Context: an optimization exercise on an open-source flow, tuned for small area. The choices shown serve that exercise and are no tape-out recipe.
Only simulation tests tie the RTL to the original design; equivalence was not proved.
The series may have gaps, and a smaller design here may also do less where the tests do not look.

===== flow/run.sh =====
#!/bin/bash
# synth_recipe.tcl (not shown) runs the flow's synth.tcl, then flattens the netlist and writes it again
# the make line also repeats each setting of config.mk as NAME=value (left out here)
make -C /OpenROAD-flow-scripts/flow DESIGN_CONFIG=/design/flow/config.mk WORK_HOME=/design/flow/orfs CLKGATE_MAP_FILE= SYNTH_SCRIPT=/design/flow/synth_recipe.tcl finish

===== flow/config.mk =====
export PLATFORM = sky130hd
export DESIGN_NAME = oc8051_top
export DESIGN_NICKNAME = oc8051_top
export VERILOG_FILES = /design/flow/design.v
export SDC_FILE = /design/flow/constraint.sdc
export NUM_CORES = 4
export LEC_CHECK = 0
export CAP_MARGIN = 20
export CORE_MARGIN = 2
export CORE_UTILIZATION = 40
export SLEW_MARGIN = 20

===== flow/constraint.sdc =====
create_clock -name core_clock -period 16.0 [get_ports {wb_clk_i}]
set_input_delay 3.2000 -clock core_clock [delete_from_list [all_inputs] [get_ports {wb_clk_i}]]
set_output_delay 3.2000 -clock core_clock [all_outputs]
set_load 0.01 [all_outputs]

===== flow/design.v =====
module generic_dpram_8_8(
	input           rclk,   
	input           rrst,   
	input           rce,    
	input           oe,	    
	input  [aw-1:0] raddr,  
	output reg [dw-1:0] dout,     
	input          wclk,   
	input          wrst,   
	input          wce,    
	input          we,     
	input [aw-1:0] waddr,  
	input [dw-1:0] di     
);
localparam aw = 8;   
localparam dw = 8;  
reg [dw-1 :0] mem [(1<<aw) -1:0];  
always @(posedge rclk)
begin
    dout <= mem[raddr];
end
always @(posedge wclk)
begin
    if (we && wce)
    begin
        mem[waddr] <= di;
    end
end
endmodule
module oc8051_ram_256x8_two_bist (
input         clk, 
input         wr, 
input         rst,
input         rd_en,
input         wr_en,
input  [7:0]  wr_data,
input  [7:0]  rd_addr,
input  [7:0]  wr_addr,
output [7:0]  rd_data
);
generic_dpram_8_8 oc8051_ram1(
    .rclk  ( clk            ),
    .rrst  ( rst            ),
    .rce   ( rd_en          ),
    .oe    ( 1'b1           ),
    .raddr ( rd_addr        ),
    .dout    ( rd_data        ),
    .wclk  ( clk            ),
    .wrst  ( rst            ),
    .wce   ( wr_en          ),
    .we    ( wr             ),
    .waddr ( wr_addr        ),
    .di    ( wr_data        )
);
endmodule
module oc8051_ram_top (
  input clk, input wr, input bit_addr, input bit_data_in, input rst,
  input [7:0] wr_data,
  input [7:0] rd_addr, input [7:0] wr_addr,
  output bit_data_out,
  output [7:0] rd_data
);
localparam ram_aw = 8;  
reg [7:0] wr_data_m;
reg [7:0] rd_addr_m, wr_addr_m;
wire       rd_en;
reg        bit_addr_r;
reg        rd_en_r;
reg  [7:0] wr_data_r;
wire [7:0] rd_data_m;
reg  [2:0] bit_select;
assign bit_data_out = rd_data[bit_select];
assign rd_data = rd_en_r ? wr_data_r: rd_data_m;
assign rd_en   = (rd_addr_m == wr_addr_m) & wr;
oc8051_ram_256x8_two_bist oc8051_idata(
                           .clk     ( clk        ),
                           .rst     ( rst        ),
                           .rd_addr ( rd_addr_m  ),
                           .rd_data ( rd_data_m  ),
                           .rd_en   ( !rd_en     ),
                           .wr_addr ( wr_addr_m  ),
                           .wr_data ( wr_data_m  ),
                           .wr_en   ( 1'b1       ),
                           .wr      ( wr         )
                           );
always @(posedge clk or posedge rst)
begin
  if (rst) begin
    bit_addr_r <= 1'b0;
    bit_select <= 3'b0;
  end else begin
    bit_addr_r <= bit_addr;
    bit_select <= rd_addr[2:0];
  end
end
always @(posedge clk or posedge rst)
begin
  if (rst) begin
    rd_en_r    <= 1'b0;
    wr_data_r  <= 8'h0;
  end else begin
    rd_en_r    <= rd_en;
    wr_data_r  <= wr_data_m;
  end
end
always @*
begin
  casex ( {bit_addr, rd_addr[7]} )  
      2'b0?: begin rd_addr_m = rd_addr; end
      2'b10: begin rd_addr_m = {4'b0010, rd_addr[6:3]}; end
      2'b11: begin rd_addr_m = {1'b1, rd_addr[6:3], 3'b000}; end
  endcase
end
always @*
begin
  casex ( {bit_addr_r, wr_addr[7]} )  
      2'b0?: begin wr_addr_m = wr_addr; end
      2'b10: begin wr_addr_m = {8'h00, 4'b0010, wr_addr[6:3]}; end
      2'b11: begin wr_addr_m = {8'h00, 1'b1, wr_addr[6:3], 3'b000}; end
  endcase
end
always @*
begin
  casex ( {bit_addr_r, bit_select} )  
      4'b0_???: begin wr_data_m = wr_data; end
      4'b1_000: begin wr_data_m = {rd_data[7:1], bit_data_in}; end
      4'b1_001: begin wr_data_m = {rd_data[7:2], bit_data_in, rd_data[0]}; end
      4'b1_010: begin wr_data_m = {rd_data[7:3], bit_data_in, rd_data[1:0]}; end
      4'b1_011: begin wr_data_m = {rd_data[7:4], bit_data_in, rd_data[2:0]}; end
      4'b1_100: begin wr_data_m = {rd_data[7:5], bit_data_in, rd_data[3:0]}; end
      4'b1_101: begin wr_data_m = {rd_data[7:6], bit_data_in, rd_data[4:0]}; end
      4'b1_110: begin wr_data_m = {rd_data[7], bit_data_in, rd_data[5:0]}; end
      4'b1_111: begin wr_data_m = {bit_data_in, rd_data[6:0]}; end
  endcase
end
endmodule
module oc8051_multiply (
  input clk, input rst, input enable,
  input [7:0] src1, input [7:0] src2,
  output desOv,
  output [7:0] des1, output [7:0] des2
);
wire [15:0] mul_result1, mul_result, shifted;
reg [1:0] cycle;
reg [15:0] tmp_mul;
assign mul_result1 = src1 * (cycle == 2'h0 ? src2[7:6] 
                           : cycle == 2'h1 ? src2[5:4]
                           : cycle == 2'h2 ? src2[3:2]
                           : src2[1:0]);
assign shifted = (cycle == 2'h0 ? 16'h0 : {tmp_mul[13:0], 2'b00});
assign mul_result = mul_result1 + shifted;
assign des1 = mul_result[15:8];
assign des2 = mul_result[7:0];
assign desOv = | des1;
always @(posedge clk or posedge rst)
begin
  if (rst) begin
    cycle <= 2'b0;
    tmp_mul <= 16'b0;
  end else begin
    if (enable) begin cycle <= cycle + 2'b1; end
    tmp_mul <= mul_result;
  end
end
endmodule
module oc8051_divide (
  input clk, input rst, input enable,
  input [7:0] src1, input [7:0] src2,
  output wire desOv,
  output wire [7:0] des1, output wire [7:0] des2);
wire div0, div1;
wire [7:0] rem0, rem1, rem2;
wire [8:0] sub0, sub1;
wire [15:0] cmp0, cmp1;
wire [7:0] div_out, rem_out;
reg [1:0] cycle;
reg [5:0] tmp_div;
reg [7:0] tmp_rem;
assign cmp1 = src2 << ({2'h3 - cycle, 1'b0} + 3'h1);
assign cmp0 = src2 << ({2'h3 - cycle, 1'b0} + 3'h0);
assign rem2 = cycle != 0 ? tmp_rem : src1;
assign sub1 = {1'b0, rem2} - {1'b0, cmp1[7:0]};
assign div1 = |cmp1[15:8] ? 1'b0 : !sub1[8];
assign rem1 = div1 ? sub1[7:0] : rem2[7:0];
assign sub0 = {1'b0, rem1} - {1'b0, cmp0[7:0]};
assign div0 = |cmp0[15:8] ? 1'b0 : !sub0[8];
assign rem0 = div0 ? sub0[7:0] : rem1[7:0];
assign div_out = {tmp_div, div1, div0};
assign rem_out = rem0;
assign desOv = src2 == 8'h0;
always @(posedge clk or posedge rst)
begin
  if (rst) begin
    cycle <= 2'b0;
    tmp_div <= 6'h0;
    tmp_rem <= 8'h0;
  end else begin
    if (enable) begin cycle <= cycle + 2'b1; end
    tmp_div <= div_out[5:0];
    tmp_rem <= rem_out;
  end
end
assign des1 = rem_out;
assign des2 = div_out;
endmodule
module oc8051_alu (
input        clk, input rst, input srcCy, input srcAc, input bit_in,
input  [3:0] op_code,
input [7:0] src1, input [7:0] src2, input [7:0] src3,
output reg       desCy, output reg desAc, output reg desOv,
output reg [7:0] des1, output reg [7:0] des2, output reg [7:0] des_acc,
output wire [7:0] sub_result);
wire [4:0] add1, add2, add3, add4;
wire [3:0] add5, add6, add7, add8;
wire [1:0] add9, adda, addb, addc;
wire [4:0] sub1, sub2, sub3, sub4;
wire [3:0] sub5, sub6, sub7, sub8;
wire [1:0] sub9, suba, subb, subc;
  wire [7:0] mulsrc1, mulsrc2;
  wire mulOv;
  reg enable_mul;
wire [7:0] divsrc1,divsrc2;
wire divOv;
reg enable_div;
reg da_tmp, da_tmp1;
wire [15:0] inc, dec;
oc8051_multiply oc8051_mul1(.clk(clk), .rst(rst), .enable(enable_mul), .src1(src1), .src2(src2), .des1(mulsrc1), .des2(mulsrc2), .desOv(mulOv));
oc8051_divide oc8051_div1(.clk(clk), .rst(rst), .enable(enable_div), .src1(src1), .src2(src2), .des1(divsrc1), .des2(divsrc2), .desOv(divOv));
assign add1 = {1'b0,src1[3:0]};
assign add2 = {1'b0,src2[3:0]};
assign add3 = {3'b000,srcCy};
assign add4 = add1+add2+add3;
assign add5 = {1'b0,src1[6:4]};
assign add6 = {1'b0,src2[6:4]};
assign add7 = {1'b0,1'b0,1'b0,add4[4]};
assign add8 = add5+add6+add7;
assign add9 = {1'b0,src1[7]};
assign adda = {1'b0,src2[7]};
assign addb = {1'b0,add8[3]};
assign addc = add9+adda+addb;
assign sub1 = {1'b1,src1[3:0]};
assign sub2 = {1'b0,src2[3:0]};
assign sub3 = {1'b0,1'b0,1'b0,srcCy};
assign sub4 = sub1-sub2-sub3;
assign sub5 = {1'b1,src1[6:4]};
assign sub6 = {1'b0,src2[6:4]};
assign sub7 = {1'b0,1'b0,1'b0, !sub4[4]};
assign sub8 = sub5-sub6-sub7;
assign sub9 = {1'b1,src1[7]};
assign suba = {1'b0,src2[7]};
assign subb = {1'b0,!sub8[3]};
assign subc = sub9-suba-subb;
assign sub_result = {subc[0],sub8[2:0],sub4[3:0]};
assign inc = {src2, src1} + {15'h0, 1'b1};
assign dec = {src2, src1} - {15'h0, 1'b1};
always @*
begin
  da_tmp = 1'b0;
  da_tmp1 = 1'b0;
  case (op_code)  
    4'b0001: begin
      des_acc = {addc[0],add8[2:0],add4[3:0]};
      des1 = src1;
      des2 = src3+ {7'b0, addc[1]};
      desCy = addc[1];
      desAc = add4[4];
      desOv = addc[1] ^ add8[3];
      enable_mul = 1'b0;
      enable_div = 1'b0;
    end
    4'b0010: begin
      des_acc = sub_result;
      des1 = 8'h00;
      des2 = 8'h00;
      desCy = !subc[1];
      desAc = !sub4[4];
      desOv = !subc[1] ^ !sub8[3];
      enable_mul = 1'b0;
      enable_div = 1'b0;
    end
    4'b0011: begin
      des_acc = mulsrc1;
      des1 = src1;
      des2 = mulsrc2;
      desOv = mulOv;
      desCy = 1'b0;
      desAc = 1'b0;
      enable_mul = 1'b1;
      enable_div = 1'b0;
    end
    4'b0100: begin
      des_acc = divsrc1;
      des1 = src1;
      des2 = divsrc2;
      desOv = divOv;
      desAc = 1'b0;
      desCy = 1'b0;
      enable_mul = 1'b0;
      enable_div = 1'b1;
    end
    4'b0101: begin
      if (srcAc==1'b1 | src1[3:0]>4'b1001) begin {da_tmp, des_acc[3:0]} = {1'b0, src1[3:0]}+ 5'b00110; end
      else begin {da_tmp, des_acc[3:0]} = {1'b0, src1[3:0]}; end
      if (srcCy | da_tmp | src1[7:4]>4'b1001) begin
        {da_tmp1, des_acc[7:4]} = {srcCy, src1[7:4]}+ 5'b00110 + {4'b0, da_tmp}; end
      else begin {da_tmp1, des_acc[7:4]} = {srcCy, src1[7:4]} + {4'b0, da_tmp}; end
      desCy = da_tmp | da_tmp1;
      des1 = src1;
      des2 = 8'h00;
      desAc = 1'b0;
      desOv = 1'b0;
      enable_mul = 1'b0;
      enable_div = 1'b0;
    end
    4'b0110: begin
      des_acc = ~src1;
      des1 = ~src1;
      des2 = 8'h00;
      desCy = !srcCy;
      desAc = 1'b0;
      desOv = 1'b0;
      enable_mul = 1'b0;
      enable_div = 1'b0;
    end
    4'b0111: begin
      des_acc = src1 & src2;
      des1 = src1 & src2;
      des2 = 8'h00;
      desCy = srcCy & bit_in;
      desAc = 1'b0;
      desOv = 1'b0;
      enable_mul = 1'b0;
      enable_div = 1'b0;
    end
    4'b1000: begin
      des_acc = src1 ^ src2;
      des1 = src1 ^ src2;
      des2 = 8'h00;
      desCy = srcCy ^ bit_in;
      desAc = 1'b0;
      desOv = 1'b0;
      enable_mul = 1'b0;
      enable_div = 1'b0;
    end
    4'b1001: begin
      des_acc = src1 | src2;
      des1 = src1 | src2;
      des2 = 8'h00;
      desCy = srcCy | bit_in;
      desAc = 1'b0;
      desOv = 1'b0;
      enable_mul = 1'b0;
      enable_div = 1'b0;
    end
    4'b1010: begin
      des_acc = {src1[6:0], src1[7]};
      des1 = src1 ;
      des2 = 8'h00;
      desCy = srcCy | !bit_in;
      desAc = 1'b0;
      desOv = 1'b0;
      enable_mul = 1'b0;
      enable_div = 1'b0;
    end
    4'b1011: begin
      des_acc = {src1[6:0], srcCy};
      des1 = src1 ;
      des2 = {src1[3:0], src1[7:4]};
      desCy = src1[7];
      desAc = 1'b0;
      desOv = 1'b0;
      enable_mul = 1'b0;
      enable_div = 1'b0;
    end
    4'b1100: begin
      des_acc = {src1[0], src1[7:1]};
      des1 = src1 ;
      des2 = 8'h00;
      desCy = srcCy & !bit_in;
      desAc = 1'b0;
      desOv = 1'b0;
      enable_mul = 1'b0;
      enable_div = 1'b0;
    end
    4'b1101: begin
      des_acc = {srcCy, src1[7:1]};
      des1 = src1 ;
      des2 = 8'h00;
      desCy = src1[0];
      desAc = 1'b0;
      desOv = 1'b0;
      enable_mul = 1'b0;
      enable_div = 1'b0;
    end
    4'b1110: begin
      if (srcCy) begin
        des_acc = dec[7:0];
        des1 = dec[7:0];
        des2 = dec[15:8];
      end else begin
        des_acc = inc[7:0];
        des1 = inc[7:0];
        des2 = inc[15:8];
      end
      desCy = 1'b0;
      desAc = 1'b0;
      desOv = 1'b0;
      enable_mul = 1'b0;
      enable_div = 1'b0;
    end
    4'b1111: begin
      if (srcCy)
      begin
        des_acc = src2;
        des1 = src2;
        des2 = src1;
      end else begin
        des_acc = {src1[7:4],src2[3:0]};
        des1 = {src1[7:4],src2[3:0]};
        des2 = {src2[7:4],src1[3:0]};
      end
      desCy = 1'b0;
      desAc = 1'b0;
      desOv = 1'b0;
      enable_mul = 1'b0;
      enable_div = 1'b0;
    end
    4'b0000: begin
      des_acc = src1;
      des1 = src1;
      des2 = src2;
      desCy = srcCy;
      desAc = srcAc;
      desOv = 1'b0;
      enable_mul = 1'b0;
      enable_div = 1'b0;
    end
  endcase
end
endmodule
module oc8051_alu_src_sel (input clk, input rst, input rd, input [2:0] sel1, input [1:0] sel2, input sel3,
                     input [7:0] acc, input [7:0] ram, input [15:0] pc, input [15:0] dptr,
                     input [7:0] op1, input [7:0] op2, input [7:0] op3,
                     output reg [7:0] src1, output reg [7:0] src2, output reg [7:0] src3);
reg [7:0] op1_r;
reg [7:0] op2_r;
reg [7:0] op3_r;
always @*
begin
  case (sel1)  
    3'b000: src1 = ram;
    3'b011: src1 = acc;
    3'b111: src1 = op1_r;
    3'b001: src1 = op2_r;
    3'b010: src1 = op3_r;
    3'b100: src1 = pc[15:8];
    3'b101: src1 = pc[7:0];
    default: src1 = 8'h00;
  endcase
end
always @*
begin
  case (sel2)  
    2'b01: src2= acc;
    2'b10: src2= 8'h00;
    2'b00: src2= ram;
    2'b11: src2= op2_r;
  endcase
end
always @*
begin
  case (sel3)  
    1'b0:   src3= dptr[15:8];
    1'b1:   src3= pc[15:8];
  endcase
end
always @(posedge clk or posedge rst)
begin
  if (rst)
  begin
    op1_r <= 8'h00;
    op2_r <= 8'h00;
    op3_r <= 8'h00;
  end else begin
    op1_r <= op1;
    op2_r <= op2;
    op3_r <= op3;
  end
end
endmodule
module oc8051_comp (
input [1:0] sel,
input b_in, input cy,
input [7:0] acc, input [7:0] des,
output eq
);
reg eq_r;
assign eq = eq_r; 
always @*
begin
  case (sel)  
    2'b00  : eq_r = (acc == 8'h00);
    2'b01 : eq_r = (des == 8'h00);
    2'b10  : eq_r = cy;
    2'b11 : eq_r = b_in;
  endcase
end
endmodule
module oc8051_cy_select (
input [1:0] cy_sel,
input cy_in, input data_in,
output reg data_out
);
always @*
begin
  case (cy_sel)  
    2'b00: data_out = 1'b0;
    2'b01: data_out = cy_in;
    2'b10: data_out = data_in;
    2'b11: data_out = 1'b1;
  endcase
end
endmodule
module oc8051_indi_addr (
input        clk,         
input          rst,         
input   wr,         
input       sel,         
input  wr_bit,         
input  [1:0] bank,         
input  [7:0] data_in,         
input  [7:0] wr_addr,         
output reg [7:0] ri_out);
reg wr_bit_r;
reg [7:0] buff [0:7];
always @(posedge clk or posedge rst)
begin
  if (rst) begin
    buff[3'b000] <= 8'h00;
    buff[3'b001] <= 8'h00;
    buff[3'b010] <= 8'h00;
    buff[3'b011] <= 8'h00;
    buff[3'b100] <= 8'h00;
    buff[3'b101] <= 8'h00;
    buff[3'b110] <= 8'h00;
    buff[3'b111] <= 8'h00;
  end else begin
    if ((wr) & !(wr_bit_r)) begin
      case (wr_addr)  
        8'h00: begin buff[3'b000] <= data_in; end
        8'h01: begin buff[3'b001] <= data_in; end
        8'h08: begin buff[3'b010] <= data_in; end
        8'h09: begin buff[3'b011] <= data_in; end
        8'h10: begin buff[3'b100] <= data_in; end
        8'h11: begin buff[3'b101] <= data_in; end
        8'h18: begin buff[3'b110] <= data_in; end
        8'h19: begin buff[3'b111] <= data_in; end
      endcase
    end
  end
end
always @*
begin
  ri_out = (({3'b000, bank, 2'b00, sel}==wr_addr) & (wr) & !wr_bit_r) ?
                 data_in : buff[{bank, sel}];
end
always @(posedge clk or posedge rst)
begin
  if (rst) begin
    wr_bit_r <= 1'b0;
  end else begin
    wr_bit_r <= wr_bit;
  end
end
endmodule
module oc8051_decoder (
  input clk, input rst, input eq, input mem_wait, input wait_data,
input [7:0] op_in,
output wr_o, output reg bit_addr, output reg pc_wr, output reg rmw, output istb, output reg src_sel3,
output reg [1:0] psw_set, output reg [1:0] cy_sel, output [1:0] wr_sfr_o,
output reg [1:0] src_sel2, output reg [1:0] comp_sel,
output reg [2:0] mem_act, output reg [2:0] src_sel1, output [2:0] ram_rd_sel_o,
output [2:0] ram_wr_sel_o, output reg [2:0] pc_sel, output [2:0] op1_c,
output [3:0] alu_op_o,
output rd);
reg wr;
reg [3:0] alu_op;
reg [1:0] wr_sfr;
reg [2:0] ram_wr_sel, ram_rd_sel;
reg  [1:0] state;
wire [1:0] state_dec;
reg  [7:0] op;
wire [7:0] op_cur;
reg  [2:0] ram_rd_sel_r;
reg stb_i;
assign rd = !state[0] && !state[1] && !wait_data; 
assign istb = (!state[1]) && stb_i;
assign state_dec = wait_data ? 2'b00 : state;
assign op_cur = mem_wait ? 8'h00
                : (state[0] || state[1] || mem_wait || wait_data) ? op : op_in;
assign op1_c = op_cur[2:0];
assign alu_op_o     = wait_data ? 4'b0000 : alu_op;
assign wr_sfr_o     = wait_data ? 2'b00   : wr_sfr;
assign ram_rd_sel_o = wait_data ? ram_rd_sel_r    : ram_rd_sel;
assign ram_wr_sel_o = wait_data ? 3'b000  : ram_wr_sel;
assign wr_o         = wait_data ? 1'b0            : wr;
always @*
begin
    case (state_dec)  
      2'b01: begin
        casex (op_cur)  
          8'b1000_0100 : begin
              ram_rd_sel = 3'b100;
            end
          8'b1010_0100 : begin
              ram_rd_sel = 3'b100;
            end
          default begin
              ram_rd_sel = 3'b000;
          end
        endcase
        stb_i = 1'b1;
        bit_addr = 1'b0;
        pc_wr = 1'b0;
        pc_sel = 3'b000;
        comp_sel =  2'b01;
        rmw = 1'b0;
      end
      2'b10: begin
        casex (op_cur)  
          8'b1000_0000 : begin
              ram_rd_sel = 3'b000;
              pc_wr = 1'b1;
              pc_sel = 3'b010;
              comp_sel =  2'b01;
              bit_addr = 1'b0;
            end
          8'b0100_0000 : begin
              ram_rd_sel = 3'b110;
              pc_wr = eq;
              pc_sel = 3'b010;
              comp_sel =  2'b10;
              bit_addr = 1'b0;
            end
          8'b0101_0000 : begin
              ram_rd_sel = 3'b110;
              pc_wr = !eq;
              pc_sel = 3'b010;
              comp_sel =  2'b10;
              bit_addr = 1'b0;
            end
          8'b0111_0000 : begin
              ram_rd_sel = 3'b111;
              pc_wr = !eq;
              pc_sel = 3'b010;
              comp_sel =  2'b00;
              bit_addr = 1'b0;
            end
          8'b0110_0000 : begin
              ram_rd_sel = 3'b111;
              pc_wr = eq;
              pc_sel = 3'b010;
              comp_sel =  2'b00;
              bit_addr = 1'b0;
            end
          8'b0010_0010 : begin
              ram_rd_sel = 3'b000;
              pc_wr = 1'b1;
              pc_sel = 3'b000;
              comp_sel =  2'b01;
              bit_addr = 1'b0;
            end
          8'b0011_0010 : begin
              ram_rd_sel = 3'b000;
              pc_wr = 1'b1;
              pc_sel = 3'b000;
              comp_sel =  2'b01;
              bit_addr = 1'b0;
            end
          8'b1011_1xxx : begin
              ram_rd_sel = 3'b000;
              pc_wr = !eq;
              pc_sel = 3'b011;
              comp_sel =  2'b01;
              bit_addr = 1'b0;
            end
          8'b1011_011x : begin
              ram_rd_sel = 3'b000;
              pc_wr = !eq;
              pc_sel = 3'b011;
              comp_sel =  2'b01;
              bit_addr = 1'b0;
            end
          8'b1011_0101 : begin
              ram_rd_sel = 3'b000;
              pc_wr = !eq;
              pc_sel = 3'b011;
              comp_sel =  2'b01;
              bit_addr = 1'b0;
            end
          8'b1011_0100 : begin
              ram_rd_sel = 3'b000;
              pc_wr = !eq;
              pc_sel = 3'b011;
              comp_sel =  2'b01;
              bit_addr = 1'b0;
            end
          8'b1101_1xxx : begin
              ram_rd_sel = 3'b000;
              pc_wr = !eq;
              pc_sel = 3'b010;
              comp_sel =  2'b01;
              bit_addr = 1'b0;
            end
          8'b1101_0101 : begin
              ram_rd_sel = 3'b000;
              pc_wr = !eq;
              pc_sel = 3'b011;
              comp_sel =  2'b01;
              bit_addr = 1'b0;
            end
          8'b0010_0000 : begin
              ram_rd_sel = 3'b000;
              pc_wr = eq;
              pc_sel = 3'b011;
              comp_sel =  2'b11;
              bit_addr = 1'b0;
            end
          8'b0001_0000 : begin
              ram_rd_sel = 3'b000;
              pc_wr = eq;
              pc_sel = 3'b011;
              comp_sel =  2'b11;
              bit_addr = 1'b1;
            end
          8'b0111_0011 : begin
              ram_rd_sel = 3'b000;
              pc_wr = 1'b1;
              pc_sel = 3'b110;
              comp_sel =  2'b01;
              bit_addr = 1'b0;
            end
          8'b0011_0000 : begin
              ram_rd_sel = 3'b000;
              pc_wr = !eq;
              pc_sel = 3'b011;
              comp_sel =  2'b11;
              bit_addr = 1'b1;
            end
          8'b1000_0100 : begin
              ram_rd_sel = 3'b100;
              pc_wr = 1'b0;
              pc_sel = 3'b000;
              comp_sel =  2'b01;
              bit_addr = 1'b0;
            end
          8'b1010_0100 : begin
              ram_rd_sel = 3'b100;
              pc_wr = 1'b0;
              pc_sel = 3'b000;
              comp_sel =  2'b01;
              bit_addr = 1'b0;
            end
          default begin
              ram_rd_sel = 3'b000;
              pc_wr = 1'b0;
              pc_sel = 3'b000;
              comp_sel =  2'b01;
              bit_addr = 1'b0;
          end
        endcase
        rmw = 1'b0;
        stb_i = 1'b1;
      end
      2'b11: begin
        casex (op_cur)  
          8'b1011_1xxx : begin
              ram_rd_sel = 3'b000;
              pc_wr = 1'b0;
              pc_sel = 3'b000;
            end
          8'b1011_011x : begin
              ram_rd_sel = 3'b000;
              pc_wr = 1'b0;
              pc_sel = 3'b000;
            end
          8'b1011_0101 : begin
              ram_rd_sel = 3'b000;
              pc_wr = 1'b0;
              pc_sel = 3'b000;
            end
          8'b1011_0100 : begin
              ram_rd_sel = 3'b000;
              pc_wr = 1'b0;
              pc_sel = 3'b000;
            end
          8'b1101_1xxx : begin
              ram_rd_sel = 3'b000;
              pc_wr = 1'b0;
              pc_sel = 3'b000;
            end
          8'b1101_0101 : begin
              ram_rd_sel = 3'b000;
              pc_wr = 1'b0;
              pc_sel = 3'b000;
            end
          8'b0010_0010 : begin
              ram_rd_sel = 3'b011;
              pc_wr = 1'b1;
              pc_sel = 3'b001;
            end
          8'b0011_0010 : begin
              ram_rd_sel = 3'b011;
              pc_wr = 1'b1;
              pc_sel = 3'b001;
            end
          8'b1000_0100 : begin
              ram_rd_sel = 3'b100;
              pc_wr = 1'b0;
              pc_sel = 3'b000;
            end
          8'b1010_0100 : begin
              ram_rd_sel = 3'b100;
              pc_wr = 1'b0;
              pc_sel = 3'b000;
            end
         default begin
              ram_rd_sel = 3'b000;
              pc_wr = 1'b0;
              pc_sel = 3'b000;
          end
        endcase
        comp_sel =  2'b01;
        rmw = 1'b0;
        stb_i = 1'b1;
        bit_addr = 1'b0;
      end
      2'b00: begin
        casex (op_cur)  
          8'bxxx1_0001 :begin
              ram_rd_sel = 3'b000;
              pc_wr = 1'b1;
              pc_sel = 3'b100;
              comp_sel =  2'b01;
              rmw = 1'b0;
              stb_i = 1'b0;
              bit_addr = 1'b0;
            end
          8'bxxx0_0001 : begin
              ram_rd_sel = 3'b000;
              pc_wr = 1'b1;
              pc_sel = 3'b100;
              comp_sel =  2'b01;
              rmw = 1'b0;
              stb_i = 1'b0;
              bit_addr = 1'b0;
            end
          8'b0010_1xxx : begin
              ram_rd_sel = 3'b000;
              pc_wr = 1'b0;
              pc_sel = 3'b000;
              comp_sel =  2'b01;
              rmw = 1'b0;
              stb_i = 1'b1;
              bit_addr = 1'b0;
            end
          8'b0011_1xxx : begin
             ram_rd_sel = 3'b000;
              pc_wr = 1'b0;
              pc_sel = 3'b000;
              comp_sel =  2'b01;
              rmw = 1'b0;
              stb_i = 1'b1;
              bit_addr = 1'b0;
            end
          8'b0101_1xxx : begin
              ram_rd_sel = 3'b000;
              pc_wr = 1'b0;
              pc_sel = 3'b000;
              comp_sel =  2'b01;
              rmw = 1'b1;
              stb_i = 1'b1;
              bit_addr = 1'b0;
            end
          8'b1011_1xxx : begin
              ram_rd_sel = 3'b000;
              pc_wr = 1'b0;
              pc_sel = 3'b000;
              comp_sel =  2'b01;
              rmw = 1'b0;
              stb_i = 1'b0;
              bit_addr = 1'b0;
            end
          8'b0001_1xxx : begin
              ram_rd_sel = 3'b000;
              pc_wr = 1'b0;
              pc_sel = 3'b000;
              comp_sel =  2'b01;
              rmw = 1'b1;
              stb_i = 1'b1;
              bit_addr = 1'b0;
            end
          8'b1101_1xxx : begin
              ram_rd_sel = 3'b000;
              pc_wr = 1'b0;
              pc_sel = 3'b000;
              comp_sel =  2'b01;
              rmw = 1'b1;
              stb_i = 1'b0;
              bit_addr = 1'b0;
            end
          8'b0000_1xxx : begin
              ram_rd_sel = 3'b000;
              pc_wr = 1'b0;
              pc_sel = 3'b000;
              comp_sel =  2'b01;
              rmw = 1'b1;
              stb_i = 1'b1;
              bit_addr = 1'b0;
            end
          8'b1110_1xxx : begin
              ram_rd_sel = 3'b000;
              pc_wr = 1'b0;
              pc_sel = 3'b000;
              comp_sel =  2'b01;
              rmw = 1'b0;
              stb_i = 1'b1;
              bit_addr = 1'b0;
            end
          8'b1010_1xxx : begin
              ram_rd_sel = 3'b010;
              pc_wr = 1'b0;
              pc_sel = 3'b000;
              comp_sel =  2'b01;
              rmw = 1'b0;
              stb_i = 1'b1;
              bit_addr = 1'b0;
            end
          8'b1000_1xxx : begin
              ram_rd_sel = 3'b000;
              pc_wr = 1'b0;
              pc_sel = 3'b000;
              comp_sel =  2'b01;
              rmw = 1'b0;
              stb_i = 1'b1;
              bit_addr = 1'b0;
            end
          8'b0100_1xxx : begin
              ram_rd_sel = 3'b000;
              pc_wr = 1'b0;
              pc_sel = 3'b000;
              comp_sel =  2'b01;
              rmw = 1'b1;
              stb_i = 1'b1;
              bit_addr = 1'b0;
            end
          8'b1001_1xxx : begin
              ram_rd_sel = 3'b000;
              pc_wr = 1'b0;
              pc_sel = 3'b000;
              comp_sel =  2'b01;
              rmw = 1'b0;
              stb_i = 1'b1;
              bit_addr = 1'b0;
            end
          8'b1100_1xxx : begin
              ram_rd_sel = 3'b000;
              pc_wr = 1'b0;
              pc_sel = 3'b000;
              comp_sel =  2'b01;
              rmw = 1'b0;
              stb_i = 1'b1;
              bit_addr = 1'b0;
            end
          8'b0110_1xxx : begin
              ram_rd_sel = 3'b000;
              pc_wr = 1'b0;
              pc_sel = 3'b000;
              comp_sel =  2'b01;
              rmw = 1'b1;
              stb_i = 1'b1;
              bit_addr = 1'b0;
            end
          8'b0010_011x : begin
              ram_rd_sel = 3'b001;
              pc_wr = 1'b0;
              pc_sel = 3'b000;
              comp_sel =  2'b01;
              rmw = 1'b0;
              stb_i = 1'b1;
              bit_addr = 1'b0;
            end
          8'b0011_011x : begin
              ram_rd_sel = 3'b001;
              pc_wr = 1'b0;
              pc_sel = 3'b000;
              comp_sel =  2'b01;
              rmw = 1'b0;
              stb_i = 1'b1;
              bit_addr = 1'b0;
            end
          8'b0101_011x : begin
              ram_rd_sel = 3'b001;
              pc_wr = 1'b0;
              pc_sel = 3'b000;
              comp_sel =  2'b01;
              rmw = 1'b1;
              stb_i = 1'b1;
              bit_addr = 1'b0;
            end
          8'b1011_011x : begin
              ram_rd_sel = 3'b001;
              pc_wr = 1'b0;
              pc_sel = 3'b000;
              comp_sel =  2'b01;
              rmw = 1'b0;
              stb_i = 1'b0;
              bit_addr = 1'b0;
            end
          8'b0001_011x : begin
              ram_rd_sel = 3'b001;
              pc_wr = 1'b0;
              pc_sel = 3'b000;
              comp_sel =  2'b01;
              rmw = 1'b1;
              stb_i = 1'b1;
              bit_addr = 1'b0;
            end
          8'b0000_011x : begin
              ram_rd_sel = 3'b001;
              pc_wr = 1'b0;
              pc_sel = 3'b000;
              comp_sel =  2'b01;
              rmw = 1'b1;
              stb_i = 1'b1;
              bit_addr = 1'b0;
            end
          8'b1110_011x : begin
              ram_rd_sel = 3'b001;
              pc_wr = 1'b0;
              pc_sel = 3'b000;
              comp_sel =  2'b01;
              rmw = 1'b0;
              stb_i = 1'b1;
              bit_addr = 1'b0;
            end
          8'b1000_011x : begin
              ram_rd_sel = 3'b001;
              pc_wr = 1'b0;
              pc_sel = 3'b000;
              comp_sel =  2'b01;
              rmw = 1'b0;
              stb_i = 1'b1;
              bit_addr = 1'b0;
            end
          8'b1010_011x : begin
              ram_rd_sel = 3'b010;
              pc_wr = 1'b0;
              pc_sel = 3'b000;
              comp_sel =  2'b01;
              rmw = 1'b0;
              stb_i = 1'b1;
              bit_addr = 1'b0;
            end
          8'b1110_001x : begin
              ram_rd_sel = 3'b000;
              pc_wr = 1'b0;
              pc_sel = 3'b000;
              comp_sel =  2'b01;
              rmw = 1'b0;
              stb_i = 1'b0;
              bit_addr = 1'b0;
            end
          8'b1111_001x :begin
              ram_rd_sel = 3'b000;
              pc_wr = 1'b0;
              pc_sel = 3'b000;
              comp_sel =  2'b01;
              rmw = 1'b0;
              stb_i = 1'b0;
              bit_addr = 1'b0;
            end
          8'b0100_011x : begin
              ram_rd_sel = 3'b001;
              pc_wr = 1'b0;
              pc_sel = 3'b000;
              comp_sel =  2'b01;
              rmw = 1'b1;
              stb_i = 1'b1;
              bit_addr = 1'b0;
            end
          8'b1001_011x : begin
              ram_rd_sel = 3'b001;
              pc_wr = 1'b0;
              pc_sel = 3'b000;
              comp_sel =  2'b01;
              rmw = 1'b0;
              stb_i = 1'b1;
              bit_addr = 1'b0;
            end
          8'b1100_011x : begin
              ram_rd_sel = 3'b001;
              pc_wr = 1'b0;
              pc_sel = 3'b000;
              comp_sel =  2'b01;
              rmw = 1'b0;
              stb_i = 1'b1;
              bit_addr = 1'b0;
            end
          8'b1101_011x :begin
              ram_rd_sel = 3'b001;
              pc_wr = 1'b0;
              pc_sel = 3'b000;
              comp_sel =  2'b01;
              rmw = 1'b0;
              stb_i = 1'b1;
              bit_addr = 1'b0;
            end
          8'b0110_011x : begin
              ram_rd_sel = 3'b001;
              pc_wr = 1'b0;
              pc_sel = 3'b000;
              comp_sel =  2'b01;
              rmw = 1'b1;
              stb_i = 1'b1;
              bit_addr = 1'b0;
            end
          8'b0010_0101 : begin
              ram_rd_sel = 3'b010;
              pc_wr = 1'b0;
              pc_sel = 3'b000;
              comp_sel =  2'b01;
              rmw = 1'b0;
              stb_i = 1'b1;
              bit_addr = 1'b0;
            end
          8'b0011_0101 : begin
              ram_rd_sel = 3'b010;
              pc_wr = 1'b0;
              pc_sel = 3'b000;
              comp_sel =  2'b01;
              rmw = 1'b0;
              stb_i = 1'b1;
              bit_addr = 1'b0;
            end
          8'b0101_0101 : begin
              ram_rd_sel = 3'b010;
              pc_wr = 1'b0;
              pc_sel = 3'b000;
              comp_sel =  2'b01;
              rmw = 1'b1;
              stb_i = 1'b1;
              bit_addr = 1'b0;
            end
          8'b0101_0100 : begin
              ram_rd_sel = 3'b000;
              pc_wr = 1'b0;
              pc_sel = 3'b000;
              comp_sel =  2'b01;
              rmw = 1'b1;
              stb_i = 1'b1;
              bit_addr = 1'b0;
            end
          8'b0101_0010 : begin
              ram_rd_sel = 3'b010;
              pc_wr = 1'b0;
              pc_sel = 3'b000;
              comp_sel =  2'b01;
              rmw = 1'b1;
              stb_i = 1'b1;
              bit_addr = 1'b0;
            end
          8'b0101_0011 : begin
              ram_rd_sel = 3'b010;
              pc_wr = 1'b0;
              pc_sel = 3'b000;
              comp_sel =  2'b01;
              rmw = 1'b1;
              stb_i = 1'b1;
              bit_addr = 1'b0;
            end
          8'b1000_0010 : begin
              ram_rd_sel = 3'b010;
              pc_wr = 1'b0;
              pc_sel = 3'b000;
              comp_sel =  2'b01;
              rmw = 1'b1;
              stb_i = 1'b1;
              bit_addr = 1'b1;
            end
          8'b1011_0000 : begin
              ram_rd_sel = 3'b010;
              pc_wr = 1'b0;
              pc_sel = 3'b000;
              comp_sel =  2'b01;
              rmw = 1'b1;
              stb_i = 1'b1;
              bit_addr = 1'b1;
            end
          8'b1011_0101 : begin
              ram_rd_sel = 3'b010;
              pc_wr = 1'b0;
              pc_sel = 3'b000;
              comp_sel =  2'b01;
              rmw = 1'b0;
              stb_i = 1'b0;
              bit_addr = 1'b0;
            end
          8'b1011_0100 : begin
              ram_rd_sel = 3'b000;
              pc_wr = 1'b0;
              pc_sel = 3'b000;
              comp_sel =  2'b01;
              rmw = 1'b0;
              stb_i = 1'b0;
              bit_addr = 1'b0;
            end
          8'b1100_0010 : begin
              ram_rd_sel = 3'b010;
              pc_wr = 1'b0;
              pc_sel = 3'b000;
              comp_sel =  2'b01;
              rmw = 1'b1;
              stb_i = 1'b1;
              bit_addr = 1'b1;
            end
          8'b1011_0010 : begin
              ram_rd_sel = 3'b010;
              pc_wr = 1'b0;
              pc_sel = 3'b000;
              comp_sel =  2'b01;
              rmw = 1'b1;
              stb_i = 1'b1;
              bit_addr = 1'b1;
            end
          8'b0001_0101 : begin
              ram_rd_sel = 3'b010;
              pc_wr = 1'b0;
              pc_sel = 3'b000;
              comp_sel =  2'b01;
              rmw = 1'b1;
              stb_i = 1'b1;
              bit_addr = 1'b0;
            end
          8'b1000_0100 : begin
              ram_rd_sel = 3'b100;
              pc_wr = 1'b0;
              pc_sel = 3'b000;
              comp_sel =  2'b01;
              rmw = 1'b0;
              stb_i = 1'b0;
              bit_addr = 1'b0;
            end
          8'b1101_0101 : begin
              ram_rd_sel = 3'b010;
              pc_wr = 1'b0;
              pc_sel = 3'b000;
              comp_sel =  2'b01;
              rmw = 1'b1;
              stb_i = 1'b0;
              bit_addr = 1'b0;
            end
          8'b0000_0101 : begin
              ram_rd_sel = 3'b010;
              pc_wr = 1'b0;
              pc_sel = 3'b000;
              comp_sel =  2'b01;
              rmw = 1'b1;
              stb_i = 1'b1;
              bit_addr = 1'b0;
            end
          8'b1010_0011 : begin
              ram_rd_sel = 3'b101;
              pc_wr = 1'b0;
              pc_sel = 3'b000;
              comp_sel =  2'b01;
              rmw = 1'b0;
              stb_i = 1'b1;
              bit_addr = 1'b0;
            end
          8'b0010_0000 : begin
              ram_rd_sel = 3'b010;
              pc_wr = 1'b0;
              pc_sel = 3'b011;
              comp_sel =  2'b11;
              rmw = 1'b0;
              stb_i = 1'b0;
              bit_addr = 1'b1;
            end
          8'b0001_0000 : begin
              ram_rd_sel = 3'b010;
              pc_wr = 1'b0;
              pc_sel = 3'b000;
              comp_sel =  2'b11;
              rmw = 1'b0;
              stb_i = 1'b0;
              bit_addr = 1'b1;
            end
          8'b0111_0011 : begin
              ram_rd_sel = 3'b101;
              pc_wr = 1'b0;
              pc_sel = 3'b000;
              comp_sel =  2'b01;
              rmw = 1'b0;
              stb_i = 1'b0;
              bit_addr = 1'b0;
            end
          8'b0011_0000 : begin
              ram_rd_sel = 3'b010;
              pc_wr = 1'b0;
              pc_sel = 3'b011;
              comp_sel =  2'b11;
              rmw = 1'b0;
              stb_i = 1'b0;
              bit_addr = 1'b1;
            end
          8'b0001_0010 :begin
              ram_rd_sel = 3'b000;
              pc_wr = 1'b1;
              pc_sel = 3'b101;
              comp_sel =  2'b01;
              rmw = 1'b0;
              stb_i = 1'b0;
              bit_addr = 1'b0;
            end
          8'b0000_0010 : begin
              ram_rd_sel = 3'b000;
              pc_wr = 1'b1;
              pc_sel = 3'b101;
              comp_sel =  2'b01;
              rmw = 1'b0;
              stb_i = 1'b0;
              bit_addr = 1'b0;
            end
          8'b1110_0101 : begin
              ram_rd_sel = 3'b010;
              pc_wr = 1'b0;
              pc_sel = 3'b000;
              comp_sel =  2'b01;
              rmw = 1'b0;
              stb_i = 1'b1;
              bit_addr = 1'b0;
            end
          8'b1000_0101 : begin
              ram_rd_sel = 3'b010;
              pc_wr = 1'b0;
              pc_sel = 3'b000;
              comp_sel =  2'b01;
              rmw = 1'b0;
              stb_i = 1'b1;
              bit_addr = 1'b0;
            end
          8'b1010_0010 : begin
              ram_rd_sel = 3'b010;
              pc_wr = 1'b0;
              pc_sel = 3'b000;
              comp_sel =  2'b01;
              rmw = 1'b0;
              stb_i = 1'b1;
              bit_addr = 1'b1;
            end
          8'b1001_0010 : begin
              ram_rd_sel = 3'b010;
              pc_wr = 1'b0;
              pc_sel = 3'b000;
              comp_sel =  2'b01;
              rmw = 1'b0;
              stb_i = 1'b1;
              bit_addr = 1'b1;
            end
          8'b1001_0011 :begin
              ram_rd_sel = 3'b101;
              pc_wr = 1'b0;
              pc_sel = 3'b000;
              comp_sel =  2'b01;
              rmw = 1'b0;
              stb_i = 1'b0;
              bit_addr = 1'b0;
            end
          8'b1000_0011 : begin
              ram_rd_sel = 3'b000;
              pc_wr = 1'b0;
              pc_sel = 3'b000;
              comp_sel =  2'b01;
              rmw = 1'b0;
              stb_i = 1'b0;
              bit_addr = 1'b0;
            end
          8'b1110_0000 : begin
              ram_rd_sel = 3'b000;
              pc_wr = 1'b0;
              pc_sel = 3'b000;
              comp_sel =  2'b01;
              rmw = 1'b0;
              stb_i = 1'b0;
              bit_addr = 1'b0;
            end
          8'b1111_0000 : begin
              ram_rd_sel = 3'b000;
              pc_wr = 1'b0;
              pc_sel = 3'b000;
              comp_sel =  2'b01;
              rmw = 1'b0;
              stb_i = 1'b0;
              bit_addr = 1'b0;
            end
          8'b1010_0100 : begin
              ram_rd_sel = 3'b100;
              pc_wr = 1'b0;
              pc_sel = 3'b000;
              comp_sel =  2'b01;
              rmw = 1'b0;
              stb_i = 1'b0;
              bit_addr = 1'b0;
            end
          8'b0100_0101 : begin
              ram_rd_sel = 3'b010;
              pc_wr = 1'b0;
              pc_sel = 3'b000;
              comp_sel =  2'b01;
              rmw = 1'b1;
              stb_i = 1'b1;
              bit_addr = 1'b0;
            end
          8'b0100_0010 : begin
              ram_rd_sel = 3'b010;
              pc_wr = 1'b0;
              pc_sel = 3'b000;
              comp_sel =  2'b01;
              rmw = 1'b1;
              stb_i = 1'b1;
              bit_addr = 1'b0;
            end
          8'b0100_0011 : begin
              ram_rd_sel = 3'b010;
              pc_wr = 1'b0;
              pc_sel = 3'b000;
              comp_sel =  2'b01;
              rmw = 1'b1;
              stb_i = 1'b1;
              bit_addr = 1'b0;
            end
          8'b0111_0010 : begin
              ram_rd_sel = 3'b010;
              pc_wr = 1'b0;
              pc_sel = 3'b000;
              comp_sel =  2'b01;
              rmw = 1'b1;
              stb_i = 1'b1;
              bit_addr = 1'b1;
            end
          8'b1010_0000 : begin
              ram_rd_sel = 3'b010;
              pc_wr = 1'b0;
              pc_sel = 3'b000;
              comp_sel =  2'b01;
              rmw = 1'b1;
              stb_i = 1'b1;
              bit_addr = 1'b1;
            end
          8'b1101_0000 : begin
              ram_rd_sel = 3'b011;
              pc_wr = 1'b0;
              pc_sel = 3'b000;
              comp_sel =  2'b01;
              rmw = 1'b0;
              stb_i = 1'b1;
              bit_addr = 1'b0;
            end
          8'b1100_0000 : begin
              ram_rd_sel = 3'b010;
              pc_wr = 1'b0;
              pc_sel = 3'b000;
              comp_sel =  2'b01;
              rmw = 1'b0;
              stb_i = 1'b1;
              bit_addr = 1'b0;
            end
          8'b0010_0010 : begin
              ram_rd_sel = 3'b011;
              pc_wr = 1'b0;
              pc_sel = 3'b000;
              comp_sel =  2'b01;
              rmw = 1'b0;
              stb_i = 1'b0;
              bit_addr = 1'b0;
            end
          8'b0011_0010 : begin
              ram_rd_sel = 3'b011;
              pc_wr = 1'b0;
              pc_sel = 3'b000;
              comp_sel =  2'b01;
              rmw = 1'b0;
              stb_i = 1'b0;
              bit_addr = 1'b0;
            end
          8'b1101_0010 : begin
              ram_rd_sel = 3'b010;
              pc_wr = 1'b0;
              pc_sel = 3'b000;
              comp_sel =  2'b01;
              rmw = 1'b1;
              stb_i = 1'b1;
              bit_addr = 1'b1;
            end
          8'b1001_0101 : begin
              ram_rd_sel = 3'b010;
              pc_wr = 1'b0;
              pc_sel = 3'b000;
              comp_sel =  2'b01;
              rmw = 1'b0;
              stb_i = 1'b1;
              bit_addr = 1'b0;
            end
          8'b1100_0101 : begin
              ram_rd_sel = 3'b010;
              pc_wr = 1'b0;
              pc_sel = 3'b000;
              comp_sel =  2'b01;
              rmw = 1'b0;
              stb_i = 1'b1;
              bit_addr = 1'b0;
            end
          8'b0110_0101 : begin
              ram_rd_sel = 3'b010;
              pc_wr = 1'b0;
              pc_sel = 3'b000;
              comp_sel =  2'b01;
              rmw = 1'b1;
              stb_i = 1'b1;
              bit_addr = 1'b0;
            end
          8'b0110_0010 : begin
              ram_rd_sel = 3'b010;
              pc_wr = 1'b0;
              pc_sel = 3'b000;
              comp_sel =  2'b01;
              rmw = 1'b1;
              stb_i = 1'b1;
              bit_addr = 1'b0;
            end
          8'b0110_0011 : begin
              ram_rd_sel = 3'b010;
              pc_wr = 1'b0;
              pc_sel = 3'b000;
              comp_sel =  2'b01;
              rmw = 1'b1;
              stb_i = 1'b1;
              bit_addr = 1'b0;
            end
          default: begin
              ram_rd_sel = 3'b000;
              pc_wr = 1'b0;
              pc_sel = 3'b000;
              comp_sel =  2'b01;
              rmw = 1'b0;
              stb_i = 1'b1;
              bit_addr = 1'b0;
           end
        endcase
      end
    endcase
end
always @(posedge clk or posedge rst)
begin
  if (rst) begin
    ram_wr_sel <= 3'b000;
    src_sel1 <= 3'b000;
    src_sel2 <= 2'b00;
    alu_op <= 4'b0000;
    wr <= 1'b0;
    psw_set <= 2'b00;
    cy_sel <= 2'b00;
    src_sel3 <= 1'b0;
    wr_sfr <= 2'b00;
  end else if (!wait_data) begin
    case (state_dec)  
      2'b01: begin
        casex (op_cur)  
          8'b1001_0011 :begin
              ram_wr_sel <= 3'b000;
              src_sel1 <= 3'b111;
              src_sel2 <= 2'b00;
              alu_op <= 4'b0000;
              wr <= 1'b0;
              psw_set <= 2'b00;
              wr_sfr <= 2'b01;
            end
          8'b1000_0011 :begin
              ram_wr_sel <= 3'b000;
              src_sel1 <= 3'b111;
              src_sel2 <= 2'b00;
              alu_op <= 4'b0000;
              wr <= 1'b0;
              psw_set <= 2'b00;
              wr_sfr <= 2'b01;
            end
          8'b1110_0000 : begin
              ram_wr_sel <= 3'b000;
              src_sel1 <= 3'b111;
              src_sel2 <= 2'b00;
              alu_op <= 4'b0000;
              wr <= 1'b0;
              psw_set <= 2'b00;
              wr_sfr <= 2'b01;
            end
          8'b1110_001x : begin
              ram_wr_sel <= 3'b000;
              src_sel1 <= 3'b111;
              src_sel2 <= 2'b00;
              alu_op <= 4'b0000;
              wr <= 1'b0;
              psw_set <= 2'b00;
              wr_sfr <= 2'b01;
            end
          8'b1000_0100 : begin
              ram_wr_sel <= 3'b111;
              src_sel1 <= 3'b011;
              src_sel2 <= 2'b00;
              alu_op <= 4'b0100;
              wr <= 1'b1;
              psw_set <= 2'b10;
              wr_sfr <= 2'b10;
            end
          8'b1010_0100 : begin
              ram_wr_sel <= 3'b111;
              src_sel1 <= 3'b011;
              src_sel2 <= 2'b00;
              alu_op <= 4'b0011;
              wr <= 1'b1;
              psw_set <= 2'b10;
              wr_sfr <= 2'b10;
            end
          default begin
              ram_wr_sel <= 3'b000;
              src_sel1 <= 3'b000;
              src_sel2 <= 2'b00;
              alu_op <= 4'b0000;
              wr <= 1'b0;
              psw_set <= 2'b00;
              wr_sfr <= 2'b00;
          end
        endcase
        cy_sel <= 2'b00;
        src_sel3 <= 1'b0;
      end
      2'b10: begin
        casex (op_cur)  
          8'bxxx1_0001 :begin
              ram_wr_sel <= 3'b011;
              src_sel1 <= 3'b100;
              src_sel2 <= 2'b00;
              alu_op <= 4'b0000;
              wr <= 1'b1;
              psw_set <= 2'b00;
            end
          8'b0001_0010 :begin
              ram_wr_sel <= 3'b011;
              src_sel1 <= 3'b100;
              src_sel2 <= 2'b00;
              alu_op <= 4'b0000;
              wr <= 1'b1;
              psw_set <= 2'b00;
            end
          8'b0001_0000 : begin
              ram_wr_sel <= 3'b001;
              src_sel1 <= 3'b000;
              src_sel2 <= 2'b00;
              alu_op <= 4'b0000;
              wr <= 1'b1;
              psw_set <= 2'b00;
            end
          8'b1000_0100 : begin
              ram_wr_sel <= 3'b000;
              src_sel1 <= 3'b011;
              src_sel2 <= 2'b00;
              alu_op <= 4'b0100;
              wr <= 1'b0;
              psw_set <= 2'b10;
            end
          8'b1010_0100 : begin
              ram_wr_sel <= 3'b000;
              src_sel1 <= 3'b011;
              src_sel2 <= 2'b00;
              alu_op <= 4'b0011;
              wr <= 1'b0;
              psw_set <= 2'b10;
            end
          default begin
              ram_wr_sel <= 3'b000;
              src_sel1 <= 3'b000;
              src_sel2 <= 2'b00;
              alu_op <= 4'b0000;
              wr <= 1'b0;
              psw_set <= 2'b00;
          end
        endcase
        cy_sel <= 2'b00;
        src_sel3 <= 1'b0;
        wr_sfr <= 2'b00;
      end
      2'b11: begin
        casex (op_cur)  
          8'b0010_0010 : begin
              src_sel1 <= 3'b000;
              src_sel2 <= 2'b00;
              alu_op <= 4'b0000;
              psw_set <= 2'b00;
            end
          8'b0011_0010 : begin
              src_sel1 <= 3'b000;
              src_sel2 <= 2'b00;
              alu_op <= 4'b0000;
              psw_set <= 2'b00;
            end
          8'b1000_0100 : begin
              src_sel1 <= 3'b011;
              src_sel2 <= 2'b00;
              alu_op <= 4'b0100;
              psw_set <= 2'b10;
            end
          8'b1010_0100 : begin
              src_sel1 <= 3'b011;
              src_sel2 <= 2'b00;
              alu_op <= 4'b0011;
              psw_set <= 2'b10;
            end
         default begin
              src_sel1 <= 3'b000;
              src_sel2 <= 2'b00;
              alu_op <= 4'b0000;
              psw_set <= 2'b00;
          end
        endcase
        ram_wr_sel <= 3'b000;
        wr <= 1'b0;
        cy_sel <= 2'b00;
        src_sel3 <= 1'b0;
        wr_sfr <= 2'b00;
      end
      default: begin
        casex (op_cur)  
          8'bxxx1_0001 :begin
              ram_wr_sel <= 3'b011;
              src_sel1 <= 3'b101;
              src_sel2 <= 2'b00;
              alu_op <= 4'b0000;
              wr <= 1'b1;
              psw_set <= 2'b00;
              cy_sel <= 2'b00;
              src_sel3 <= 1'b0;
              wr_sfr <= 2'b00;
            end
          8'bxxx0_0001 : begin
              ram_wr_sel <= 3'b000;
              src_sel1 <= 3'b000;
              src_sel2 <= 2'b00;
              alu_op <= 4'b0000;
              wr <= 1'b0;
              psw_set <= 2'b00;
              cy_sel <= 2'b00;
              src_sel3 <= 1'b0;
              wr_sfr <= 2'b00;
            end
          8'b0010_1xxx : begin
              ram_wr_sel <= 3'b000;
              src_sel1 <= 3'b011;
              src_sel2 <= 2'b00;
              alu_op <= 4'b0001;
              wr <= 1'b0;
              psw_set <= 2'b11;
              cy_sel <= 2'b00;
              src_sel3 <= 1'b0;
              wr_sfr <= 2'b01;
            end
          8'b0011_1xxx : begin
              ram_wr_sel <= 3'b000;
              src_sel1 <= 3'b011;
              src_sel2 <= 2'b00;
              alu_op <= 4'b0001;
              wr <= 1'b0;
              psw_set <= 2'b11;
              cy_sel <= 2'b01;
              src_sel3 <= 1'b0;
              wr_sfr <= 2'b01;
            end
          8'b0101_1xxx : begin
              ram_wr_sel <= 3'b000;
              src_sel1 <= 3'b011;
              src_sel2 <= 2'b00;
              alu_op <= 4'b0111;
              wr <= 1'b0;
              psw_set <= 2'b00;
              cy_sel <= 2'b00;
              src_sel3 <= 1'b0;
              wr_sfr <= 2'b01;
            end
          8'b1011_1xxx : begin
              ram_wr_sel <= 3'b000;
              src_sel1 <= 3'b000;
              src_sel2 <= 2'b11;
              alu_op <= 4'b0010;
              wr <= 1'b0;
              psw_set <= 2'b01;
              cy_sel <= 2'b00;
              src_sel3 <= 1'b0;
              wr_sfr <= 2'b00;
            end
          8'b0001_1xxx : begin
              ram_wr_sel <= 3'b000;
              src_sel1 <= 3'b000;
              src_sel2 <= 2'b10;
              alu_op <= 4'b1110;
              wr <= 1'b1;
              psw_set <= 2'b00;
              cy_sel <= 2'b11;
              src_sel3 <= 1'b0;
              wr_sfr <= 2'b00;
            end
          8'b1101_1xxx : begin
              ram_wr_sel <= 3'b000;
              src_sel1 <= 3'b000;
              src_sel2 <= 2'b10;
              alu_op <= 4'b1110;
              wr <= 1'b1;
              psw_set <= 2'b00;
              cy_sel <= 2'b11;
              src_sel3 <= 1'b0;
              wr_sfr <= 2'b00;
            end
          8'b0000_1xxx : begin
              ram_wr_sel <= 3'b000;
              src_sel1 <= 3'b000;
              src_sel2 <= 2'b10;
              alu_op <= 4'b1110;
              wr <= 1'b1;
              psw_set <= 2'b00;
              cy_sel <= 2'b00;
              src_sel3 <= 1'b0;
              wr_sfr <= 2'b00;
            end
          8'b1110_1xxx : begin
              ram_wr_sel <= 3'b000;
              src_sel1 <= 3'b000;
              src_sel2 <= 2'b00;
              alu_op <= 4'b0000;
              wr <= 1'b0;
              psw_set <= 2'b00;
              cy_sel <= 2'b00;
              src_sel3 <= 1'b0;
              wr_sfr <= 2'b01;
            end
          8'b1111_1xxx : begin
              ram_wr_sel <= 3'b000;
              src_sel1 <= 3'b011;
              src_sel2 <= 2'b00;
              alu_op <= 4'b0000;
              wr <= 1'b1;
              psw_set <= 2'b00;
              cy_sel <= 2'b00;
              src_sel3 <= 1'b0;
              wr_sfr <= 2'b00;
            end
          8'b1010_1xxx : begin
              ram_wr_sel <= 3'b000;
              src_sel1 <= 3'b000;
              src_sel2 <= 2'b00;
              alu_op <= 4'b0000;
              wr <= 1'b1;
              psw_set <= 2'b00;
              cy_sel <= 2'b00;
              src_sel3 <= 1'b0;
              wr_sfr <= 2'b00;
            end
          8'b0111_1xxx : begin
              ram_wr_sel <= 3'b000;
              src_sel1 <= 3'b001;
              src_sel2 <= 2'b00;
              alu_op <= 4'b0000;
              wr <= 1'b1;
              psw_set <= 2'b00;
              cy_sel <= 2'b00;
              src_sel3 <= 1'b0;
              wr_sfr <= 2'b00;
            end
          8'b1000_1xxx : begin
              ram_wr_sel <= 3'b001;
              src_sel1 <= 3'b000;
              src_sel2 <= 2'b00;
              alu_op <= 4'b0000;
              wr <= 1'b1;
              psw_set <= 2'b00;
              cy_sel <= 2'b00;
              src_sel3 <= 1'b0;
              wr_sfr <= 2'b00;
            end
          8'b0100_1xxx : begin
              ram_wr_sel <= 3'b000;
              src_sel1 <= 3'b000;
              src_sel2 <= 2'b01;
              alu_op <= 4'b1001;
              wr <= 1'b0;
              psw_set <= 2'b00;
              cy_sel <= 2'b00;
              src_sel3 <= 1'b0;
              wr_sfr <= 2'b01;
            end
          8'b1001_1xxx : begin
              ram_wr_sel <= 3'b000;
              src_sel1 <= 3'b011;
              src_sel2 <= 2'b00;
              alu_op <= 4'b0010;
              wr <= 1'b0;
              psw_set <= 2'b11;
              cy_sel <= 2'b01;
              src_sel3 <= 1'b0;
              wr_sfr <= 2'b01;
            end
          8'b1100_1xxx : begin
              ram_wr_sel <= 3'b000;
              src_sel1 <= 3'b000;
              src_sel2 <= 2'b01;
              alu_op <= 4'b1111;
              wr <= 1'b1;
              psw_set <= 2'b00;
              cy_sel <= 2'b11;
              src_sel3 <= 1'b0;
              wr_sfr <= 2'b10;
            end
          8'b0110_1xxx : begin
              ram_wr_sel <= 3'b000;
              src_sel1 <= 3'b000;
              src_sel2 <= 2'b01;
              alu_op <= 4'b1000;
              wr <= 1'b0;
              psw_set <= 2'b00;
              cy_sel <= 2'b00;
              src_sel3 <= 1'b0;
              wr_sfr <= 2'b01;
            end
          8'b0010_011x : begin
              ram_wr_sel <= 3'b000;
              src_sel1 <= 3'b011;
              src_sel2 <= 2'b00;
              alu_op <= 4'b0001;
              wr <= 1'b0;
              psw_set <= 2'b11;
              cy_sel <= 2'b00;
              src_sel3 <= 1'b0;
              wr_sfr <= 2'b01;
            end
          8'b0011_011x : begin
              ram_wr_sel <= 3'b000;
              src_sel1 <= 3'b011;
              src_sel2 <= 2'b00;
              alu_op <= 4'b0001;
              wr <= 1'b0;
              psw_set <= 2'b11;
              cy_sel <= 2'b01;
              src_sel3 <= 1'b0;
              wr_sfr <= 2'b01;
            end
          8'b0101_011x : begin
              ram_wr_sel <= 3'b000;
              src_sel1 <= 3'b011;
              src_sel2 <= 2'b00;
              alu_op <= 4'b0111;
              wr <= 1'b0;
              psw_set <= 2'b00;
              cy_sel <= 2'b00;
              src_sel3 <= 1'b0;
              wr_sfr <= 2'b01;
            end
          8'b1011_011x : begin
              ram_wr_sel <= 3'b000;
              src_sel1 <= 3'b000;
              src_sel2 <= 2'b11;
              alu_op <= 4'b0010;
              wr <= 1'b0;
              psw_set <= 2'b01;
              cy_sel <= 2'b00;
              src_sel3 <= 1'b0;
              wr_sfr <= 2'b00;
            end
          8'b0001_011x : begin
              ram_wr_sel <= 3'b010;
              src_sel1 <= 3'b000;
              src_sel2 <= 2'b10;
              alu_op <= 4'b1110;
              wr <= 1'b1;
              psw_set <= 2'b00;
              cy_sel <= 2'b11;
              src_sel3 <= 1'b0;
              wr_sfr <= 2'b00;
            end
          8'b0000_011x : begin
              ram_wr_sel <= 3'b010;
              src_sel1 <= 3'b000;
              src_sel2 <= 2'b10;
              alu_op <= 4'b1110;
              wr <= 1'b1;
              psw_set <= 2'b00;
              cy_sel <= 2'b00;
              src_sel3 <= 1'b0;
              wr_sfr <= 2'b00;
            end
          8'b1110_011x : begin
              ram_wr_sel <= 3'b000;
              src_sel1 <= 3'b000;
              src_sel2 <= 2'b00;
              alu_op <= 4'b0000;
              wr <= 1'b0;
              psw_set <= 2'b00;
              cy_sel <= 2'b00;
              src_sel3 <= 1'b0;
              wr_sfr <= 2'b01;
            end
          8'b1000_011x : begin
              ram_wr_sel <= 3'b001;
              src_sel1 <= 3'b000;
              src_sel2 <= 2'b00;
              alu_op <= 4'b0000;
              wr <= 1'b1;
              psw_set <= 2'b00;
              cy_sel <= 2'b00;
              src_sel3 <= 1'b0;
              wr_sfr <= 2'b00;
            end
          8'b1111_011x : begin
              ram_wr_sel <= 3'b010;
              src_sel1 <= 3'b011;
              src_sel2 <= 2'b00;
              alu_op <= 4'b0000;
              wr <= 1'b1;
              psw_set <= 2'b00;
              cy_sel <= 2'b00;
              src_sel3 <= 1'b0;
              wr_sfr <= 2'b00;
            end
          8'b1010_011x : begin
              ram_wr_sel <= 3'b010;
              src_sel1 <= 3'b000;
              src_sel2 <= 2'b00;
              alu_op <= 4'b0000;
              wr <= 1'b1;
              psw_set <= 2'b00;
              cy_sel <= 2'b00;
              src_sel3 <= 1'b0;
              wr_sfr <= 2'b00;
            end
          8'b0111_011x : begin
              ram_wr_sel <= 3'b010;
              src_sel1 <= 3'b001;
              src_sel2 <= 2'b00;
              alu_op <= 4'b0000;
              wr <= 1'b1;
              psw_set <= 2'b00;
              cy_sel <= 2'b00;
              src_sel3 <= 1'b0;
              wr_sfr <= 2'b00;
            end
          8'b1110_001x : begin
              ram_wr_sel <= 3'b000;
              src_sel1 <= 3'b000;
              src_sel2 <= 2'b00;
              alu_op <= 4'b0000;
              wr <= 1'b0;
              psw_set <= 2'b00;
              cy_sel <= 2'b00;
              src_sel3 <= 1'b0;
              wr_sfr <= 2'b00;
            end
          8'b1111_001x :begin
              ram_wr_sel <= 3'b000;
              src_sel1 <= 3'b000;
              src_sel2 <= 2'b00;
              alu_op <= 4'b0000;
              wr <= 1'b0;
              psw_set <= 2'b00;
              cy_sel <= 2'b00;
              src_sel3 <= 1'b0;
              wr_sfr <= 2'b00;
            end
          8'b0100_011x : begin
              ram_wr_sel <= 3'b000;
              src_sel1 <= 3'b000;
              src_sel2 <= 2'b01;
              alu_op <= 4'b1001;
              wr <= 1'b0;
              psw_set <= 2'b00;
              cy_sel <= 2'b00;
              src_sel3 <= 1'b0;
              wr_sfr <= 2'b01;
            end
          8'b1001_011x : begin
              ram_wr_sel <= 3'b000;
              src_sel1 <= 3'b011;
              src_sel2 <= 2'b00;
              alu_op <= 4'b0010;
              wr <= 1'b0;
              psw_set <= 2'b11;
              cy_sel <= 2'b01;
              src_sel3 <= 1'b0;
              wr_sfr <= 2'b01;
            end
          8'b1100_011x : begin
              ram_wr_sel <= 3'b010;
              src_sel1 <= 3'b000;
              src_sel2 <= 2'b01;
              alu_op <= 4'b1111;
              wr <= 1'b1;
              psw_set <= 2'b00;
              cy_sel <= 2'b11;
              src_sel3 <= 1'b0;
              wr_sfr <= 2'b10;
            end
          8'b1101_011x :begin
              ram_wr_sel <= 3'b010;
              src_sel1 <= 3'b000;
              src_sel2 <= 2'b01;
              alu_op <= 4'b1111;
              wr <= 1'b1;
              psw_set <= 2'b00;
              cy_sel <= 2'b00;
              src_sel3 <= 1'b0;
              wr_sfr <= 2'b10;
            end
          8'b0110_011x : begin
              ram_wr_sel <= 3'b000;
              src_sel1 <= 3'b000;
              src_sel2 <= 2'b01;
              alu_op <= 4'b1000;
              wr <= 1'b0;
              psw_set <= 2'b00;
              cy_sel <= 2'b00;
              src_sel3 <= 1'b0;
              wr_sfr <= 2'b01;
            end
          8'b0010_0101 : begin
              ram_wr_sel <= 3'b000;
              src_sel1 <= 3'b011;
              src_sel2 <= 2'b00;
              alu_op <= 4'b0001;
              wr <= 1'b0;
              psw_set <= 2'b11;
              cy_sel <= 2'b00;
              src_sel3 <= 1'b0;
              wr_sfr <= 2'b01;
            end
          8'b0010_0100 : begin
              ram_wr_sel <= 3'b000;
              src_sel1 <= 3'b001;
              src_sel2 <= 2'b01;
              alu_op <= 4'b0001;
              wr <= 1'b0;
              psw_set <= 2'b11;
              cy_sel <= 2'b00;
              src_sel3 <= 1'b0;
              wr_sfr <= 2'b01;
            end
          8'b0011_0101 : begin
              ram_wr_sel <= 3'b000;
              src_sel1 <= 3'b011;
              src_sel2 <= 2'b00;
              alu_op <= 4'b0001;
              wr <= 1'b0;
              psw_set <= 2'b11;
              cy_sel <= 2'b01;
              src_sel3 <= 1'b0;
              wr_sfr <= 2'b01;
            end
          8'b0011_0100 : begin
              ram_wr_sel <= 3'b000;
              src_sel1 <= 3'b001;
              src_sel2 <= 2'b01;
              alu_op <= 4'b0001;
              wr <= 1'b0;
              psw_set <= 2'b11;
              cy_sel <= 2'b01;
              src_sel3 <= 1'b0;
              wr_sfr <= 2'b01;
            end
          8'b0101_0101 : begin
              ram_wr_sel <= 3'b000;
              src_sel1 <= 3'b011;
              src_sel2 <= 2'b00;
              alu_op <= 4'b0111;
              wr <= 1'b0;
              psw_set <= 2'b00;
              cy_sel <= 2'b00;
              src_sel3 <= 1'b0;
              wr_sfr <= 2'b01;
            end
          8'b0101_0100 : begin
              ram_wr_sel <= 3'b000;
              src_sel1 <= 3'b001;
              src_sel2 <= 2'b01;
              alu_op <= 4'b0111;
              wr <= 1'b0;
              psw_set <= 2'b00;
              cy_sel <= 2'b00;
              src_sel3 <= 1'b0;
              wr_sfr <= 2'b01;
            end
          8'b0101_0010 : begin
              ram_wr_sel <= 3'b001;
              src_sel1 <= 3'b011;
              src_sel2 <= 2'b00;
              alu_op <= 4'b0111;
              wr <= 1'b1;
              psw_set <= 2'b00;
              cy_sel <= 2'b00;
              src_sel3 <= 1'b0;
              wr_sfr <= 2'b00;
            end
          8'b0101_0011 : begin
              ram_wr_sel <= 3'b001;
              src_sel1 <= 3'b010;
              src_sel2 <= 2'b00;
              alu_op <= 4'b0111;
              wr <= 1'b1;
              psw_set <= 2'b00;
              cy_sel <= 2'b00;
              src_sel3 <= 1'b0;
              wr_sfr <= 2'b00;
            end
          8'b1000_0010 : begin
              ram_wr_sel <= 3'b000;
              src_sel1 <= 3'b000;
              src_sel2 <= 2'b00;
              alu_op <= 4'b0111;
              wr <= 1'b0;
              psw_set <= 2'b01;
              cy_sel <= 2'b01;
              src_sel3 <= 1'b0;
              wr_sfr <= 2'b00;
            end
          8'b1011_0000 : begin
              ram_wr_sel <= 3'b000;
              src_sel1 <= 3'b000;
              src_sel2 <= 2'b00;
              alu_op <= 4'b1100;
              wr <= 1'b0;
              psw_set <= 2'b01;
              cy_sel <= 2'b01;
              src_sel3 <= 1'b0;
              wr_sfr <= 2'b00;
            end
          8'b1011_0101 : begin
              ram_wr_sel <= 3'b000;
              src_sel1 <= 3'b011;
              src_sel2 <= 2'b00;
              alu_op <= 4'b0010;
              wr <= 1'b0;
              psw_set <= 2'b01;
              cy_sel <= 2'b00;
              src_sel3 <= 1'b0;
              wr_sfr <= 2'b00;
            end
          8'b1011_0100 : begin
              ram_wr_sel <= 3'b000;
              src_sel1 <= 3'b011;
              src_sel2 <= 2'b11;
              alu_op <= 4'b0010;
              wr <= 1'b0;
              psw_set <= 2'b01;
              cy_sel <= 2'b00;
              src_sel3 <= 1'b0;
              wr_sfr <= 2'b00;
            end
          8'b1110_0100 : begin
              ram_wr_sel <= 3'b000;
              src_sel1 <= 3'b011;
              src_sel2 <= 2'b01;
              alu_op <= 4'b0010;
              wr <= 1'b0;
              psw_set <= 2'b00;
              cy_sel <= 2'b00;
              src_sel3 <= 1'b1;
              wr_sfr <= 2'b01;
            end
          8'b1100_0011 : begin
              ram_wr_sel <= 3'b000;
              src_sel1 <= 3'b000;
              src_sel2 <= 2'b00;
              alu_op <= 4'b0000;
              wr <= 1'b0;
              psw_set <= 2'b01;
              cy_sel <= 2'b00;
              src_sel3 <= 1'b1;
              wr_sfr <= 2'b00;
            end
          8'b1100_0010 : begin
              ram_wr_sel <= 3'b001;
              src_sel1 <= 3'b000;
              src_sel2 <= 2'b00;
              alu_op <= 4'b0000;
              wr <= 1'b1;
              psw_set <= 2'b00;
              cy_sel <= 2'b00;
              src_sel3 <= 1'b1;
              wr_sfr <= 2'b00;
            end
          8'b1111_0100 : begin
              ram_wr_sel <= 3'b000;
              src_sel1 <= 3'b011;
              src_sel2 <= 2'b00;
              alu_op <= 4'b0110;
              wr <= 1'b0;
              psw_set <= 2'b00;
              cy_sel <= 2'b00;
              src_sel3 <= 1'b0;
              wr_sfr <= 2'b01;
            end
          8'b1011_0011 : begin
              ram_wr_sel <= 3'b000;
              src_sel1 <= 3'b000;
              src_sel2 <= 2'b00;
              alu_op <= 4'b0110;
              wr <= 1'b0;
              psw_set <= 2'b01;
              cy_sel <= 2'b01;
              src_sel3 <= 1'b0;
              wr_sfr <= 2'b00;
            end
          8'b1011_0010 : begin
              ram_wr_sel <= 3'b001;
              src_sel1 <= 3'b000;
              src_sel2 <= 2'b00;
              alu_op <= 4'b0110;
              wr <= 1'b1;
              psw_set <= 2'b00;
              cy_sel <= 2'b10;
              src_sel3 <= 1'b0;
              wr_sfr <= 2'b00;
            end
          8'b1101_0100 : begin
              ram_wr_sel <= 3'b000;
              src_sel1 <= 3'b011;
              src_sel2 <= 2'b00;
              alu_op <= 4'b0101;
              wr <= 1'b0;
              psw_set <= 2'b01;
              cy_sel <= 2'b01;
              src_sel3 <= 1'b0;
              wr_sfr <= 2'b01;
            end
          8'b0001_0100 : begin
              ram_wr_sel <= 3'b000;
              src_sel1 <= 3'b011;
              src_sel2 <= 2'b10;
              alu_op <= 4'b1110;
              wr <= 1'b0;
              psw_set <= 2'b00;
              cy_sel <= 2'b11;
              src_sel3 <= 1'b0;
              wr_sfr <= 2'b01;
            end
          8'b0001_0101 : begin
              ram_wr_sel <= 3'b001;
              src_sel1 <= 3'b000;
              src_sel2 <= 2'b10;
              alu_op <= 4'b1110;
              wr <= 1'b1;
              psw_set <= 2'b00;
              cy_sel <= 2'b11;
              src_sel3 <= 1'b0;
              wr_sfr <= 2'b00;
            end
          8'b1000_0100 : begin
              ram_wr_sel <= 3'b000;
              src_sel1 <= 3'b011;
              src_sel2 <= 2'b00;
              alu_op <= 4'b0100;
              wr <= 1'b0;
              psw_set <= 2'b10;
              cy_sel <= 2'b00;
              src_sel3 <= 1'b0;
              wr_sfr <= 2'b00;
            end
          8'b1101_0101 : begin
              ram_wr_sel <= 3'b001;
              src_sel1 <= 3'b000;
              src_sel2 <= 2'b10;
              alu_op <= 4'b1110;
              wr <= 1'b1;
              psw_set <= 2'b00;
              cy_sel <= 2'b11;
              src_sel3 <= 1'b0;
              wr_sfr <= 2'b00;
            end
          8'b0000_0100 : begin
              ram_wr_sel <= 3'b000;
              src_sel1 <= 3'b011;
              src_sel2 <= 2'b10;
              alu_op <= 4'b1110;
              wr <= 1'b0;
              psw_set <= 2'b00;
              cy_sel <= 2'b00;
              src_sel3 <= 1'b0;
              wr_sfr <= 2'b01;
            end
          8'b0000_0101 : begin
              ram_wr_sel <= 3'b001;
              src_sel1 <= 3'b000;
              src_sel2 <= 2'b10;
              alu_op <= 4'b1110;
              wr <= 1'b1;
              psw_set <= 2'b00;
              cy_sel <= 2'b00;
              src_sel3 <= 1'b0;
              wr_sfr <= 2'b00;
            end
          8'b1010_0011 : begin
              ram_wr_sel <= 3'b000;
              src_sel1 <= 3'b000;
              src_sel2 <= 2'b10;
              alu_op <= 4'b0001;
              wr <= 1'b0;
              psw_set <= 2'b00;
              cy_sel <= 2'b11;
              src_sel3 <= 1'b0;
              wr_sfr <= 2'b11;
            end
          8'b0010_0000 : begin
              ram_wr_sel <= 3'b000;
              src_sel1 <= 3'b000;
              src_sel2 <= 2'b00;
              alu_op <= 4'b0000;
              wr <= 1'b0;
              psw_set <= 2'b00;
              cy_sel <= 2'b00;
              src_sel3 <= 1'b1;
              wr_sfr <= 2'b00;
            end
          8'b0001_0000 :begin
              ram_wr_sel <= 3'b000;
              src_sel1 <= 3'b000;
              src_sel2 <= 2'b00;
              alu_op <= 4'b0000;
              wr <= 1'b0;
              psw_set <= 2'b00;
              cy_sel <= 2'b00;
              src_sel3 <= 1'b1;
              wr_sfr <= 2'b00;
            end
          8'b0100_0000 : begin
              ram_wr_sel <= 3'b000;
              src_sel1 <= 3'b000;
              src_sel2 <= 2'b00;
              alu_op <= 4'b0000;
              wr <= 1'b0;
              psw_set <= 2'b00;
              cy_sel <= 2'b00;
              src_sel3 <= 1'b1;
              wr_sfr <= 2'b00;
            end
          8'b0111_0011 : begin
              ram_wr_sel <= 3'b000;
              src_sel1 <= 3'b011;
              src_sel2 <= 2'b00;
              alu_op <= 4'b0001;
              wr <= 1'b0;
              psw_set <= 2'b00;
              cy_sel <= 2'b00;
              src_sel3 <= 1'b0;
              wr_sfr <= 2'b00;
            end
          8'b0011_0000 : begin
              ram_wr_sel <= 3'b000;
              src_sel1 <= 3'b000;
              src_sel2 <= 2'b00;
              alu_op <= 4'b0000;
              wr <= 1'b0;
              psw_set <= 2'b00;
              cy_sel <= 2'b00;
              src_sel3 <= 1'b1;
              wr_sfr <= 2'b00;
            end
          8'b0101_0000 : begin
              ram_wr_sel <= 3'b000;
              src_sel1 <= 3'b000;
              src_sel2 <= 2'b00;
              alu_op <= 4'b0000;
              wr <= 1'b0;
              psw_set <= 2'b00;
              cy_sel <= 2'b00;
              src_sel3 <= 1'b1;
              wr_sfr <= 2'b00;
            end
          8'b0111_0000 :begin
              ram_wr_sel <= 3'b000;
              src_sel1 <= 3'b000;
              src_sel2 <= 2'b00;
              alu_op <= 4'b0000;
              wr <= 1'b0;
              psw_set <= 2'b00;
              cy_sel <= 2'b00;
              src_sel3 <= 1'b1;
              wr_sfr <= 2'b00;
            end
          8'b0110_0000 : begin
              ram_wr_sel <= 3'b000;
              src_sel1 <= 3'b000;
              src_sel2 <= 2'b00;
              alu_op <= 4'b0000;
              wr <= 1'b0;
              psw_set <= 2'b00;
              cy_sel <= 2'b00;
              src_sel3 <= 1'b1;
              wr_sfr <= 2'b00;
            end
          8'b0001_0010 :begin
              ram_wr_sel <= 3'b011;
              src_sel1 <= 3'b101;
              src_sel2 <= 2'b00;
              alu_op <= 4'b0000;
              wr <= 1'b1;
              psw_set <= 2'b00;
              cy_sel <= 2'b00;
              src_sel3 <= 1'b0;
              wr_sfr <= 2'b00;
            end
          8'b0000_0010 : begin
              ram_wr_sel <= 3'b000;
              src_sel1 <= 3'b000;
              src_sel2 <= 2'b00;
              alu_op <= 4'b0000;
              wr <= 1'b0;
              psw_set <= 2'b00;
              cy_sel <= 2'b00;
              src_sel3 <= 1'b0;
              wr_sfr <= 2'b00;
            end
          8'b1110_0101 : begin
              ram_wr_sel <= 3'b000;
              src_sel1 <= 3'b000;
              src_sel2 <= 2'b00;
              alu_op <= 4'b0000;
              wr <= 1'b0;
              psw_set <= 2'b00;
              cy_sel <= 2'b00;
              src_sel3 <= 1'b0;
              wr_sfr <= 2'b01;
            end
          8'b0111_0100 : begin
              ram_wr_sel <= 3'b000;
              src_sel1 <= 3'b001;
              src_sel2 <= 2'b00;
              alu_op <= 4'b0000;
              wr <= 1'b0;
              psw_set <= 2'b00;
              cy_sel <= 2'b00;
              src_sel3 <= 1'b0;
              wr_sfr <= 2'b01;
            end
          8'b1111_0101 : begin
              ram_wr_sel <= 3'b001;
              src_sel1 <= 3'b011;
              src_sel2 <= 2'b00;
              alu_op <= 4'b0000;
              wr <= 1'b1;
              psw_set <= 2'b00;
              cy_sel <= 2'b00;
              src_sel3 <= 1'b0;
              wr_sfr <= 2'b00;
            end
          8'b1000_0101 : begin
              ram_wr_sel <= 3'b101;
              src_sel1 <= 3'b000;
              src_sel2 <= 2'b00;
              alu_op <= 4'b0000;
              wr <= 1'b1;
              psw_set <= 2'b00;
              cy_sel <= 2'b00;
              src_sel3 <= 1'b0;
              wr_sfr <= 2'b00;
            end
          8'b0111_0101 : begin
              ram_wr_sel <= 3'b001;
              src_sel1 <= 3'b010;
              src_sel2 <= 2'b00;
              alu_op <= 4'b0000;
              wr <= 1'b1;
              psw_set <= 2'b00;
              cy_sel <= 2'b00;
              src_sel3 <= 1'b0;
              wr_sfr <= 2'b00;
            end
          8'b1010_0010 : begin
              ram_wr_sel <= 3'b000;
              src_sel1 <= 3'b000;
              src_sel2 <= 2'b00;
              alu_op <= 4'b0000;
              wr <= 1'b0;
              psw_set <= 2'b01;
              cy_sel <= 2'b10;
              src_sel3 <= 1'b0;
              wr_sfr <= 2'b00;
            end
          8'b1001_0010 : begin
              ram_wr_sel <= 3'b001;
              src_sel1 <= 3'b000;
              src_sel2 <= 2'b00;
              alu_op <= 4'b0000;
              wr <= 1'b1;
              psw_set <= 2'b00;
              cy_sel <= 2'b01;
              src_sel3 <= 1'b0;
              wr_sfr <= 2'b00;
            end
          8'b1001_0000 : begin
              ram_wr_sel <= 3'b000;
              src_sel1 <= 3'b010;
              src_sel2 <= 2'b11;
              alu_op <= 4'b0000;
              wr <= 1'b0;
              psw_set <= 2'b00;
              cy_sel <= 2'b00;
              src_sel3 <= 1'b0;
              wr_sfr <= 2'b11;
            end
          8'b1001_0011 :begin
              ram_wr_sel <= 3'b000;
              src_sel1 <= 3'b011;
              src_sel2 <= 2'b00;
              alu_op <= 4'b0001;
              wr <= 1'b0;
              psw_set <= 2'b00;
              cy_sel <= 2'b00;
              src_sel3 <= 1'b0;
              wr_sfr <= 2'b00;
            end
          8'b1000_0011 : begin
              ram_wr_sel <= 3'b000;
              src_sel1 <= 3'b101;
              src_sel2 <= 2'b01;
              alu_op <= 4'b0001;
              wr <= 1'b0;
              psw_set <= 2'b00;
              cy_sel <= 2'b00;
              src_sel3 <= 1'b1;
              wr_sfr <= 2'b00;
            end
          8'b1110_0000 : begin
              ram_wr_sel <= 3'b000;
              src_sel1 <= 3'b000;
              src_sel2 <= 2'b00;
              alu_op <= 4'b0000;
              wr <= 1'b0;
              psw_set <= 2'b00;
              cy_sel <= 2'b00;
              src_sel3 <= 1'b0;
              wr_sfr <= 2'b00;
            end
          8'b1111_0000 : begin
              ram_wr_sel <= 3'b000;
              src_sel1 <= 3'b000;
              src_sel2 <= 2'b00;
              alu_op <= 4'b0000;
              wr <= 1'b0;
              psw_set <= 2'b00;
              cy_sel <= 2'b00;
              src_sel3 <= 1'b0;
              wr_sfr <= 2'b00;
            end
          8'b1010_0100 : begin
              ram_wr_sel <= 3'b000;
              src_sel1 <= 3'b011;
              src_sel2 <= 2'b00;
              alu_op <= 4'b0011;
              wr <= 1'b0;
              psw_set <= 2'b10;
              cy_sel <= 2'b00;
              src_sel3 <= 1'b0;
              wr_sfr <= 2'b00;
            end
          8'b0100_0101 : begin
              ram_wr_sel <= 3'b000;
              src_sel1 <= 3'b000;
              src_sel2 <= 2'b01;
              alu_op <= 4'b1001;
              wr <= 1'b0;
              psw_set <= 2'b00;
              cy_sel <= 2'b00;
              src_sel3 <= 1'b0;
              wr_sfr <= 2'b01;
            end
          8'b0100_0100 : begin
              ram_wr_sel <= 3'b000;
              src_sel1 <= 3'b001;
              src_sel2 <= 2'b01;
              alu_op <= 4'b1001;
              wr <= 1'b0;
              psw_set <= 2'b00;
              cy_sel <= 2'b00;
              src_sel3 <= 1'b0;
              wr_sfr <= 2'b01;
            end
          8'b0100_0010 : begin
              ram_wr_sel <= 3'b001;
              src_sel1 <= 3'b000;
              src_sel2 <= 2'b01;
              alu_op <= 4'b1001;
              wr <= 1'b1;
              psw_set <= 2'b00;
              cy_sel <= 2'b00;
              src_sel3 <= 1'b0;
              wr_sfr <= 2'b00;
            end
          8'b0100_0011 : begin
              ram_wr_sel <= 3'b001;
              src_sel1 <= 3'b010;
              src_sel2 <= 2'b00;
              alu_op <= 4'b1001;
              wr <= 1'b1;
              psw_set <= 2'b00;
              cy_sel <= 2'b00;
              src_sel3 <= 1'b0;
              wr_sfr <= 2'b00;
            end
          8'b0111_0010 : begin
              ram_wr_sel <= 3'b000;
              src_sel1 <= 3'b000;
              src_sel2 <= 2'b00;
              alu_op <= 4'b1001;
              wr <= 1'b0;
              psw_set <= 2'b01;
              cy_sel <= 2'b01;
              src_sel3 <= 1'b0;
              wr_sfr <= 2'b00;
            end
          8'b1010_0000 : begin
              ram_wr_sel <= 3'b000;
              src_sel1 <= 3'b000;
              src_sel2 <= 2'b00;
              alu_op <= 4'b1010;
              wr <= 1'b0;
              psw_set <= 2'b01;
              cy_sel <= 2'b01;
              src_sel3 <= 1'b0;
              wr_sfr <= 2'b00;
            end
          8'b1101_0000 : begin
              ram_wr_sel <= 3'b001;
              src_sel1 <= 3'b000;
              src_sel2 <= 2'b00;
              alu_op <= 4'b0000;
              wr <= 1'b1;
              psw_set <= 2'b00;
              cy_sel <= 2'b00;
              src_sel3 <= 1'b0;
              wr_sfr <= 2'b00;
            end
          8'b1100_0000 : begin
              ram_wr_sel <= 3'b011;
              src_sel1 <= 3'b000;
              src_sel2 <= 2'b00;
              alu_op <= 4'b0000;
              wr <= 1'b1;
              psw_set <= 2'b00;
              cy_sel <= 2'b00;
              src_sel3 <= 1'b0;
              wr_sfr <= 2'b00;
            end
          8'b0010_0010 : begin
              ram_wr_sel <= 3'b000;
              src_sel1 <= 3'b000;
              src_sel2 <= 2'b00;
              alu_op <= 4'b0000;
              wr <= 1'b0;
              psw_set <= 2'b00;
              cy_sel <= 2'b00;
              src_sel3 <= 1'b0;
              wr_sfr <= 2'b00;
            end
          8'b0011_0010 : begin
              ram_wr_sel <= 3'b000;
              src_sel1 <= 3'b000;
              src_sel2 <= 2'b00;
              alu_op <= 4'b0000;
              wr <= 1'b0;
              psw_set <= 2'b00;
              cy_sel <= 2'b00;
              src_sel3 <= 1'b0;
              wr_sfr <= 2'b00;
            end
          8'b0010_0011 : begin
              ram_wr_sel <= 3'b000;
              src_sel1 <= 3'b011;
              src_sel2 <= 2'b00;
              alu_op <= 4'b1010;
              wr <= 1'b0;
              psw_set <= 2'b00;
              cy_sel <= 2'b00;
              src_sel3 <= 1'b0;
              wr_sfr <= 2'b01;
            end
          8'b0011_0011 : begin
              ram_wr_sel <= 3'b000;
              src_sel1 <= 3'b011;
              src_sel2 <= 2'b00;
              alu_op <= 4'b1011;
              wr <= 1'b0;
              psw_set <= 2'b01;
              cy_sel <= 2'b01;
              src_sel3 <= 1'b0;
              wr_sfr <= 2'b01;
            end
          8'b0000_0011 : begin
              ram_wr_sel <= 3'b000;
              src_sel1 <= 3'b011;
              src_sel2 <= 2'b00;
              alu_op <= 4'b1100;
              wr <= 1'b0;
              psw_set <= 2'b00;
              cy_sel <= 2'b00;
              src_sel3 <= 1'b0;
              wr_sfr <= 2'b01;
            end
          8'b0001_0011 : begin
              ram_wr_sel <= 3'b000;
              src_sel1 <= 3'b011;
              src_sel2 <= 2'b00;
              alu_op <= 4'b1101;
              wr <= 1'b0;
              psw_set <= 2'b01;
              cy_sel <= 2'b01;
              src_sel3 <= 1'b0;
              wr_sfr <= 2'b01;
            end
          8'b1101_0011 : begin
              ram_wr_sel <= 3'b000;
              src_sel1 <= 3'b000;
              src_sel2 <= 2'b00;
              alu_op <= 4'b0000;
              wr <= 1'b0;
              psw_set <= 2'b01;
              cy_sel <= 2'b11;
              src_sel3 <= 1'b1;
              wr_sfr <= 2'b00;
            end
          8'b1101_0010 : begin
              ram_wr_sel <= 3'b001;
              src_sel1 <= 3'b000;
              src_sel2 <= 2'b00;
              alu_op <= 4'b0000;
              wr <= 1'b1;
              psw_set <= 2'b00;
              cy_sel <= 2'b11;
              src_sel3 <= 1'b1;
              wr_sfr <= 2'b00;
            end
          8'b1000_0000 : begin
              ram_wr_sel <= 3'b000;
              src_sel1 <= 3'b000;
              src_sel2 <= 2'b00;
              alu_op <= 4'b0000;
              wr <= 1'b0;
              psw_set <= 2'b00;
              cy_sel <= 2'b00;
              src_sel3 <= 1'b1;
              wr_sfr <= 2'b00;
            end
          8'b1001_0101 : begin
              ram_wr_sel <= 3'b000;
              src_sel1 <= 3'b011;
              src_sel2 <= 2'b00;
              alu_op <= 4'b0010;
              wr <= 1'b0;
              psw_set <= 2'b11;
              cy_sel <= 2'b01;
              src_sel3 <= 1'b0;
              wr_sfr <= 2'b01;
            end
          8'b1001_0100 : begin
              ram_wr_sel <= 3'b000;
              src_sel1 <= 3'b011;
              src_sel2 <= 2'b11;
              alu_op <= 4'b0010;
              wr <= 1'b0;
              psw_set <= 2'b11;
              cy_sel <= 2'b01;
              src_sel3 <= 1'b0;
              wr_sfr <= 2'b01;
            end
          8'b1100_0100 : begin
              ram_wr_sel <= 3'b000;
              src_sel1 <= 3'b011;
              src_sel2 <= 2'b00;
              alu_op <= 4'b1011;
              wr <= 1'b0;
              psw_set <= 2'b00;
              cy_sel <= 2'b00;
              src_sel3 <= 1'b0;
              wr_sfr <= 2'b10;
            end
          8'b1100_0101 : begin
              ram_wr_sel <= 3'b001;
              src_sel1 <= 3'b000;
              src_sel2 <= 2'b01;
              alu_op <= 4'b1111;
              wr <= 1'b1;
              psw_set <= 2'b00;
              cy_sel <= 2'b11;
              src_sel3 <= 1'b0;
              wr_sfr <= 2'b10;
            end
          8'b0110_0101 : begin
              ram_wr_sel <= 3'b000;
              src_sel1 <= 3'b000;
              src_sel2 <= 2'b01;
              alu_op <= 4'b1000;
              wr <= 1'b0;
              psw_set <= 2'b00;
              cy_sel <= 2'b00;
              src_sel3 <= 1'b0;
              wr_sfr <= 2'b01;
            end
          8'b0110_0100 : begin
              ram_wr_sel <= 3'b000;
              src_sel1 <= 3'b001;
              src_sel2 <= 2'b01;
              alu_op <= 4'b1000;
              wr <= 1'b0;
              psw_set <= 2'b00;
              cy_sel <= 2'b00;
              src_sel3 <= 1'b0;
              wr_sfr <= 2'b01;
            end
          8'b0110_0010 : begin
              ram_wr_sel <= 3'b001;
              src_sel1 <= 3'b000;
              src_sel2 <= 2'b01;
              alu_op <= 4'b1000;
              wr <= 1'b1;
              psw_set <= 2'b00;
              cy_sel <= 2'b00;
              src_sel3 <= 1'b0;
              wr_sfr <= 2'b00;
            end
          8'b0110_0011 : begin
              ram_wr_sel <= 3'b001;
              src_sel1 <= 3'b010;
              src_sel2 <= 2'b00;
              alu_op <= 4'b1000;
              wr <= 1'b1;
              psw_set <= 2'b00;
              cy_sel <= 2'b00;
              src_sel3 <= 1'b0;
              wr_sfr <= 2'b00;
            end
          default: begin
              ram_wr_sel <= 3'b000;
              src_sel1 <= 3'b000;
              src_sel2 <= 2'b00;
              alu_op <= 4'b0000;
              wr <= 1'b0;
              psw_set <= 2'b00;
              cy_sel <= 2'b00;
              src_sel3 <= 1'b0;
              wr_sfr <= 2'b00;
           end
        endcase
      end
      endcase
  end
end
always @(posedge clk or posedge rst)
begin
  if (rst) begin op <= 8'b00; end
  else if (state==2'b00) begin op <= op_in; end
end
always @(posedge clk or posedge rst)
begin
  if (rst) begin
    state <= 2'b11; end
  else if  (!mem_wait & !wait_data) begin
    case (state)  
      2'b10: begin  state <= 2'b01; end
      2'b11: begin  state <= 2'b10; end
      2'b00:
          casex (op_in)  
            8'bxxx1_0001   : begin  state <= 2'b10; end
            8'bxxx0_0001    : begin  state <= 2'b10; end
            8'b1011_1xxx  : begin  state <= 2'b10; end
            8'b1011_011x  : begin  state <= 2'b10; end
            8'b1011_0101  : begin  state <= 2'b10; end
            8'b1011_0100  : begin  state <= 2'b10; end
            8'b0000_0010    : begin  state <= 2'b10; end
            8'b1101_1xxx  : begin  state <= 2'b10; end
            8'b1101_0101  : begin  state <= 2'b10; end
            8'b0001_0010   : begin  state <= 2'b10; end
            8'b1001_0011 : begin  state <= 2'b11; end
            8'b1000_0011 : begin  state <= 2'b11; end
            8'b1110_001x : begin  state <= 2'b10; end
            8'b1111_001x : begin  state <= 2'b10; end
            8'b1110_0000 : begin  state <= 2'b10; end
            8'b1111_0000 : begin  state <= 2'b10; end
            8'b0010_0010     : begin  state <= 2'b11; end
            8'b0011_0010    : begin  state <= 2'b11; end
            8'b1000_0000    : begin  state <= 2'b10; end
            8'b0010_0000      : begin  state <= 2'b10; end
            8'b0001_0000     : begin  state <= 2'b10; end
            8'b0100_0000      : begin  state <= 2'b10; end
            8'b0111_0011   : begin  state <= 2'b10; end
            8'b0101_0000     : begin  state <= 2'b10; end
            8'b0011_0000     : begin  state <= 2'b10; end
            8'b0111_0000     : begin  state <= 2'b10; end
            8'b0110_0000      : begin  state <= 2'b10; end
            8'b1000_0100     : begin  state <= 2'b11; end
            8'b1010_0100     : begin  state <= 2'b11; end
          endcase
      default: begin  state <= 2'b00; end
    endcase
  end
end
always @(posedge clk or posedge rst)
begin
  if (rst) begin
    mem_act <= 3'b111;
  end else if (!rd) begin
    mem_act <= 3'b111;
  end else begin
    casex (op_cur)  
      8'b1111_001x : begin mem_act <= 3'b011; end
      8'b1111_0000 : begin mem_act <= 3'b001; end
      8'b1110_001x : begin mem_act <= 3'b010; end
      8'b1110_0000 : begin mem_act <= 3'b000; end
      8'b1001_0011 : begin mem_act <= 3'b100; end
      8'b1000_0011 : begin mem_act <= 3'b100; end
      default : begin mem_act <= 3'b111; end
    endcase
  end
end
always @(posedge clk or posedge rst)
begin
  if (rst) begin
    ram_rd_sel_r <= 3'h0;
  end else begin
    ram_rd_sel_r <= ram_rd_sel;
  end
end
endmodule
module oc8051_memory_interface (
input         clk,
input         rst,
input         wr_i,
input         wr_bit_i,
input         bit_in,
input         sfr_bit,
input         dack_i,
input [2:0]   mem_act,
input [7:0]   in_ram,
input [7:0]   sfr,
input [7:0]   acc,
input [7:0]   sp_w,
input [31:0]  idat_i,
output reg    bit_out,
output        mem_wait,
output reg    reti,
output reg [7:0]  iram_out,
output [7:0]  wr_dat,
output        wr_o,
output        wr_bit_o,
input         iack_i,
input [7:0]   des_acc,
input [7:0]   des1,
input [7:0]   des2,
output [15:0] iadr_o,
input [7:0]   ri,
input [7:0]   ddat_i,
input [15:0]  dptr,
output reg    dstb_o,
output reg    dwe_o,
output reg [7:0]  ddat_o,
output [15:0] dadr_o,
input [2:0]   rd_sel,
input [2:0]   wr_sel,
input [4:0]   rn,
input [7:0]   sp,
output reg    rd_ind,
output reg    wr_ind,
output reg [7:0]  wr_addr,
output reg [7:0]  rd_addr,
input         intr,
input         rd,
input         ea, 
input         ea_int, 
input         istb,
input  [7:0]  int_v,
input  [31:0] idat_onchip,
output reg    int_ack,
output        istb_o,
output reg [7:0] op1_out,
output [7:0] op3_out,
output [7:0] op2_out,
input [2:0]   pc_wr_sel,
input         pc_wr,
output reg [15:0] pc
);
reg [7:0]        sp_r;
reg           rd_addr_r;
reg           dack_ir;
reg [7:0]     ddat_ir;
reg [23:0]    idat_ir;
wire          ea_rom_sel;
reg [4:0]     rn_r;
reg [7:0]     ri_r;
reg [7:0]     imm_r;
reg [7:0]     imm2_r;
reg [7:0]     op1_r;
wire [7:0]    imm;
wire [7:0]    imm2;
reg           int_ack_t;
reg           int_ack_buff;
reg [7:0]     int_vec_buff;
reg [7:0]     op2_buff;
reg [7:0]     op3_buff;
reg [7:0]     op1_o;
reg [7:0]     op2_o;
reg [7:0]     op3_o;
reg [7:0]     op1_xt;
reg [7:0]     op2_xt;
reg [7:0]     op3_xt;
reg [7:0]     op1;
reg [7:0]     op2;
reg [7:0]     op3;
wire [7:0]    op2_direct;
reg [15:0]    pc_buf;
wire [15:0]   alu;
reg           int_buff;
reg           int_buff1;  
reg           istb_t;
reg           imem_wait;
reg [15:0]    iadr_t;
reg [15:0]    dadr_ot;
reg           dmem_wait;
wire          pc_wait;
wire [1:0]    bank;
wire [7:0]    isr_call;
reg [1:0]     op_length;
reg [2:0]     op_pos;
wire          inc_pc;
reg           pc_wr_r;
wire [15:0]   pc_out;
reg [31:0]    idat_cur;
reg [31:0]    idat_old;
reg           inc_pc_r;
reg           pc_wr_r2;
reg [7:0]     cdata;
reg           cdone;
assign bank       = rn[4:3];
assign imm        = op2_out;
assign imm2       = op3_out;
assign alu        = {des2, des_acc};
assign ea_rom_sel = ea && ea_int;
assign wr_o       = wr_i;
assign wr_bit_o   = wr_bit_i;
assign mem_wait   = dmem_wait || imem_wait || pc_wr_r2;
assign istb_o     = (istb || (istb_t & !iack_i)) && !dstb_o && !ea_rom_sel;
assign pc_wait    = rd && (ea_rom_sel || (!istb_t && iack_i));
assign wr_dat     = des1;
always @*
begin
  if (rd_addr_r && !rd_ind) begin
    iram_out = sfr;
    bit_out = sfr_bit;
  end else begin
    iram_out = in_ram;
    bit_out = bit_in;
  end
end
always @*
begin
  case (rd_sel)  
    3'b000   : begin rd_addr = {3'h0, rn}; end
    3'b001    : begin rd_addr = ri; end
    3'b010    : begin rd_addr = imm; end
    3'b011   : begin rd_addr = sp; end
    3'b100    : begin rd_addr = 8'hf0; end
    3'b101 : begin rd_addr = 8'h82; end
    3'b110  : begin rd_addr = 8'hd0; end
    3'b111  : begin rd_addr = 8'he0; end
  endcase
end
always @*
begin
  case (wr_sel)  
    3'b000 : begin wr_addr = {3'h0, rn_r}; end
    3'b010  : begin wr_addr = ri_r; end
    3'b001  : begin wr_addr = imm_r; end
    3'b011 : begin wr_addr = sp_w; end
    3'b101 : begin wr_addr = imm2_r; end
    3'b111  : begin wr_addr = 8'hf0; end
    default : begin wr_addr = 8'h00; end
  endcase
end
always @(posedge clk or posedge rst)
begin
  if (rst) begin
    rd_ind <= 1'b0; end
  else if ((rd_sel==3'b001) || (rd_sel==3'b011)) begin
    rd_ind <= 1'b1;
  end else begin
    rd_ind <= 1'b0;
  end
end
always @*
begin
  if ((wr_sel==3'b010) || (wr_sel==3'b011)) begin
    wr_ind = 1'b1;
  end else begin
    wr_ind = 1'b0;
  end
end
assign iadr_o = (istb_t) ? iadr_t : pc_out;
always @(posedge clk or posedge rst)
begin
  if (rst) begin
    iadr_t <= 23'h0;
    istb_t <= 1'b0;
    imem_wait <= 1'b0;
    idat_ir <= 24'h0;
  end else if (mem_act==3'b100) begin
    iadr_t <= alu;
    istb_t <= 1'b1;
    imem_wait <= 1'b1;
  end else if (ea_rom_sel && imem_wait) begin
    imem_wait <= 1'b0;
  end else if (!imem_wait && istb_t) begin
    istb_t <= 1'b0;
  end else if (iack_i) begin
    imem_wait <= 1'b0;
    idat_ir <= idat_i [23:0];
  end
end
assign dadr_o = dadr_ot;
always @(posedge clk or posedge rst)
begin
  if (rst) begin
    dwe_o <= 1'b0;
    dmem_wait <= 1'b0;
    dstb_o <= 1'b0;
    ddat_o <= 8'h00;
    dadr_ot <= 23'h0;
  end else if (dack_i) begin
    dwe_o <= 1'b0;
    dstb_o <= 1'b0;
    dmem_wait <= 1'b0;
  end else begin
    case (mem_act)  
      3'b000: begin   
        dwe_o <= 1'b0;
        dstb_o <= 1'b1;
        ddat_o <= 8'h00;
        dadr_ot <= {7'h0, dptr};
        dmem_wait <= 1'b1;
      end
      3'b001: begin   
        dwe_o <= 1'b1;
        dstb_o <= 1'b1;
        ddat_o <= acc;
        dadr_ot <= {7'h0, dptr};
        dmem_wait <= 1'b1;
      end
      3'b010:   begin   
        dwe_o <= 1'b0;
        dstb_o <= 1'b1;
        ddat_o <= 8'h00;
        dadr_ot <= {15'h0, ri};
        dmem_wait <= 1'b1;
      end
      3'b011: begin     
        dwe_o <= 1'b1;
        dstb_o <= 1'b1;
        ddat_o <= acc;
        dadr_ot <= {15'h0, ri};
        dmem_wait <= 1'b1;
      end
    endcase
  end
end
always @(posedge clk or posedge rst)
begin
  if (rst) begin
    idat_cur <= 32'h0;
    idat_old <= 32'h0;
  end else if ((iack_i | ea_rom_sel) & (inc_pc | pc_wr_r2)) begin
    idat_cur <= ea_rom_sel ? idat_onchip : idat_i;
    idat_old <= idat_cur;
  end
end
always @(posedge clk or posedge rst)
begin
  if (rst) begin
    cdata <= 8'h00;
    cdone <= 1'b0;
  end else if (istb_t) begin
    cdata <= ea_rom_sel ? idat_onchip[7:0] : idat_i[7:0];
    cdone <= 1'b1;
  end else begin
    cdone <= 1'b0;
  end
end
always @*
begin
  case (op_pos)   
    3'b000: begin
       op1 = idat_old[7:0]  ;
       op2 = idat_old[15:8] ;
       op3 = idat_old[23:16];
      end
    3'b001: begin
       op1 = idat_old[15:8] ;
       op2 = idat_old[23:16];
       op3 = idat_old[31:24];
      end
    3'b010: begin
       op1 = idat_old[23:16];
       op2 = idat_old[31:24];
       op3 = idat_cur[7:0]  ;
      end
    3'b011: begin
       op1 = idat_old[31:24];
       op2 = idat_cur[7:0]  ;
       op3 = idat_cur[15:8] ;
      end
    3'b100: begin
       op1 = idat_cur[7:0]  ;
       op2 = idat_cur[15:8] ;
       op3 = idat_cur[23:16];
      end
    default: begin
       op1 = idat_cur[15:8] ;
       op2 = idat_cur[23:16];
       op3 = idat_cur[31:24];
      end
  endcase
end
always @*
begin
  if (dack_ir) begin
    op1_out = ddat_ir;
  end else if (cdone) begin
    op1_out = cdata;
  end else begin
    op1_out = op1_o;
  end
end
assign op3_out = (rd) ? op3_o : op3_buff;
assign op2_out = (rd) ? op2_o : op2_buff;
always @*
begin
  if (iack_i) begin
    op1_xt = idat_i[7:0];
    op2_xt = idat_i[15:8];
    op3_xt = idat_i[23:16];
  end else if (!rd) begin
    op1_xt = idat_ir[7:0];
    op2_xt = idat_ir[15:8];
    op3_xt = idat_ir[23:16];
  end else begin
    op1_xt = 8'h00;
    op2_xt = 8'h00;
    op3_xt = 8'h00;
  end
end
always @*
begin
  if (int_ack_t && (iack_i || ea_rom_sel)) begin
    op1_o = 8'b0001_0010;
    op2_o = 8'h00;
    op3_o = int_vec_buff;
  end else begin
    op1_o = op1;
    op2_o = op2;
    op3_o = op3;
  end
end
always @(posedge clk or posedge rst)
begin
  if (rst) begin reti <= 1'b0; end
  else if ((op1_o==8'b0011_0010) & rd & !mem_wait) begin reti <= 1'b1; end
  else begin reti <= 1'b0; end
end
always @(posedge clk or posedge rst)
begin
  if (rst) begin
    op2_buff <= 8'h0;
    op3_buff <= 8'h0;
  end else if (rd) begin
    op2_buff <= op2_o;
    op3_buff <= op3_o;
  end
end
always @*
begin
  casex (op1_out)  
    8'bxxx1_0001 : begin  op_length = 2'h2; end
    8'bxxx0_0001 : begin   op_length = 2'h2; end
    8'b1011_1xxx : begin op_length = 2'h3; end
    8'b1101_1xxx : begin op_length = 2'h2; end
    8'b1010_1xxx : begin op_length = 2'h2; end
    8'b0111_1xxx : begin op_length = 2'h2; end
    8'b1000_1xxx : begin op_length = 2'h2; end
    8'b1011_011x : begin op_length = 2'h3; end
    8'b1000_011x : begin op_length = 2'h2; end
    8'b1010_011x : begin op_length = 2'h2; end
    8'b0111_011x : begin op_length = 2'h2; end
    8'b0010_0101 : begin  op_length = 2'h2; end
    8'b0010_0100 : begin  op_length = 2'h2; end
    8'b0011_0101 : begin op_length = 2'h2; end
    8'b0011_0100 : begin op_length = 2'h2; end
    8'b0101_0101 : begin  op_length = 2'h2; end
    8'b0101_0100 : begin  op_length = 2'h2; end
    8'b0101_0010 : begin op_length = 2'h2; end
    8'b0101_0011 : begin op_length = 2'h3; end
    8'b1000_0010 : begin  op_length = 2'h2; end
    8'b1011_0000 : begin op_length = 2'h2; end
    8'b1011_0101 : begin op_length = 2'h3; end
    8'b1011_0100 : begin op_length = 2'h3; end
    8'b1100_0010 : begin  op_length = 2'h2; end
    8'b1011_0010 : begin  op_length = 2'h2; end
    8'b0001_0101 : begin  op_length = 2'h2; end
    8'b1101_0101 : begin op_length = 2'h3; end
    8'b0000_0101 : begin  op_length = 2'h2; end
    8'b0010_0000 : begin     op_length = 2'h3; end
    8'b0001_0000 : begin    op_length = 2'h3; end
    8'b0100_0000 : begin     op_length = 2'h2; end
    8'b0011_0000 : begin    op_length = 2'h3; end
    8'b0101_0000 : begin    op_length = 2'h2; end
    8'b0111_0000 : begin    op_length = 2'h2; end
    8'b0110_0000 : begin     op_length = 2'h2; end
    8'b0001_0010 : begin  op_length = 2'h3; end
    8'b0000_0010 : begin   op_length = 2'h3; end
    8'b1110_0101 : begin  op_length = 2'h2; end
    8'b0111_0100 : begin  op_length = 2'h2; end
    8'b1111_0101 : begin op_length = 2'h2; end
    8'b1000_0101 : begin op_length = 2'h3; end
    8'b0111_0101 : begin op_length = 2'h3; end
    8'b1010_0010 : begin op_length = 2'h2; end
    8'b1001_0010 : begin op_length = 2'h2; end
    8'b1001_0000 : begin op_length = 2'h3; end
    8'b0100_0101 : begin  op_length = 2'h2; end
    8'b0100_0100 : begin  op_length = 2'h2; end
    8'b0100_0010 : begin op_length = 2'h2; end
    8'b0100_0011 : begin op_length = 2'h3; end
    8'b0111_0010 : begin  op_length = 2'h2; end
    8'b1010_0000 : begin op_length = 2'h2; end
    8'b1101_0000 : begin    op_length = 2'h2; end
    8'b1100_0000 : begin   op_length = 2'h2; end
    8'b1101_0010 : begin op_length = 2'h2; end
    8'b1000_0000 : begin   op_length = 2'h2; end
    8'b1001_0101 : begin op_length = 2'h2; end
    8'b1001_0100 : begin op_length = 2'h2; end
    8'b1100_0101 : begin  op_length = 2'h2; end
    8'b0110_0101 : begin  op_length = 2'h2; end
    8'b0110_0100 : begin  op_length = 2'h2; end
    8'b0110_0010 : begin op_length = 2'h2; end
    8'b0110_0011 : begin op_length = 2'h3; end
    default:       begin  op_length = 2'h1; end
  endcase
end
assign inc_pc = ((op_pos[2] | (&op_pos[1:0])) & rd) | pc_wr_r2;
always @(posedge rst or posedge clk)
begin
  if (rst) begin
    op_pos <= 3'h0;
  end else if (pc_wr_r2) begin
    op_pos <= 3'h4; 
  end else if (inc_pc & rd) begin
    op_pos[2]   <= op_pos[2] & !op_pos[1] & op_pos[0] & (&op_length);
    op_pos[1:0] <= op_pos[1:0] + op_length;
  end else if (rd) begin
    op_pos <= op_pos + {1'b0, op_length};
  end
end
always @(posedge clk or posedge rst)
begin
 if (rst) begin
   int_ack_t <= 1'b0;
   int_vec_buff <= 8'h00;
 end else if (intr) begin
   int_ack_t <= 1'b1;
   int_vec_buff <= int_v;
 end else if (rd && (ea_rom_sel || iack_i) && !pc_wr_r2) begin int_ack_t <= 1'b0; end
end
always @(posedge clk or posedge rst)
begin
  if (rst) begin int_ack_buff <= 1'b0; end
  else begin int_ack_buff <= int_ack_t; end
end
always @(posedge clk or posedge rst)
begin
  if (rst) int_ack <= 1'b0;
  else begin
    if ((int_ack_buff) & !(int_ack_t))
    begin
      int_ack <= 1'b1;
    end else begin int_ack <= 1'b0; end
  end
end
always @(posedge clk or posedge rst)
begin
  if (rst) begin
    int_buff1 <= 1'b0;
  end else begin
    int_buff1 <= int_buff;
  end
end
always @(posedge clk or posedge rst)
begin
  if (rst) begin
    int_buff <= 1'b0;
  end else if (intr) begin
    int_buff <= 1'b1;
  end else if (pc_wait) begin
    int_buff <= 1'b0;
  end
end
wire [7:0]  pcs_source;
reg  [15:0] pcs_result;
reg         pcs_cy;
assign pcs_source = pc_wr_sel[0] ? op3_out : op2_out;
always @*
begin
  pcs_cy = 1'b0;
  if (pcs_source[7]) begin
    {pcs_cy, pcs_result[7:0]} = {1'b0, pc[7:0]} + {1'b0, pcs_source};
    pcs_result[15:8] = pc[15:8] - {7'h0, !pcs_cy};
  end else begin
    pcs_result = pc + {8'h00, pcs_source};
  end
end
always @(posedge clk or posedge rst)
begin
  if (rst) begin
    pc <= 16'h0;
  end else if (pc_wr_r2) begin
    pc <= pc_buf;
  end else if (rd & !int_ack_t) begin
    pc <= pc_buf - 16'h8 + {13'h0, op_pos} + {14'h0, op_length};
  end
end
always @(posedge clk or posedge rst)
begin
  if (rst) begin
    pc_buf <= 23'h0;
  end else if (pc_wr) begin
      case (pc_wr_sel)  
        3'b110: begin pc_buf        <= alu; end
        3'b000: begin  pc_buf[7:0]   <= alu[7:0]; end
        3'b001: begin  pc_buf[15:8]  <= alu[7:0]; end
        3'b100: begin pc_buf[10:0]  <= {op1_out[7:5], op2_out}; end
        3'b101: begin pc_buf        <= {op2_out, op3_out}; end
        3'b010: begin pc_buf        <= pcs_result; end
        3'b011: begin pc_buf        <= pcs_result; end
      endcase
  end else begin
      pc_buf <= pc_out;
  end
end
assign pc_out = inc_pc ? pc_buf + 16'h4
                       : pc_buf ;
always @(posedge clk or posedge rst)
begin
  if (rst) begin
    ddat_ir <= 8'h00;
  end else if (dack_i) begin
    ddat_ir <= ddat_i;
  end
end
always @(posedge clk or posedge rst)
begin
  if (rst) begin
    rn_r      <= 5'd0;
    ri_r      <= 8'h00;
    imm_r     <= 8'h00;
    imm2_r    <= 8'h00;
    rd_addr_r <= 1'b0;
    op1_r     <= 8'h0;
    dack_ir   <= 1'b0;
    sp_r      <= 1'b0;
    pc_wr_r   <= 1'b0;
    pc_wr_r2  <= 1'b0;
  end else begin
    rn_r      <= rn;
    ri_r      <= ri;
    imm_r     <= imm;
    imm2_r    <= imm2;
    rd_addr_r <= rd_addr[7];
    op1_r     <= op1_out;
    dack_ir   <= dack_i;
    sp_r      <= sp;
    pc_wr_r   <= pc_wr && (pc_wr_sel != 3'b001);
    pc_wr_r2  <= pc_wr_r;
  end
end
always @(posedge clk or posedge rst)
begin
  if (rst) begin
    inc_pc_r  <= 1'b1;
  end else if (istb) begin
    inc_pc_r  <= inc_pc;
  end
end
endmodule
module oc8051_acc (input clk, input rst, 
                 input bit_in, input [7:0] data_in, input [7:0] data2_in, 
                 output reg [7:0] data_out,
                 input wr, input wr_bit, input [7:0] wr_addr,
                 output wire p, input [1:0] wr_sfr);
reg [7:0] acc;
wire wr_acc, wr2_acc, wr_bit_acc;
assign p = ^acc;
assign wr_acc     = (wr_sfr==2'b01) | (wr & !wr_bit & (wr_addr==8'he0));
assign wr2_acc    = (wr_sfr==2'b10);
assign wr_bit_acc = (wr & wr_bit & (wr_addr[7:3]==5'b11100));
always @*
begin
  if (wr2_acc) begin
    acc = data2_in;
  end else if (wr_acc) begin
    acc = data_in;
  end else if (wr_bit_acc) begin
    case (wr_addr[2:0])  
      3'b000: acc = {data_out[7:1], bit_in};
      3'b001: acc = {data_out[7:2], bit_in, data_out[0]};
      3'b010: acc = {data_out[7:3], bit_in, data_out[1:0]};
      3'b011: acc = {data_out[7:4], bit_in, data_out[2:0]};
      3'b100: acc = {data_out[7:5], bit_in, data_out[3:0]};
      3'b101: acc = {data_out[7:6], bit_in, data_out[4:0]};
      3'b110: acc = {data_out[7],   bit_in, data_out[5:0]};
      3'b111: acc = {bit_in, data_out[6:0]};
    endcase
  end else begin
    acc = data_out;
  end
end
always @(posedge clk or posedge rst)
begin
  if (rst)
  begin
    data_out <= 8'h00;
  end else begin
    data_out <= acc;
  end
end
endmodule
module oc8051_b_register ( 
input clk, input rst, input bit_in,
input [7:0] data_in, input wr, input wr_bit,
input [7:0] wr_addr, output reg [7:0] data_out);
always @(posedge clk or posedge rst)
begin
  if (rst) begin
    data_out <= 8'h00;
  end else if (wr) begin
    if (!wr_bit) begin
      if (wr_addr==8'hf0) begin
        data_out <= data_in; end
    end else begin
      if (wr_addr[7:3]==5'b11110) begin
        data_out[wr_addr[2:0]] <= bit_in; end
    end
  end
end
endmodule
module oc8051_sp (
  input clk, input rst, input wr, input wr_bit,
  input [2:0] ram_rd_sel, input [2:0] ram_wr_sel,
  input [7:0] data_in, input [7:0] wr_addr,
  output reg [7:0] sp_out, output reg [7:0] sp_w
);
reg pop;
wire write;
wire [7:0] sp_t;
reg [7:0] sp;
assign write = ((wr_addr==8'h81) & (wr) & !(wr_bit));
assign sp_t= write ? data_in : sp;
always @(posedge clk or posedge rst)
begin
  if (rst) begin
    sp <= 8'b0000_0111;
  end else if (write) begin
    sp <= data_in;
  end else begin
    sp <= sp_out;
  end
end
always @*
begin
  if (ram_wr_sel==3'b011) begin sp_w = sp + 8'h01; end
  else begin sp_w = sp; end
end
always @*
begin
  if (write) begin sp_out = sp_t; end
  else if (ram_wr_sel==3'b011) begin sp_out = sp_t + 8'h01; end
  else begin sp_out = sp_t - {7'b0, pop}; end
end
always @(posedge clk or posedge rst)
begin
  if (rst) begin
    pop <= 1'b0;
  end else if (ram_rd_sel==3'b011) begin
    pop <= 1'b1;
  end else begin
    pop <= 1'b0;
  end
end
endmodule
module oc8051_dptr(
input clk, input rst, input wr, input wr_bit,
input [1:0] wr_sfr,
input [7:0] addr, input [7:0] data_in, input [7:0] data2_in,
output reg [7:0] data_hi, output reg [7:0] data_lo
);
always @(posedge clk or posedge rst)
begin
  if (rst) begin
    data_hi <= 8'h00;
    data_lo <= 8'h00;
  end else if (wr_sfr==2'b11) begin
    data_hi <= data2_in;
    data_lo <= data_in;
  end else if ((addr==8'h83) & (wr) & !(wr_bit)) begin
    data_hi <= data_in;
  end else if ((addr==8'h82) & (wr) & !(wr_bit)) begin
    data_lo <= data_in;
  end
end
endmodule
module oc8051_psw (
input clk, 
input rst, 
input wr, 
input p, 
input cy_in, 
input ac_in, 
input ov_in, 
input wr_bit,
input [1:0] set,
input [7:0] wr_addr, input [7:0] data_in,
output [1:0] bank_sel,
output [7:0] data_out
);
reg [7:1] data;
wire wr_psw;
assign wr_psw = (wr & (wr_addr==8'hd0) && !wr_bit);
assign bank_sel = wr_psw ? data_in[4:3]:data[4:3];
assign data_out = {data[7:1], p};
always @(posedge clk or posedge rst)
begin
  if (rst)
  begin
    data <= 8'h00;
  end else begin
    if (wr & (wr_bit==1'b0) & (wr_addr==8'hd0)) begin
      data[7:1] <= data_in[7:1];
    end else if (wr & wr_bit & (wr_addr[7:3]==5'b11010)) begin
      data[wr_addr[2:0]] <= cy_in;
    end else begin
      case (set)  
        2'b01: begin
          data[7] <= cy_in;
        end
        2'b10: begin
          data[7] <= cy_in;
          data[2] <= ov_in;
        end
        2'b11:begin
          data[7] <= cy_in;
          data[6] <= ac_in;
          data[2] <= ov_in;
        end
      endcase
    end
  end
end
endmodule
module oc8051_ports (
  input        clk,         
  input        rst,         
  input        wr,         
  input        wr_bit,         
  input        bit_in,         
  input        rmw,         
  input [7:0]  wr_addr,         
  input [7:0]  data_in,          
  output reg [7:0]    p0_out,
  input  [7:0]        p0_in,
  output [7:0]        p0_data,
  output reg [7:0]    p1_out,
  input  [7:0]        p1_in,
  output [7:0]        p1_data,
  output reg [7:0]    p2_out,
  input  [7:0]        p2_in,
  output [7:0]        p2_data,
  output reg [7:0]    p3_out,
  input  [7:0]        p3_in,
  output [7:0]        p3_data
);
assign p0_data = rmw ? p0_out : p0_in;
assign p1_data = rmw ? p1_out : p1_in;
assign p2_data = rmw ? p2_out : p2_in;
assign p3_data = rmw ? p3_out : p3_in;
always @(posedge clk or posedge rst)
begin
  if (rst) begin
    p0_out <= 8'b1111_1111;
    p1_out <= 8'b1111_1111;
    p2_out <= 8'b1111_1111;
    p3_out <= 8'b1111_1111;
  end else if (wr) begin
    if (!wr_bit) begin
      case (wr_addr)  
        8'h80: begin p0_out <= data_in; end
        8'h90: begin p1_out <= data_in; end
        8'ha0: begin p2_out <= data_in; end
        8'hb0: begin p3_out <= data_in; end
      endcase
    end else begin
      case (wr_addr[7:3])  
        5'b10000: begin p0_out[wr_addr[2:0]] <= bit_in; end
        5'b10010: begin p1_out[wr_addr[2:0]] <= bit_in; end
        5'b10100: begin p2_out[wr_addr[2:0]] <= bit_in; end
        5'b10110: begin p3_out[wr_addr[2:0]] <= bit_in; end
      endcase
    end
  end
end
endmodule
module oc8051_uart (
input clk,
input rst,
input bit_in,
input wr,
input rxd,
input wr_bit,
input t1_ow,
input brate2,
input pres_ow,
input rclk,
input tclk,
input [7:0] data_in,
input [7:0] wr_addr,
output reg txd,
output intr,
output reg [7:0] scon,
output reg [7:0] pcon,
output [7:0] sbuf
);
reg t1_ow_buf;
reg trans;
reg receive;
reg tx_done;
reg rx_done;
reg rxd_r;
reg shift_tr;
reg shift_re;
reg [1:0]  rx_sam;
reg [3:0]  tr_count;
reg [3:0]  re_count;
reg [7:0]  sbuf_rxd;
reg [11:0] sbuf_rxd_tmp;
reg [10:0] sbuf_txd;
assign sbuf = sbuf_rxd;
assign intr = scon[1] | scon [0];
wire ren;
wire tb8;
wire rb8;
wire ri;
assign ren = scon[4];
assign tb8 = scon[3];
assign rb8 = scon[2];
assign ri  = scon[0];
always @(posedge clk or posedge rst)
begin
  if (rst) begin
    scon <= 8'b0000_0000;
  end else if ((wr) & !(wr_bit) & (wr_addr==8'h98)) begin
    scon <= data_in;
  end else if ((wr) & (wr_bit) & (wr_addr[7:3]==5'b10011)) begin
    scon[wr_addr[2:0]] <= bit_in;
  end else if (tx_done) begin
    scon[1] <= 1'b1;
  end else if (!rx_done) begin
    if (scon[7:6]==2'b00) begin
      scon[0] <= 1'b1;
    end else if ((sbuf_rxd_tmp[11]) | !(scon[5])) begin
      scon[0] <= 1'b1;
      scon[2] <= sbuf_rxd_tmp[11];
    end else begin
      scon[2] <= sbuf_rxd_tmp[11];
    end
  end
end
wire smod;
assign smod = pcon[7];
always @(posedge clk or posedge rst)
begin
  if (rst)
  begin
    pcon <= 8'b0000_0000;
  end else if ((wr_addr==8'h87) & (wr) & !(wr_bit)) begin
    pcon <= data_in;
  end
end
wire wr_sbuf;
assign wr_sbuf = (wr_addr==8'h99) & (wr) & !(wr_bit);
always @(posedge clk or posedge rst)
begin
  if (rst) begin
    txd      <= 1'b1;
    tr_count <= 4'd0;
    trans    <= 1'b0;
    sbuf_txd <= 11'h00;
    tx_done  <= 1'b0;
  end else if (wr_sbuf) begin
    case (scon[7:6])  
      2'b00: begin   
        sbuf_txd <= {3'b001, data_in};
      end
      2'b01: begin  
        sbuf_txd <= {2'b01, data_in, 1'b0};
      end
      default: begin   
        sbuf_txd <= {1'b1, tb8, data_in, 1'b0};
      end
    endcase
    trans    <= 1'b1;
    tr_count <= 4'd0;
    tx_done  <= 1'b0;
  end else if (trans & (scon[7:6] == 2'b00) & pres_ow)  
  begin
    if (~|sbuf_txd[10:1]) begin
      trans   <= 1'b0;
      tx_done <= 1'b1;
    end else begin
      {sbuf_txd, txd} <= {1'b0, sbuf_txd};
      tx_done         <= 1'b0;
    end
  end else if (trans & (scon[7:6] != 2'b00) & shift_tr) begin  
    tr_count <= tr_count + 4'd1;
    if (~|tr_count) begin
      if (~|sbuf_txd[10:0]) begin
        trans   <= 1'b0;
        tx_done <= 1'b1;
        txd <= 1'b1;
      end else begin
        {sbuf_txd, txd} <= {1'b0, sbuf_txd};
        tx_done         <= 1'b0;
      end
    end
  end else if (!trans) begin
    txd     <= 1'b1;
    tx_done <= 1'b0;
  end
end
reg sc_clk_tr;
reg smod_clk_tr;
always @*
begin
  if (scon[7:6]==8'b10) begin  
    sc_clk_tr = 1'b1;
  end else if (tclk) begin 
    sc_clk_tr = brate2;
  end else begin 
    sc_clk_tr = !t1_ow_buf & t1_ow;
  end
end
always @(posedge clk or posedge rst)
begin
  if (rst) begin
    smod_clk_tr <= 1'b0;
    shift_tr    <= 1'b0;
  end else if (sc_clk_tr) begin
    if (smod) begin
      shift_tr <= 1'b1;
    end else begin
      shift_tr    <=  smod_clk_tr;
      smod_clk_tr <= !smod_clk_tr;
    end
  end else begin
    shift_tr <= 1'b0;
  end
end
always @(posedge clk or posedge rst)
begin
  if (rst) begin
    re_count     <= 4'd0;
    receive      <= 1'b0;
    sbuf_rxd     <= 8'h00;
    sbuf_rxd_tmp <= 12'd0;
    rx_done      <= 1'b1;
    rxd_r        <= 1'b1;
    rx_sam       <= 2'b00;
  end else if (!rx_done) begin
    receive <= 1'b0;
    rx_done <= 1'b1;
    sbuf_rxd <= sbuf_rxd_tmp[10:3];
  end else if (receive & (scon[7:6]==2'b00) & pres_ow) begin  
    {sbuf_rxd_tmp, rx_done} <= {rxd, sbuf_rxd_tmp};
  end else if (receive & (scon[7:6]!=2'b00) & shift_re) begin  
    re_count <= re_count + 4'd1;
    case (re_count)  
      4'h7: begin rx_sam[0] <= rxd; end
      4'h8: begin rx_sam[1] <= rxd; end
      4'h9: begin
        {sbuf_rxd_tmp, rx_done} <= {(rxd==rx_sam[0] ? rxd : rx_sam[1]), sbuf_rxd_tmp};
      end
    endcase
  end else if (scon[7:6]==2'b00) begin  
    rx_done <= 1'b1;
    if (ren && !ri && !receive) begin
      receive      <= 1'b1;
      sbuf_rxd_tmp <= 10'h0ff;
    end
  end else if (ren & shift_re) begin
    rxd_r <= rxd;
    rx_done <= 1'b1;
    re_count <= 4'h0;
    receive <= (rxd_r & !rxd);
    sbuf_rxd_tmp <= 10'h1ff;
  end else if (!ren) begin
    rxd_r <= rxd;
  end else begin
    rx_done <= 1'b1;
  end
end
reg sc_clk_re, smod_clk_re;
always @*
begin
  if (scon[7:6]==8'b10) begin  
    sc_clk_re = 1'b1;
  end else if (rclk) begin 
    sc_clk_re = brate2;
  end else begin 
    sc_clk_re = !t1_ow_buf & t1_ow;
  end
end
always @(posedge clk or posedge rst)
begin
  if (rst) begin
    smod_clk_re <= 1'b0;
    shift_re    <= 1'b0;
  end else if (sc_clk_re) begin
    if (smod) begin
      shift_re <= 1'b1;
    end else begin
      shift_re    <=  smod_clk_re;
      smod_clk_re <= !smod_clk_re;
    end
  end else begin
    shift_re <= 1'b0;
  end
end
always @(posedge clk or posedge rst)
begin
  if (rst) begin
    t1_ow_buf <= 1'b0;
  end else begin
    t1_ow_buf <= t1_ow;
  end
end
endmodule
module oc8051_int (
  input clk, input rst,
  input [7:0] wr_addr, input [7:0] data_in,
  input wr, input tf0, input tf1, input t2_int, input ie0, input ie1,
  input reti, input wr_bit, input bit_in, input ack, input uart_int,
  output tr0, output tr1, output intr,
  output reg [7:0] int_vec,
  output reg [7:0] ie,
  output wire [7:0] tcon,
  output reg [7:0] ip
);
reg [3:0] tcon_s;
reg tcon_tf1, tcon_tf0, tcon_ie1, tcon_ie0;
reg [2:0] isrc_cur;
reg [2:0] isrc [1:0];
reg [1:0] int_dept;
reg [1:0] int_dept_1;
reg int_proc;
reg [1:0] int_lev [1:0];
reg cur_lev;
always @*
begin
  isrc_cur = int_proc ? isrc[int_dept_1] : 2'h0;
  int_dept_1 = int_dept - 2'b01;
  cur_lev = int_lev[int_dept_1];
end
wire [5:0] int_l0, int_l1;
wire [5:0] ip_l0, ip_l1;
wire [5:0] int_src;
wire il0, il1;
reg tf0_buff, tf1_buff, ie0_buff, ie1_buff;
assign ip_l0 = ~ip[5:0];
assign ip_l1 = ip[5:0];
assign int_src = {t2_int, uart_int, tcon_tf1, tcon_ie1, tcon_tf0, tcon_ie0};
assign int_l0 = ip_l0 & {ie[5:0]} & int_src;
assign int_l1 = ip_l1 & {ie[5:0]} & int_src;
assign il0 = |int_l0;
assign il1 = |int_l1;
assign tcon = {tcon_tf1, tcon_s[3], tcon_tf0, tcon_s[2], tcon_ie1, tcon_s[1], tcon_ie0, tcon_s[0]};
assign tr0 = tcon_s[2];
assign tr1 = tcon_s[3];
assign intr = |int_vec;
always @(posedge clk or posedge rst)
begin
 if (rst) begin
   ip <=8'b0000_0000;
 end else if ((wr) & !(wr_bit) & (wr_addr==8'hb7)) begin
   ip <= data_in;
 end else if ((wr) & (wr_bit) & (wr_addr[7:3]==5'b10111)) begin
   ip[wr_addr[2:0]] <= bit_in;
  end
end
always @(posedge clk or posedge rst)
begin
 if (rst) begin
   ie <=8'b0000_0000;
 end else if ((wr) & !(wr_bit) & (wr_addr==8'ha8)) begin
   ie <= data_in;
 end else if ((wr) & (wr_bit) & (wr_addr[7:3]==5'b10101)) begin
   ie[wr_addr[2:0]] <= bit_in;
 end
end
always @(posedge clk or posedge rst)
begin
 if (rst) begin
   tcon_s <=4'b0000;
 end else if ((wr) & !(wr_bit) & (wr_addr==8'h88)) begin
   tcon_s <= {data_in[6], data_in[4], data_in[2], data_in[0]};
 end else if ((wr) & (wr_bit) & (wr_addr[7:3]==5'b10001)) begin
   case (wr_addr[2:0])  
     3'b000: begin tcon_s[0] <= bit_in; end
     3'b010: begin tcon_s[1] <= bit_in; end
     3'b100: begin tcon_s[2] <= bit_in; end
     3'b110: begin tcon_s[3] <= bit_in; end
   endcase
 end
end
always @(posedge clk or posedge rst)
begin
 if (rst) begin
   tcon_tf1 <=1'b0;
 end else if ((wr) & !(wr_bit) & (wr_addr==8'h88)) begin
   tcon_tf1 <= data_in[7];
 end else if ((wr) & (wr_bit) & (wr_addr=={5'b10001, 3'b111})) begin
   tcon_tf1 <= bit_in;
 end else if (!(tf1_buff) & (tf1)) begin
   tcon_tf1 <= 1'b1;
 end else if (ack & (isrc_cur==3'b100)) begin
   tcon_tf1 <= 1'b0;
 end
end
always @(posedge clk or posedge rst)
begin
 if (rst) begin
   tcon_tf0 <=1'b0;
 end else if ((wr) & !(wr_bit) & (wr_addr==8'h88)) begin
   tcon_tf0 <= data_in[5];
 end else if ((wr) & (wr_bit) & (wr_addr=={5'b10001, 3'b101})) begin
   tcon_tf0 <= bit_in;
 end else if (!(tf0_buff) & (tf0)) begin
   tcon_tf0 <= 1'b1;
 end else if (ack & (isrc_cur==3'b010)) begin
   tcon_tf0 <= 1'b0;
 end
end
always @(posedge clk or posedge rst)
begin
 if (rst) begin
   tcon_ie0 <=1'b0;
 end else if ((wr) & !(wr_bit) & (wr_addr==8'h88)) begin
   tcon_ie0 <= data_in[1];
 end else if ((wr) & (wr_bit) & (wr_addr=={5'b10001, 3'b001})) begin
   tcon_ie0 <= bit_in;
 end else if (((tcon_s[0]) & (ie0_buff) & !(ie0)) | (!(tcon_s[0]) & !(ie0))) begin
   tcon_ie0 <= 1'b1;
 end else if (ack & (isrc_cur==3'b001) & (tcon_s[0])) begin
   tcon_ie0 <= 1'b0;
 end else if (!(tcon_s[0]) & (ie0)) begin
   tcon_ie0 <= 1'b0;
 end
end
always @(posedge clk or posedge rst)
begin
 if (rst) begin
   tcon_ie1 <=1'b0;
 end else if ((wr) & !(wr_bit) & (wr_addr==8'h88)) begin
   tcon_ie1 <= data_in[3];
 end else if ((wr) & (wr_bit) & (wr_addr=={5'b10001, 3'b011})) begin
   tcon_ie1 <= bit_in;
 end else if (((tcon_s[1]) & (ie1_buff) & !(ie1)) | (!(tcon_s[1]) & !(ie1))) begin
   tcon_ie1 <= 1'b1;
 end else if (ack & (isrc_cur==3'b011) & (tcon_s[1])) begin
   tcon_ie1 <= 1'b0;
 end else if (!(tcon_s[1]) & (ie1)) begin
   tcon_ie1 <= 1'b0;
 end
end
always @(posedge clk or posedge rst)
begin
  if (rst) begin
    int_vec <= 8'h00;
    int_dept <= 2'b0;
    isrc[0] <= 3'h0;
    isrc[1] <= 3'h0;
    int_proc <= 1'b0;
    int_lev[0] <= 1'b0;
    int_lev[1] <= 1'b0;
  end else if (reti & int_proc) begin   
   if (int_dept==2'b01)
     int_proc <= 1'b0;
   int_dept <= int_dept - 2'b01;
  end else if (((ie[7]) & (!cur_lev) || !int_proc) & il1) begin   
   int_proc <= 1'b1;
   int_lev[int_dept] <= 1'b1;
   int_dept <= int_dept + 2'b01;
   if (int_l1[0]) begin
     int_vec <= 8'h03;
     isrc[int_dept] <= 3'b001;
   end else if (int_l1[1]) begin
     int_vec <= 8'h0b;
     isrc[int_dept] <= 3'b010;
   end else if (int_l1[2]) begin
     int_vec <= 8'h13;
     isrc[int_dept] <= 3'b011;
   end else if (int_l1[3]) begin
     int_vec <= 8'h1b;
     isrc[int_dept] <= 3'b100;
   end else if (int_l1[4]) begin
     int_vec <= 8'h23;
     isrc[int_dept] <= 3'b101;
   end else if (int_l1[5]) begin
     int_vec <= 8'h2b;
     isrc[int_dept] <= 3'b110;
   end
 end else if ((ie[7]) & !int_proc & il0) begin   
   int_proc <= 1'b1;
   int_lev[int_dept] <= 1'b0;
   int_dept <= 2'b01;
   if (int_l0[0]) begin
     int_vec <= 8'h03;
     isrc[int_dept] <= 3'b001;
   end else if (int_l0[1]) begin
     int_vec <= 8'h0b;
     isrc[int_dept] <= 3'b010;
   end else if (int_l0[2]) begin
     int_vec <= 8'h13;
     isrc[int_dept] <= 3'b011;
   end else if (int_l0[3]) begin
     int_vec <= 8'h1b;
     isrc[int_dept] <= 3'b100;
   end else if (int_l0[4]) begin
     int_vec <= 8'h23;
     isrc[int_dept] <= 3'b101;
   end else if (int_l0[5]) begin
     int_vec <= 8'h2b;
     isrc[int_dept] <= 3'b110;
   end
 end else begin
   int_vec <= 8'h00;
 end
end
always @(posedge clk or posedge rst)
begin
  if (rst) begin
    tf0_buff <= 1'b0;
    tf1_buff <= 1'b0;
    ie0_buff <= 1'b0;
    ie1_buff <= 1'b0;
  end else begin
    tf0_buff <= tf0;
    tf1_buff <= tf1;
    ie0_buff <= ie0;
    ie1_buff <= ie1;
  end
end
endmodule
module oc8051_tc (
input clk,
input rst,
input [7:0]  wr_addr,
input [7:0]  data_in,
input wr,
input wr_bit,
input ie0,
input ie1,
input tr0,
input tr1,
input t0,
input t1,
input pres_ow,
output reg [7:0] tmod,
output reg [7:0] tl0,
output reg [7:0] th0,
output reg [7:0] tl1,
output reg [7:0] th1,
output reg tf0,
output tf1
);
reg tf1_0, tf1_1, t0_buff, t1_buff;
wire tc0_add, tc1_add;
assign tc0_add = (tr0 & (!tmod[3] | !ie0) & ((!tmod[2] & pres_ow) | (tmod[2] & !t0 & t0_buff)));
assign tc1_add = (tr1 & (!tmod[7] | !ie1) & ((!tmod[6] & pres_ow) | (tmod[6] & !t1 & t1_buff)));
assign tf1= tf1_0 | tf1_1;
always @(posedge clk or posedge rst)
begin
 if (rst) begin
   tmod <=8'b0000_0000;
 end else if ((wr) & !(wr_bit) & (wr_addr==8'h89)) begin
    tmod <= data_in;
  end
end
always @(posedge clk or posedge rst)
begin
 if (rst) begin
   tl0 <=8'b0000_0000;
   th0 <=8'b0000_0000;
   tf0 <= 1'b0;
   tf1_0 <= 1'b0;
 end else if ((wr) & !(wr_bit) & (wr_addr==8'h8a)) begin
   tl0 <= data_in;
   tf0 <= 1'b0;
   tf1_0 <= 1'b0;
 end else if ((wr) & !(wr_bit) & (wr_addr==8'h8c)) begin
   th0 <= data_in;
   tf0 <= 1'b0;
   tf1_0 <= 1'b0;
 end else begin
     case (tmod[1:0])  
      2'b00: begin                        
        tf1_0 <= 1'b0;
        if (tc0_add)
          {tf0, th0,tl0[4:0]} <= {1'b0, th0, tl0[4:0]}+ 1'b1;
      end
      2'b01: begin                        
        tf1_0 <= 1'b0;
        if (tc0_add)
          {tf0, th0,tl0} <= {1'b0, th0, tl0}+ 1'b1;
      end
      2'b10: begin                        
        tf1_0 <= 1'b0;
        if (tc0_add) begin
          if (tl0 == 8'b1111_1111) begin
            tf0 <=1'b1;
            tl0 <=th0;
           end
          else begin
            tl0 <=tl0 + 8'h1;
            tf0 <= 1'b0;
          end
        end
      end
      2'b11: begin                        
         if (tc0_add)
           {tf0, tl0} <= {1'b0, tl0} +1'b1;
         if (tr1 & pres_ow)
           {tf1_0, th0} <= {1'b0, th0} +1'b1;
      end
    endcase
 end
end
always @(posedge clk or posedge rst)
begin
 if (rst) begin
   tl1 <=8'b0000_0000;
   th1 <=8'b0000_0000;
   tf1_1 <= 1'b0;
 end else if ((wr) & !(wr_bit) & (wr_addr==8'h8b)) begin
   tl1 <= data_in;
   tf1_1 <= 1'b0;
 end else if ((wr) & !(wr_bit) & (wr_addr==8'h8d)) begin
   th1 <= data_in;
   tf1_1 <= 1'b0;
 end else begin
     case (tmod[5:4])  
      2'b00: begin                        
        if (tc1_add)
          {tf1_1, th1,tl1[4:0]} <= {1'b0, th1, tl1[4:0]}+ 1'b1;
      end
      2'b01: begin                        
        if (tc1_add)
          {tf1_1, th1,tl1} <= {1'b0, th1, tl1}+ 1'b1;
      end
      2'b10: begin                        
        if (tc1_add) begin
          if (tl1 == 8'b1111_1111) begin
            tf1_1 <=1'b1;
            tl1 <=th1;
           end
          else begin
            tl1 <=tl1 + 8'h1;
            tf1_1 <= 1'b0;
          end
        end
      end
    endcase
 end
end
always @(posedge clk or posedge rst)
begin
  if (rst) begin
    t0_buff <= 1'b0;
    t1_buff <= 1'b0;
  end else begin
    t0_buff <= t0;
    t1_buff <= t1;
  end
end
endmodule
module oc8051_tc2 (
input clk,
input rst,
input [7:0] wr_addr,
input [7:0] data_in,
input wr,
input wr_bit,
input t2,
input t2ex,
input bit_in,
input pres_ow,         
output reg [7:0] t2con,
output reg [7:0] tl2,
output reg [7:0] th2,
output reg [7:0] rcap2l,
output reg [7:0] rcap2h,
output tc2_int,
output rclk,
output tclk,
output reg brate2
);
reg neg_trans, t2ex_r, t2_r, tc2_event, tf2_set;
wire run;
wire tf2, exf2, exen2, tr2, ct2, cprl2;
assign tc2_int = tf2 | exf2;
assign tf2   = t2con[7];
assign exf2  = t2con[6];
assign rclk  = t2con[5];
assign tclk  = t2con[4];
assign exen2 = t2con[3];
assign tr2   = t2con[2];
assign ct2   = t2con[1];
assign cprl2 = t2con[0];
always @(posedge clk or posedge rst)
begin
  if (rst) begin
    t2con <= 8'h00;
  end else if ((wr) & !(wr_bit) & (wr_addr==8'hc8)) begin
    t2con <= data_in;
  end else if ((wr) & (wr_bit) & (wr_addr[7:3]==5'b11001)) begin
    t2con[wr_addr[2:0]] <= bit_in;
  end else if (tf2_set) begin
    t2con[7] <= 1'b1;
  end else if (exen2 & neg_trans) begin
    t2con[6] <= 1'b1;
  end
end
assign run = tr2 & ((!ct2 & pres_ow) | (ct2 & tc2_event));
always @(posedge clk or posedge rst)
begin
  if (rst) begin
    tl2 <= 8'h00;
    th2 <= 8'h00;
    brate2 <= 1'b0;
    tf2_set <= 1'b0;
  end else if ((wr) & !(wr_bit) & (wr_addr==8'hcd)) begin
    th2 <= data_in;
  end else if ((wr) & !(wr_bit) & (wr_addr==8'hcc)) begin
    tl2 <= data_in;
  end else if (!(rclk | tclk) & !cprl2 & exen2 & neg_trans) begin
    th2 <= rcap2h;
    tl2 <= rcap2l;
    tf2_set <= 1'b0;
  end else if (run) begin
    if (rclk | tclk) begin
      if (&{th2, tl2}) begin
        th2 <= rcap2h;
        tl2 <= rcap2l;
        brate2 <= 1'b1;
      end else begin
        {brate2, th2, tl2}  <= {1'b0, th2, tl2} + 17'h1;
      end
      tf2_set <= 1'b0;
    end else if (cprl2) begin
      {tf2_set, th2, tl2}  <= {1'b0, th2, tl2} + 17'h1;
    end else begin
      if (&{th2, tl2}) begin
        th2 <= rcap2h;
        tl2 <= rcap2l;
        tf2_set <= 1'b1;
      end else begin
        {tf2_set, th2, tl2} <= {1'b0, th2, tl2} + 17'h1;
      end
    end
  end else begin tf2_set <= 1'b0; end
end
always @(posedge clk or posedge rst)
begin
  if (rst) begin
    rcap2l <= 8'h00;
    rcap2h <= 8'h00;
  end else if ((wr) & !(wr_bit) & (wr_addr==8'hcb)) begin
    rcap2h <= data_in;
  end else if ((wr) & !(wr_bit) & (wr_addr==8'hca)) begin
    rcap2l <= data_in;
  end else if (!(rclk | tclk) & exen2 & cprl2 & neg_trans) begin
    rcap2l <= tl2;
    rcap2h <= th2;
  end
end
always @(posedge clk or posedge rst)
begin
  if (rst) begin
    neg_trans <= 1'b0;
    t2ex_r <= 1'b0;
  end else if (t2ex) begin
    neg_trans <= 1'b0;
    t2ex_r <= 1'b1;
  end else if (t2ex_r) begin
    neg_trans <= 1'b1;
    t2ex_r <= 1'b0;
  end else begin
    neg_trans <= 1'b0;
    t2ex_r <= t2ex_r;
  end
end
always @(posedge clk or posedge rst)
begin
  if (rst) begin
    tc2_event <= 1'b0;
    t2_r <= 1'b0;
  end else if (t2) begin
    tc2_event <= 1'b0;
    t2_r <= 1'b1;
  end else if (!t2 & t2_r) begin
    tc2_event <= 1'b1;
    t2_r <= 1'b0;
  end else begin
    tc2_event <= 1'b0;
  end
end
endmodule
module oc8051_sfr (
input  clk,         
input  rst,         
input  we,      
input  bit_in,
input  desAc,
input  desOv,
input  rmw,
input  int_ack,
input  int0,
input  int1,
input  reti,
input  wr_bit,
input [1:0] psw_set,
input [1:0] wr_sfr,
input [1:0] comp_sel,
input [2:0] ram_rd_sel,
input [2:0] ram_wr_sel,
input [7:0] adr0,          
input [7:0] adr1,          
input [7:0] des_acc,
input [7:0] dat1,         
input [7:0] dat2,         
output reg bit_out,
output intr,
output srcAc,
output cy,
output reg wait_data,
output comp_wait,
output [1:0] bank_sel,
output reg [7:0] dat0,         
output [7:0] int_src,
output [7:0] dptr_hi,
output [7:0] dptr_lo,
output [7:0] acc,
output [7:0] sp,
output [7:0] sp_w,
input  [7:0] p0_in,
output [7:0] p0_out,
input  [7:0] p1_in,
output [7:0] p1_out,
input  [7:0] p2_in,
output [7:0] p2_out,
input  [7:0] p3_in,
output [7:0] p3_out,
input        rxd,
output       txd,
input             t0, input t1,
input             t2, input t2ex
);
reg [7:0]  adr0_r;
reg        wr_bit_r;
reg [2:0]  ram_wr_sel_r;
wire   [7:0] p0_data;
wire   [7:0] p1_data;
wire   [7:0] p2_data;
wire   [7:0] p3_data;
wire       p;
wire uart_int;
wire tf0;
wire tf1;
wire tr0;
wire tr1;
wire rclk;
wire tclk;
wire brate2;
wire tc2_int;
wire [7:0] b_reg;
wire [7:0] psw;
wire [7:0] t2con;
wire [7:0] tl2;
wire [7:0] th2;
wire [7:0] rcap2l;
wire [7:0] rcap2h;
wire [7:0] tmod;
wire [7:0] tl0;
wire [7:0] th0;
wire [7:0] tl1;
wire [7:0] th1;
wire [7:0] scon;
wire [7:0] pcon;
wire [7:0] sbuf;
wire [7:0] ie;
wire [7:0] tcon;
wire [7:0] ip;
reg        pres_ow;
reg [3:0]  prescaler;
assign cy = psw[7];
assign srcAc = psw [6];
oc8051_acc oc8051_acc1(.clk(clk), 
                       .rst(rst), 
                       .bit_in(bit_in), 
                       .data_in(des_acc),
                       .data2_in(dat2),
                       .wr(we),
                       .wr_bit(wr_bit_r),
                       .wr_sfr(wr_sfr),
                       .wr_addr(adr1),
                       .data_out(acc),
                       .p(p));
oc8051_b_register oc8051_b_register (.clk(clk),
                                     .rst(rst),
                                     .bit_in(bit_in),
                                     .data_in(des_acc),
                                     .wr(we), 
                                     .wr_bit(wr_bit_r), 
                                     .wr_addr(adr1),
                                     .data_out(b_reg));
oc8051_sp oc8051_sp1(.clk(clk), 
                     .rst(rst), 
                     .ram_rd_sel(ram_rd_sel), 
                     .ram_wr_sel(ram_wr_sel), 
                     .wr_addr(adr1), 
                     .wr(we), 
                     .wr_bit(wr_bit_r), 
                     .data_in(dat1), 
                     .sp_out(sp), 
                     .sp_w(sp_w));
oc8051_dptr oc8051_dptr1(.clk(clk), 
                         .rst(rst), 
                         .addr(adr1), 
                         .data_in(des_acc),
                         .data2_in(dat2), 
                         .wr(we), 
                         .wr_bit(wr_bit_r),
                         .data_hi(dptr_hi),
                         .data_lo(dptr_lo), 
                         .wr_sfr(wr_sfr));
oc8051_psw oc8051_psw1 (.clk(clk), 
                        .rst(rst), 
                        .wr_addr(adr1), 
                        .data_in(dat1),
                        .wr(we), 
                        .wr_bit(wr_bit_r), 
                        .data_out(psw), 
                        .p(p), 
                        .cy_in(bit_in),
                        .ac_in(desAc), 
                        .ov_in(desOv), 
                        .set(psw_set), 
                        .bank_sel(bank_sel));
  oc8051_ports oc8051_ports1(.clk(clk),
                           .rst(rst),
                           .bit_in(bit_in),
                           .data_in(dat1),
                           .wr(we),
                           .wr_bit(wr_bit_r),
                           .wr_addr(adr1),
                           .p0_out(p0_out),
                           .p0_in(p0_in),
                           .p0_data(p0_data),
                           .p1_out(p1_out),
                           .p1_in(p1_in),
                           .p1_data(p1_data),
                           .p2_out(p2_out),
                           .p2_in(p2_in),
                           .p2_data(p2_data),
                           .p3_out(p3_out),
                           .p3_in(p3_in),
                           .p3_data(p3_data),
                           .rmw(rmw));
  oc8051_uart oc8051_uatr1 (.clk(clk), 
                            .rst(rst), 
                            .bit_in(bit_in),
                            .data_in(dat1), 
                            .wr(we), 
                            .wr_bit(wr_bit_r), 
                            .wr_addr(adr1),
                            .rxd(rxd), 
                            .txd(txd), 
                            .intr(uart_int),
                            .brate2(brate2),
                            .t1_ow(tf1),
                            .pres_ow(pres_ow),
                            .rclk(rclk),
                            .tclk(tclk),
                            .scon(scon),
                            .pcon(pcon),
                            .sbuf(sbuf));
oc8051_int oc8051_int1 (.clk(clk), 
                        .rst(rst), 
                        .wr_addr(adr1), 
                        .bit_in(bit_in),
                        .ack(int_ack), 
                        .data_in(dat1),
                        .wr(we), 
                        .wr_bit(wr_bit_r),
                        .tf0(tf0), 
                        .tf1(tf1), 
                        .t2_int(tc2_int), 
                        .tr0(tr0), 
                        .tr1(tr1),
                        .ie0(int0), 
                        .ie1(int1),
                        .uart_int(uart_int),
                        .reti(reti),
                        .intr(intr),
                        .int_vec(int_src),
                        .ie(ie),
                        .tcon(tcon), 
                        .ip(ip));
  oc8051_tc oc8051_tc1(.clk(clk), 
                       .rst(rst), 
                       .wr_addr(adr1),
                       .data_in(dat1), 
                       .wr(we), 
                       .wr_bit(wr_bit_r), 
                       .ie0(int0), 
                       .ie1(int1), 
                       .tr0(tr0),
                       .tr1(tr1), 
                       .t0(t0), 
                       .t1(t1), 
                       .tf0(tf0), 
                       .tf1(tf1), 
                       .pres_ow(pres_ow),
                       .tmod(tmod), 
                       .tl0(tl0), 
                       .th0(th0), 
                       .tl1(tl1), 
                       .th1(th1));
  oc8051_tc2 oc8051_tc21(.clk(clk), 
                         .rst(rst), 
                         .wr_addr(adr1),
                         .data_in(dat1), 
                         .wr(we),
                         .wr_bit(wr_bit_r), 
                         .bit_in(bit_in), 
                         .t2(t2), 
                         .t2ex(t2ex),
                         .rclk(rclk), 
                         .tclk(tclk), 
                         .brate2(brate2), 
                         .tc2_int(tc2_int), 
                         .pres_ow(pres_ow),
                         .t2con(t2con), 
                         .tl2(tl2), 
                         .th2(th2), 
                         .rcap2l(rcap2l), 
                         .rcap2h(rcap2h));
always @(posedge clk or posedge rst)
begin
  if (rst) begin
    adr0_r <= 8'h00;
    ram_wr_sel_r <= 3'b000;
    wr_bit_r <= 1'b0;
  end else begin
    adr0_r <= adr0;
    ram_wr_sel_r <= ram_wr_sel;
    wr_bit_r <= wr_bit;
  end
end
assign comp_wait = !(
                    ((comp_sel==2'b00) &
                       ((wr_sfr==2'b01) |
                        (wr_sfr==2'b10) |
                        ((adr1==8'he0) & we & !wr_bit_r) |
                        ((adr1[7:3]==5'b11100) & we & wr_bit_r))) |
                    ((comp_sel==2'b10) &
                       ((|psw_set) |
                        ((adr1==8'hd0) & we & !wr_bit_r) |
                        ((adr1[7:3]==5'b11010) & we & wr_bit_r))) |
                    ((comp_sel==2'b11) &
                       ((adr1[7:3]==adr0[7:3]) & (~&adr1[2:0]) &  we & !wr_bit_r) |
                       ((adr1==adr0) & adr1[7] & we & !wr_bit_r)));
always @(posedge clk or posedge rst)
begin
  if (rst) begin
    dat0 <= 8'h00;
    wait_data <= 1'b0;
  end else if ((wr_sfr==2'b11) & (adr0==8'h82)) begin                                 
    dat0 <= des_acc;
    wait_data <= 1'b0;
  end else if (
      (
        ((wr_sfr==2'b01) & (adr0==8'he0)) |          
        (adr1[7] & (adr1==adr0) & we & !wr_bit_r) |                         
        (adr1[7] & (adr1[7:3]==adr0[7:3]) & (~&adr0[2:0]) &  we & wr_bit_r)  
      ) & !wait_data) begin
    wait_data <= 1'b1;
  end else if ((
      ((|psw_set) & (adr0==8'hd0)) |
      ((wr_sfr==2'b10) & (adr0==8'he0)) |          
      ((wr_sfr==2'b11) & (adr0==8'h83))         
      ) & !wait_data) begin
    wait_data <= 1'b1;
  end else begin
    case (adr0)  
      8'he0:   begin      dat0 <= acc; end
      8'hd0:   begin      dat0 <= psw; end
      8'h80:   begin      dat0 <= p0_data; end
      8'h90:   begin      dat0 <= p1_data; end
      8'ha0:   begin      dat0 <= p2_data; end
      8'hb0:   begin      dat0 <= p3_data; end
      8'h81:   begin      dat0 <= sp; end
      8'hf0:   begin      dat0 <= b_reg; end
      8'h83:   begin      dat0 <= dptr_hi; end
      8'h82:   begin      dat0 <= dptr_lo; end
      8'h98:   begin      dat0 <= scon; end
      8'h99:   begin      dat0 <= sbuf; end
      8'h87:   begin      dat0 <= pcon; end
      8'h8c:   begin      dat0 <= th0; end
      8'h8d:   begin      dat0 <= th1; end
      8'h8a:   begin      dat0 <= tl0; end
      8'h8b:   begin      dat0 <= tl1; end
      8'h89:   begin      dat0 <= tmod; end
      8'hb7:   begin      dat0 <= ip; end
      8'ha8:   begin      dat0 <= ie; end
      8'h88:   begin      dat0 <= tcon; end
      8'hcb:   begin      dat0 <= rcap2h; end
      8'hca:   begin      dat0 <= rcap2l; end
      8'hcd:   begin      dat0 <= th2; end
      8'hcc:   begin      dat0 <= tl2; end
      8'hc8:   begin      dat0 <= t2con; end
    endcase
    wait_data <= 1'b0;
  end
end
always @(posedge clk or posedge rst)
begin
  if (rst) begin
    bit_out <= 1'h0;
  end else if (
          ((adr1[7:3]==adr0[7:3]) & (~&adr1[2:0]) &  we & !wr_bit_r) |
          ((wr_sfr==2'b01) & (adr0[7:3]==5'b11100))          
  ) begin
    bit_out <= dat1[adr0[2:0]];
  end else if ((adr1==adr0) & we & wr_bit_r) begin
    bit_out <= bit_in;
  end else begin
    case (adr0[7:3])  
      5'b11100: begin bit_out <= acc[adr0[2:0]]; end
      5'b11010: begin bit_out <= psw[adr0[2:0]]; end
      5'b10000: begin bit_out <= p0_data[adr0[2:0]]; end
      5'b10010: begin bit_out <= p1_data[adr0[2:0]]; end
      5'b10100: begin bit_out <= p2_data[adr0[2:0]]; end
      5'b10110: begin bit_out <= p3_data[adr0[2:0]]; end
      5'b11110: begin  bit_out <= b_reg[adr0[2:0]]; end
      5'b10111: begin bit_out <= ip[adr0[2:0]]; end
      5'b10101: begin bit_out <= ie[adr0[2:0]]; end
      5'b10001: begin bit_out <= tcon[adr0[2:0]]; end
      5'b10011: begin bit_out <= scon[adr0[2:0]]; end
      5'b11001: begin bit_out <= t2con[adr0[2:0]]; end
    endcase
  end
end
always @(posedge clk or posedge rst)
begin
  if (rst) begin
    prescaler <= 4'h0;
    pres_ow <= 1'b0;
  end else if (prescaler==4'b1011) begin
    prescaler <= 4'h0;
    pres_ow <= 1'b1;
  end else begin
    prescaler <= prescaler + 4'h1;
    pres_ow <= 1'b0;
  end
end
endmodule
module oc8051_top (
input wb_clk_i,   
input wb_rst_i,   
input int0_i,   
input int1_i,   
input ea_in,    
input wbd_ack_i,    
input wbi_ack_i,    
input wbd_err_i,    
input wbi_err_i,    
input [7:0]   wbd_dat_i,    
input [31:0]  wbi_dat_i,    
output wbd_we_o,   
output wbd_stb_o,    
output wbd_cyc_o,    
output wbi_stb_o,    
output wbi_cyc_o,    
output [7:0]  wbd_dat_o,    
output [15:0] wbd_adr_o,    
output [15:0] wbi_adr_o,    
input  [7:0]  p0_i,   
output [7:0]  p0_o,   
input  [7:0]  p1_i,   
output [7:0]  p1_o,   
input  [7:0]  p2_i,   
output [7:0]  p2_o,   
input  [7:0]  p3_i,   
output [7:0]  p3_o,   
input rxd_i,    
output txd_o,    
input t0_i,   
input t1_i,   
input t2_i,   
input t2ex_i  
);
wire [7:0] dptr_hi;
wire [7:0] dptr_lo; 
wire [7:0] ri; 
wire [7:0] data_out;
wire [7:0] op1;
wire [7:0] op2;
wire [7:0] op3;
wire [7:0] acc;
wire [7:0] p0_out;
wire [7:0] p1_out;
wire [7:0] p2_out;
wire [7:0] p3_out;
wire [7:0] sp;
wire [7:0] sp_w;
wire [31:0] idat_onchip;
wire [15:0] pc;
assign wbd_cyc_o = wbd_stb_o;
wire        src_sel3;
wire [1:0]  wr_sfr;
wire [1:0] src_sel2;
wire [2:0]  ram_rd_sel;         
wire [2:0] ram_wr_sel;         
wire [2:0] src_sel1;
wire [7:0]  ram_data;
wire [7:0] ram_out;         
wire [7:0] sfr_out;
wire [7:0] wr_dat;
wire [7:0] wr_addr;         
wire [7:0] rd_addr;         
wire sfr_bit;
wire [1:0]  cy_sel;         
wire [1:0] bank_sel;
wire rom_addr_sel;         
wire rmw;
wire ea_int;
wire reti;
wire intr;
wire int_ack;
wire istb;
wire [7:0]  int_src;
wire        mem_wait;
wire [2:0]  mem_act;
wire [3:0]  alu_op;         
wire [1:0]  psw_set;     
wire [7:0]  src1;         
wire [7:0] src2;         
wire [7:0] src3;         
wire [7:0] des_acc;
wire [7:0] des1;         
wire [7:0] des2;         
wire        desCy;         
wire desAc;
wire desOv;         
wire alu_cy;
wire wr;  
wire wr_o;
wire        rd;                 
wire pc_wr;
wire [2:0]  pc_wr_sel;         
wire [7:0]  op1_n;  
wire [7:0] op2_n;
wire [7:0] op3_n;
wire [1:0]  comp_sel;         
wire        eq;                 
wire srcAc;
wire cy;
wire rd_ind;
wire wr_ind;
wire comp_wait;
wire [2:0]  op1_cur;
wire        bit_addr;         
wire bit_data;         
wire bit_out;         
wire bit_addr_o;
wire wait_data;
wire iack_i;
wire istb_o;
wire icyc_o;
wire [31:0] idat_i;
wire [15:0] iadr_o;
oc8051_decoder oc8051_decoder1(.clk(wb_clk_i), 
                               .rst(wb_rst_i), 
                               .op_in(op1_n), 
                               .op1_c(op1_cur),
                               .ram_rd_sel_o(ram_rd_sel), 
                               .ram_wr_sel_o(ram_wr_sel), 
                               .bit_addr(bit_addr),
                               .src_sel1(src_sel1),
                               .src_sel2(src_sel2),
                               .src_sel3(src_sel3),
                               .alu_op_o(alu_op),
                               .psw_set(psw_set),
                               .cy_sel(cy_sel),
                               .wr_o(wr),
                               .pc_wr(pc_wr),
                               .pc_sel(pc_wr_sel),
                               .comp_sel(comp_sel),
                               .eq(eq),
                               .wr_sfr_o(wr_sfr),
                               .rd(rd),
                               .rmw(rmw),
                               .istb(istb),
                               .mem_act(mem_act),
                               .mem_wait(mem_wait),
                               .wait_data(wait_data));
wire [7:0] sub_result;
oc8051_alu oc8051_alu1(.rst(wb_rst_i),
                       .clk(wb_clk_i),
                       .op_code(alu_op),
                       .src1(src1),
                       .src2(src2),
                       .src3(src3),
                       .srcCy(alu_cy),
                       .srcAc(srcAc),
                       .des_acc(des_acc),
                       .sub_result(sub_result),
                       .des1(des1),
                       .des2(des2),
                       .desCy(desCy),
                       .desAc(desAc),
                       .desOv(desOv),
                       .bit_in(bit_out));
oc8051_ram_top oc8051_ram_top1(.clk(wb_clk_i),
                               .rst(wb_rst_i),
                               .rd_addr(rd_addr),
                               .rd_data(ram_data),
                               .wr_addr(wr_addr),
                               .bit_addr(bit_addr_o),
                               .wr_data(wr_dat),
                               .wr(wr_o && (!wr_addr[7] || wr_ind)),
                               .bit_data_in(desCy),
                               .bit_data_out(bit_data)
                               );
oc8051_alu_src_sel oc8051_alu_src_sel1(.clk(wb_clk_i),
                                       .rst(wb_rst_i),
                                       .rd(rd),
                                       .sel1(src_sel1),
                                       .sel2(src_sel2),
                                       .sel3(src_sel3),
                                       .acc(acc),
                                       .ram(ram_out),
                                       .pc(pc),
                                       .dptr({dptr_hi, dptr_lo}),
                                       .op1(op1_n),
                                       .op2(op2_n),
                                       .op3(op3_n),
                                       .src1(src1),
                                       .src2(src2),
                                       .src3(src3));
oc8051_comp oc8051_comp1(.sel(comp_sel),
                         .eq(eq),
                         .b_in(bit_out),
                         .cy(cy),
                         .acc(acc),
                         .des(sub_result)
                         );
  assign ea_int = 1'b0;
  assign idat_onchip = 32'h0;
oc8051_cy_select oc8051_cy_select1(.cy_sel(cy_sel), 
                                   .cy_in(cy), 
                                   .data_in(bit_out),
                                   .data_out(alu_cy));
oc8051_indi_addr oc8051_indi_addr1 (.clk(wb_clk_i), 
                                    .rst(wb_rst_i), 
                                    .wr_addr(wr_addr),
                                    .data_in(wr_dat),
                                    .wr(wr_o),
                                    .wr_bit(bit_addr_o), 
                                    .ri_out(ri),
                                    .sel(op1_cur[0]),
                                    .bank(bank_sel));
assign icyc_o = istb_o;
oc8051_memory_interface oc8051_memory_interface1(.clk(wb_clk_i), 
                       .rst(wb_rst_i),
                       .wr_i(wr), 
                       .wr_o(wr_o), 
                       .wr_bit_i(bit_addr), 
                       .wr_bit_o(bit_addr_o), 
                       .wr_dat(wr_dat),
                       .des_acc(des_acc),
                       .des1(des1),
                       .des2(des2),
                       .rd_addr(rd_addr),
                       .wr_addr(wr_addr),
                       .wr_ind(wr_ind),
                       .bit_in(bit_data),
                       .in_ram(ram_data),
                       .sfr(sfr_out),
                       .sfr_bit(sfr_bit),
                       .bit_out(bit_out),
                       .iram_out(ram_out),
                       .iack_i(iack_i),
                       .iadr_o(iadr_o),
                       .idat_i(idat_i),
                       .istb_o(istb_o),
                       .idat_onchip(idat_onchip),
                       .dadr_o(wbd_adr_o),
                       .ddat_o(wbd_dat_o),
                       .dwe_o(wbd_we_o),
                       .dstb_o(wbd_stb_o),
                       .ddat_i(wbd_dat_i),
                       .dack_i(wbd_ack_i),
                       .rd_sel(ram_rd_sel),
                       .wr_sel(ram_wr_sel),
                       .rn({bank_sel, op1_cur}),
                       .rd_ind(rd_ind),
                       .rd(rd),
                       .mem_act(mem_act),
                       .mem_wait(mem_wait),
                       .ea(ea_in),
                       .ea_int(ea_int),
                       .op1_out(op1_n),
                       .op2_out(op2_n),
                       .op3_out(op3_n),
                       .intr(intr), 
                       .int_v(int_src), 
                       .int_ack(int_ack), 
                       .istb(istb),
                       .reti(reti),
                       .pc_wr_sel(pc_wr_sel), 
                       .pc_wr(pc_wr & comp_wait),
                       .pc(pc),
                       .sp_w(sp_w), 
                       .dptr({dptr_hi, dptr_lo}),
                       .ri(ri), 
                       .acc(acc),
                       .sp(sp)
                       );
oc8051_sfr oc8051_sfr1(.rst(wb_rst_i), 
                       .clk(wb_clk_i), 
                       .adr0(rd_addr[7:0]), 
                       .adr1(wr_addr[7:0]),
                       .dat0(sfr_out),
                       .dat1(wr_dat),
                       .dat2(des2),
                       .des_acc(des_acc),
                       .we(wr_o && !wr_ind),
                       .bit_in(desCy),
                       .bit_out(sfr_bit), 
                       .wr_bit(bit_addr_o),
                       .ram_rd_sel(ram_rd_sel),
                       .ram_wr_sel(ram_wr_sel),
                       .wr_sfr(wr_sfr),
                       .comp_sel(comp_sel),
                       .comp_wait(comp_wait),
                       .acc(acc),
                       .sp(sp), 
                       .sp_w(sp_w),
                       .bank_sel(bank_sel), 
                       .desAc(desAc), 
                       .desOv(desOv), 
                       .psw_set(psw_set),
                       .srcAc(srcAc), 
                       .cy(cy),
                       .rmw(rmw),
                       .p0_out(p0_o),
                       .p0_in(p0_i),
                       .p1_out(p1_o),
                       .p1_in(p1_i),
                       .p2_out(p2_o),
                       .p2_in(p2_i),
                       .p3_out(p3_o),
                       .p3_in(p3_i),
                       .rxd(rxd_i), .txd(txd_o),
                       .int_ack(int_ack),
                       .intr(intr),
                       .int0(int0_i),
                       .int1(int1_i),
                       .reti(reti),
                       .int_src(int_src),
                       .t0(t0_i),
                       .t1(t1_i),
                       .t2(t2_i),
                       .t2ex(t2ex_i),
                       .dptr_hi(dptr_hi),
                       .dptr_lo(dptr_lo),
                       .wait_data(wait_data)
);
assign wbi_adr_o = iadr_o    ;
assign idat_i    = wbi_dat_i ;
assign wbi_stb_o = 1'b1      ;
assign iack_i    = wbi_ack_i ;
assign wbi_cyc_o = 1'b1      ;
endmodule

==> run_1/registers.png <==
Scale bar: 200 um.
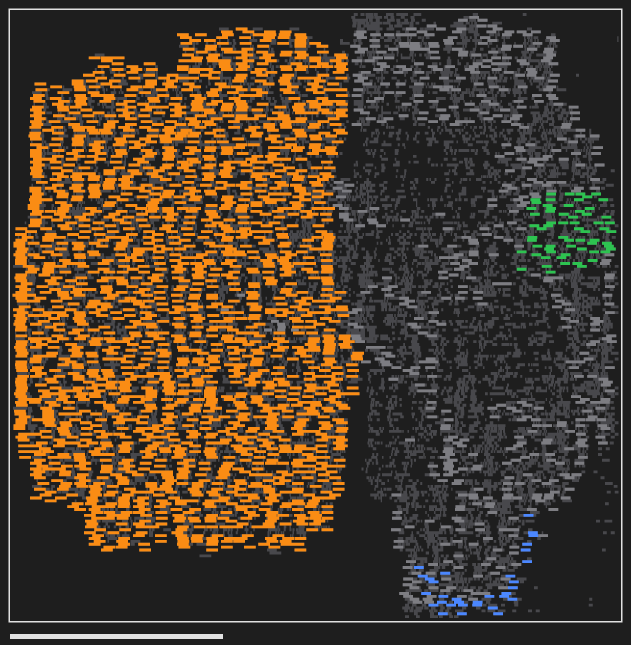
legend:
  orange:
    netlist_name: oc8051_ram_top1.oc8051_idata.oc8051_ram1.mem
    sequential_cells: 2,048
  blue:
    netlist_name: oc8051_memory_interface1.idat_cur
    sequential_cells: 32
    where: bottom right
  green:
    netlist_name: oc8051_indi_addr1.buff
    sequential_cells: 64
sequential portion of the cell area: 0.5318
Register Area: 78,010 um^2
final core utilization: 0.4531

==> run_1/cts_layout.png <==
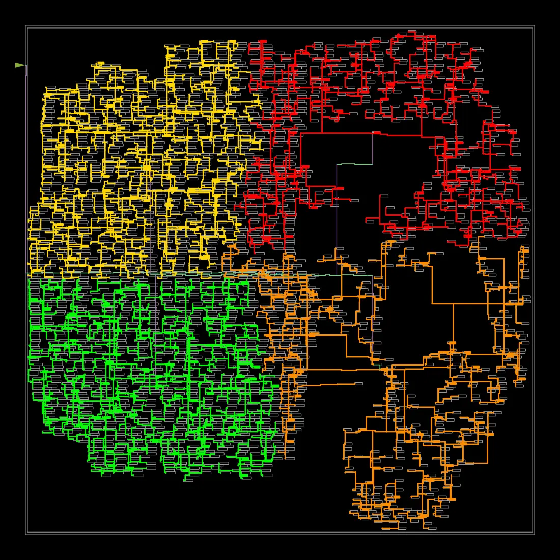
depth of the CTS H-tree: 5
FF+latch count: 2,707
CTS sink count: 2,707
cell chosen for the clock root: sky130_fd_sc_hd__clkbuf_16
number of buffers added by the clock tree synthesis step: 303

==> run_1/met1.png <==
Scale bar: 200 um. Supply wires on this layer in grey.
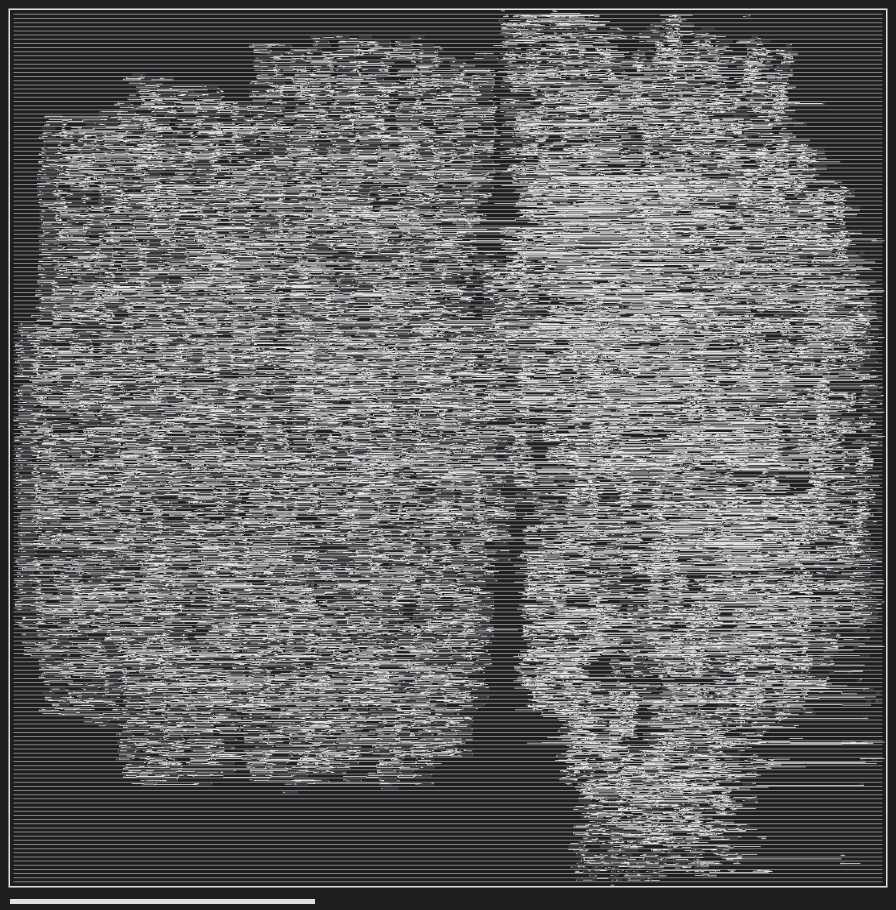
main direction: horizontal
longest straight run: 99.4 um
wire length on this layer: 197 mm
routed vias: 101.9k
Routed Wire Length: 493,900 um
M1 GR Usage: 0.3831

==> flow_summary.rst, run 1 <==
.. list-table::
   :header-rows: 1

   * - Metric
     - Value
   * - Run status
     - timing/DRC/antenna clean
   * - Leading register cell type out of synthesis
     - sky130_fd_sc_hd__edfxtp_1
   * - Initial antenna violation count
     - 27
   * - Number of gates resized after cts
     - 0
   * - Actual slew at the worst max-slew pin
     - 1317 ps
   * - FILL cells
     - 29.78k
   * - Total of buffers placed on input and output ports
     - 158
   * - Number of ports placed on the die boundary
     - 164
   * - Final setup vio count
     - 0
   * - Global placement routability congestion
     - 1.047
   * - Non-clock buffer instance count of the final layout
     - 492
   * - CP max FO
     - 111
   * - Setup total negative slack
     - 0 ps
   * - Hold Slack
     - 351.3 ps
   * - Critical hold path startpoint
     - oc8051_memory_interface1.pc_wr_r
   * - Mux contribution to synthesized area
     - 0.04100
   * - Req. time, crit path
     - 16,820 ps
   * - Post-Syn Instances
     - 11.70k
   * - Initial Util
     - 0.4015
   * - Final #Nets
     - 11.97k
   * - Final-report hold violation count
     - 0
   * - RSZ-0062 raised after global routing
     - false
   * - Share of layout cells above drive strength 1
     - 0.09883
   * - Sequential cell area fraction in the yosys report
     - 0.6001
   * - Capturing element type of the critical path
     - flop
   * - Worst EP arrival
     - 13,320 ps
   * - Count of buffering cells on the critical path with inverters included
     - 5
   * - Inverters, non-clock
     - 212
   * - Area of the multi-input gates
     - 48,250 um^2
   * - Clock tree from TritonCTS
     - done
   * - Share of the final layout cell area in multi-input gates
     - 0.3289
   * - Leading registers by flop count
     - oc8051_ram_top1.oc8051_idata.oc8051_ram1.mem x2048, oc8051_indi_addr1.buff x64
   * - Post-detailed-route count of antenna-violating nets
     - 0
   * - Core region area
     - 323,700 um^2
   * - Critical path's slowest cell
     - sky130_fd_sc_hd__a2111oi_4
   * - DRT Pass-1 Iters
     - 8
   * - Number of global-route vias before repair
     - 97.15k
   * - Vias per inst
     - 6.250
## run 1: synthesized netlist by cell type, drive strengths merged, types with 117 or more instances
master	instances	share of area
a211oi	413	0.024
a21oi	674	0.026
a22oi	119	0.0070
a31oi	280	0.013
and3	336	0.016
buf	301	0.012
clkbuf	485	0.014
dfrtp	608	0.12
edfxtp	2048	0.47
ha	148	0.014
inv	200	0.0058
mux2	166	0.014
mux2i	334	0.026
nand2	1942	0.056
nand3	336	0.013
nand4	129	0.0063
nor2	770	0.022
nor3	152	0.0061
nor4	117	0.0068
o21ai	690	0.027
## run 1: cell usage in the layout (no fill, tap or decap), types with 280 or more instances in the layout
cell type / instances
sky130_fd_sc_hd__dfrtp_1: 604
sky130_fd_sc_hd__a211oi_1: 409
sky130_fd_sc_hd__and3_1: 336
sky130_fd_sc_hd__nand2_1: 1929
sky130_fd_sc_hd__edfxtp_1: 2048
sky130_fd_sc_hd__o21ai_0: 656
sky130_fd_sc_hd__nor2_1: 761
sky130_fd_sc_hd__a31oi_1: 280
sky130_fd_sc_hd__buf_4: 304
sky130_fd_sc_hd__a21oi_1: 661
sky130_fd_sc_hd__clkbuf_16: 312
sky130_fd_sc_hd__nand3_1: 335
sky130_fd_sc_hd__mux2i_1: 331
## run 1: routing by layer
metal / vias to the layer above / track usage / share of wire
li1: 43950 / - / -
met1: 51110 / 0.3831 / 0.40
met2: 5581 / 0.4489 / 0.45
met3: 1220 / 0.05521 / 0.090
met4: 6 / 0.1629 / 0.062
met5: - / 0 / 0.000077
## run 1: path summary, 6_finish.rpt
check | end | slack (ps) | cells after the start
worst max-delay path | oc8051_ram_top1.oc8051_idata.oc8051_ram1.dout[7] | 3490 | 24
worst min-delay path | oc8051_memory_interface1.pc_wr_r2 | 350 | 0
worst max register to register | oc8051_ram_top1.oc8051_idata.oc8051_ram1.dout[7] | 3560 | 37
worst min register to register | oc8051_memory_interface1.pc_wr_r2 | 350 | 0
max in group asynchronous | oc8051_sfr1.oc8051_int1.ip[5] | 10090 | 5
min in group asynchronous | oc8051_memory_interface1.idat_old[2] | 2820 | 2
## run 1: through the flow
step	worst slack [ps]	area (um^2)
5_1_grt	3148	146600
3_3_place_gp	2828	136800
3_5_place_dp	2855	136800
6_report	3494	146700
4_1_cts	3787	146600
2_1_floorplan	1268	130000
==> run 2, diff against run 1 <==
--- a/flow/design.v
+++ b/flow/design.v
@@ -1,56 +1 @@
-module generic_dpram_8_8(
-	input           rclk,   
-	input           rrst,   
-	input           rce,    
-	input           oe,	    
-	input  [aw-1:0] raddr,  
-	output reg [dw-1:0] dout,     
-	input          wclk,   
-	input          wrst,   
-	input          wce,    
-	input          we,     
-	input [aw-1:0] waddr,  
-	input [dw-1:0] di     
-);
-localparam aw = 8;   
-localparam dw = 8;  
-reg [dw-1 :0] mem [(1<<aw) -1:0];  
-always @(posedge rclk)
-begin
-    dout <= mem[raddr];
-end
-always @(posedge wclk)
-begin
-    if (we && wce)
-    begin
-        mem[waddr] <= di;
-    end
-end
-endmodule
-module oc8051_ram_256x8_two_bist (
-input         clk, 
-input         wr, 
-input         rst,
-input         rd_en,
-input         wr_en,
-input  [7:0]  wr_data,
-input  [7:0]  rd_addr,
-input  [7:0]  wr_addr,
-output [7:0]  rd_data
-);
-generic_dpram_8_8 oc8051_ram1(
-    .rclk  ( clk            ),
-    .rrst  ( rst            ),
-    .rce   ( rd_en          ),
-    .oe    ( 1'b1           ),
-    .raddr ( rd_addr        ),
-    .dout    ( rd_data        ),
-    .wclk  ( clk            ),
-    .wrst  ( rst            ),
-    .wce   ( wr_en          ),
-    .we    ( wr             ),
-    .waddr ( wr_addr        ),
-    .di    ( wr_data        )
-);
-endmodule
 module oc8051_ram_top (
@@ -60,27 +5,14 @@
   output bit_data_out,
-  output [7:0] rd_data
+  output [7:0] rd_data,
+  input        ri_wr,      
+  input        ri_sel,     
+  input  [1:0] ri_bank,    
+  output [7:0] ri_out
 );
-localparam ram_aw = 8;  
-reg [7:0] wr_data_m;
-reg [7:0] rd_addr_m, wr_addr_m;
-wire       rd_en;
+wire [7:0] mem [0:255];
+reg  [7:0] raddr_r;
 reg        bit_addr_r;
-reg        rd_en_r;
-reg  [7:0] wr_data_r;
-wire [7:0] rd_data_m;
 reg  [2:0] bit_select;
-assign bit_data_out = rd_data[bit_select];
-assign rd_data = rd_en_r ? wr_data_r: rd_data_m;
-assign rd_en   = (rd_addr_m == wr_addr_m) & wr;
-oc8051_ram_256x8_two_bist oc8051_idata(
-                           .clk     ( clk        ),
-                           .rst     ( rst        ),
-                           .rd_addr ( rd_addr_m  ),
-                           .rd_data ( rd_data_m  ),
-                           .rd_en   ( !rd_en     ),
-                           .wr_addr ( wr_addr_m  ),
-                           .wr_data ( wr_data_m  ),
-                           .wr_en   ( 1'b1       ),
-                           .wr      ( wr         )
-                           );
+reg  [7:0] ri_valid;
+reg  [7:0] rd_addr_m, wr_addr_m, wr_data_m;
 always @(posedge clk or posedge rst)
@@ -95,18 +27,8 @@
 end
-always @(posedge clk or posedge rst)
-begin
-  if (rst) begin
-    rd_en_r    <= 1'b0;
-    wr_data_r  <= 8'h0;
-  end else begin
-    rd_en_r    <= rd_en;
-    wr_data_r  <= wr_data_m;
-  end
-end
 always @*
 begin
-  casex ( {bit_addr, rd_addr[7]} )  
-      2'b0?: begin rd_addr_m = rd_addr; end
-      2'b10: begin rd_addr_m = {4'b0010, rd_addr[6:3]}; end
-      2'b11: begin rd_addr_m = {1'b1, rd_addr[6:3], 3'b000}; end
+  casex ( {bit_addr, rd_addr[7]} )
+      2'b0?: rd_addr_m = rd_addr;
+      2'b10: rd_addr_m = {4'b0010, rd_addr[6:3]};
+      default: rd_addr_m = {1'b1, rd_addr[6:3], 3'b000};
   endcase
@@ -115,6 +37,6 @@
 begin
-  casex ( {bit_addr_r, wr_addr[7]} )  
-      2'b0?: begin wr_addr_m = wr_addr; end
-      2'b10: begin wr_addr_m = {8'h00, 4'b0010, wr_addr[6:3]}; end
-      2'b11: begin wr_addr_m = {8'h00, 1'b1, wr_addr[6:3], 3'b000}; end
+  casex ( {bit_addr_r, wr_addr[7]} )
+      2'b0?: wr_addr_m = wr_addr;
+      2'b10: wr_addr_m = {4'b0010, wr_addr[6:3]};
+      default: wr_addr_m = {1'b1, wr_addr[6:3], 3'b000};
   endcase
@@ -123,14 +45,59 @@
 begin
-  casex ( {bit_addr_r, bit_select} )  
-      4'b0_???: begin wr_data_m = wr_data; end
-      4'b1_000: begin wr_data_m = {rd_data[7:1], bit_data_in}; end
-      4'b1_001: begin wr_data_m = {rd_data[7:2], bit_data_in, rd_data[0]}; end
-      4'b1_010: begin wr_data_m = {rd_data[7:3], bit_data_in, rd_data[1:0]}; end
-      4'b1_011: begin wr_data_m = {rd_data[7:4], bit_data_in, rd_data[2:0]}; end
-      4'b1_100: begin wr_data_m = {rd_data[7:5], bit_data_in, rd_data[3:0]}; end
-      4'b1_101: begin wr_data_m = {rd_data[7:6], bit_data_in, rd_data[4:0]}; end
-      4'b1_110: begin wr_data_m = {rd_data[7], bit_data_in, rd_data[5:0]}; end
-      4'b1_111: begin wr_data_m = {bit_data_in, rd_data[6:0]}; end
-  endcase
+  wr_data_m = wr_data;
+  if (bit_addr_r) begin
+    wr_data_m = rd_data;
+    wr_data_m[bit_select] = bit_data_in;
+  end
+end
+always @(posedge clk)
+  raddr_r <= rd_addr_m;
+genvar w;
+generate
+  for (w = 0; w < 256; w = w + 1) begin : word
+    reg [7:0] q;
+    always @(posedge clk)
+      if (wr && (wr_addr_m == w))
+        q <= wr_data_m;
+    assign mem[w] = q;
+  end
+endgenerate
+wire [31:0] rlo;
+wire [7:0] rhi;
+genvar g;
+generate
+  for (g = 0; g < 32; g = g + 1) begin : declo
+    assign rlo[g] = (raddr_r[4:0] == g);
+  end
+  for (g = 0; g < 8; g = g + 1) begin : dechi
+    assign rhi[g] = (raddr_r[7:5] == g);
+  end
+endgenerate
+reg [7:0] grp [0:7];
+reg [7:0] rd_or;
+integer j, h;
+always @*
+begin
+  for (h = 0; h < 8; h = h + 1) begin
+    grp[h] = 8'h00;
+    for (j = 0; j < 32; j = j + 1)
+      grp[h] = grp[h] | ({8{rlo[j]}} & mem[h*32+j]);
+  end
+  rd_or = 8'h00;
+  for (h = 0; h < 8; h = h + 1)
+    rd_or = rd_or | ({8{rhi[h]}} & grp[h]);
+end
+assign rd_data = rd_or;
+assign bit_data_out = rd_data[bit_select];
+wire [2:0] ri_idx = {ri_bank, ri_sel};
+wire [7:0] ri_addr = {3'b000, ri_bank, 2'b00, ri_sel};
+wire       ri_we = ri_wr & !bit_addr_r;
+always @(posedge clk or posedge rst)
+begin
+  if (rst)
+    ri_valid <= 8'h00;
+  else if (ri_we && (wr_addr[7:5] == 3'b000) && (wr_addr[2:1] == 2'b00))
+    ri_valid[{wr_addr[4:3], wr_addr[0]}] <= 1'b1;
 end
+assign ri_out = (ri_we && (wr_addr == ri_addr)) ? wr_data :
+                ri_valid[ri_idx] ? mem[ri_addr] : 8'h00;
 endmodule
@@ -443,6 +410,5 @@
                      input [7:0] op1, input [7:0] op2, input [7:0] op3,
+                     input [7:0] op2_r, input [7:0] op3_r,  
                      output reg [7:0] src1, output reg [7:0] src2, output reg [7:0] src3);
 reg [7:0] op1_r;
-reg [7:0] op2_r;
-reg [7:0] op3_r;
 always @*
@@ -481,8 +447,4 @@
     op1_r <= 8'h00;
-    op2_r <= 8'h00;
-    op3_r <= 8'h00;
   end else begin
     op1_r <= op1;
-    op2_r <= op2;
-    op3_r <= op3;
   end
@@ -523,54 +485,2 @@
 endmodule
-module oc8051_indi_addr (
-input        clk,         
-input          rst,         
-input   wr,         
-input       sel,         
-input  wr_bit,         
-input  [1:0] bank,         
-input  [7:0] data_in,         
-input  [7:0] wr_addr,         
-output reg [7:0] ri_out);
-reg wr_bit_r;
-reg [7:0] buff [0:7];
-always @(posedge clk or posedge rst)
-begin
-  if (rst) begin
-    buff[3'b000] <= 8'h00;
-    buff[3'b001] <= 8'h00;
-    buff[3'b010] <= 8'h00;
-    buff[3'b011] <= 8'h00;
-    buff[3'b100] <= 8'h00;
-    buff[3'b101] <= 8'h00;
-    buff[3'b110] <= 8'h00;
-    buff[3'b111] <= 8'h00;
-  end else begin
-    if ((wr) & !(wr_bit_r)) begin
-      case (wr_addr)  
-        8'h00: begin buff[3'b000] <= data_in; end
-        8'h01: begin buff[3'b001] <= data_in; end
-        8'h08: begin buff[3'b010] <= data_in; end
-        8'h09: begin buff[3'b011] <= data_in; end
-        8'h10: begin buff[3'b100] <= data_in; end
-        8'h11: begin buff[3'b101] <= data_in; end
-        8'h18: begin buff[3'b110] <= data_in; end
-        8'h19: begin buff[3'b111] <= data_in; end
-      endcase
-    end
-  end
-end
-always @*
-begin
-  ri_out = (({3'b000, bank, 2'b00, sel}==wr_addr) & (wr) & !wr_bit_r) ?
-                 data_in : buff[{bank, sel}];
-end
-always @(posedge clk or posedge rst)
-begin
-  if (rst) begin
-    wr_bit_r <= 1'b0;
-  end else begin
-    wr_bit_r <= wr_bit;
-  end
-end
-endmodule
 module oc8051_decoder (
@@ -3097,2 +3007,4 @@
 output [7:0] op2_out,
+  output [7:0] op2_reg,    
+  output [7:0] op3_reg,    
 input [2:0]   pc_wr_sel,
@@ -3109,4 +3021,2 @@
 reg [7:0]     ri_r;
-reg [7:0]     imm_r;
-reg [7:0]     imm2_r;
 reg [7:0]     op1_r;
@@ -3191,5 +3101,5 @@
     3'b010  : begin wr_addr = ri_r; end
-    3'b001  : begin wr_addr = imm_r; end
+    3'b001  : begin wr_addr = op2_buff; end
     3'b011 : begin wr_addr = sp_w; end
-    3'b101 : begin wr_addr = imm2_r; end
+    3'b101 : begin wr_addr = op3_buff; end
     3'b111  : begin wr_addr = 8'hf0; end
@@ -3352,2 +3262,4 @@
 assign op2_out = (rd) ? op2_o : op2_buff;
+assign op2_reg = op2_buff;
+assign op3_reg = op3_buff;
 always @*
@@ -3528,9 +3440,5 @@
   pcs_cy = 1'b0;
-  if (pcs_source[7]) begin
-    {pcs_cy, pcs_result[7:0]} = {1'b0, pc[7:0]} + {1'b0, pcs_source};
-    pcs_result[15:8] = pc[15:8] - {7'h0, !pcs_cy};
-  end else begin
-    pcs_result = pc + {8'h00, pcs_source};
-  end
+  pcs_result = pc + {{8{pcs_source[7]}}, pcs_source};
 end
+wire [4:0] pc_delta = {2'b00, op_pos} + {3'b000, op_length} - 5'd8;
 always @(posedge clk or posedge rst)
@@ -3542,3 +3450,3 @@
   end else if (rd & !int_ack_t) begin
-    pc <= pc_buf - 16'h8 + {13'h0, op_pos} + {14'h0, op_length};
+    pc <= pc_buf + {{11{pc_delta[4]}}, pc_delta};
   end
@@ -3578,4 +3486,2 @@
     ri_r      <= 8'h00;
-    imm_r     <= 8'h00;
-    imm2_r    <= 8'h00;
     rd_addr_r <= 1'b0;
@@ -3589,4 +3495,2 @@
     ri_r      <= ri;
-    imm_r     <= imm;
-    imm2_r    <= imm2;
     rd_addr_r <= rd_addr[7];
@@ -5005,2 +4909,3 @@
 wire [7:0] op3_n;
+wire [7:0] op2_reg, op3_reg;
 wire [1:0]  comp_sel;         
@@ -5074,3 +4979,7 @@
                                .bit_data_in(desCy),
-                               .bit_data_out(bit_data)
+                               .bit_data_out(bit_data),
+                               .ri_wr(wr_o),
+                               .ri_sel(op1_cur[0]),
+                               .ri_bank(bank_sel),
+                               .ri_out(ri)
                                );
@@ -5089,2 +4998,4 @@
                                        .op3(op3_n),
+                                       .op2_r(op2_reg),
+                                       .op3_r(op3_reg),
                                        .src1(src1),
@@ -5105,11 +5016,2 @@
                                    .data_out(alu_cy));
-oc8051_indi_addr oc8051_indi_addr1 (.clk(wb_clk_i), 
-                                    .rst(wb_rst_i), 
-                                    .wr_addr(wr_addr),
-                                    .data_in(wr_dat),
-                                    .wr(wr_o),
-                                    .wr_bit(bit_addr_o), 
-                                    .ri_out(ri),
-                                    .sel(op1_cur[0]),
-                                    .bank(bank_sel));
 assign icyc_o = istb_o;
@@ -5157,2 +5059,4 @@
                        .op3_out(op3_n),
+                       .op2_reg(op2_reg),
+                       .op3_reg(op3_reg),
                        .intr(intr), 
--- a/flow/config.mk
+++ b/flow/config.mk
@@ -10,2 +10,3 @@
 export CORE_UTILIZATION = 40
+export CTS_BUF_LIST = sky130_fd_sc_hd__clkbuf_8
 export SLEW_MARGIN = 20
==> run_2/cts_layout.png <==
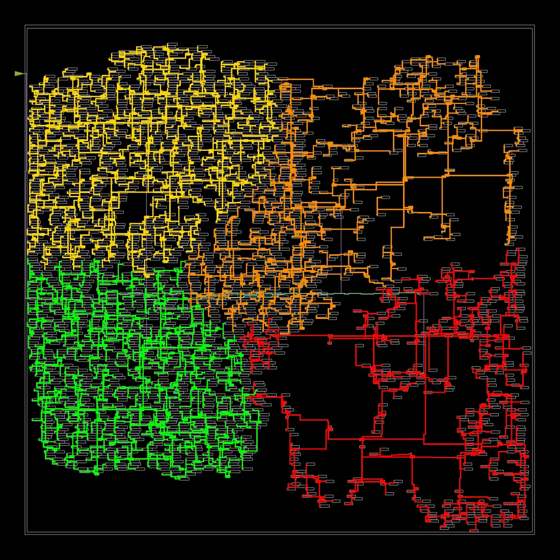
cell chosen for the clock root: sky130_fd_sc_hd__clkbuf_8
FF+latch count: 2,642
CTS sink count: 2,642
number of buffers added by the clock tree synthesis step: 431

==> run_2/met2.png <==
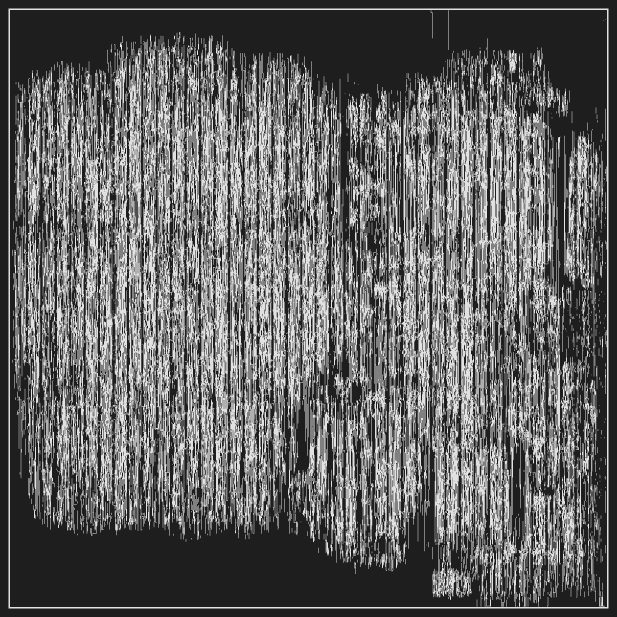
longest straight run: 174 um
wire length on this layer: 244 mm
main direction: vertical
share of all routed wire: 44%
met2 usage: 0.5219
routed vias: 101.5k
Routed Wire Length: 554,700 um

==> run 2 against run 1 <==
  * Global-route usage increased by 5.1 points
  * Die area shrank 4.4%
  * Hold slack lost 1.5 ps
  * Sequential cell count decreased by 65
  * Cell count fell by 6.3%
  * Wire length grew 12%
  * Clock skew is 58 ps higher
  * Synthesized cell count decreased by 10%
  * Sequential share of layout area grew 0.99 points
  * Critical path type is now flop to flop
  * Largest cell class unchanged
==> flow_summary.rst, run 2 <==
.. list-table::
   :header-rows: 1

   * - Metric
     - Value
   * - Endpoint of the worst hold-timing path
     - oc8051_memory_interface1.pc_wr_r2 (unchanged)
   * - Run status
     - timing/DRC/antenna clean (unchanged)
   * - Leading register cell type out of synthesis
     - sky130_fd_sc_hd__edfxtp_1 (unchanged)
   * - Initial Util
     - 0.4021 (was 0.4015)
   * - Synth area leaders
     - sky130_fd_sc_hd__edfxtp_1 (50%), sky130_fd_sc_hd__dfrtp_1 (11%), sky130_fd_sc_hd__a22oi_1 (3.0%) (was sky130_fd_sc_hd__edfxtp_1 (47%), sky130_fd_sc_hd__dfrtp_1 (12%), sky130_fd_sc_hd__nand2_1 (5.6%))
   * - Most common cell after layout, fill and taps aside
     - sky130_fd_sc_hd__edfxtp_1 (unchanged)
   * - M1 GR Usage
     - 0.4432 (was 0.3831)
   * - CP max FO
     - 101 (was 111)
   * - Setup total negative slack
     - 0 ps (unchanged)
   * - Capturing element type of the critical path
     - flop (unchanged)
   * - Post-detailed-route count of antenna-violating nets
     - 0 (unchanged)
   * - Area leader, netlist
     - sky130_fd_sc_hd__edfxtp_1 (unchanged)
   * - Mux contribution to synthesized area
     - 0.03771 (was 0.04100)
   * - Critical hold path startpoint
     - oc8051_memory_interface1.pc_wr_r (unchanged)
   * - Total of buffers placed on input and output ports
     - 158 (unchanged)
   * - DRT Pass-1 Iters
     - 8 (unchanged)
   * - R2r setup slk
     - 1700 ps (was 3560 ps)
   * - Final-report hold violation count
     - 0 (unchanged)
   * - Number of global-route vias before repair
     - 95.20k (was 97.15k)
   * - Req. time, crit path
     - 16,910 ps (was 16,820 ps)
   * - Core region area
     - 308,800 um^2 (was 323,700 um^2)
   * - Register Area
     - 76,400 um^2 (was 78,010 um^2)
   * - Vias per inst
     - 6.646 (was 6.250)
   * - Leading registers by flop count
     - oc8051_ram_top1.word.q x2048, oc8051_memory_interface1.idat_cur x32, oc8051_memory_interface1.idat_old x32 (was oc8051_ram_top1.oc8051_idata.oc8051_ram1.mem x2048, oc8051_indi_addr1.buff x64)
   * - Critical path's slowest cell
     - sky130_fd_sc_hd__a2111oi_2 (was sky130_fd_sc_hd__a2111oi_4)
   * - R2R cell count
     - 47 (was 37)
   * - Cells on Worst Hold Path
     - 0 (unchanged)
## run 2: worst max-delay path by stage
stage                                          start                           end  slack [ps]  cells past startpoint
after floorplan           oc8051_ram_top1.raddr_r[2]  oc8051_ram_top1.word[0].q[2]         360                     39
after CTS                 oc8051_ram_top1.raddr_r[0]           oc8051_sfr1.dat0[0]        2080                     48
after global placement    oc8051_ram_top1.raddr_r[0]           oc8051_sfr1.dat0[0]        2110                     48
after detailed placement  oc8051_ram_top1.raddr_r[0]           oc8051_sfr1.dat0[0]        2130                     48
after global routing      oc8051_ram_top1.raddr_r[0]           oc8051_sfr1.dat0[0]        1480                     44
final                     oc8051_ram_top1.raddr_r[0]           oc8051_sfr1.dat0[0]        1700                     47
## run 2: stage by stage
stage | utilization | area [um^2]
final | 0.4567 | 141000
after CTS | 0.4561 | 140900
after detailed placement | 0.4292 | 132600
after global placement | 0.4286 | 132400
after floorplan | - | 124200
after global routing | 0.4566 | 141000
## run 2: logic make-up after synthesis
family | after synthesis
buf+inv | 946
flops | 2642
other cells | 1
mux | 436
compound gates | 2726
xor+xnor | 156
fa+ha+maj | 169
simple gates | 3394
## run 2: layout make-up
class	instances	area share
timing repair buffer	607	0.03769
inverter	243	0.006494
tap	4120	0.03655
clock buffer	453	0.04421
clock inverter	311	0.01462
sequential	2642	0.5417
antenna	11	0.0001952
multi-input combinational	6883	0.3186
## run 2: critical path: cells and delay by family, from the launching register on
kind            cells  cell delay (ps)
compound gates     21             6620
xor+xnor            3              790
mux                 1              360
flops               1              840
simple gates       12             2510
buf+inv             8             1990
fa+ha+maj           2              460
## run 2: layer usage
layer | wire length, um | vias up | share of wire
li1 | - | 41210 | -
met2 | 244000 | 7901 | 0.44
met3 | 67310 | 1781 | 0.12
met1 | 205200 | 50570 | 0.37
met5 | 111 | - | 0.00020
met4 | 38080 | 20 | 0.069
==> run 3, diff against run 2 <==
--- a/flow/design.v
+++ b/flow/design.v
@@ -125,8 +125,8 @@
     cycle <= 2'b0;
-    tmp_mul <= 16'b0;
   end else begin
     if (enable) begin cycle <= cycle + 2'b1; end
-    tmp_mul <= mul_result;
   end
 end
+always @(posedge clk)
+  tmp_mul <= mul_result;
 endmodule
@@ -162,3 +162,2 @@
     tmp_div <= 6'h0;
-    tmp_rem <= 8'h0;
   end else begin
@@ -166,5 +165,6 @@
     tmp_div <= div_out[5:0];
-    tmp_rem <= rem_out;
   end
 end
+always @(posedge clk)
+  tmp_rem <= rem_out;
 assign des1 = rem_out;
@@ -3026,3 +3026,4 @@
 reg           int_ack_buff;
-reg [7:0]     int_vec_buff;
+reg [3:0]     int_vec_r;      
+wire [7:0]    int_vec_buff = {2'b00, int_vec_r[2:0], 1'b0, {2{int_vec_r[3]}}};
 reg [7:0]     op2_buff;
@@ -3394,6 +3395,6 @@
    int_ack_t <= 1'b0;
-   int_vec_buff <= 8'h00;
+   int_vec_r <= 4'h0;
  end else if (intr) begin
    int_ack_t <= 1'b1;
-   int_vec_buff <= int_v;
+   int_vec_r <= {int_v[0], int_v[5:3]};
  end else if (rd && (ea_rom_sel || iack_i) && !pc_wr_r2) begin int_ack_t <= 1'b0; end
@@ -3978,3 +3979,3 @@
   output tr0, output tr1, output intr,
-  output reg [7:0] int_vec,
+  output [7:0] int_vec,
   output reg [7:0] ie,
@@ -3986,3 +3987,7 @@
 reg [2:0] isrc_cur;
-reg [2:0] isrc [1:0];
+reg [3:0] int_vec_r;
+assign int_vec = {2'b00, int_vec_r[2:0], 1'b0, {2{int_vec_r[3]}}};
+reg [2:0] isrc0_c, isrc1_c;  
+wire [2:0] isrc0 = isrc0_c + 3'd1;
+wire [2:0] isrc1 = isrc1_c + 3'd1;
 reg [1:0] int_dept;
@@ -3990,3 +3995,3 @@
 reg int_proc;
-reg [1:0] int_lev [1:0];
+reg int_lev0, int_lev1;    
 reg cur_lev;
@@ -3994,5 +3999,5 @@
 begin
-  isrc_cur = int_proc ? isrc[int_dept_1] : 2'h0;
+  isrc_cur = int_proc ? (int_dept_1[0] ? isrc1 : isrc0) : 2'h0;
   int_dept_1 = int_dept - 2'b01;
-  cur_lev = int_lev[int_dept_1];
+  cur_lev = int_dept_1[0] ? int_lev1 : int_lev0;
 end
@@ -4112,9 +4117,9 @@
   if (rst) begin
-    int_vec <= 8'h00;
+    int_vec_r <= 4'b0000;
     int_dept <= 2'b0;
-    isrc[0] <= 3'h0;
-    isrc[1] <= 3'h0;
+    isrc0_c <= 3'h7;
+    isrc1_c <= 3'h7;
     int_proc <= 1'b0;
-    int_lev[0] <= 1'b0;
-    int_lev[1] <= 1'b0;
+    int_lev0 <= 1'b0;
+    int_lev1 <= 1'b0;
   end else if (reti & int_proc) begin   
@@ -4125,22 +4130,22 @@
    int_proc <= 1'b1;
-   int_lev[int_dept] <= 1'b1;
+   if (int_dept == 2'd0) int_lev0 <= 1'b1; else if (int_dept == 2'd1) int_lev1 <= 1'b1;
    int_dept <= int_dept + 2'b01;
    if (int_l1[0]) begin
-     int_vec <= 8'h03;
-     isrc[int_dept] <= 3'b001;
+     int_vec_r <= {1'b1, 3'd0};
+     if (int_dept == 2'd0) isrc0_c <= 3'd0; else if (int_dept == 2'd1) isrc1_c <= 3'd0;
    end else if (int_l1[1]) begin
-     int_vec <= 8'h0b;
-     isrc[int_dept] <= 3'b010;
+     int_vec_r <= {1'b1, 3'd1};
+     if (int_dept == 2'd0) isrc0_c <= 3'd1; else if (int_dept == 2'd1) isrc1_c <= 3'd1;
    end else if (int_l1[2]) begin
-     int_vec <= 8'h13;
-     isrc[int_dept] <= 3'b011;
+     int_vec_r <= {1'b1, 3'd2};
+     if (int_dept == 2'd0) isrc0_c <= 3'd2; else if (int_dept == 2'd1) isrc1_c <= 3'd2;
    end else if (int_l1[3]) begin
-     int_vec <= 8'h1b;
-     isrc[int_dept] <= 3'b100;
+     int_vec_r <= {1'b1, 3'd3};
+     if (int_dept == 2'd0) isrc0_c <= 3'd3; else if (int_dept == 2'd1) isrc1_c <= 3'd3;
    end else if (int_l1[4]) begin
-     int_vec <= 8'h23;
-     isrc[int_dept] <= 3'b101;
+     int_vec_r <= {1'b1, 3'd4};
+     if (int_dept == 2'd0) isrc0_c <= 3'd4; else if (int_dept == 2'd1) isrc1_c <= 3'd4;
    end else if (int_l1[5]) begin
-     int_vec <= 8'h2b;
-     isrc[int_dept] <= 3'b110;
+     int_vec_r <= {1'b1, 3'd5};
+     if (int_dept == 2'd0) isrc0_c <= 3'd5; else if (int_dept == 2'd1) isrc1_c <= 3'd5;
    end
@@ -4148,25 +4153,25 @@
    int_proc <= 1'b1;
-   int_lev[int_dept] <= 1'b0;
+   if (int_dept == 2'd0) int_lev0 <= 1'b0; else if (int_dept == 2'd1) int_lev1 <= 1'b0;
    int_dept <= 2'b01;
    if (int_l0[0]) begin
-     int_vec <= 8'h03;
-     isrc[int_dept] <= 3'b001;
+     int_vec_r <= {1'b1, 3'd0};
+     if (int_dept == 2'd0) isrc0_c <= 3'd0; else if (int_dept == 2'd1) isrc1_c <= 3'd0;
    end else if (int_l0[1]) begin
-     int_vec <= 8'h0b;
-     isrc[int_dept] <= 3'b010;
+     int_vec_r <= {1'b1, 3'd1};
+     if (int_dept == 2'd0) isrc0_c <= 3'd1; else if (int_dept == 2'd1) isrc1_c <= 3'd1;
    end else if (int_l0[2]) begin
-     int_vec <= 8'h13;
-     isrc[int_dept] <= 3'b011;
+     int_vec_r <= {1'b1, 3'd2};
+     if (int_dept == 2'd0) isrc0_c <= 3'd2; else if (int_dept == 2'd1) isrc1_c <= 3'd2;
    end else if (int_l0[3]) begin
-     int_vec <= 8'h1b;
-     isrc[int_dept] <= 3'b100;
+     int_vec_r <= {1'b1, 3'd3};
+     if (int_dept == 2'd0) isrc0_c <= 3'd3; else if (int_dept == 2'd1) isrc1_c <= 3'd3;
    end else if (int_l0[4]) begin
-     int_vec <= 8'h23;
-     isrc[int_dept] <= 3'b101;
+     int_vec_r <= {1'b1, 3'd4};
+     if (int_dept == 2'd0) isrc0_c <= 3'd4; else if (int_dept == 2'd1) isrc1_c <= 3'd4;
    end else if (int_l0[5]) begin
-     int_vec <= 8'h2b;
-     isrc[int_dept] <= 3'b110;
+     int_vec_r <= {1'b1, 3'd5};
+     if (int_dept == 2'd0) isrc0_c <= 3'd5; else if (int_dept == 2'd1) isrc1_c <= 3'd5;
    end
  end else begin
-   int_vec <= 8'h00;
+   int_vec_r <= 4'b0000;
  end
==> flow/flow/run.sh (new file) <==
#!/bin/bash
# Own layout flow: the standard ORFS flow, with these changes
#  - synthesis: the standard synthesis script, but ABC maps with an area-oriented
#    script (flow/area.abc) instead of ORFS's delay-oriented one; registers are untouched
#  - port buffers: every input and output still gets a buffer, of the smallest buffer cell
#  - clock tree: small clock buffers in small clusters and no dummy loads
# Each tool's output goes to a log file in this folder (make_synth.log, make_finish.log),
# and ORFS's own per-step logs are under orfs/logs/.
set -euo pipefail
W=$PWD
sed -e "s|log_cmd abc {\*}\$abc_args|set abc_args [lreplace \$abc_args 0 1 -script $W/flow/area.abc]\n  log_cmd abc {*}\$abc_args|" \
  "$FLOW_HOME/scripts/synth.tcl" > "$W/flow_synth.tcl"
grep -q "$W/flow/area.abc" "$W/flow_synth.tcl"
sed -e "s|\$::env(SCRIPTS_DIR)/synth.tcl|$W/flow_synth.tcl|" synth_recipe.tcl > "$W/flow_synth_recipe.tcl"
grep -q "$W/flow_synth.tcl" "$W/flow_synth_recipe.tcl"
bash standard.sh synth SYNTH_SCRIPT="$W/flow_synth_recipe.tcl" > "$W/make_synth.log" 2>&1
bash standard.sh finish \
  BUFFER_PORTS_ARGS="-buffer_cell sky130_fd_sc_hd__buf_1" \
  CTS_ARGS="-sink_clustering_enable -repair_clock_nets -dont_use_dummy_load -buf_list sky130_fd_sc_hd__clkbuf_4 -root_buf sky130_fd_sc_hd__clkbuf_16 -sink_clustering_size 10 -sink_clustering_max_diameter 40" \
  > "$W/make_finish.log" 2>&1
==> flow/flow/area.abc (new file) <==
strash
&get -n
&fraig -x
&put
scorr
dc2
strash
&get -n
&dch -f
&nf -R 1000 -p -C 32 -F 8
&put
strash
&get -n
&dch -f
&nf -R 1000 -p -C 32 -F 8
&put
strash
&get -n
&dch -f
&nf -R 1000 -p -C 32 -F 8
&put
==> flow/standard.sh (new file) <==
#!/bin/bash
# synth_recipe.tcl (not shown) runs the flow's synth.tcl, then flattens the netlist and writes it again
# the make line also repeats each setting of config.mk as NAME=value (left out here)
make -C /OpenROAD-flow-scripts/flow DESIGN_CONFIG=/design/flow/config.mk WORK_HOME=/design/flow/orfs CLKGATE_MAP_FILE= SYNTH_SCRIPT=/design/flow/synth_recipe.tcl "${@:-finish}"
--- a/flow/config.mk
+++ b/flow/config.mk
@@ -9,4 +9,3 @@
 export CORE_MARGIN = 2
-export CORE_UTILIZATION = 40
-export CTS_BUF_LIST = sky130_fd_sc_hd__clkbuf_8
+export CORE_UTILIZATION = 45
 export SLEW_MARGIN = 20
removed: flow/run.sh
==> run 3 against run 2 <==
  * Non-clock buffer count shrank 140
  * Hold slack better by 11 ps
  * Sequential share of layout area increased by 7.8 points
  * Count of clock-buffer cells in the layout is 47 lower
  * Die area fell by 20%
==> flow_summary.rst, run 3 <==
.. list-table::
   :header-rows: 1

   * - Metric
     - Value
   * - Clock tree from TritonCTS
     - done (unchanged)
   * - Post-detailed-route count of antenna-violating nets
     - 0 (unchanged)
   * - Final-report hold violation count
     - 0 (unchanged)
   * - Endpoint of the worst hold-timing path
     - oc8051_memory_interface1.pc_wr_r2 (unchanged)
   * - Cells on Worst Hold Path
     - 0 (unchanged)
   * - Global placement routability congestion
     - 1.030 (was 1.027)
   * - Capture point of the worst reg-to-reg path
     - oc8051_sfr1.dat0[2] (was oc8051_sfr1.dat0[0])
   * - Run status
     - timing/DRC/antenna clean (unchanged)
   * - Cell chosen for the clock root
     - sky130_fd_sc_hd__clkbuf_16 (was sky130_fd_sc_hd__clkbuf_8)
   * - Family of cells with the greatest summed delay on the critical path
     - simple AND/OR/NAND/NOR gates (was compound AO/OA/AOI/OAI gates)
   * - Leading register cell type out of synthesis
     - sky130_fd_sc_hd__edfxtp_1 (unchanged)
   * - Count of buffering cells on the critical path with inverters included
     - 6 (was 8)
   * - DRT Pass-1 Iters
     - 11 (was 8)
   * - Leading registers by flop count
     - oc8051_ram_top1.word.q x2048, oc8051_memory_interface1.idat_cur x32, oc8051_memory_interface1.idat_old x32 (unchanged)
   * - Final #Nets
     - 9,232 (was 11.06k)
   * - Setup total negative slack
     - 0 ps (unchanged)
   * - Pre-CTS WS
     - 1717 ps (was 2128 ps)
   * - Initial Util
     - 0.4530 (was 0.4021)
   * - Number of buffers added by the clock tree synthesis step
     - 406 (was 431)
   * - Hold Slack
     - 360.4 ps (was 349.8 ps)
   * - Post-synth top area share
     - 0.5510 (was 0.4952)
   * - R2R cell count
     - 43 (was 47)
   * - CTS sink count
     - 2,642 (unchanged)
   * - Synth area leaders
     - sky130_fd_sc_hd__edfxtp_1 (55%), sky130_fd_sc_hd__dfrtp_1 (12%), sky130_fd_sc_hd__a222oi_1 (5.9%) (was sky130_fd_sc_hd__edfxtp_1 (50%), sky130_fd_sc_hd__dfrtp_1 (11%), sky130_fd_sc_hd__a22oi_1 (3.0%))
   * - Worst EP arrival
     - 15,630 ps (was 15,210 ps)
   * - R2r setup slk
     - 1150 ps (was 1700 ps)
   * - Sequential cell area fraction in the yosys report
     - 0.6833 (was 0.6150)
   * - Core region area
     - 246,400 um^2 (was 308,800 um^2)
   * - Most common cell after layout, fill and taps aside
     - sky130_fd_sc_hd__edfxtp_1 (unchanged)
   * - Worst setup path startpoint
     - oc8051_ram_top1.raddr_r[2] (was oc8051_ram_top1.raddr_r[0])
   * - Number of ports placed on the die boundary
     - 164 (unchanged)
   * - Number of gates resized after cts
     - 0 (unchanged)
   * - Total of buffers placed on input and output ports
     - 158 (unchanged)
   * - Min setup slack post-route
     - 1148 ps (was 1698 ps)
   * - Most numerous cell in the Yosys netlist
     - sky130_fd_sc_hd__edfxtp_1 (unchanged)
   * - Most frequent cells in the layout
     - sky130_fd_sc_hd__edfxtp_1 (2,048), sky130_fd_sc_hd__nor2_1 (709), sky130_fd_sc_hd__a222oi_1 (657), sky130_fd_sc_hd__nand2_1 (628), sky130_fd_sc_hd__dfrtp_1 (513) (was sky130_fd_sc_hd__edfxtp_1 (2,048), sky130_fd_sc_hd__nand2_1 (781), sky130_fd_sc_hd__nor2_1 (775), sky130_fd_sc_hd__o21ai_0 (566), sky130_fd_sc_hd__dfrtp_1 (540))
   * - Maximum clock rate
     - 67.33 MHz (was 69.92 MHz)
   * - Initial antenna violation count
     - 17 (was 33)
   * - Number of global-route vias before repair
     - 80.93k (was 95.20k)
   * - Final setup vio count
     - 0 (unchanged)
   * - Critical path's slowest cell
     - sky130_fd_sc_hd__nor4_1 (was sky130_fd_sc_hd__a2111oi_2)
   * - RSZ-0062 raised after global routing
     - false (unchanged)
   * - Avg Inst Size Synth
     - 13.78 um^2 (was 11.86 um^2)
   * - Actual slew at the worst max-slew pin
     - 1302 ps (was 1312 ps)
   * - Area leader, netlist
     - sky130_fd_sc_hd__edfxtp_1 (unchanged)
   * - Req. time, crit path
     - 16,770 ps (was 16,910 ps)
   * - Synth cell count leaders
     - sky130_fd_sc_hd__edfxtp_1 (2,048), sky130_fd_sc_hd__nor2_1 (740), sky130_fd_sc_hd__a222oi_1 (657) (was sky130_fd_sc_hd__edfxtp_1 (2,048), sky130_fd_sc_hd__nor2_1 (880), sky130_fd_sc_hd__nand2_1 (798))
   * - Post-Syn Instances
     - 8,102 (was 10.47k)
   * - Vias per inst
     - 6.898 (was 6.646)
run 3: changes by cell type in the layout (fill, tap and decap cells not counted), sizes merged, moves of 45 or more:
cell	before	now
nor2	880	740
clkdlybuf4s50	158	0
a21oi	399	451
mux2	185	140
and3	394	37
clkbuf	453	406
a2111oi	136	18
a22oi	501	245
o21ai	586	437
mux2i	245	75
nand2	798	631
a222oi	44	657
nand3	473	222
inv	382	1
run 3: per-stage QoR:
stage	area [um^2]	util
after detailed placement	119400	0.4845
final	123100	0.4996
after CTS	123000	0.4992
after global placement	119400	0.4844
after global routing	123100	0.4996
after floorplan	111600	-
run 3: logic make-up (layout without fill, tap and decap cells):
logic type,after synthesis,count (layout),synth area share
compound gates,2454,2454,0.1625
xor+xnor,131,131,0.01028
fa+ha+maj,173,173,0.02085
buf+inv,166,1035,0.005683
flops,2642,2642,0.6833
mux,217,217,0.02125
other cells,1,11,0.00003360
simple gates,2318,2318,0.09602
run 3: layer usage:
layer | share of wire | up-vias | track usage
li1 | - | 35190 | -
met1 | 0.37 | 42480 | 0.4418
met2 | 0.45 | 5941 | 0.5182
met3 | 0.11 | 1184 | 0.07167
met4 | 0.061 | 14 | 0.1775
met5 | 0.00027 | - | 0
run 3: how the worst max path moves through the flow:
stage / endpoint / slack, ps / cells after the start
after floorplan: oc8051_ram_top1.word[0].q[3] / 740 / 33
after CTS: oc8051_sfr1.dat0[2] / 1640 / 43
after global routing: oc8051_sfr1.dat0[2] / 870 / 44
after detailed placement: oc8051_sfr1.dat0[2] / 1720 / 43
final: oc8051_sfr1.dat0[2] / 1150 / 43
after global placement: oc8051_sfr1.dat0[2] / 1790 / 43
run 3: final cells by class:
type,count,area (um^2)
inverters,162,615.6
well taps,3312,4144
repair buffers,467,3151
clock buffers,406,3626
diodes,9,22.52
fillers,21400,123300
flip-flops and latches,2642,76280
multi-input cells,5295,35270
==> run_3/met1.png <==
Scale bar: 200 um. Supply wires on this layer in grey.
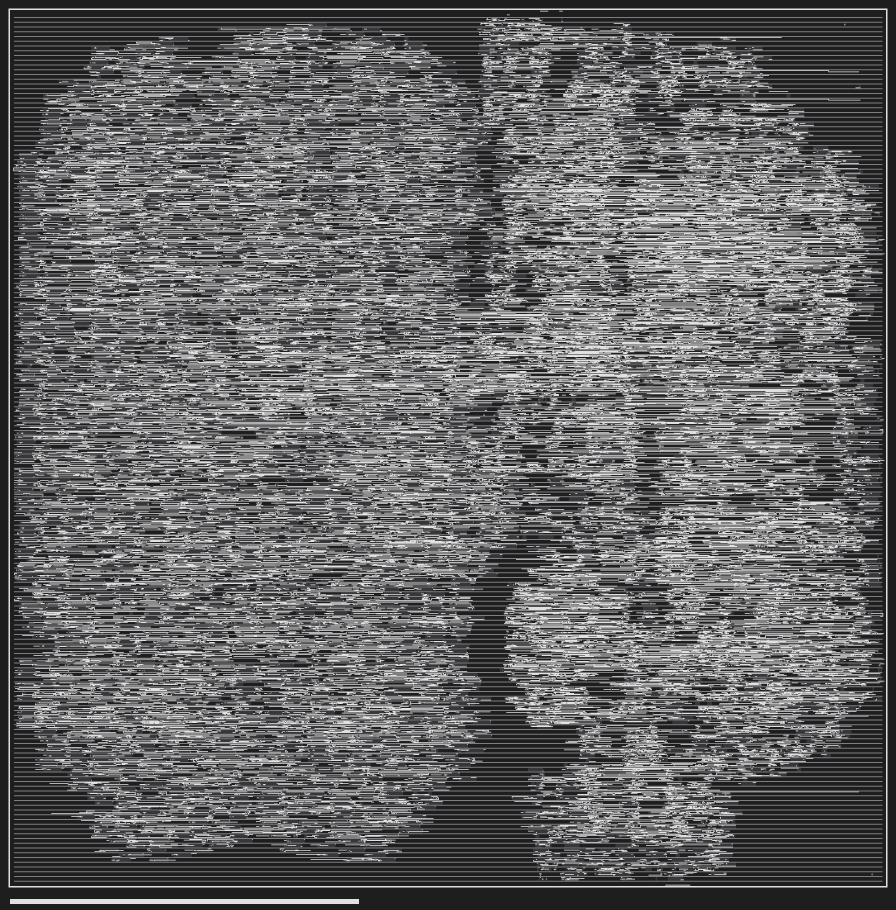
share of all routed wire: 37%
wire length on this layer: 161 mm
nets with wire on the layer: 8,794
main direction: horizontal
longest straight run: 112 um
Routed Wire Length: 430,600 um
routed vias: 84.80k
M1 GR Usage: 0.4418

==> run_3/zoom.png <==
Region (101, 352) to (151, 402) um. Cells in grey, sequential cells in the stronger grey; small squares are vias.
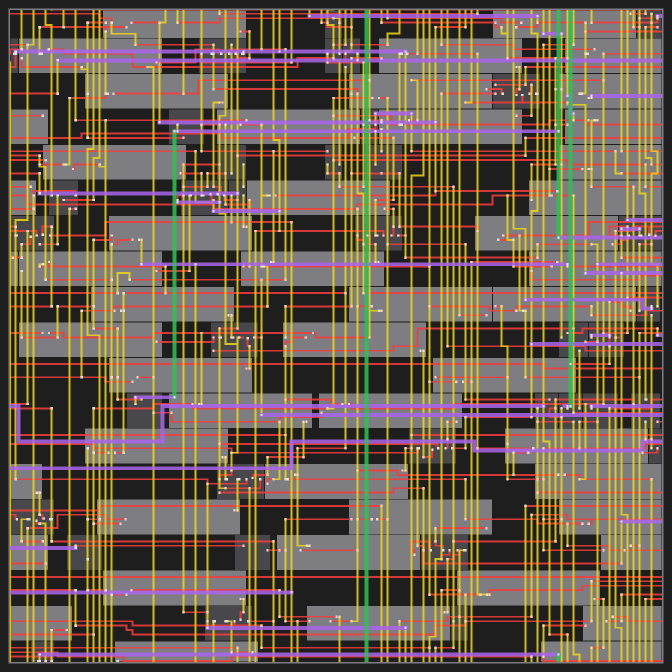
legend:
  green:
    layer: met4
  yellow:
    layer: met2
  red:
    layer: met1
  purple:
    layer: met3
most frequent: edfxtp_1 (43), a222oi_1 (12)
netlist names of flops here include: oc8051_ram_top1.word.q (43)
sequential cells in the window: 43
cells with their middle in the window: 78

==> run_3/registers.png <==
Scale bar: 200 um.
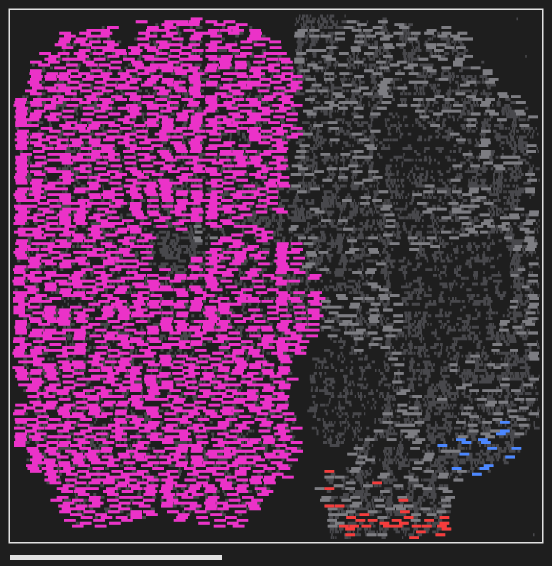

==> run 4, diff against run 3 <==
--- a/flow/design.v
+++ b/flow/design.v
@@ -3989,5 +3989,3 @@
 assign int_vec = {2'b00, int_vec_r[2:0], 1'b0, {2{int_vec_r[3]}}};
-reg [2:0] isrc0_c, isrc1_c;  
-wire [2:0] isrc0 = isrc0_c + 3'd1;
-wire [2:0] isrc1 = isrc1_c + 3'd1;
+reg [2:0] isrc0, isrc1;    
 reg [1:0] int_dept;
@@ -4119,4 +4117,2 @@
     int_dept <= 2'b0;
-    isrc0_c <= 3'h7;
-    isrc1_c <= 3'h7;
     int_proc <= 1'b0;
@@ -4134,18 +4130,12 @@
      int_vec_r <= {1'b1, 3'd0};
-     if (int_dept == 2'd0) isrc0_c <= 3'd0; else if (int_dept == 2'd1) isrc1_c <= 3'd0;
    end else if (int_l1[1]) begin
      int_vec_r <= {1'b1, 3'd1};
-     if (int_dept == 2'd0) isrc0_c <= 3'd1; else if (int_dept == 2'd1) isrc1_c <= 3'd1;
    end else if (int_l1[2]) begin
      int_vec_r <= {1'b1, 3'd2};
-     if (int_dept == 2'd0) isrc0_c <= 3'd2; else if (int_dept == 2'd1) isrc1_c <= 3'd2;
    end else if (int_l1[3]) begin
      int_vec_r <= {1'b1, 3'd3};
-     if (int_dept == 2'd0) isrc0_c <= 3'd3; else if (int_dept == 2'd1) isrc1_c <= 3'd3;
    end else if (int_l1[4]) begin
      int_vec_r <= {1'b1, 3'd4};
-     if (int_dept == 2'd0) isrc0_c <= 3'd4; else if (int_dept == 2'd1) isrc1_c <= 3'd4;
    end else if (int_l1[5]) begin
      int_vec_r <= {1'b1, 3'd5};
-     if (int_dept == 2'd0) isrc0_c <= 3'd5; else if (int_dept == 2'd1) isrc1_c <= 3'd5;
    end
@@ -4157,18 +4147,12 @@
      int_vec_r <= {1'b1, 3'd0};
-     if (int_dept == 2'd0) isrc0_c <= 3'd0; else if (int_dept == 2'd1) isrc1_c <= 3'd0;
    end else if (int_l0[1]) begin
      int_vec_r <= {1'b1, 3'd1};
-     if (int_dept == 2'd0) isrc0_c <= 3'd1; else if (int_dept == 2'd1) isrc1_c <= 3'd1;
    end else if (int_l0[2]) begin
      int_vec_r <= {1'b1, 3'd2};
-     if (int_dept == 2'd0) isrc0_c <= 3'd2; else if (int_dept == 2'd1) isrc1_c <= 3'd2;
    end else if (int_l0[3]) begin
      int_vec_r <= {1'b1, 3'd3};
-     if (int_dept == 2'd0) isrc0_c <= 3'd3; else if (int_dept == 2'd1) isrc1_c <= 3'd3;
    end else if (int_l0[4]) begin
      int_vec_r <= {1'b1, 3'd4};
-     if (int_dept == 2'd0) isrc0_c <= 3'd4; else if (int_dept == 2'd1) isrc1_c <= 3'd4;
    end else if (int_l0[5]) begin
      int_vec_r <= {1'b1, 3'd5};
-     if (int_dept == 2'd0) isrc0_c <= 3'd5; else if (int_dept == 2'd1) isrc1_c <= 3'd5;
    end
@@ -4178,2 +4162,17 @@
 end
+wire       isrc_l1 = ((ie[7]) & (!cur_lev) || !int_proc) & il1;
+wire [5:0] int_lx = isrc_l1 ? int_l1 : int_l0;
+wire       isrc_we = !(reti & int_proc) & (isrc_l1 | ((ie[7]) & !int_proc & il0));
+wire [2:0] isrc_new = int_lx[0] ? 3'b001 : int_lx[1] ? 3'b010 : int_lx[2] ? 3'b011 :
+                      int_lx[3] ? 3'b100 : int_lx[4] ? 3'b101 : 3'b110;
+always @(posedge clk or posedge rst)
+begin
+  if (rst) begin
+    isrc0 <= 3'h0;
+    isrc1 <= 3'h0;
+  end else if (isrc_we) begin
+    if (int_dept == 2'd0) isrc0 <= isrc_new;
+    if (int_dept == 2'd1) isrc1 <= isrc_new;
+  end
+end
 always @(posedge clk or posedge rst)
==> run_4/registers.png <==
Scale bar: 200 um.
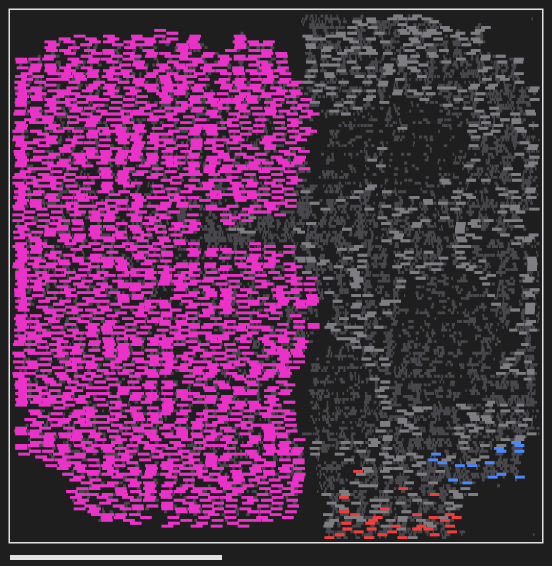
legend:
  red:
    netlist_name: oc8051_memory_interface1.idat_cur
    sequential_cells: 32
  blue:
    netlist_name: oc8051_memory_interface1.pc
    sequential_cells: 16
    where: bottom right
  magenta:
    netlist_name: oc8051_ram_top1.word.q
    sequential_cells: 2,048
not coloured: 546
Register Area: 76,270 um^2
final core utilization: 0.4996

==> run_4/zoom.png <==
Region (101, 352) to (151, 402) um. Cells in grey, sequential cells in the stronger grey; small squares are vias.
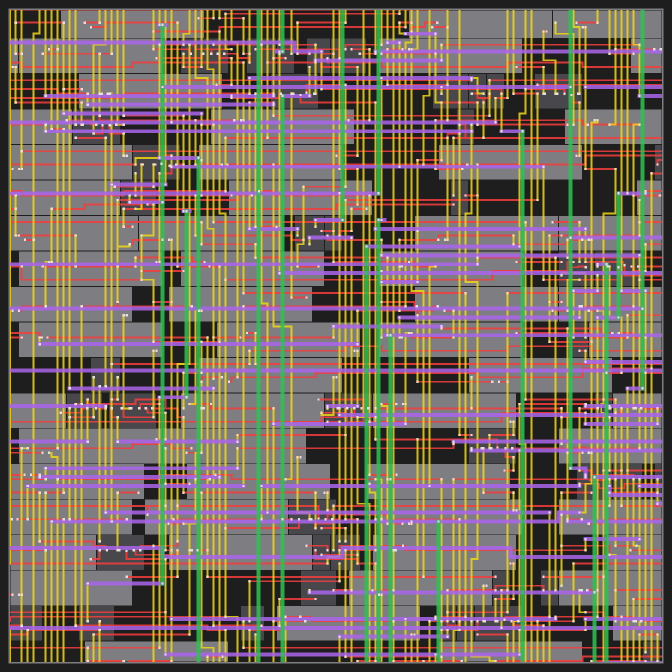
legend:
  yellow:
    layer: met2
  purple:
    layer: met3
  green:
    layer: met4
  red:
    layer: met1
cells with their middle in the window: 93
sequential cells in the window: 51
most frequent: edfxtp_1 (51), a222oi_1 (12), nor2_1 (10)
netlist names of flops here include: oc8051_ram_top1.word.q (51)

==> run 4 against run 3 <==
  * Die area is essentially flat
  * Clock skew grew 2.3 ps
  * Maximum frequency shrank 1.5%
  * Critical path depth grew 4
  * Hold slack lost 7.0 ps
  * Sequential share of layout area grew 0.060 points
  * Non-clock buffer count shrank 22
  * Area after synthesis is essentially flat
  * First-iteration DRC count shrank 1.7%
  * Synthesized cell count is essentially flat
  * Via count shrank 0.67%
==> flow_summary.rst, run 4 <==
.. list-table::
   :header-rows: 1

   * - Metric
     - Value
   * - Actual slew at the worst max-slew pin
     - 1294 ps (was 1302 ps)
   * - Final-report hold violation count
     - 0 (unchanged)
   * - Detailed-route wire length on metal 1
     - 161,500 um (was 161,000 um)
   * - Capturing element type of the critical path
     - flop (unchanged)
   * - Number of gates resized after cts
     - 0 (unchanged)
   * - Post-Syn Instances
     - 8,107 (was 8,102)
   * - Synth area leaders
     - sky130_fd_sc_hd__edfxtp_1 (55%), sky130_fd_sc_hd__dfrtp_1 (12%), sky130_fd_sc_hd__a222oi_1 (6.0%) (was sky130_fd_sc_hd__edfxtp_1 (55%), sky130_fd_sc_hd__dfrtp_1 (12%), sky130_fd_sc_hd__a222oi_1 (5.9%))
   * - R2r setup slk
     - 930 ps (was 1150 ps)
   * - Critical hold path startpoint
     - oc8051_memory_interface1.pc_wr_r (unchanged)
   * - Worst setup path startpoint
     - oc8051_ram_top1.raddr_r[3] (was oc8051_ram_top1.raddr_r[2])
   * - Initial antenna violation count
     - 14 (was 17)
   * - Layer carrying the most global-route usage
     - met2 (unchanged)
   * - Met2 usage
     - 0.5287 (was 0.5182)
   * - Worst EP arrival
     - 15,760 ps (was 15,630 ps)
   * - Most common cell after layout, fill and taps aside
     - sky130_fd_sc_hd__edfxtp_1 (unchanged)
   * - Capturing element of the worst setup path
     - oc8051_sfr1.bit_out (was oc8051_sfr1.dat0[2])
   * - CTS sink count
     - 2,642 (unchanged)
   * - Number of ports placed on the die boundary
     - 164 (unchanged)
   * - Top routing layer used
     - met5 (unchanged)
   * - Cell chosen for the clock root
     - sky130_fd_sc_hd__clkbuf_16 (unchanged)
   * - Hold Slack
     - 353.4 ps (was 360.4 ps)
   * - Global Route met3 Usage
     - 0.06485 (was 0.07167)
   * - Clock tree from TritonCTS
     - done (unchanged)
   * - Sequential cell area fraction in the yosys report
     - 0.6834 (was 0.6833)
   * - Capture point of the worst reg-to-reg path
     - oc8051_sfr1.bit_out (was oc8051_sfr1.dat0[2])
   * - Share of layout cells above drive strength 1
     - 0.09340 (was 0.09541)
   * - Final setup vio count
     - 0 (unchanged)
   * - Initial Util
     - 0.4534 (was 0.4530)
   * - Number of buffers added by the clock tree synthesis step
     - 402 (was 406)
   * - CP max FO
     - 25 (was 21)
   * - Area leader, netlist
     - sky130_fd_sc_hd__edfxtp_1 (unchanged)
   * - Most numerous cell in the Yosys netlist
     - sky130_fd_sc_hd__edfxtp_1 (unchanged)
   * - Area after DPL
     - 119,300 um^2 (was 119,400 um^2)
   * - Min setup slack post-route
     - 927.3 ps (was 1148 ps)
   * - Run status
     - timing/DRC/antenna clean (unchanged)
   * - Routed Wire Length
     - 430,600 um (about the same)
   * - Avg Inst Size Synth
     - 13.77 um^2 (was 13.78 um^2)
   * - Critical path's slowest cell
     - sky130_fd_sc_hd__a2111oi_0 (was sky130_fd_sc_hd__nor4_1)
   * - Req. time, crit path
     - 16,690 ps (was 16,770 ps)
   * - Design Area, Final
     - 123,000 um^2 (was 123,100 um^2)
   * - RSZ-0062 raised after global routing
     - false (unchanged)
   * - Leading registers by flop count
     - oc8051_ram_top1.word.q x2048, oc8051_memory_interface1.idat_cur x32, oc8051_memory_interface1.idat_old x32 (unchanged)
   * - Pre-CTS WS
     - 1780 ps (was 1717 ps)
   * - Synth cell count leaders
     - sky130_fd_sc_hd__edfxtp_1 (2,048), sky130_fd_sc_hd__nor2_1 (737), sky130_fd_sc_hd__a222oi_1 (670) (was sky130_fd_sc_hd__edfxtp_1 (2,048), sky130_fd_sc_hd__nor2_1 (740), sky130_fd_sc_hd__a222oi_1 (657))
   * - Detail Route met2 WL
     - 196,500 um (was 194,900 um)
   * - DRT Pass-1 Iters
     - 15 (was 11)
   * - FILL cells
     - 21.40k (about the same)
   * - Post-synth top area share
     - 0.5510 (about the same)
run 4: changes by cell type after synthesis, moves of 10 or more:
cell / previous run / this run
sky130_fd_sc_hd__or3_1: 24 / 35
sky130_fd_sc_hd__a222oi_1: 657 / 670
sky130_fd_sc_hd__a21oi_1: 451 / 437
sky130_fd_sc_hd__o21a_1: 24 / 43
sky130_fd_sc_hd__or2_0: 26 / 16
sky130_fd_sc_hd__mux2i_1: 75 / 59
sky130_fd_sc_hd__xor2_1: 46 / 60
sky130_fd_sc_hd__a22o_1: 51 / 65
sky130_fd_sc_hd__nor2b_1: 81 / 69
sky130_fd_sc_hd__o2111ai_1: 20 / 9
sky130_fd_sc_hd__nand2_1: 631 / 621
sky130_fd_sc_hd__clkinv_1: 162 / 177
run 4: worst max-delay path, delay by kind of cell (launching register included):
family,cells,cell delay (ps)
mux,1,610
simple gates,15,4450
compound gates,19,5850
buf+inv,5,1130
fa+ha+maj,4,1690
flops,1,380
xor+xnor,3,710
run 4: cells by family (layout without fill, tap and decap cells):
| group | Yosys count | count (layout) | share of synthesized area |
|---|---|---|---|
| compound gates | 2471 | 2471 | 0.1639 |
| xor+xnor | 140 | 140 | 0.01099 |
| fa+ha+maj | 170 | 170 | 0.02054 |
| buf+inv | 181 | 1024 | 0.006188 |
| flops | 2642 | 2642 | 0.6834 |
| mux | 199 | 199 | 0.01962 |
| other cells | 1 | 20 | 0.00003360 |
| simple gates | 2303 | 2303 | 0.09538 |
run 4: cell type report:
| type | count | area (um^2) | area share |
|---|---|---|---|
| Antenna cell | 18 | 45.04 | 0.0003663 |
| Tap cell | 3312 | 4144 | 0.03370 |
| Multi-Input combinational cell | 5285 | 35290 | 0.2870 |
| Clock buffer | 402 | 3596 | 0.02924 |
| Inverter | 177 | 671.9 | 0.005464 |
| Timing Repair Buffer | 445 | 2952 | 0.02400 |
| Sequential cell | 2642 | 76270 | 0.6202 |
==> run_4/met1.png <==
Scale bar: 200 um. Supply wires on this layer in grey.
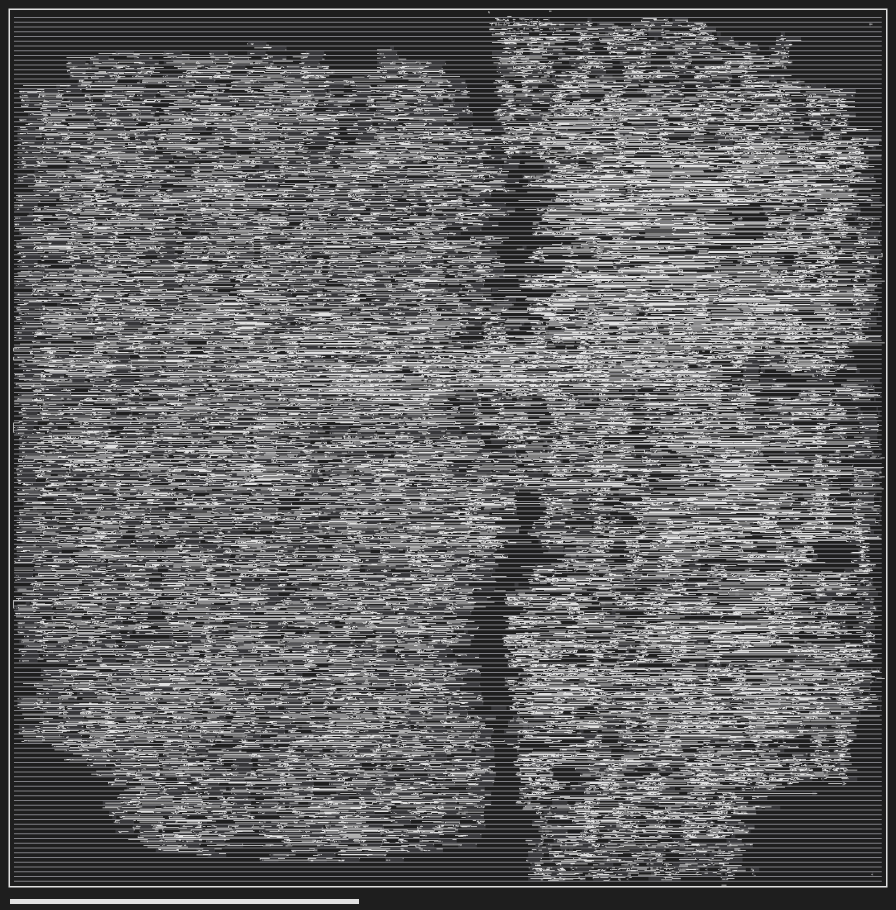

==> run 5, diff against run 4 <==
--- a/flow/config.mk
+++ b/flow/config.mk
@@ -9,3 +9,3 @@
 export CORE_MARGIN = 2
-export CORE_UTILIZATION = 45
+export CORE_UTILIZATION = 50
 export SLEW_MARGIN = 20
==> run_5/met1.png <==
Scale bar: 100 um. Supply wires on this layer in grey.
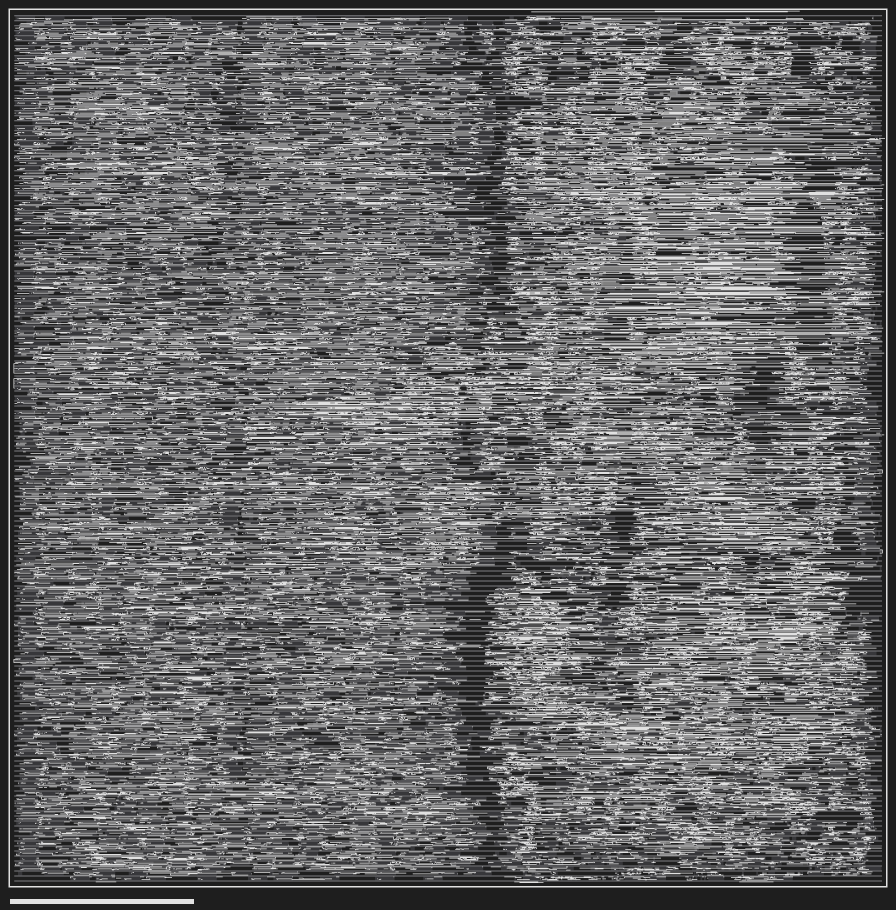
wire length on this layer: 168 mm
share of all routed wire: 39%
routed vias: 84.94k
Routed Wire Length: 432,400 um
M1 GR Usage: 0.5212

==> run_5/registers.png <==
Scale bar: 100 um.
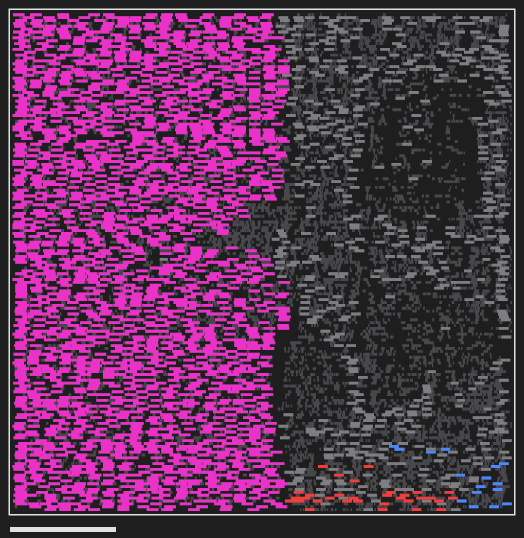
legend:
  red:
    netlist_name: oc8051_memory_interface1.idat_cur
    sequential_cells: 32
  magenta:
    netlist_name: oc8051_ram_top1.word.q
    sequential_cells: 2,048
  blue:
    netlist_name: oc8051_memory_interface1.pc
    sequential_cells: 16
    where: bottom right
not coloured: 546
final core utilization: 0.5528
sequential portion of the cell area: 0.6212

==> run 5 against run 4 <==
  * Core utilization increased by 5.3 points
  * Critical path type unchanged
  * Count of clock-buffer cells in the layout is 9 higher
  * Register-to-register slack better by 540 ps
  * Global-route usage grew 3.7 points
  * Sequential cell count stayed put
  * Maximum frequency up 3.7%
  * Hold slack got worse by 18 ps
  * Synthesized cell count unchanged
  * Cell area is 0.17% lower
  * Still clean
==> flow_summary.rst, run 5 <==
.. list-table::
   :header-rows: 1

   * - Metric
     - Value
   * - Run status
     - timing/DRC/antenna clean (unchanged)
   * - Design Area, Final
     - 122,800 um^2 (was 123,000 um^2)
   * - Cell chosen for the clock root
     - sky130_fd_sc_hd__clkbuf_16 (unchanged)
   * - Depth of the CTS H-tree
     - 5 (unchanged)
   * - Area after DPL
     - 119,000 um^2 (was 119,300 um^2)
   * - Final setup vio count
     - 0 (unchanged)
   * - Final #Nets
     - 9,250 (was 9,209)
   * - Critical path's slowest cell
     - sky130_fd_sc_hd__nor4_1 (was sky130_fd_sc_hd__a2111oi_0)
   * - Req. time, crit path
     - 16,670 ps (was 16,690 ps)
   * - RSZ-0062 raised after global routing
     - false (unchanged)
   * - Leading registers by flop count
     - oc8051_ram_top1.word.q x2048, oc8051_memory_interface1.idat_cur x32, oc8051_memory_interface1.idat_old x32 (unchanged)
   * - Final-report hold violation count
     - 0 (unchanged)
   * - Critical hold path startpoint
     - oc8051_memory_interface1.pc_wr_r (unchanged)
   * - Post-Syn Instances
     - 8,107 (unchanged)
   * - Number of buffers added by the clock tree synthesis step
     - 411 (was 402)
   * - CP max FO
     - 20 (was 25)
   * - Global placement routability congestion
     - 1.036 (was 1.027)
   * - Capturing element type of the critical path
     - flop (unchanged)
   * - Initial antenna violation count
     - 15 (was 14)
   * - Total of buffers placed on input and output ports
     - 158 (unchanged)
   * - CTS sink count
     - 2,642 (unchanged)
   * - Number of global-route vias before repair
     - 80.21k (was 80.73k)
   * - Leading register cell type out of synthesis
     - sky130_fd_sc_hd__edfxtp_1 (unchanged)
   * - Number of gates resized after cts
     - 0 (unchanged)
   * - Post-detailed-route count of antenna-violating nets
     - 0 (unchanged)
   * - Actual slew at the worst max-slew pin
     - 1245 ps (was 1294 ps)
[run 5: cell counts after synthesis]
Identical to the previous run, type by type.
[run 5: cells by family (layout without fill, tap and decap cells)]
kind of cell             after synthesis  after routing  synth area share
AO/OA/AOI/OAI                       2471           2471            0.1639
other                                  1             13        0.00003360
flip-flops                          2642           2642            0.6834
XOR/XNOR                             140            140           0.01099
buffers and inverters                181           1065          0.006188
multiplexers                         199            199           0.01962
adder cells (fa/ha/maj)              170            170           0.02054
AND/OR/NAND/NOR                     2303           2303           0.09538
[run 5: per-stage QoR]
| stage | hold slack, ps | util | std cells |
|---|---|---|---|
| floorplan | 331.2 | - | 8108 |
| global placement | 332.2 | 0.5359 | 11550 |
| detailed placement | 339.6 | 0.5360 | 11550 |
| CTS | 331.3 | 0.5525 | 11970 |
| global route | 335.3 | 0.5528 | 11980 |
| finish | 335.7 | 0.5528 | 11980 |
[run 5: layer usage]
layer	track usage	up-vias	part of all wire
met5	0	-	0.00043
met4	0.1748	16	0.056
met3	0.07191	1098	0.11
met2	0.5618	5890	0.44
met1	0.5212	42670	0.39
li1	-	35260	-
[run 5: worst max-delay path by stage]
| stage | start | to | slack, ps | depth (start not counted) |
|---|---|---|---|---|
| floorplan | wb_rst_i | oc8051_alu1.oc8051_div1.cycle[0] | 2240 | 1 |
| global placement | oc8051_ram_top1.raddr_r[3] | oc8051_sfr1.bit_out | 2030 | 46 |
| detailed placement | oc8051_ram_top1.raddr_r[2] | oc8051_sfr1.bit_out | 2090 | 48 |
| CTS | oc8051_ram_top1.raddr_r[3] | oc8051_sfr1.bit_out | 1980 | 46 |
| global route | oc8051_ram_top1.raddr_r[3] | oc8051_sfr1.bit_out | 1310 | 46 |
| finish | oc8051_ram_top1.raddr_r[2] | oc8051_sfr1.dat0[0] | 1470 | 38 |
[run 5: area by class of cell]
class	instances	area, um^2
well taps	2975	3722
fillers	18600	99320
diodes	11	27.53
clock buffers	411	3664
inverters	177	671.9
repair buffers	477	3192
multi-input cells	5285	35220
flip-flops and latches	2642	76270

afterwards: timing with drivers on the ports:
No port has a modelled driver above. Below, the same layouts with a new extraction and two added sets of constraints. Step 1 (the two cells are an assumption about what drives the block):
set clk [get_ports {wb_clk_i}]
set_driving_cell -lib_cell sky130_fd_sc_hd__clkbuf_16 $clk
set_driving_cell -lib_cell sky130_fd_sc_hd__buf_2 [delete_from_list [all_inputs] $clk]
Step 2 adds t to the input delays and takes it off the output delays; t is the mean of the earliest and latest rising clock arrival at the registers after step 1. Input paths then give back, and output paths get back, about the clock's delay inside the block. Three values: no drivers, after step 1, after step 2; two values: the first two.
| run | shift t [ns] | setup slack, ns | clock arrival spread, ns | cell pins on the clock port's net |
|---|---|---|---|---|
| run 1 | 1.016 | 3.494 / 3.560 / 2.547 | 0.089 / 0.089 | 1 |
| run 2 | 1.228 | 1.698 / 1.698 / 1.698 | 0.147 / 0.147 | 1 |
| run 3 | 0.983 | 1.148 / 1.148 / 1.148 | 0.136 / 0.136 | 1 |
| run 4 | 0.963 | 0.927 / 0.927 / 0.927 | 0.138 / 0.138 | 1 |
| run 5 | 0.974 | 1.467 / 1.467 / 1.467 | 0.148 / 0.149 | 1 |
After both steps every run listed still meets setup and hold. The setup slack of run 1, which loses most, moves by +0.066 ns with the drivers and by -0.947 ns with both steps.
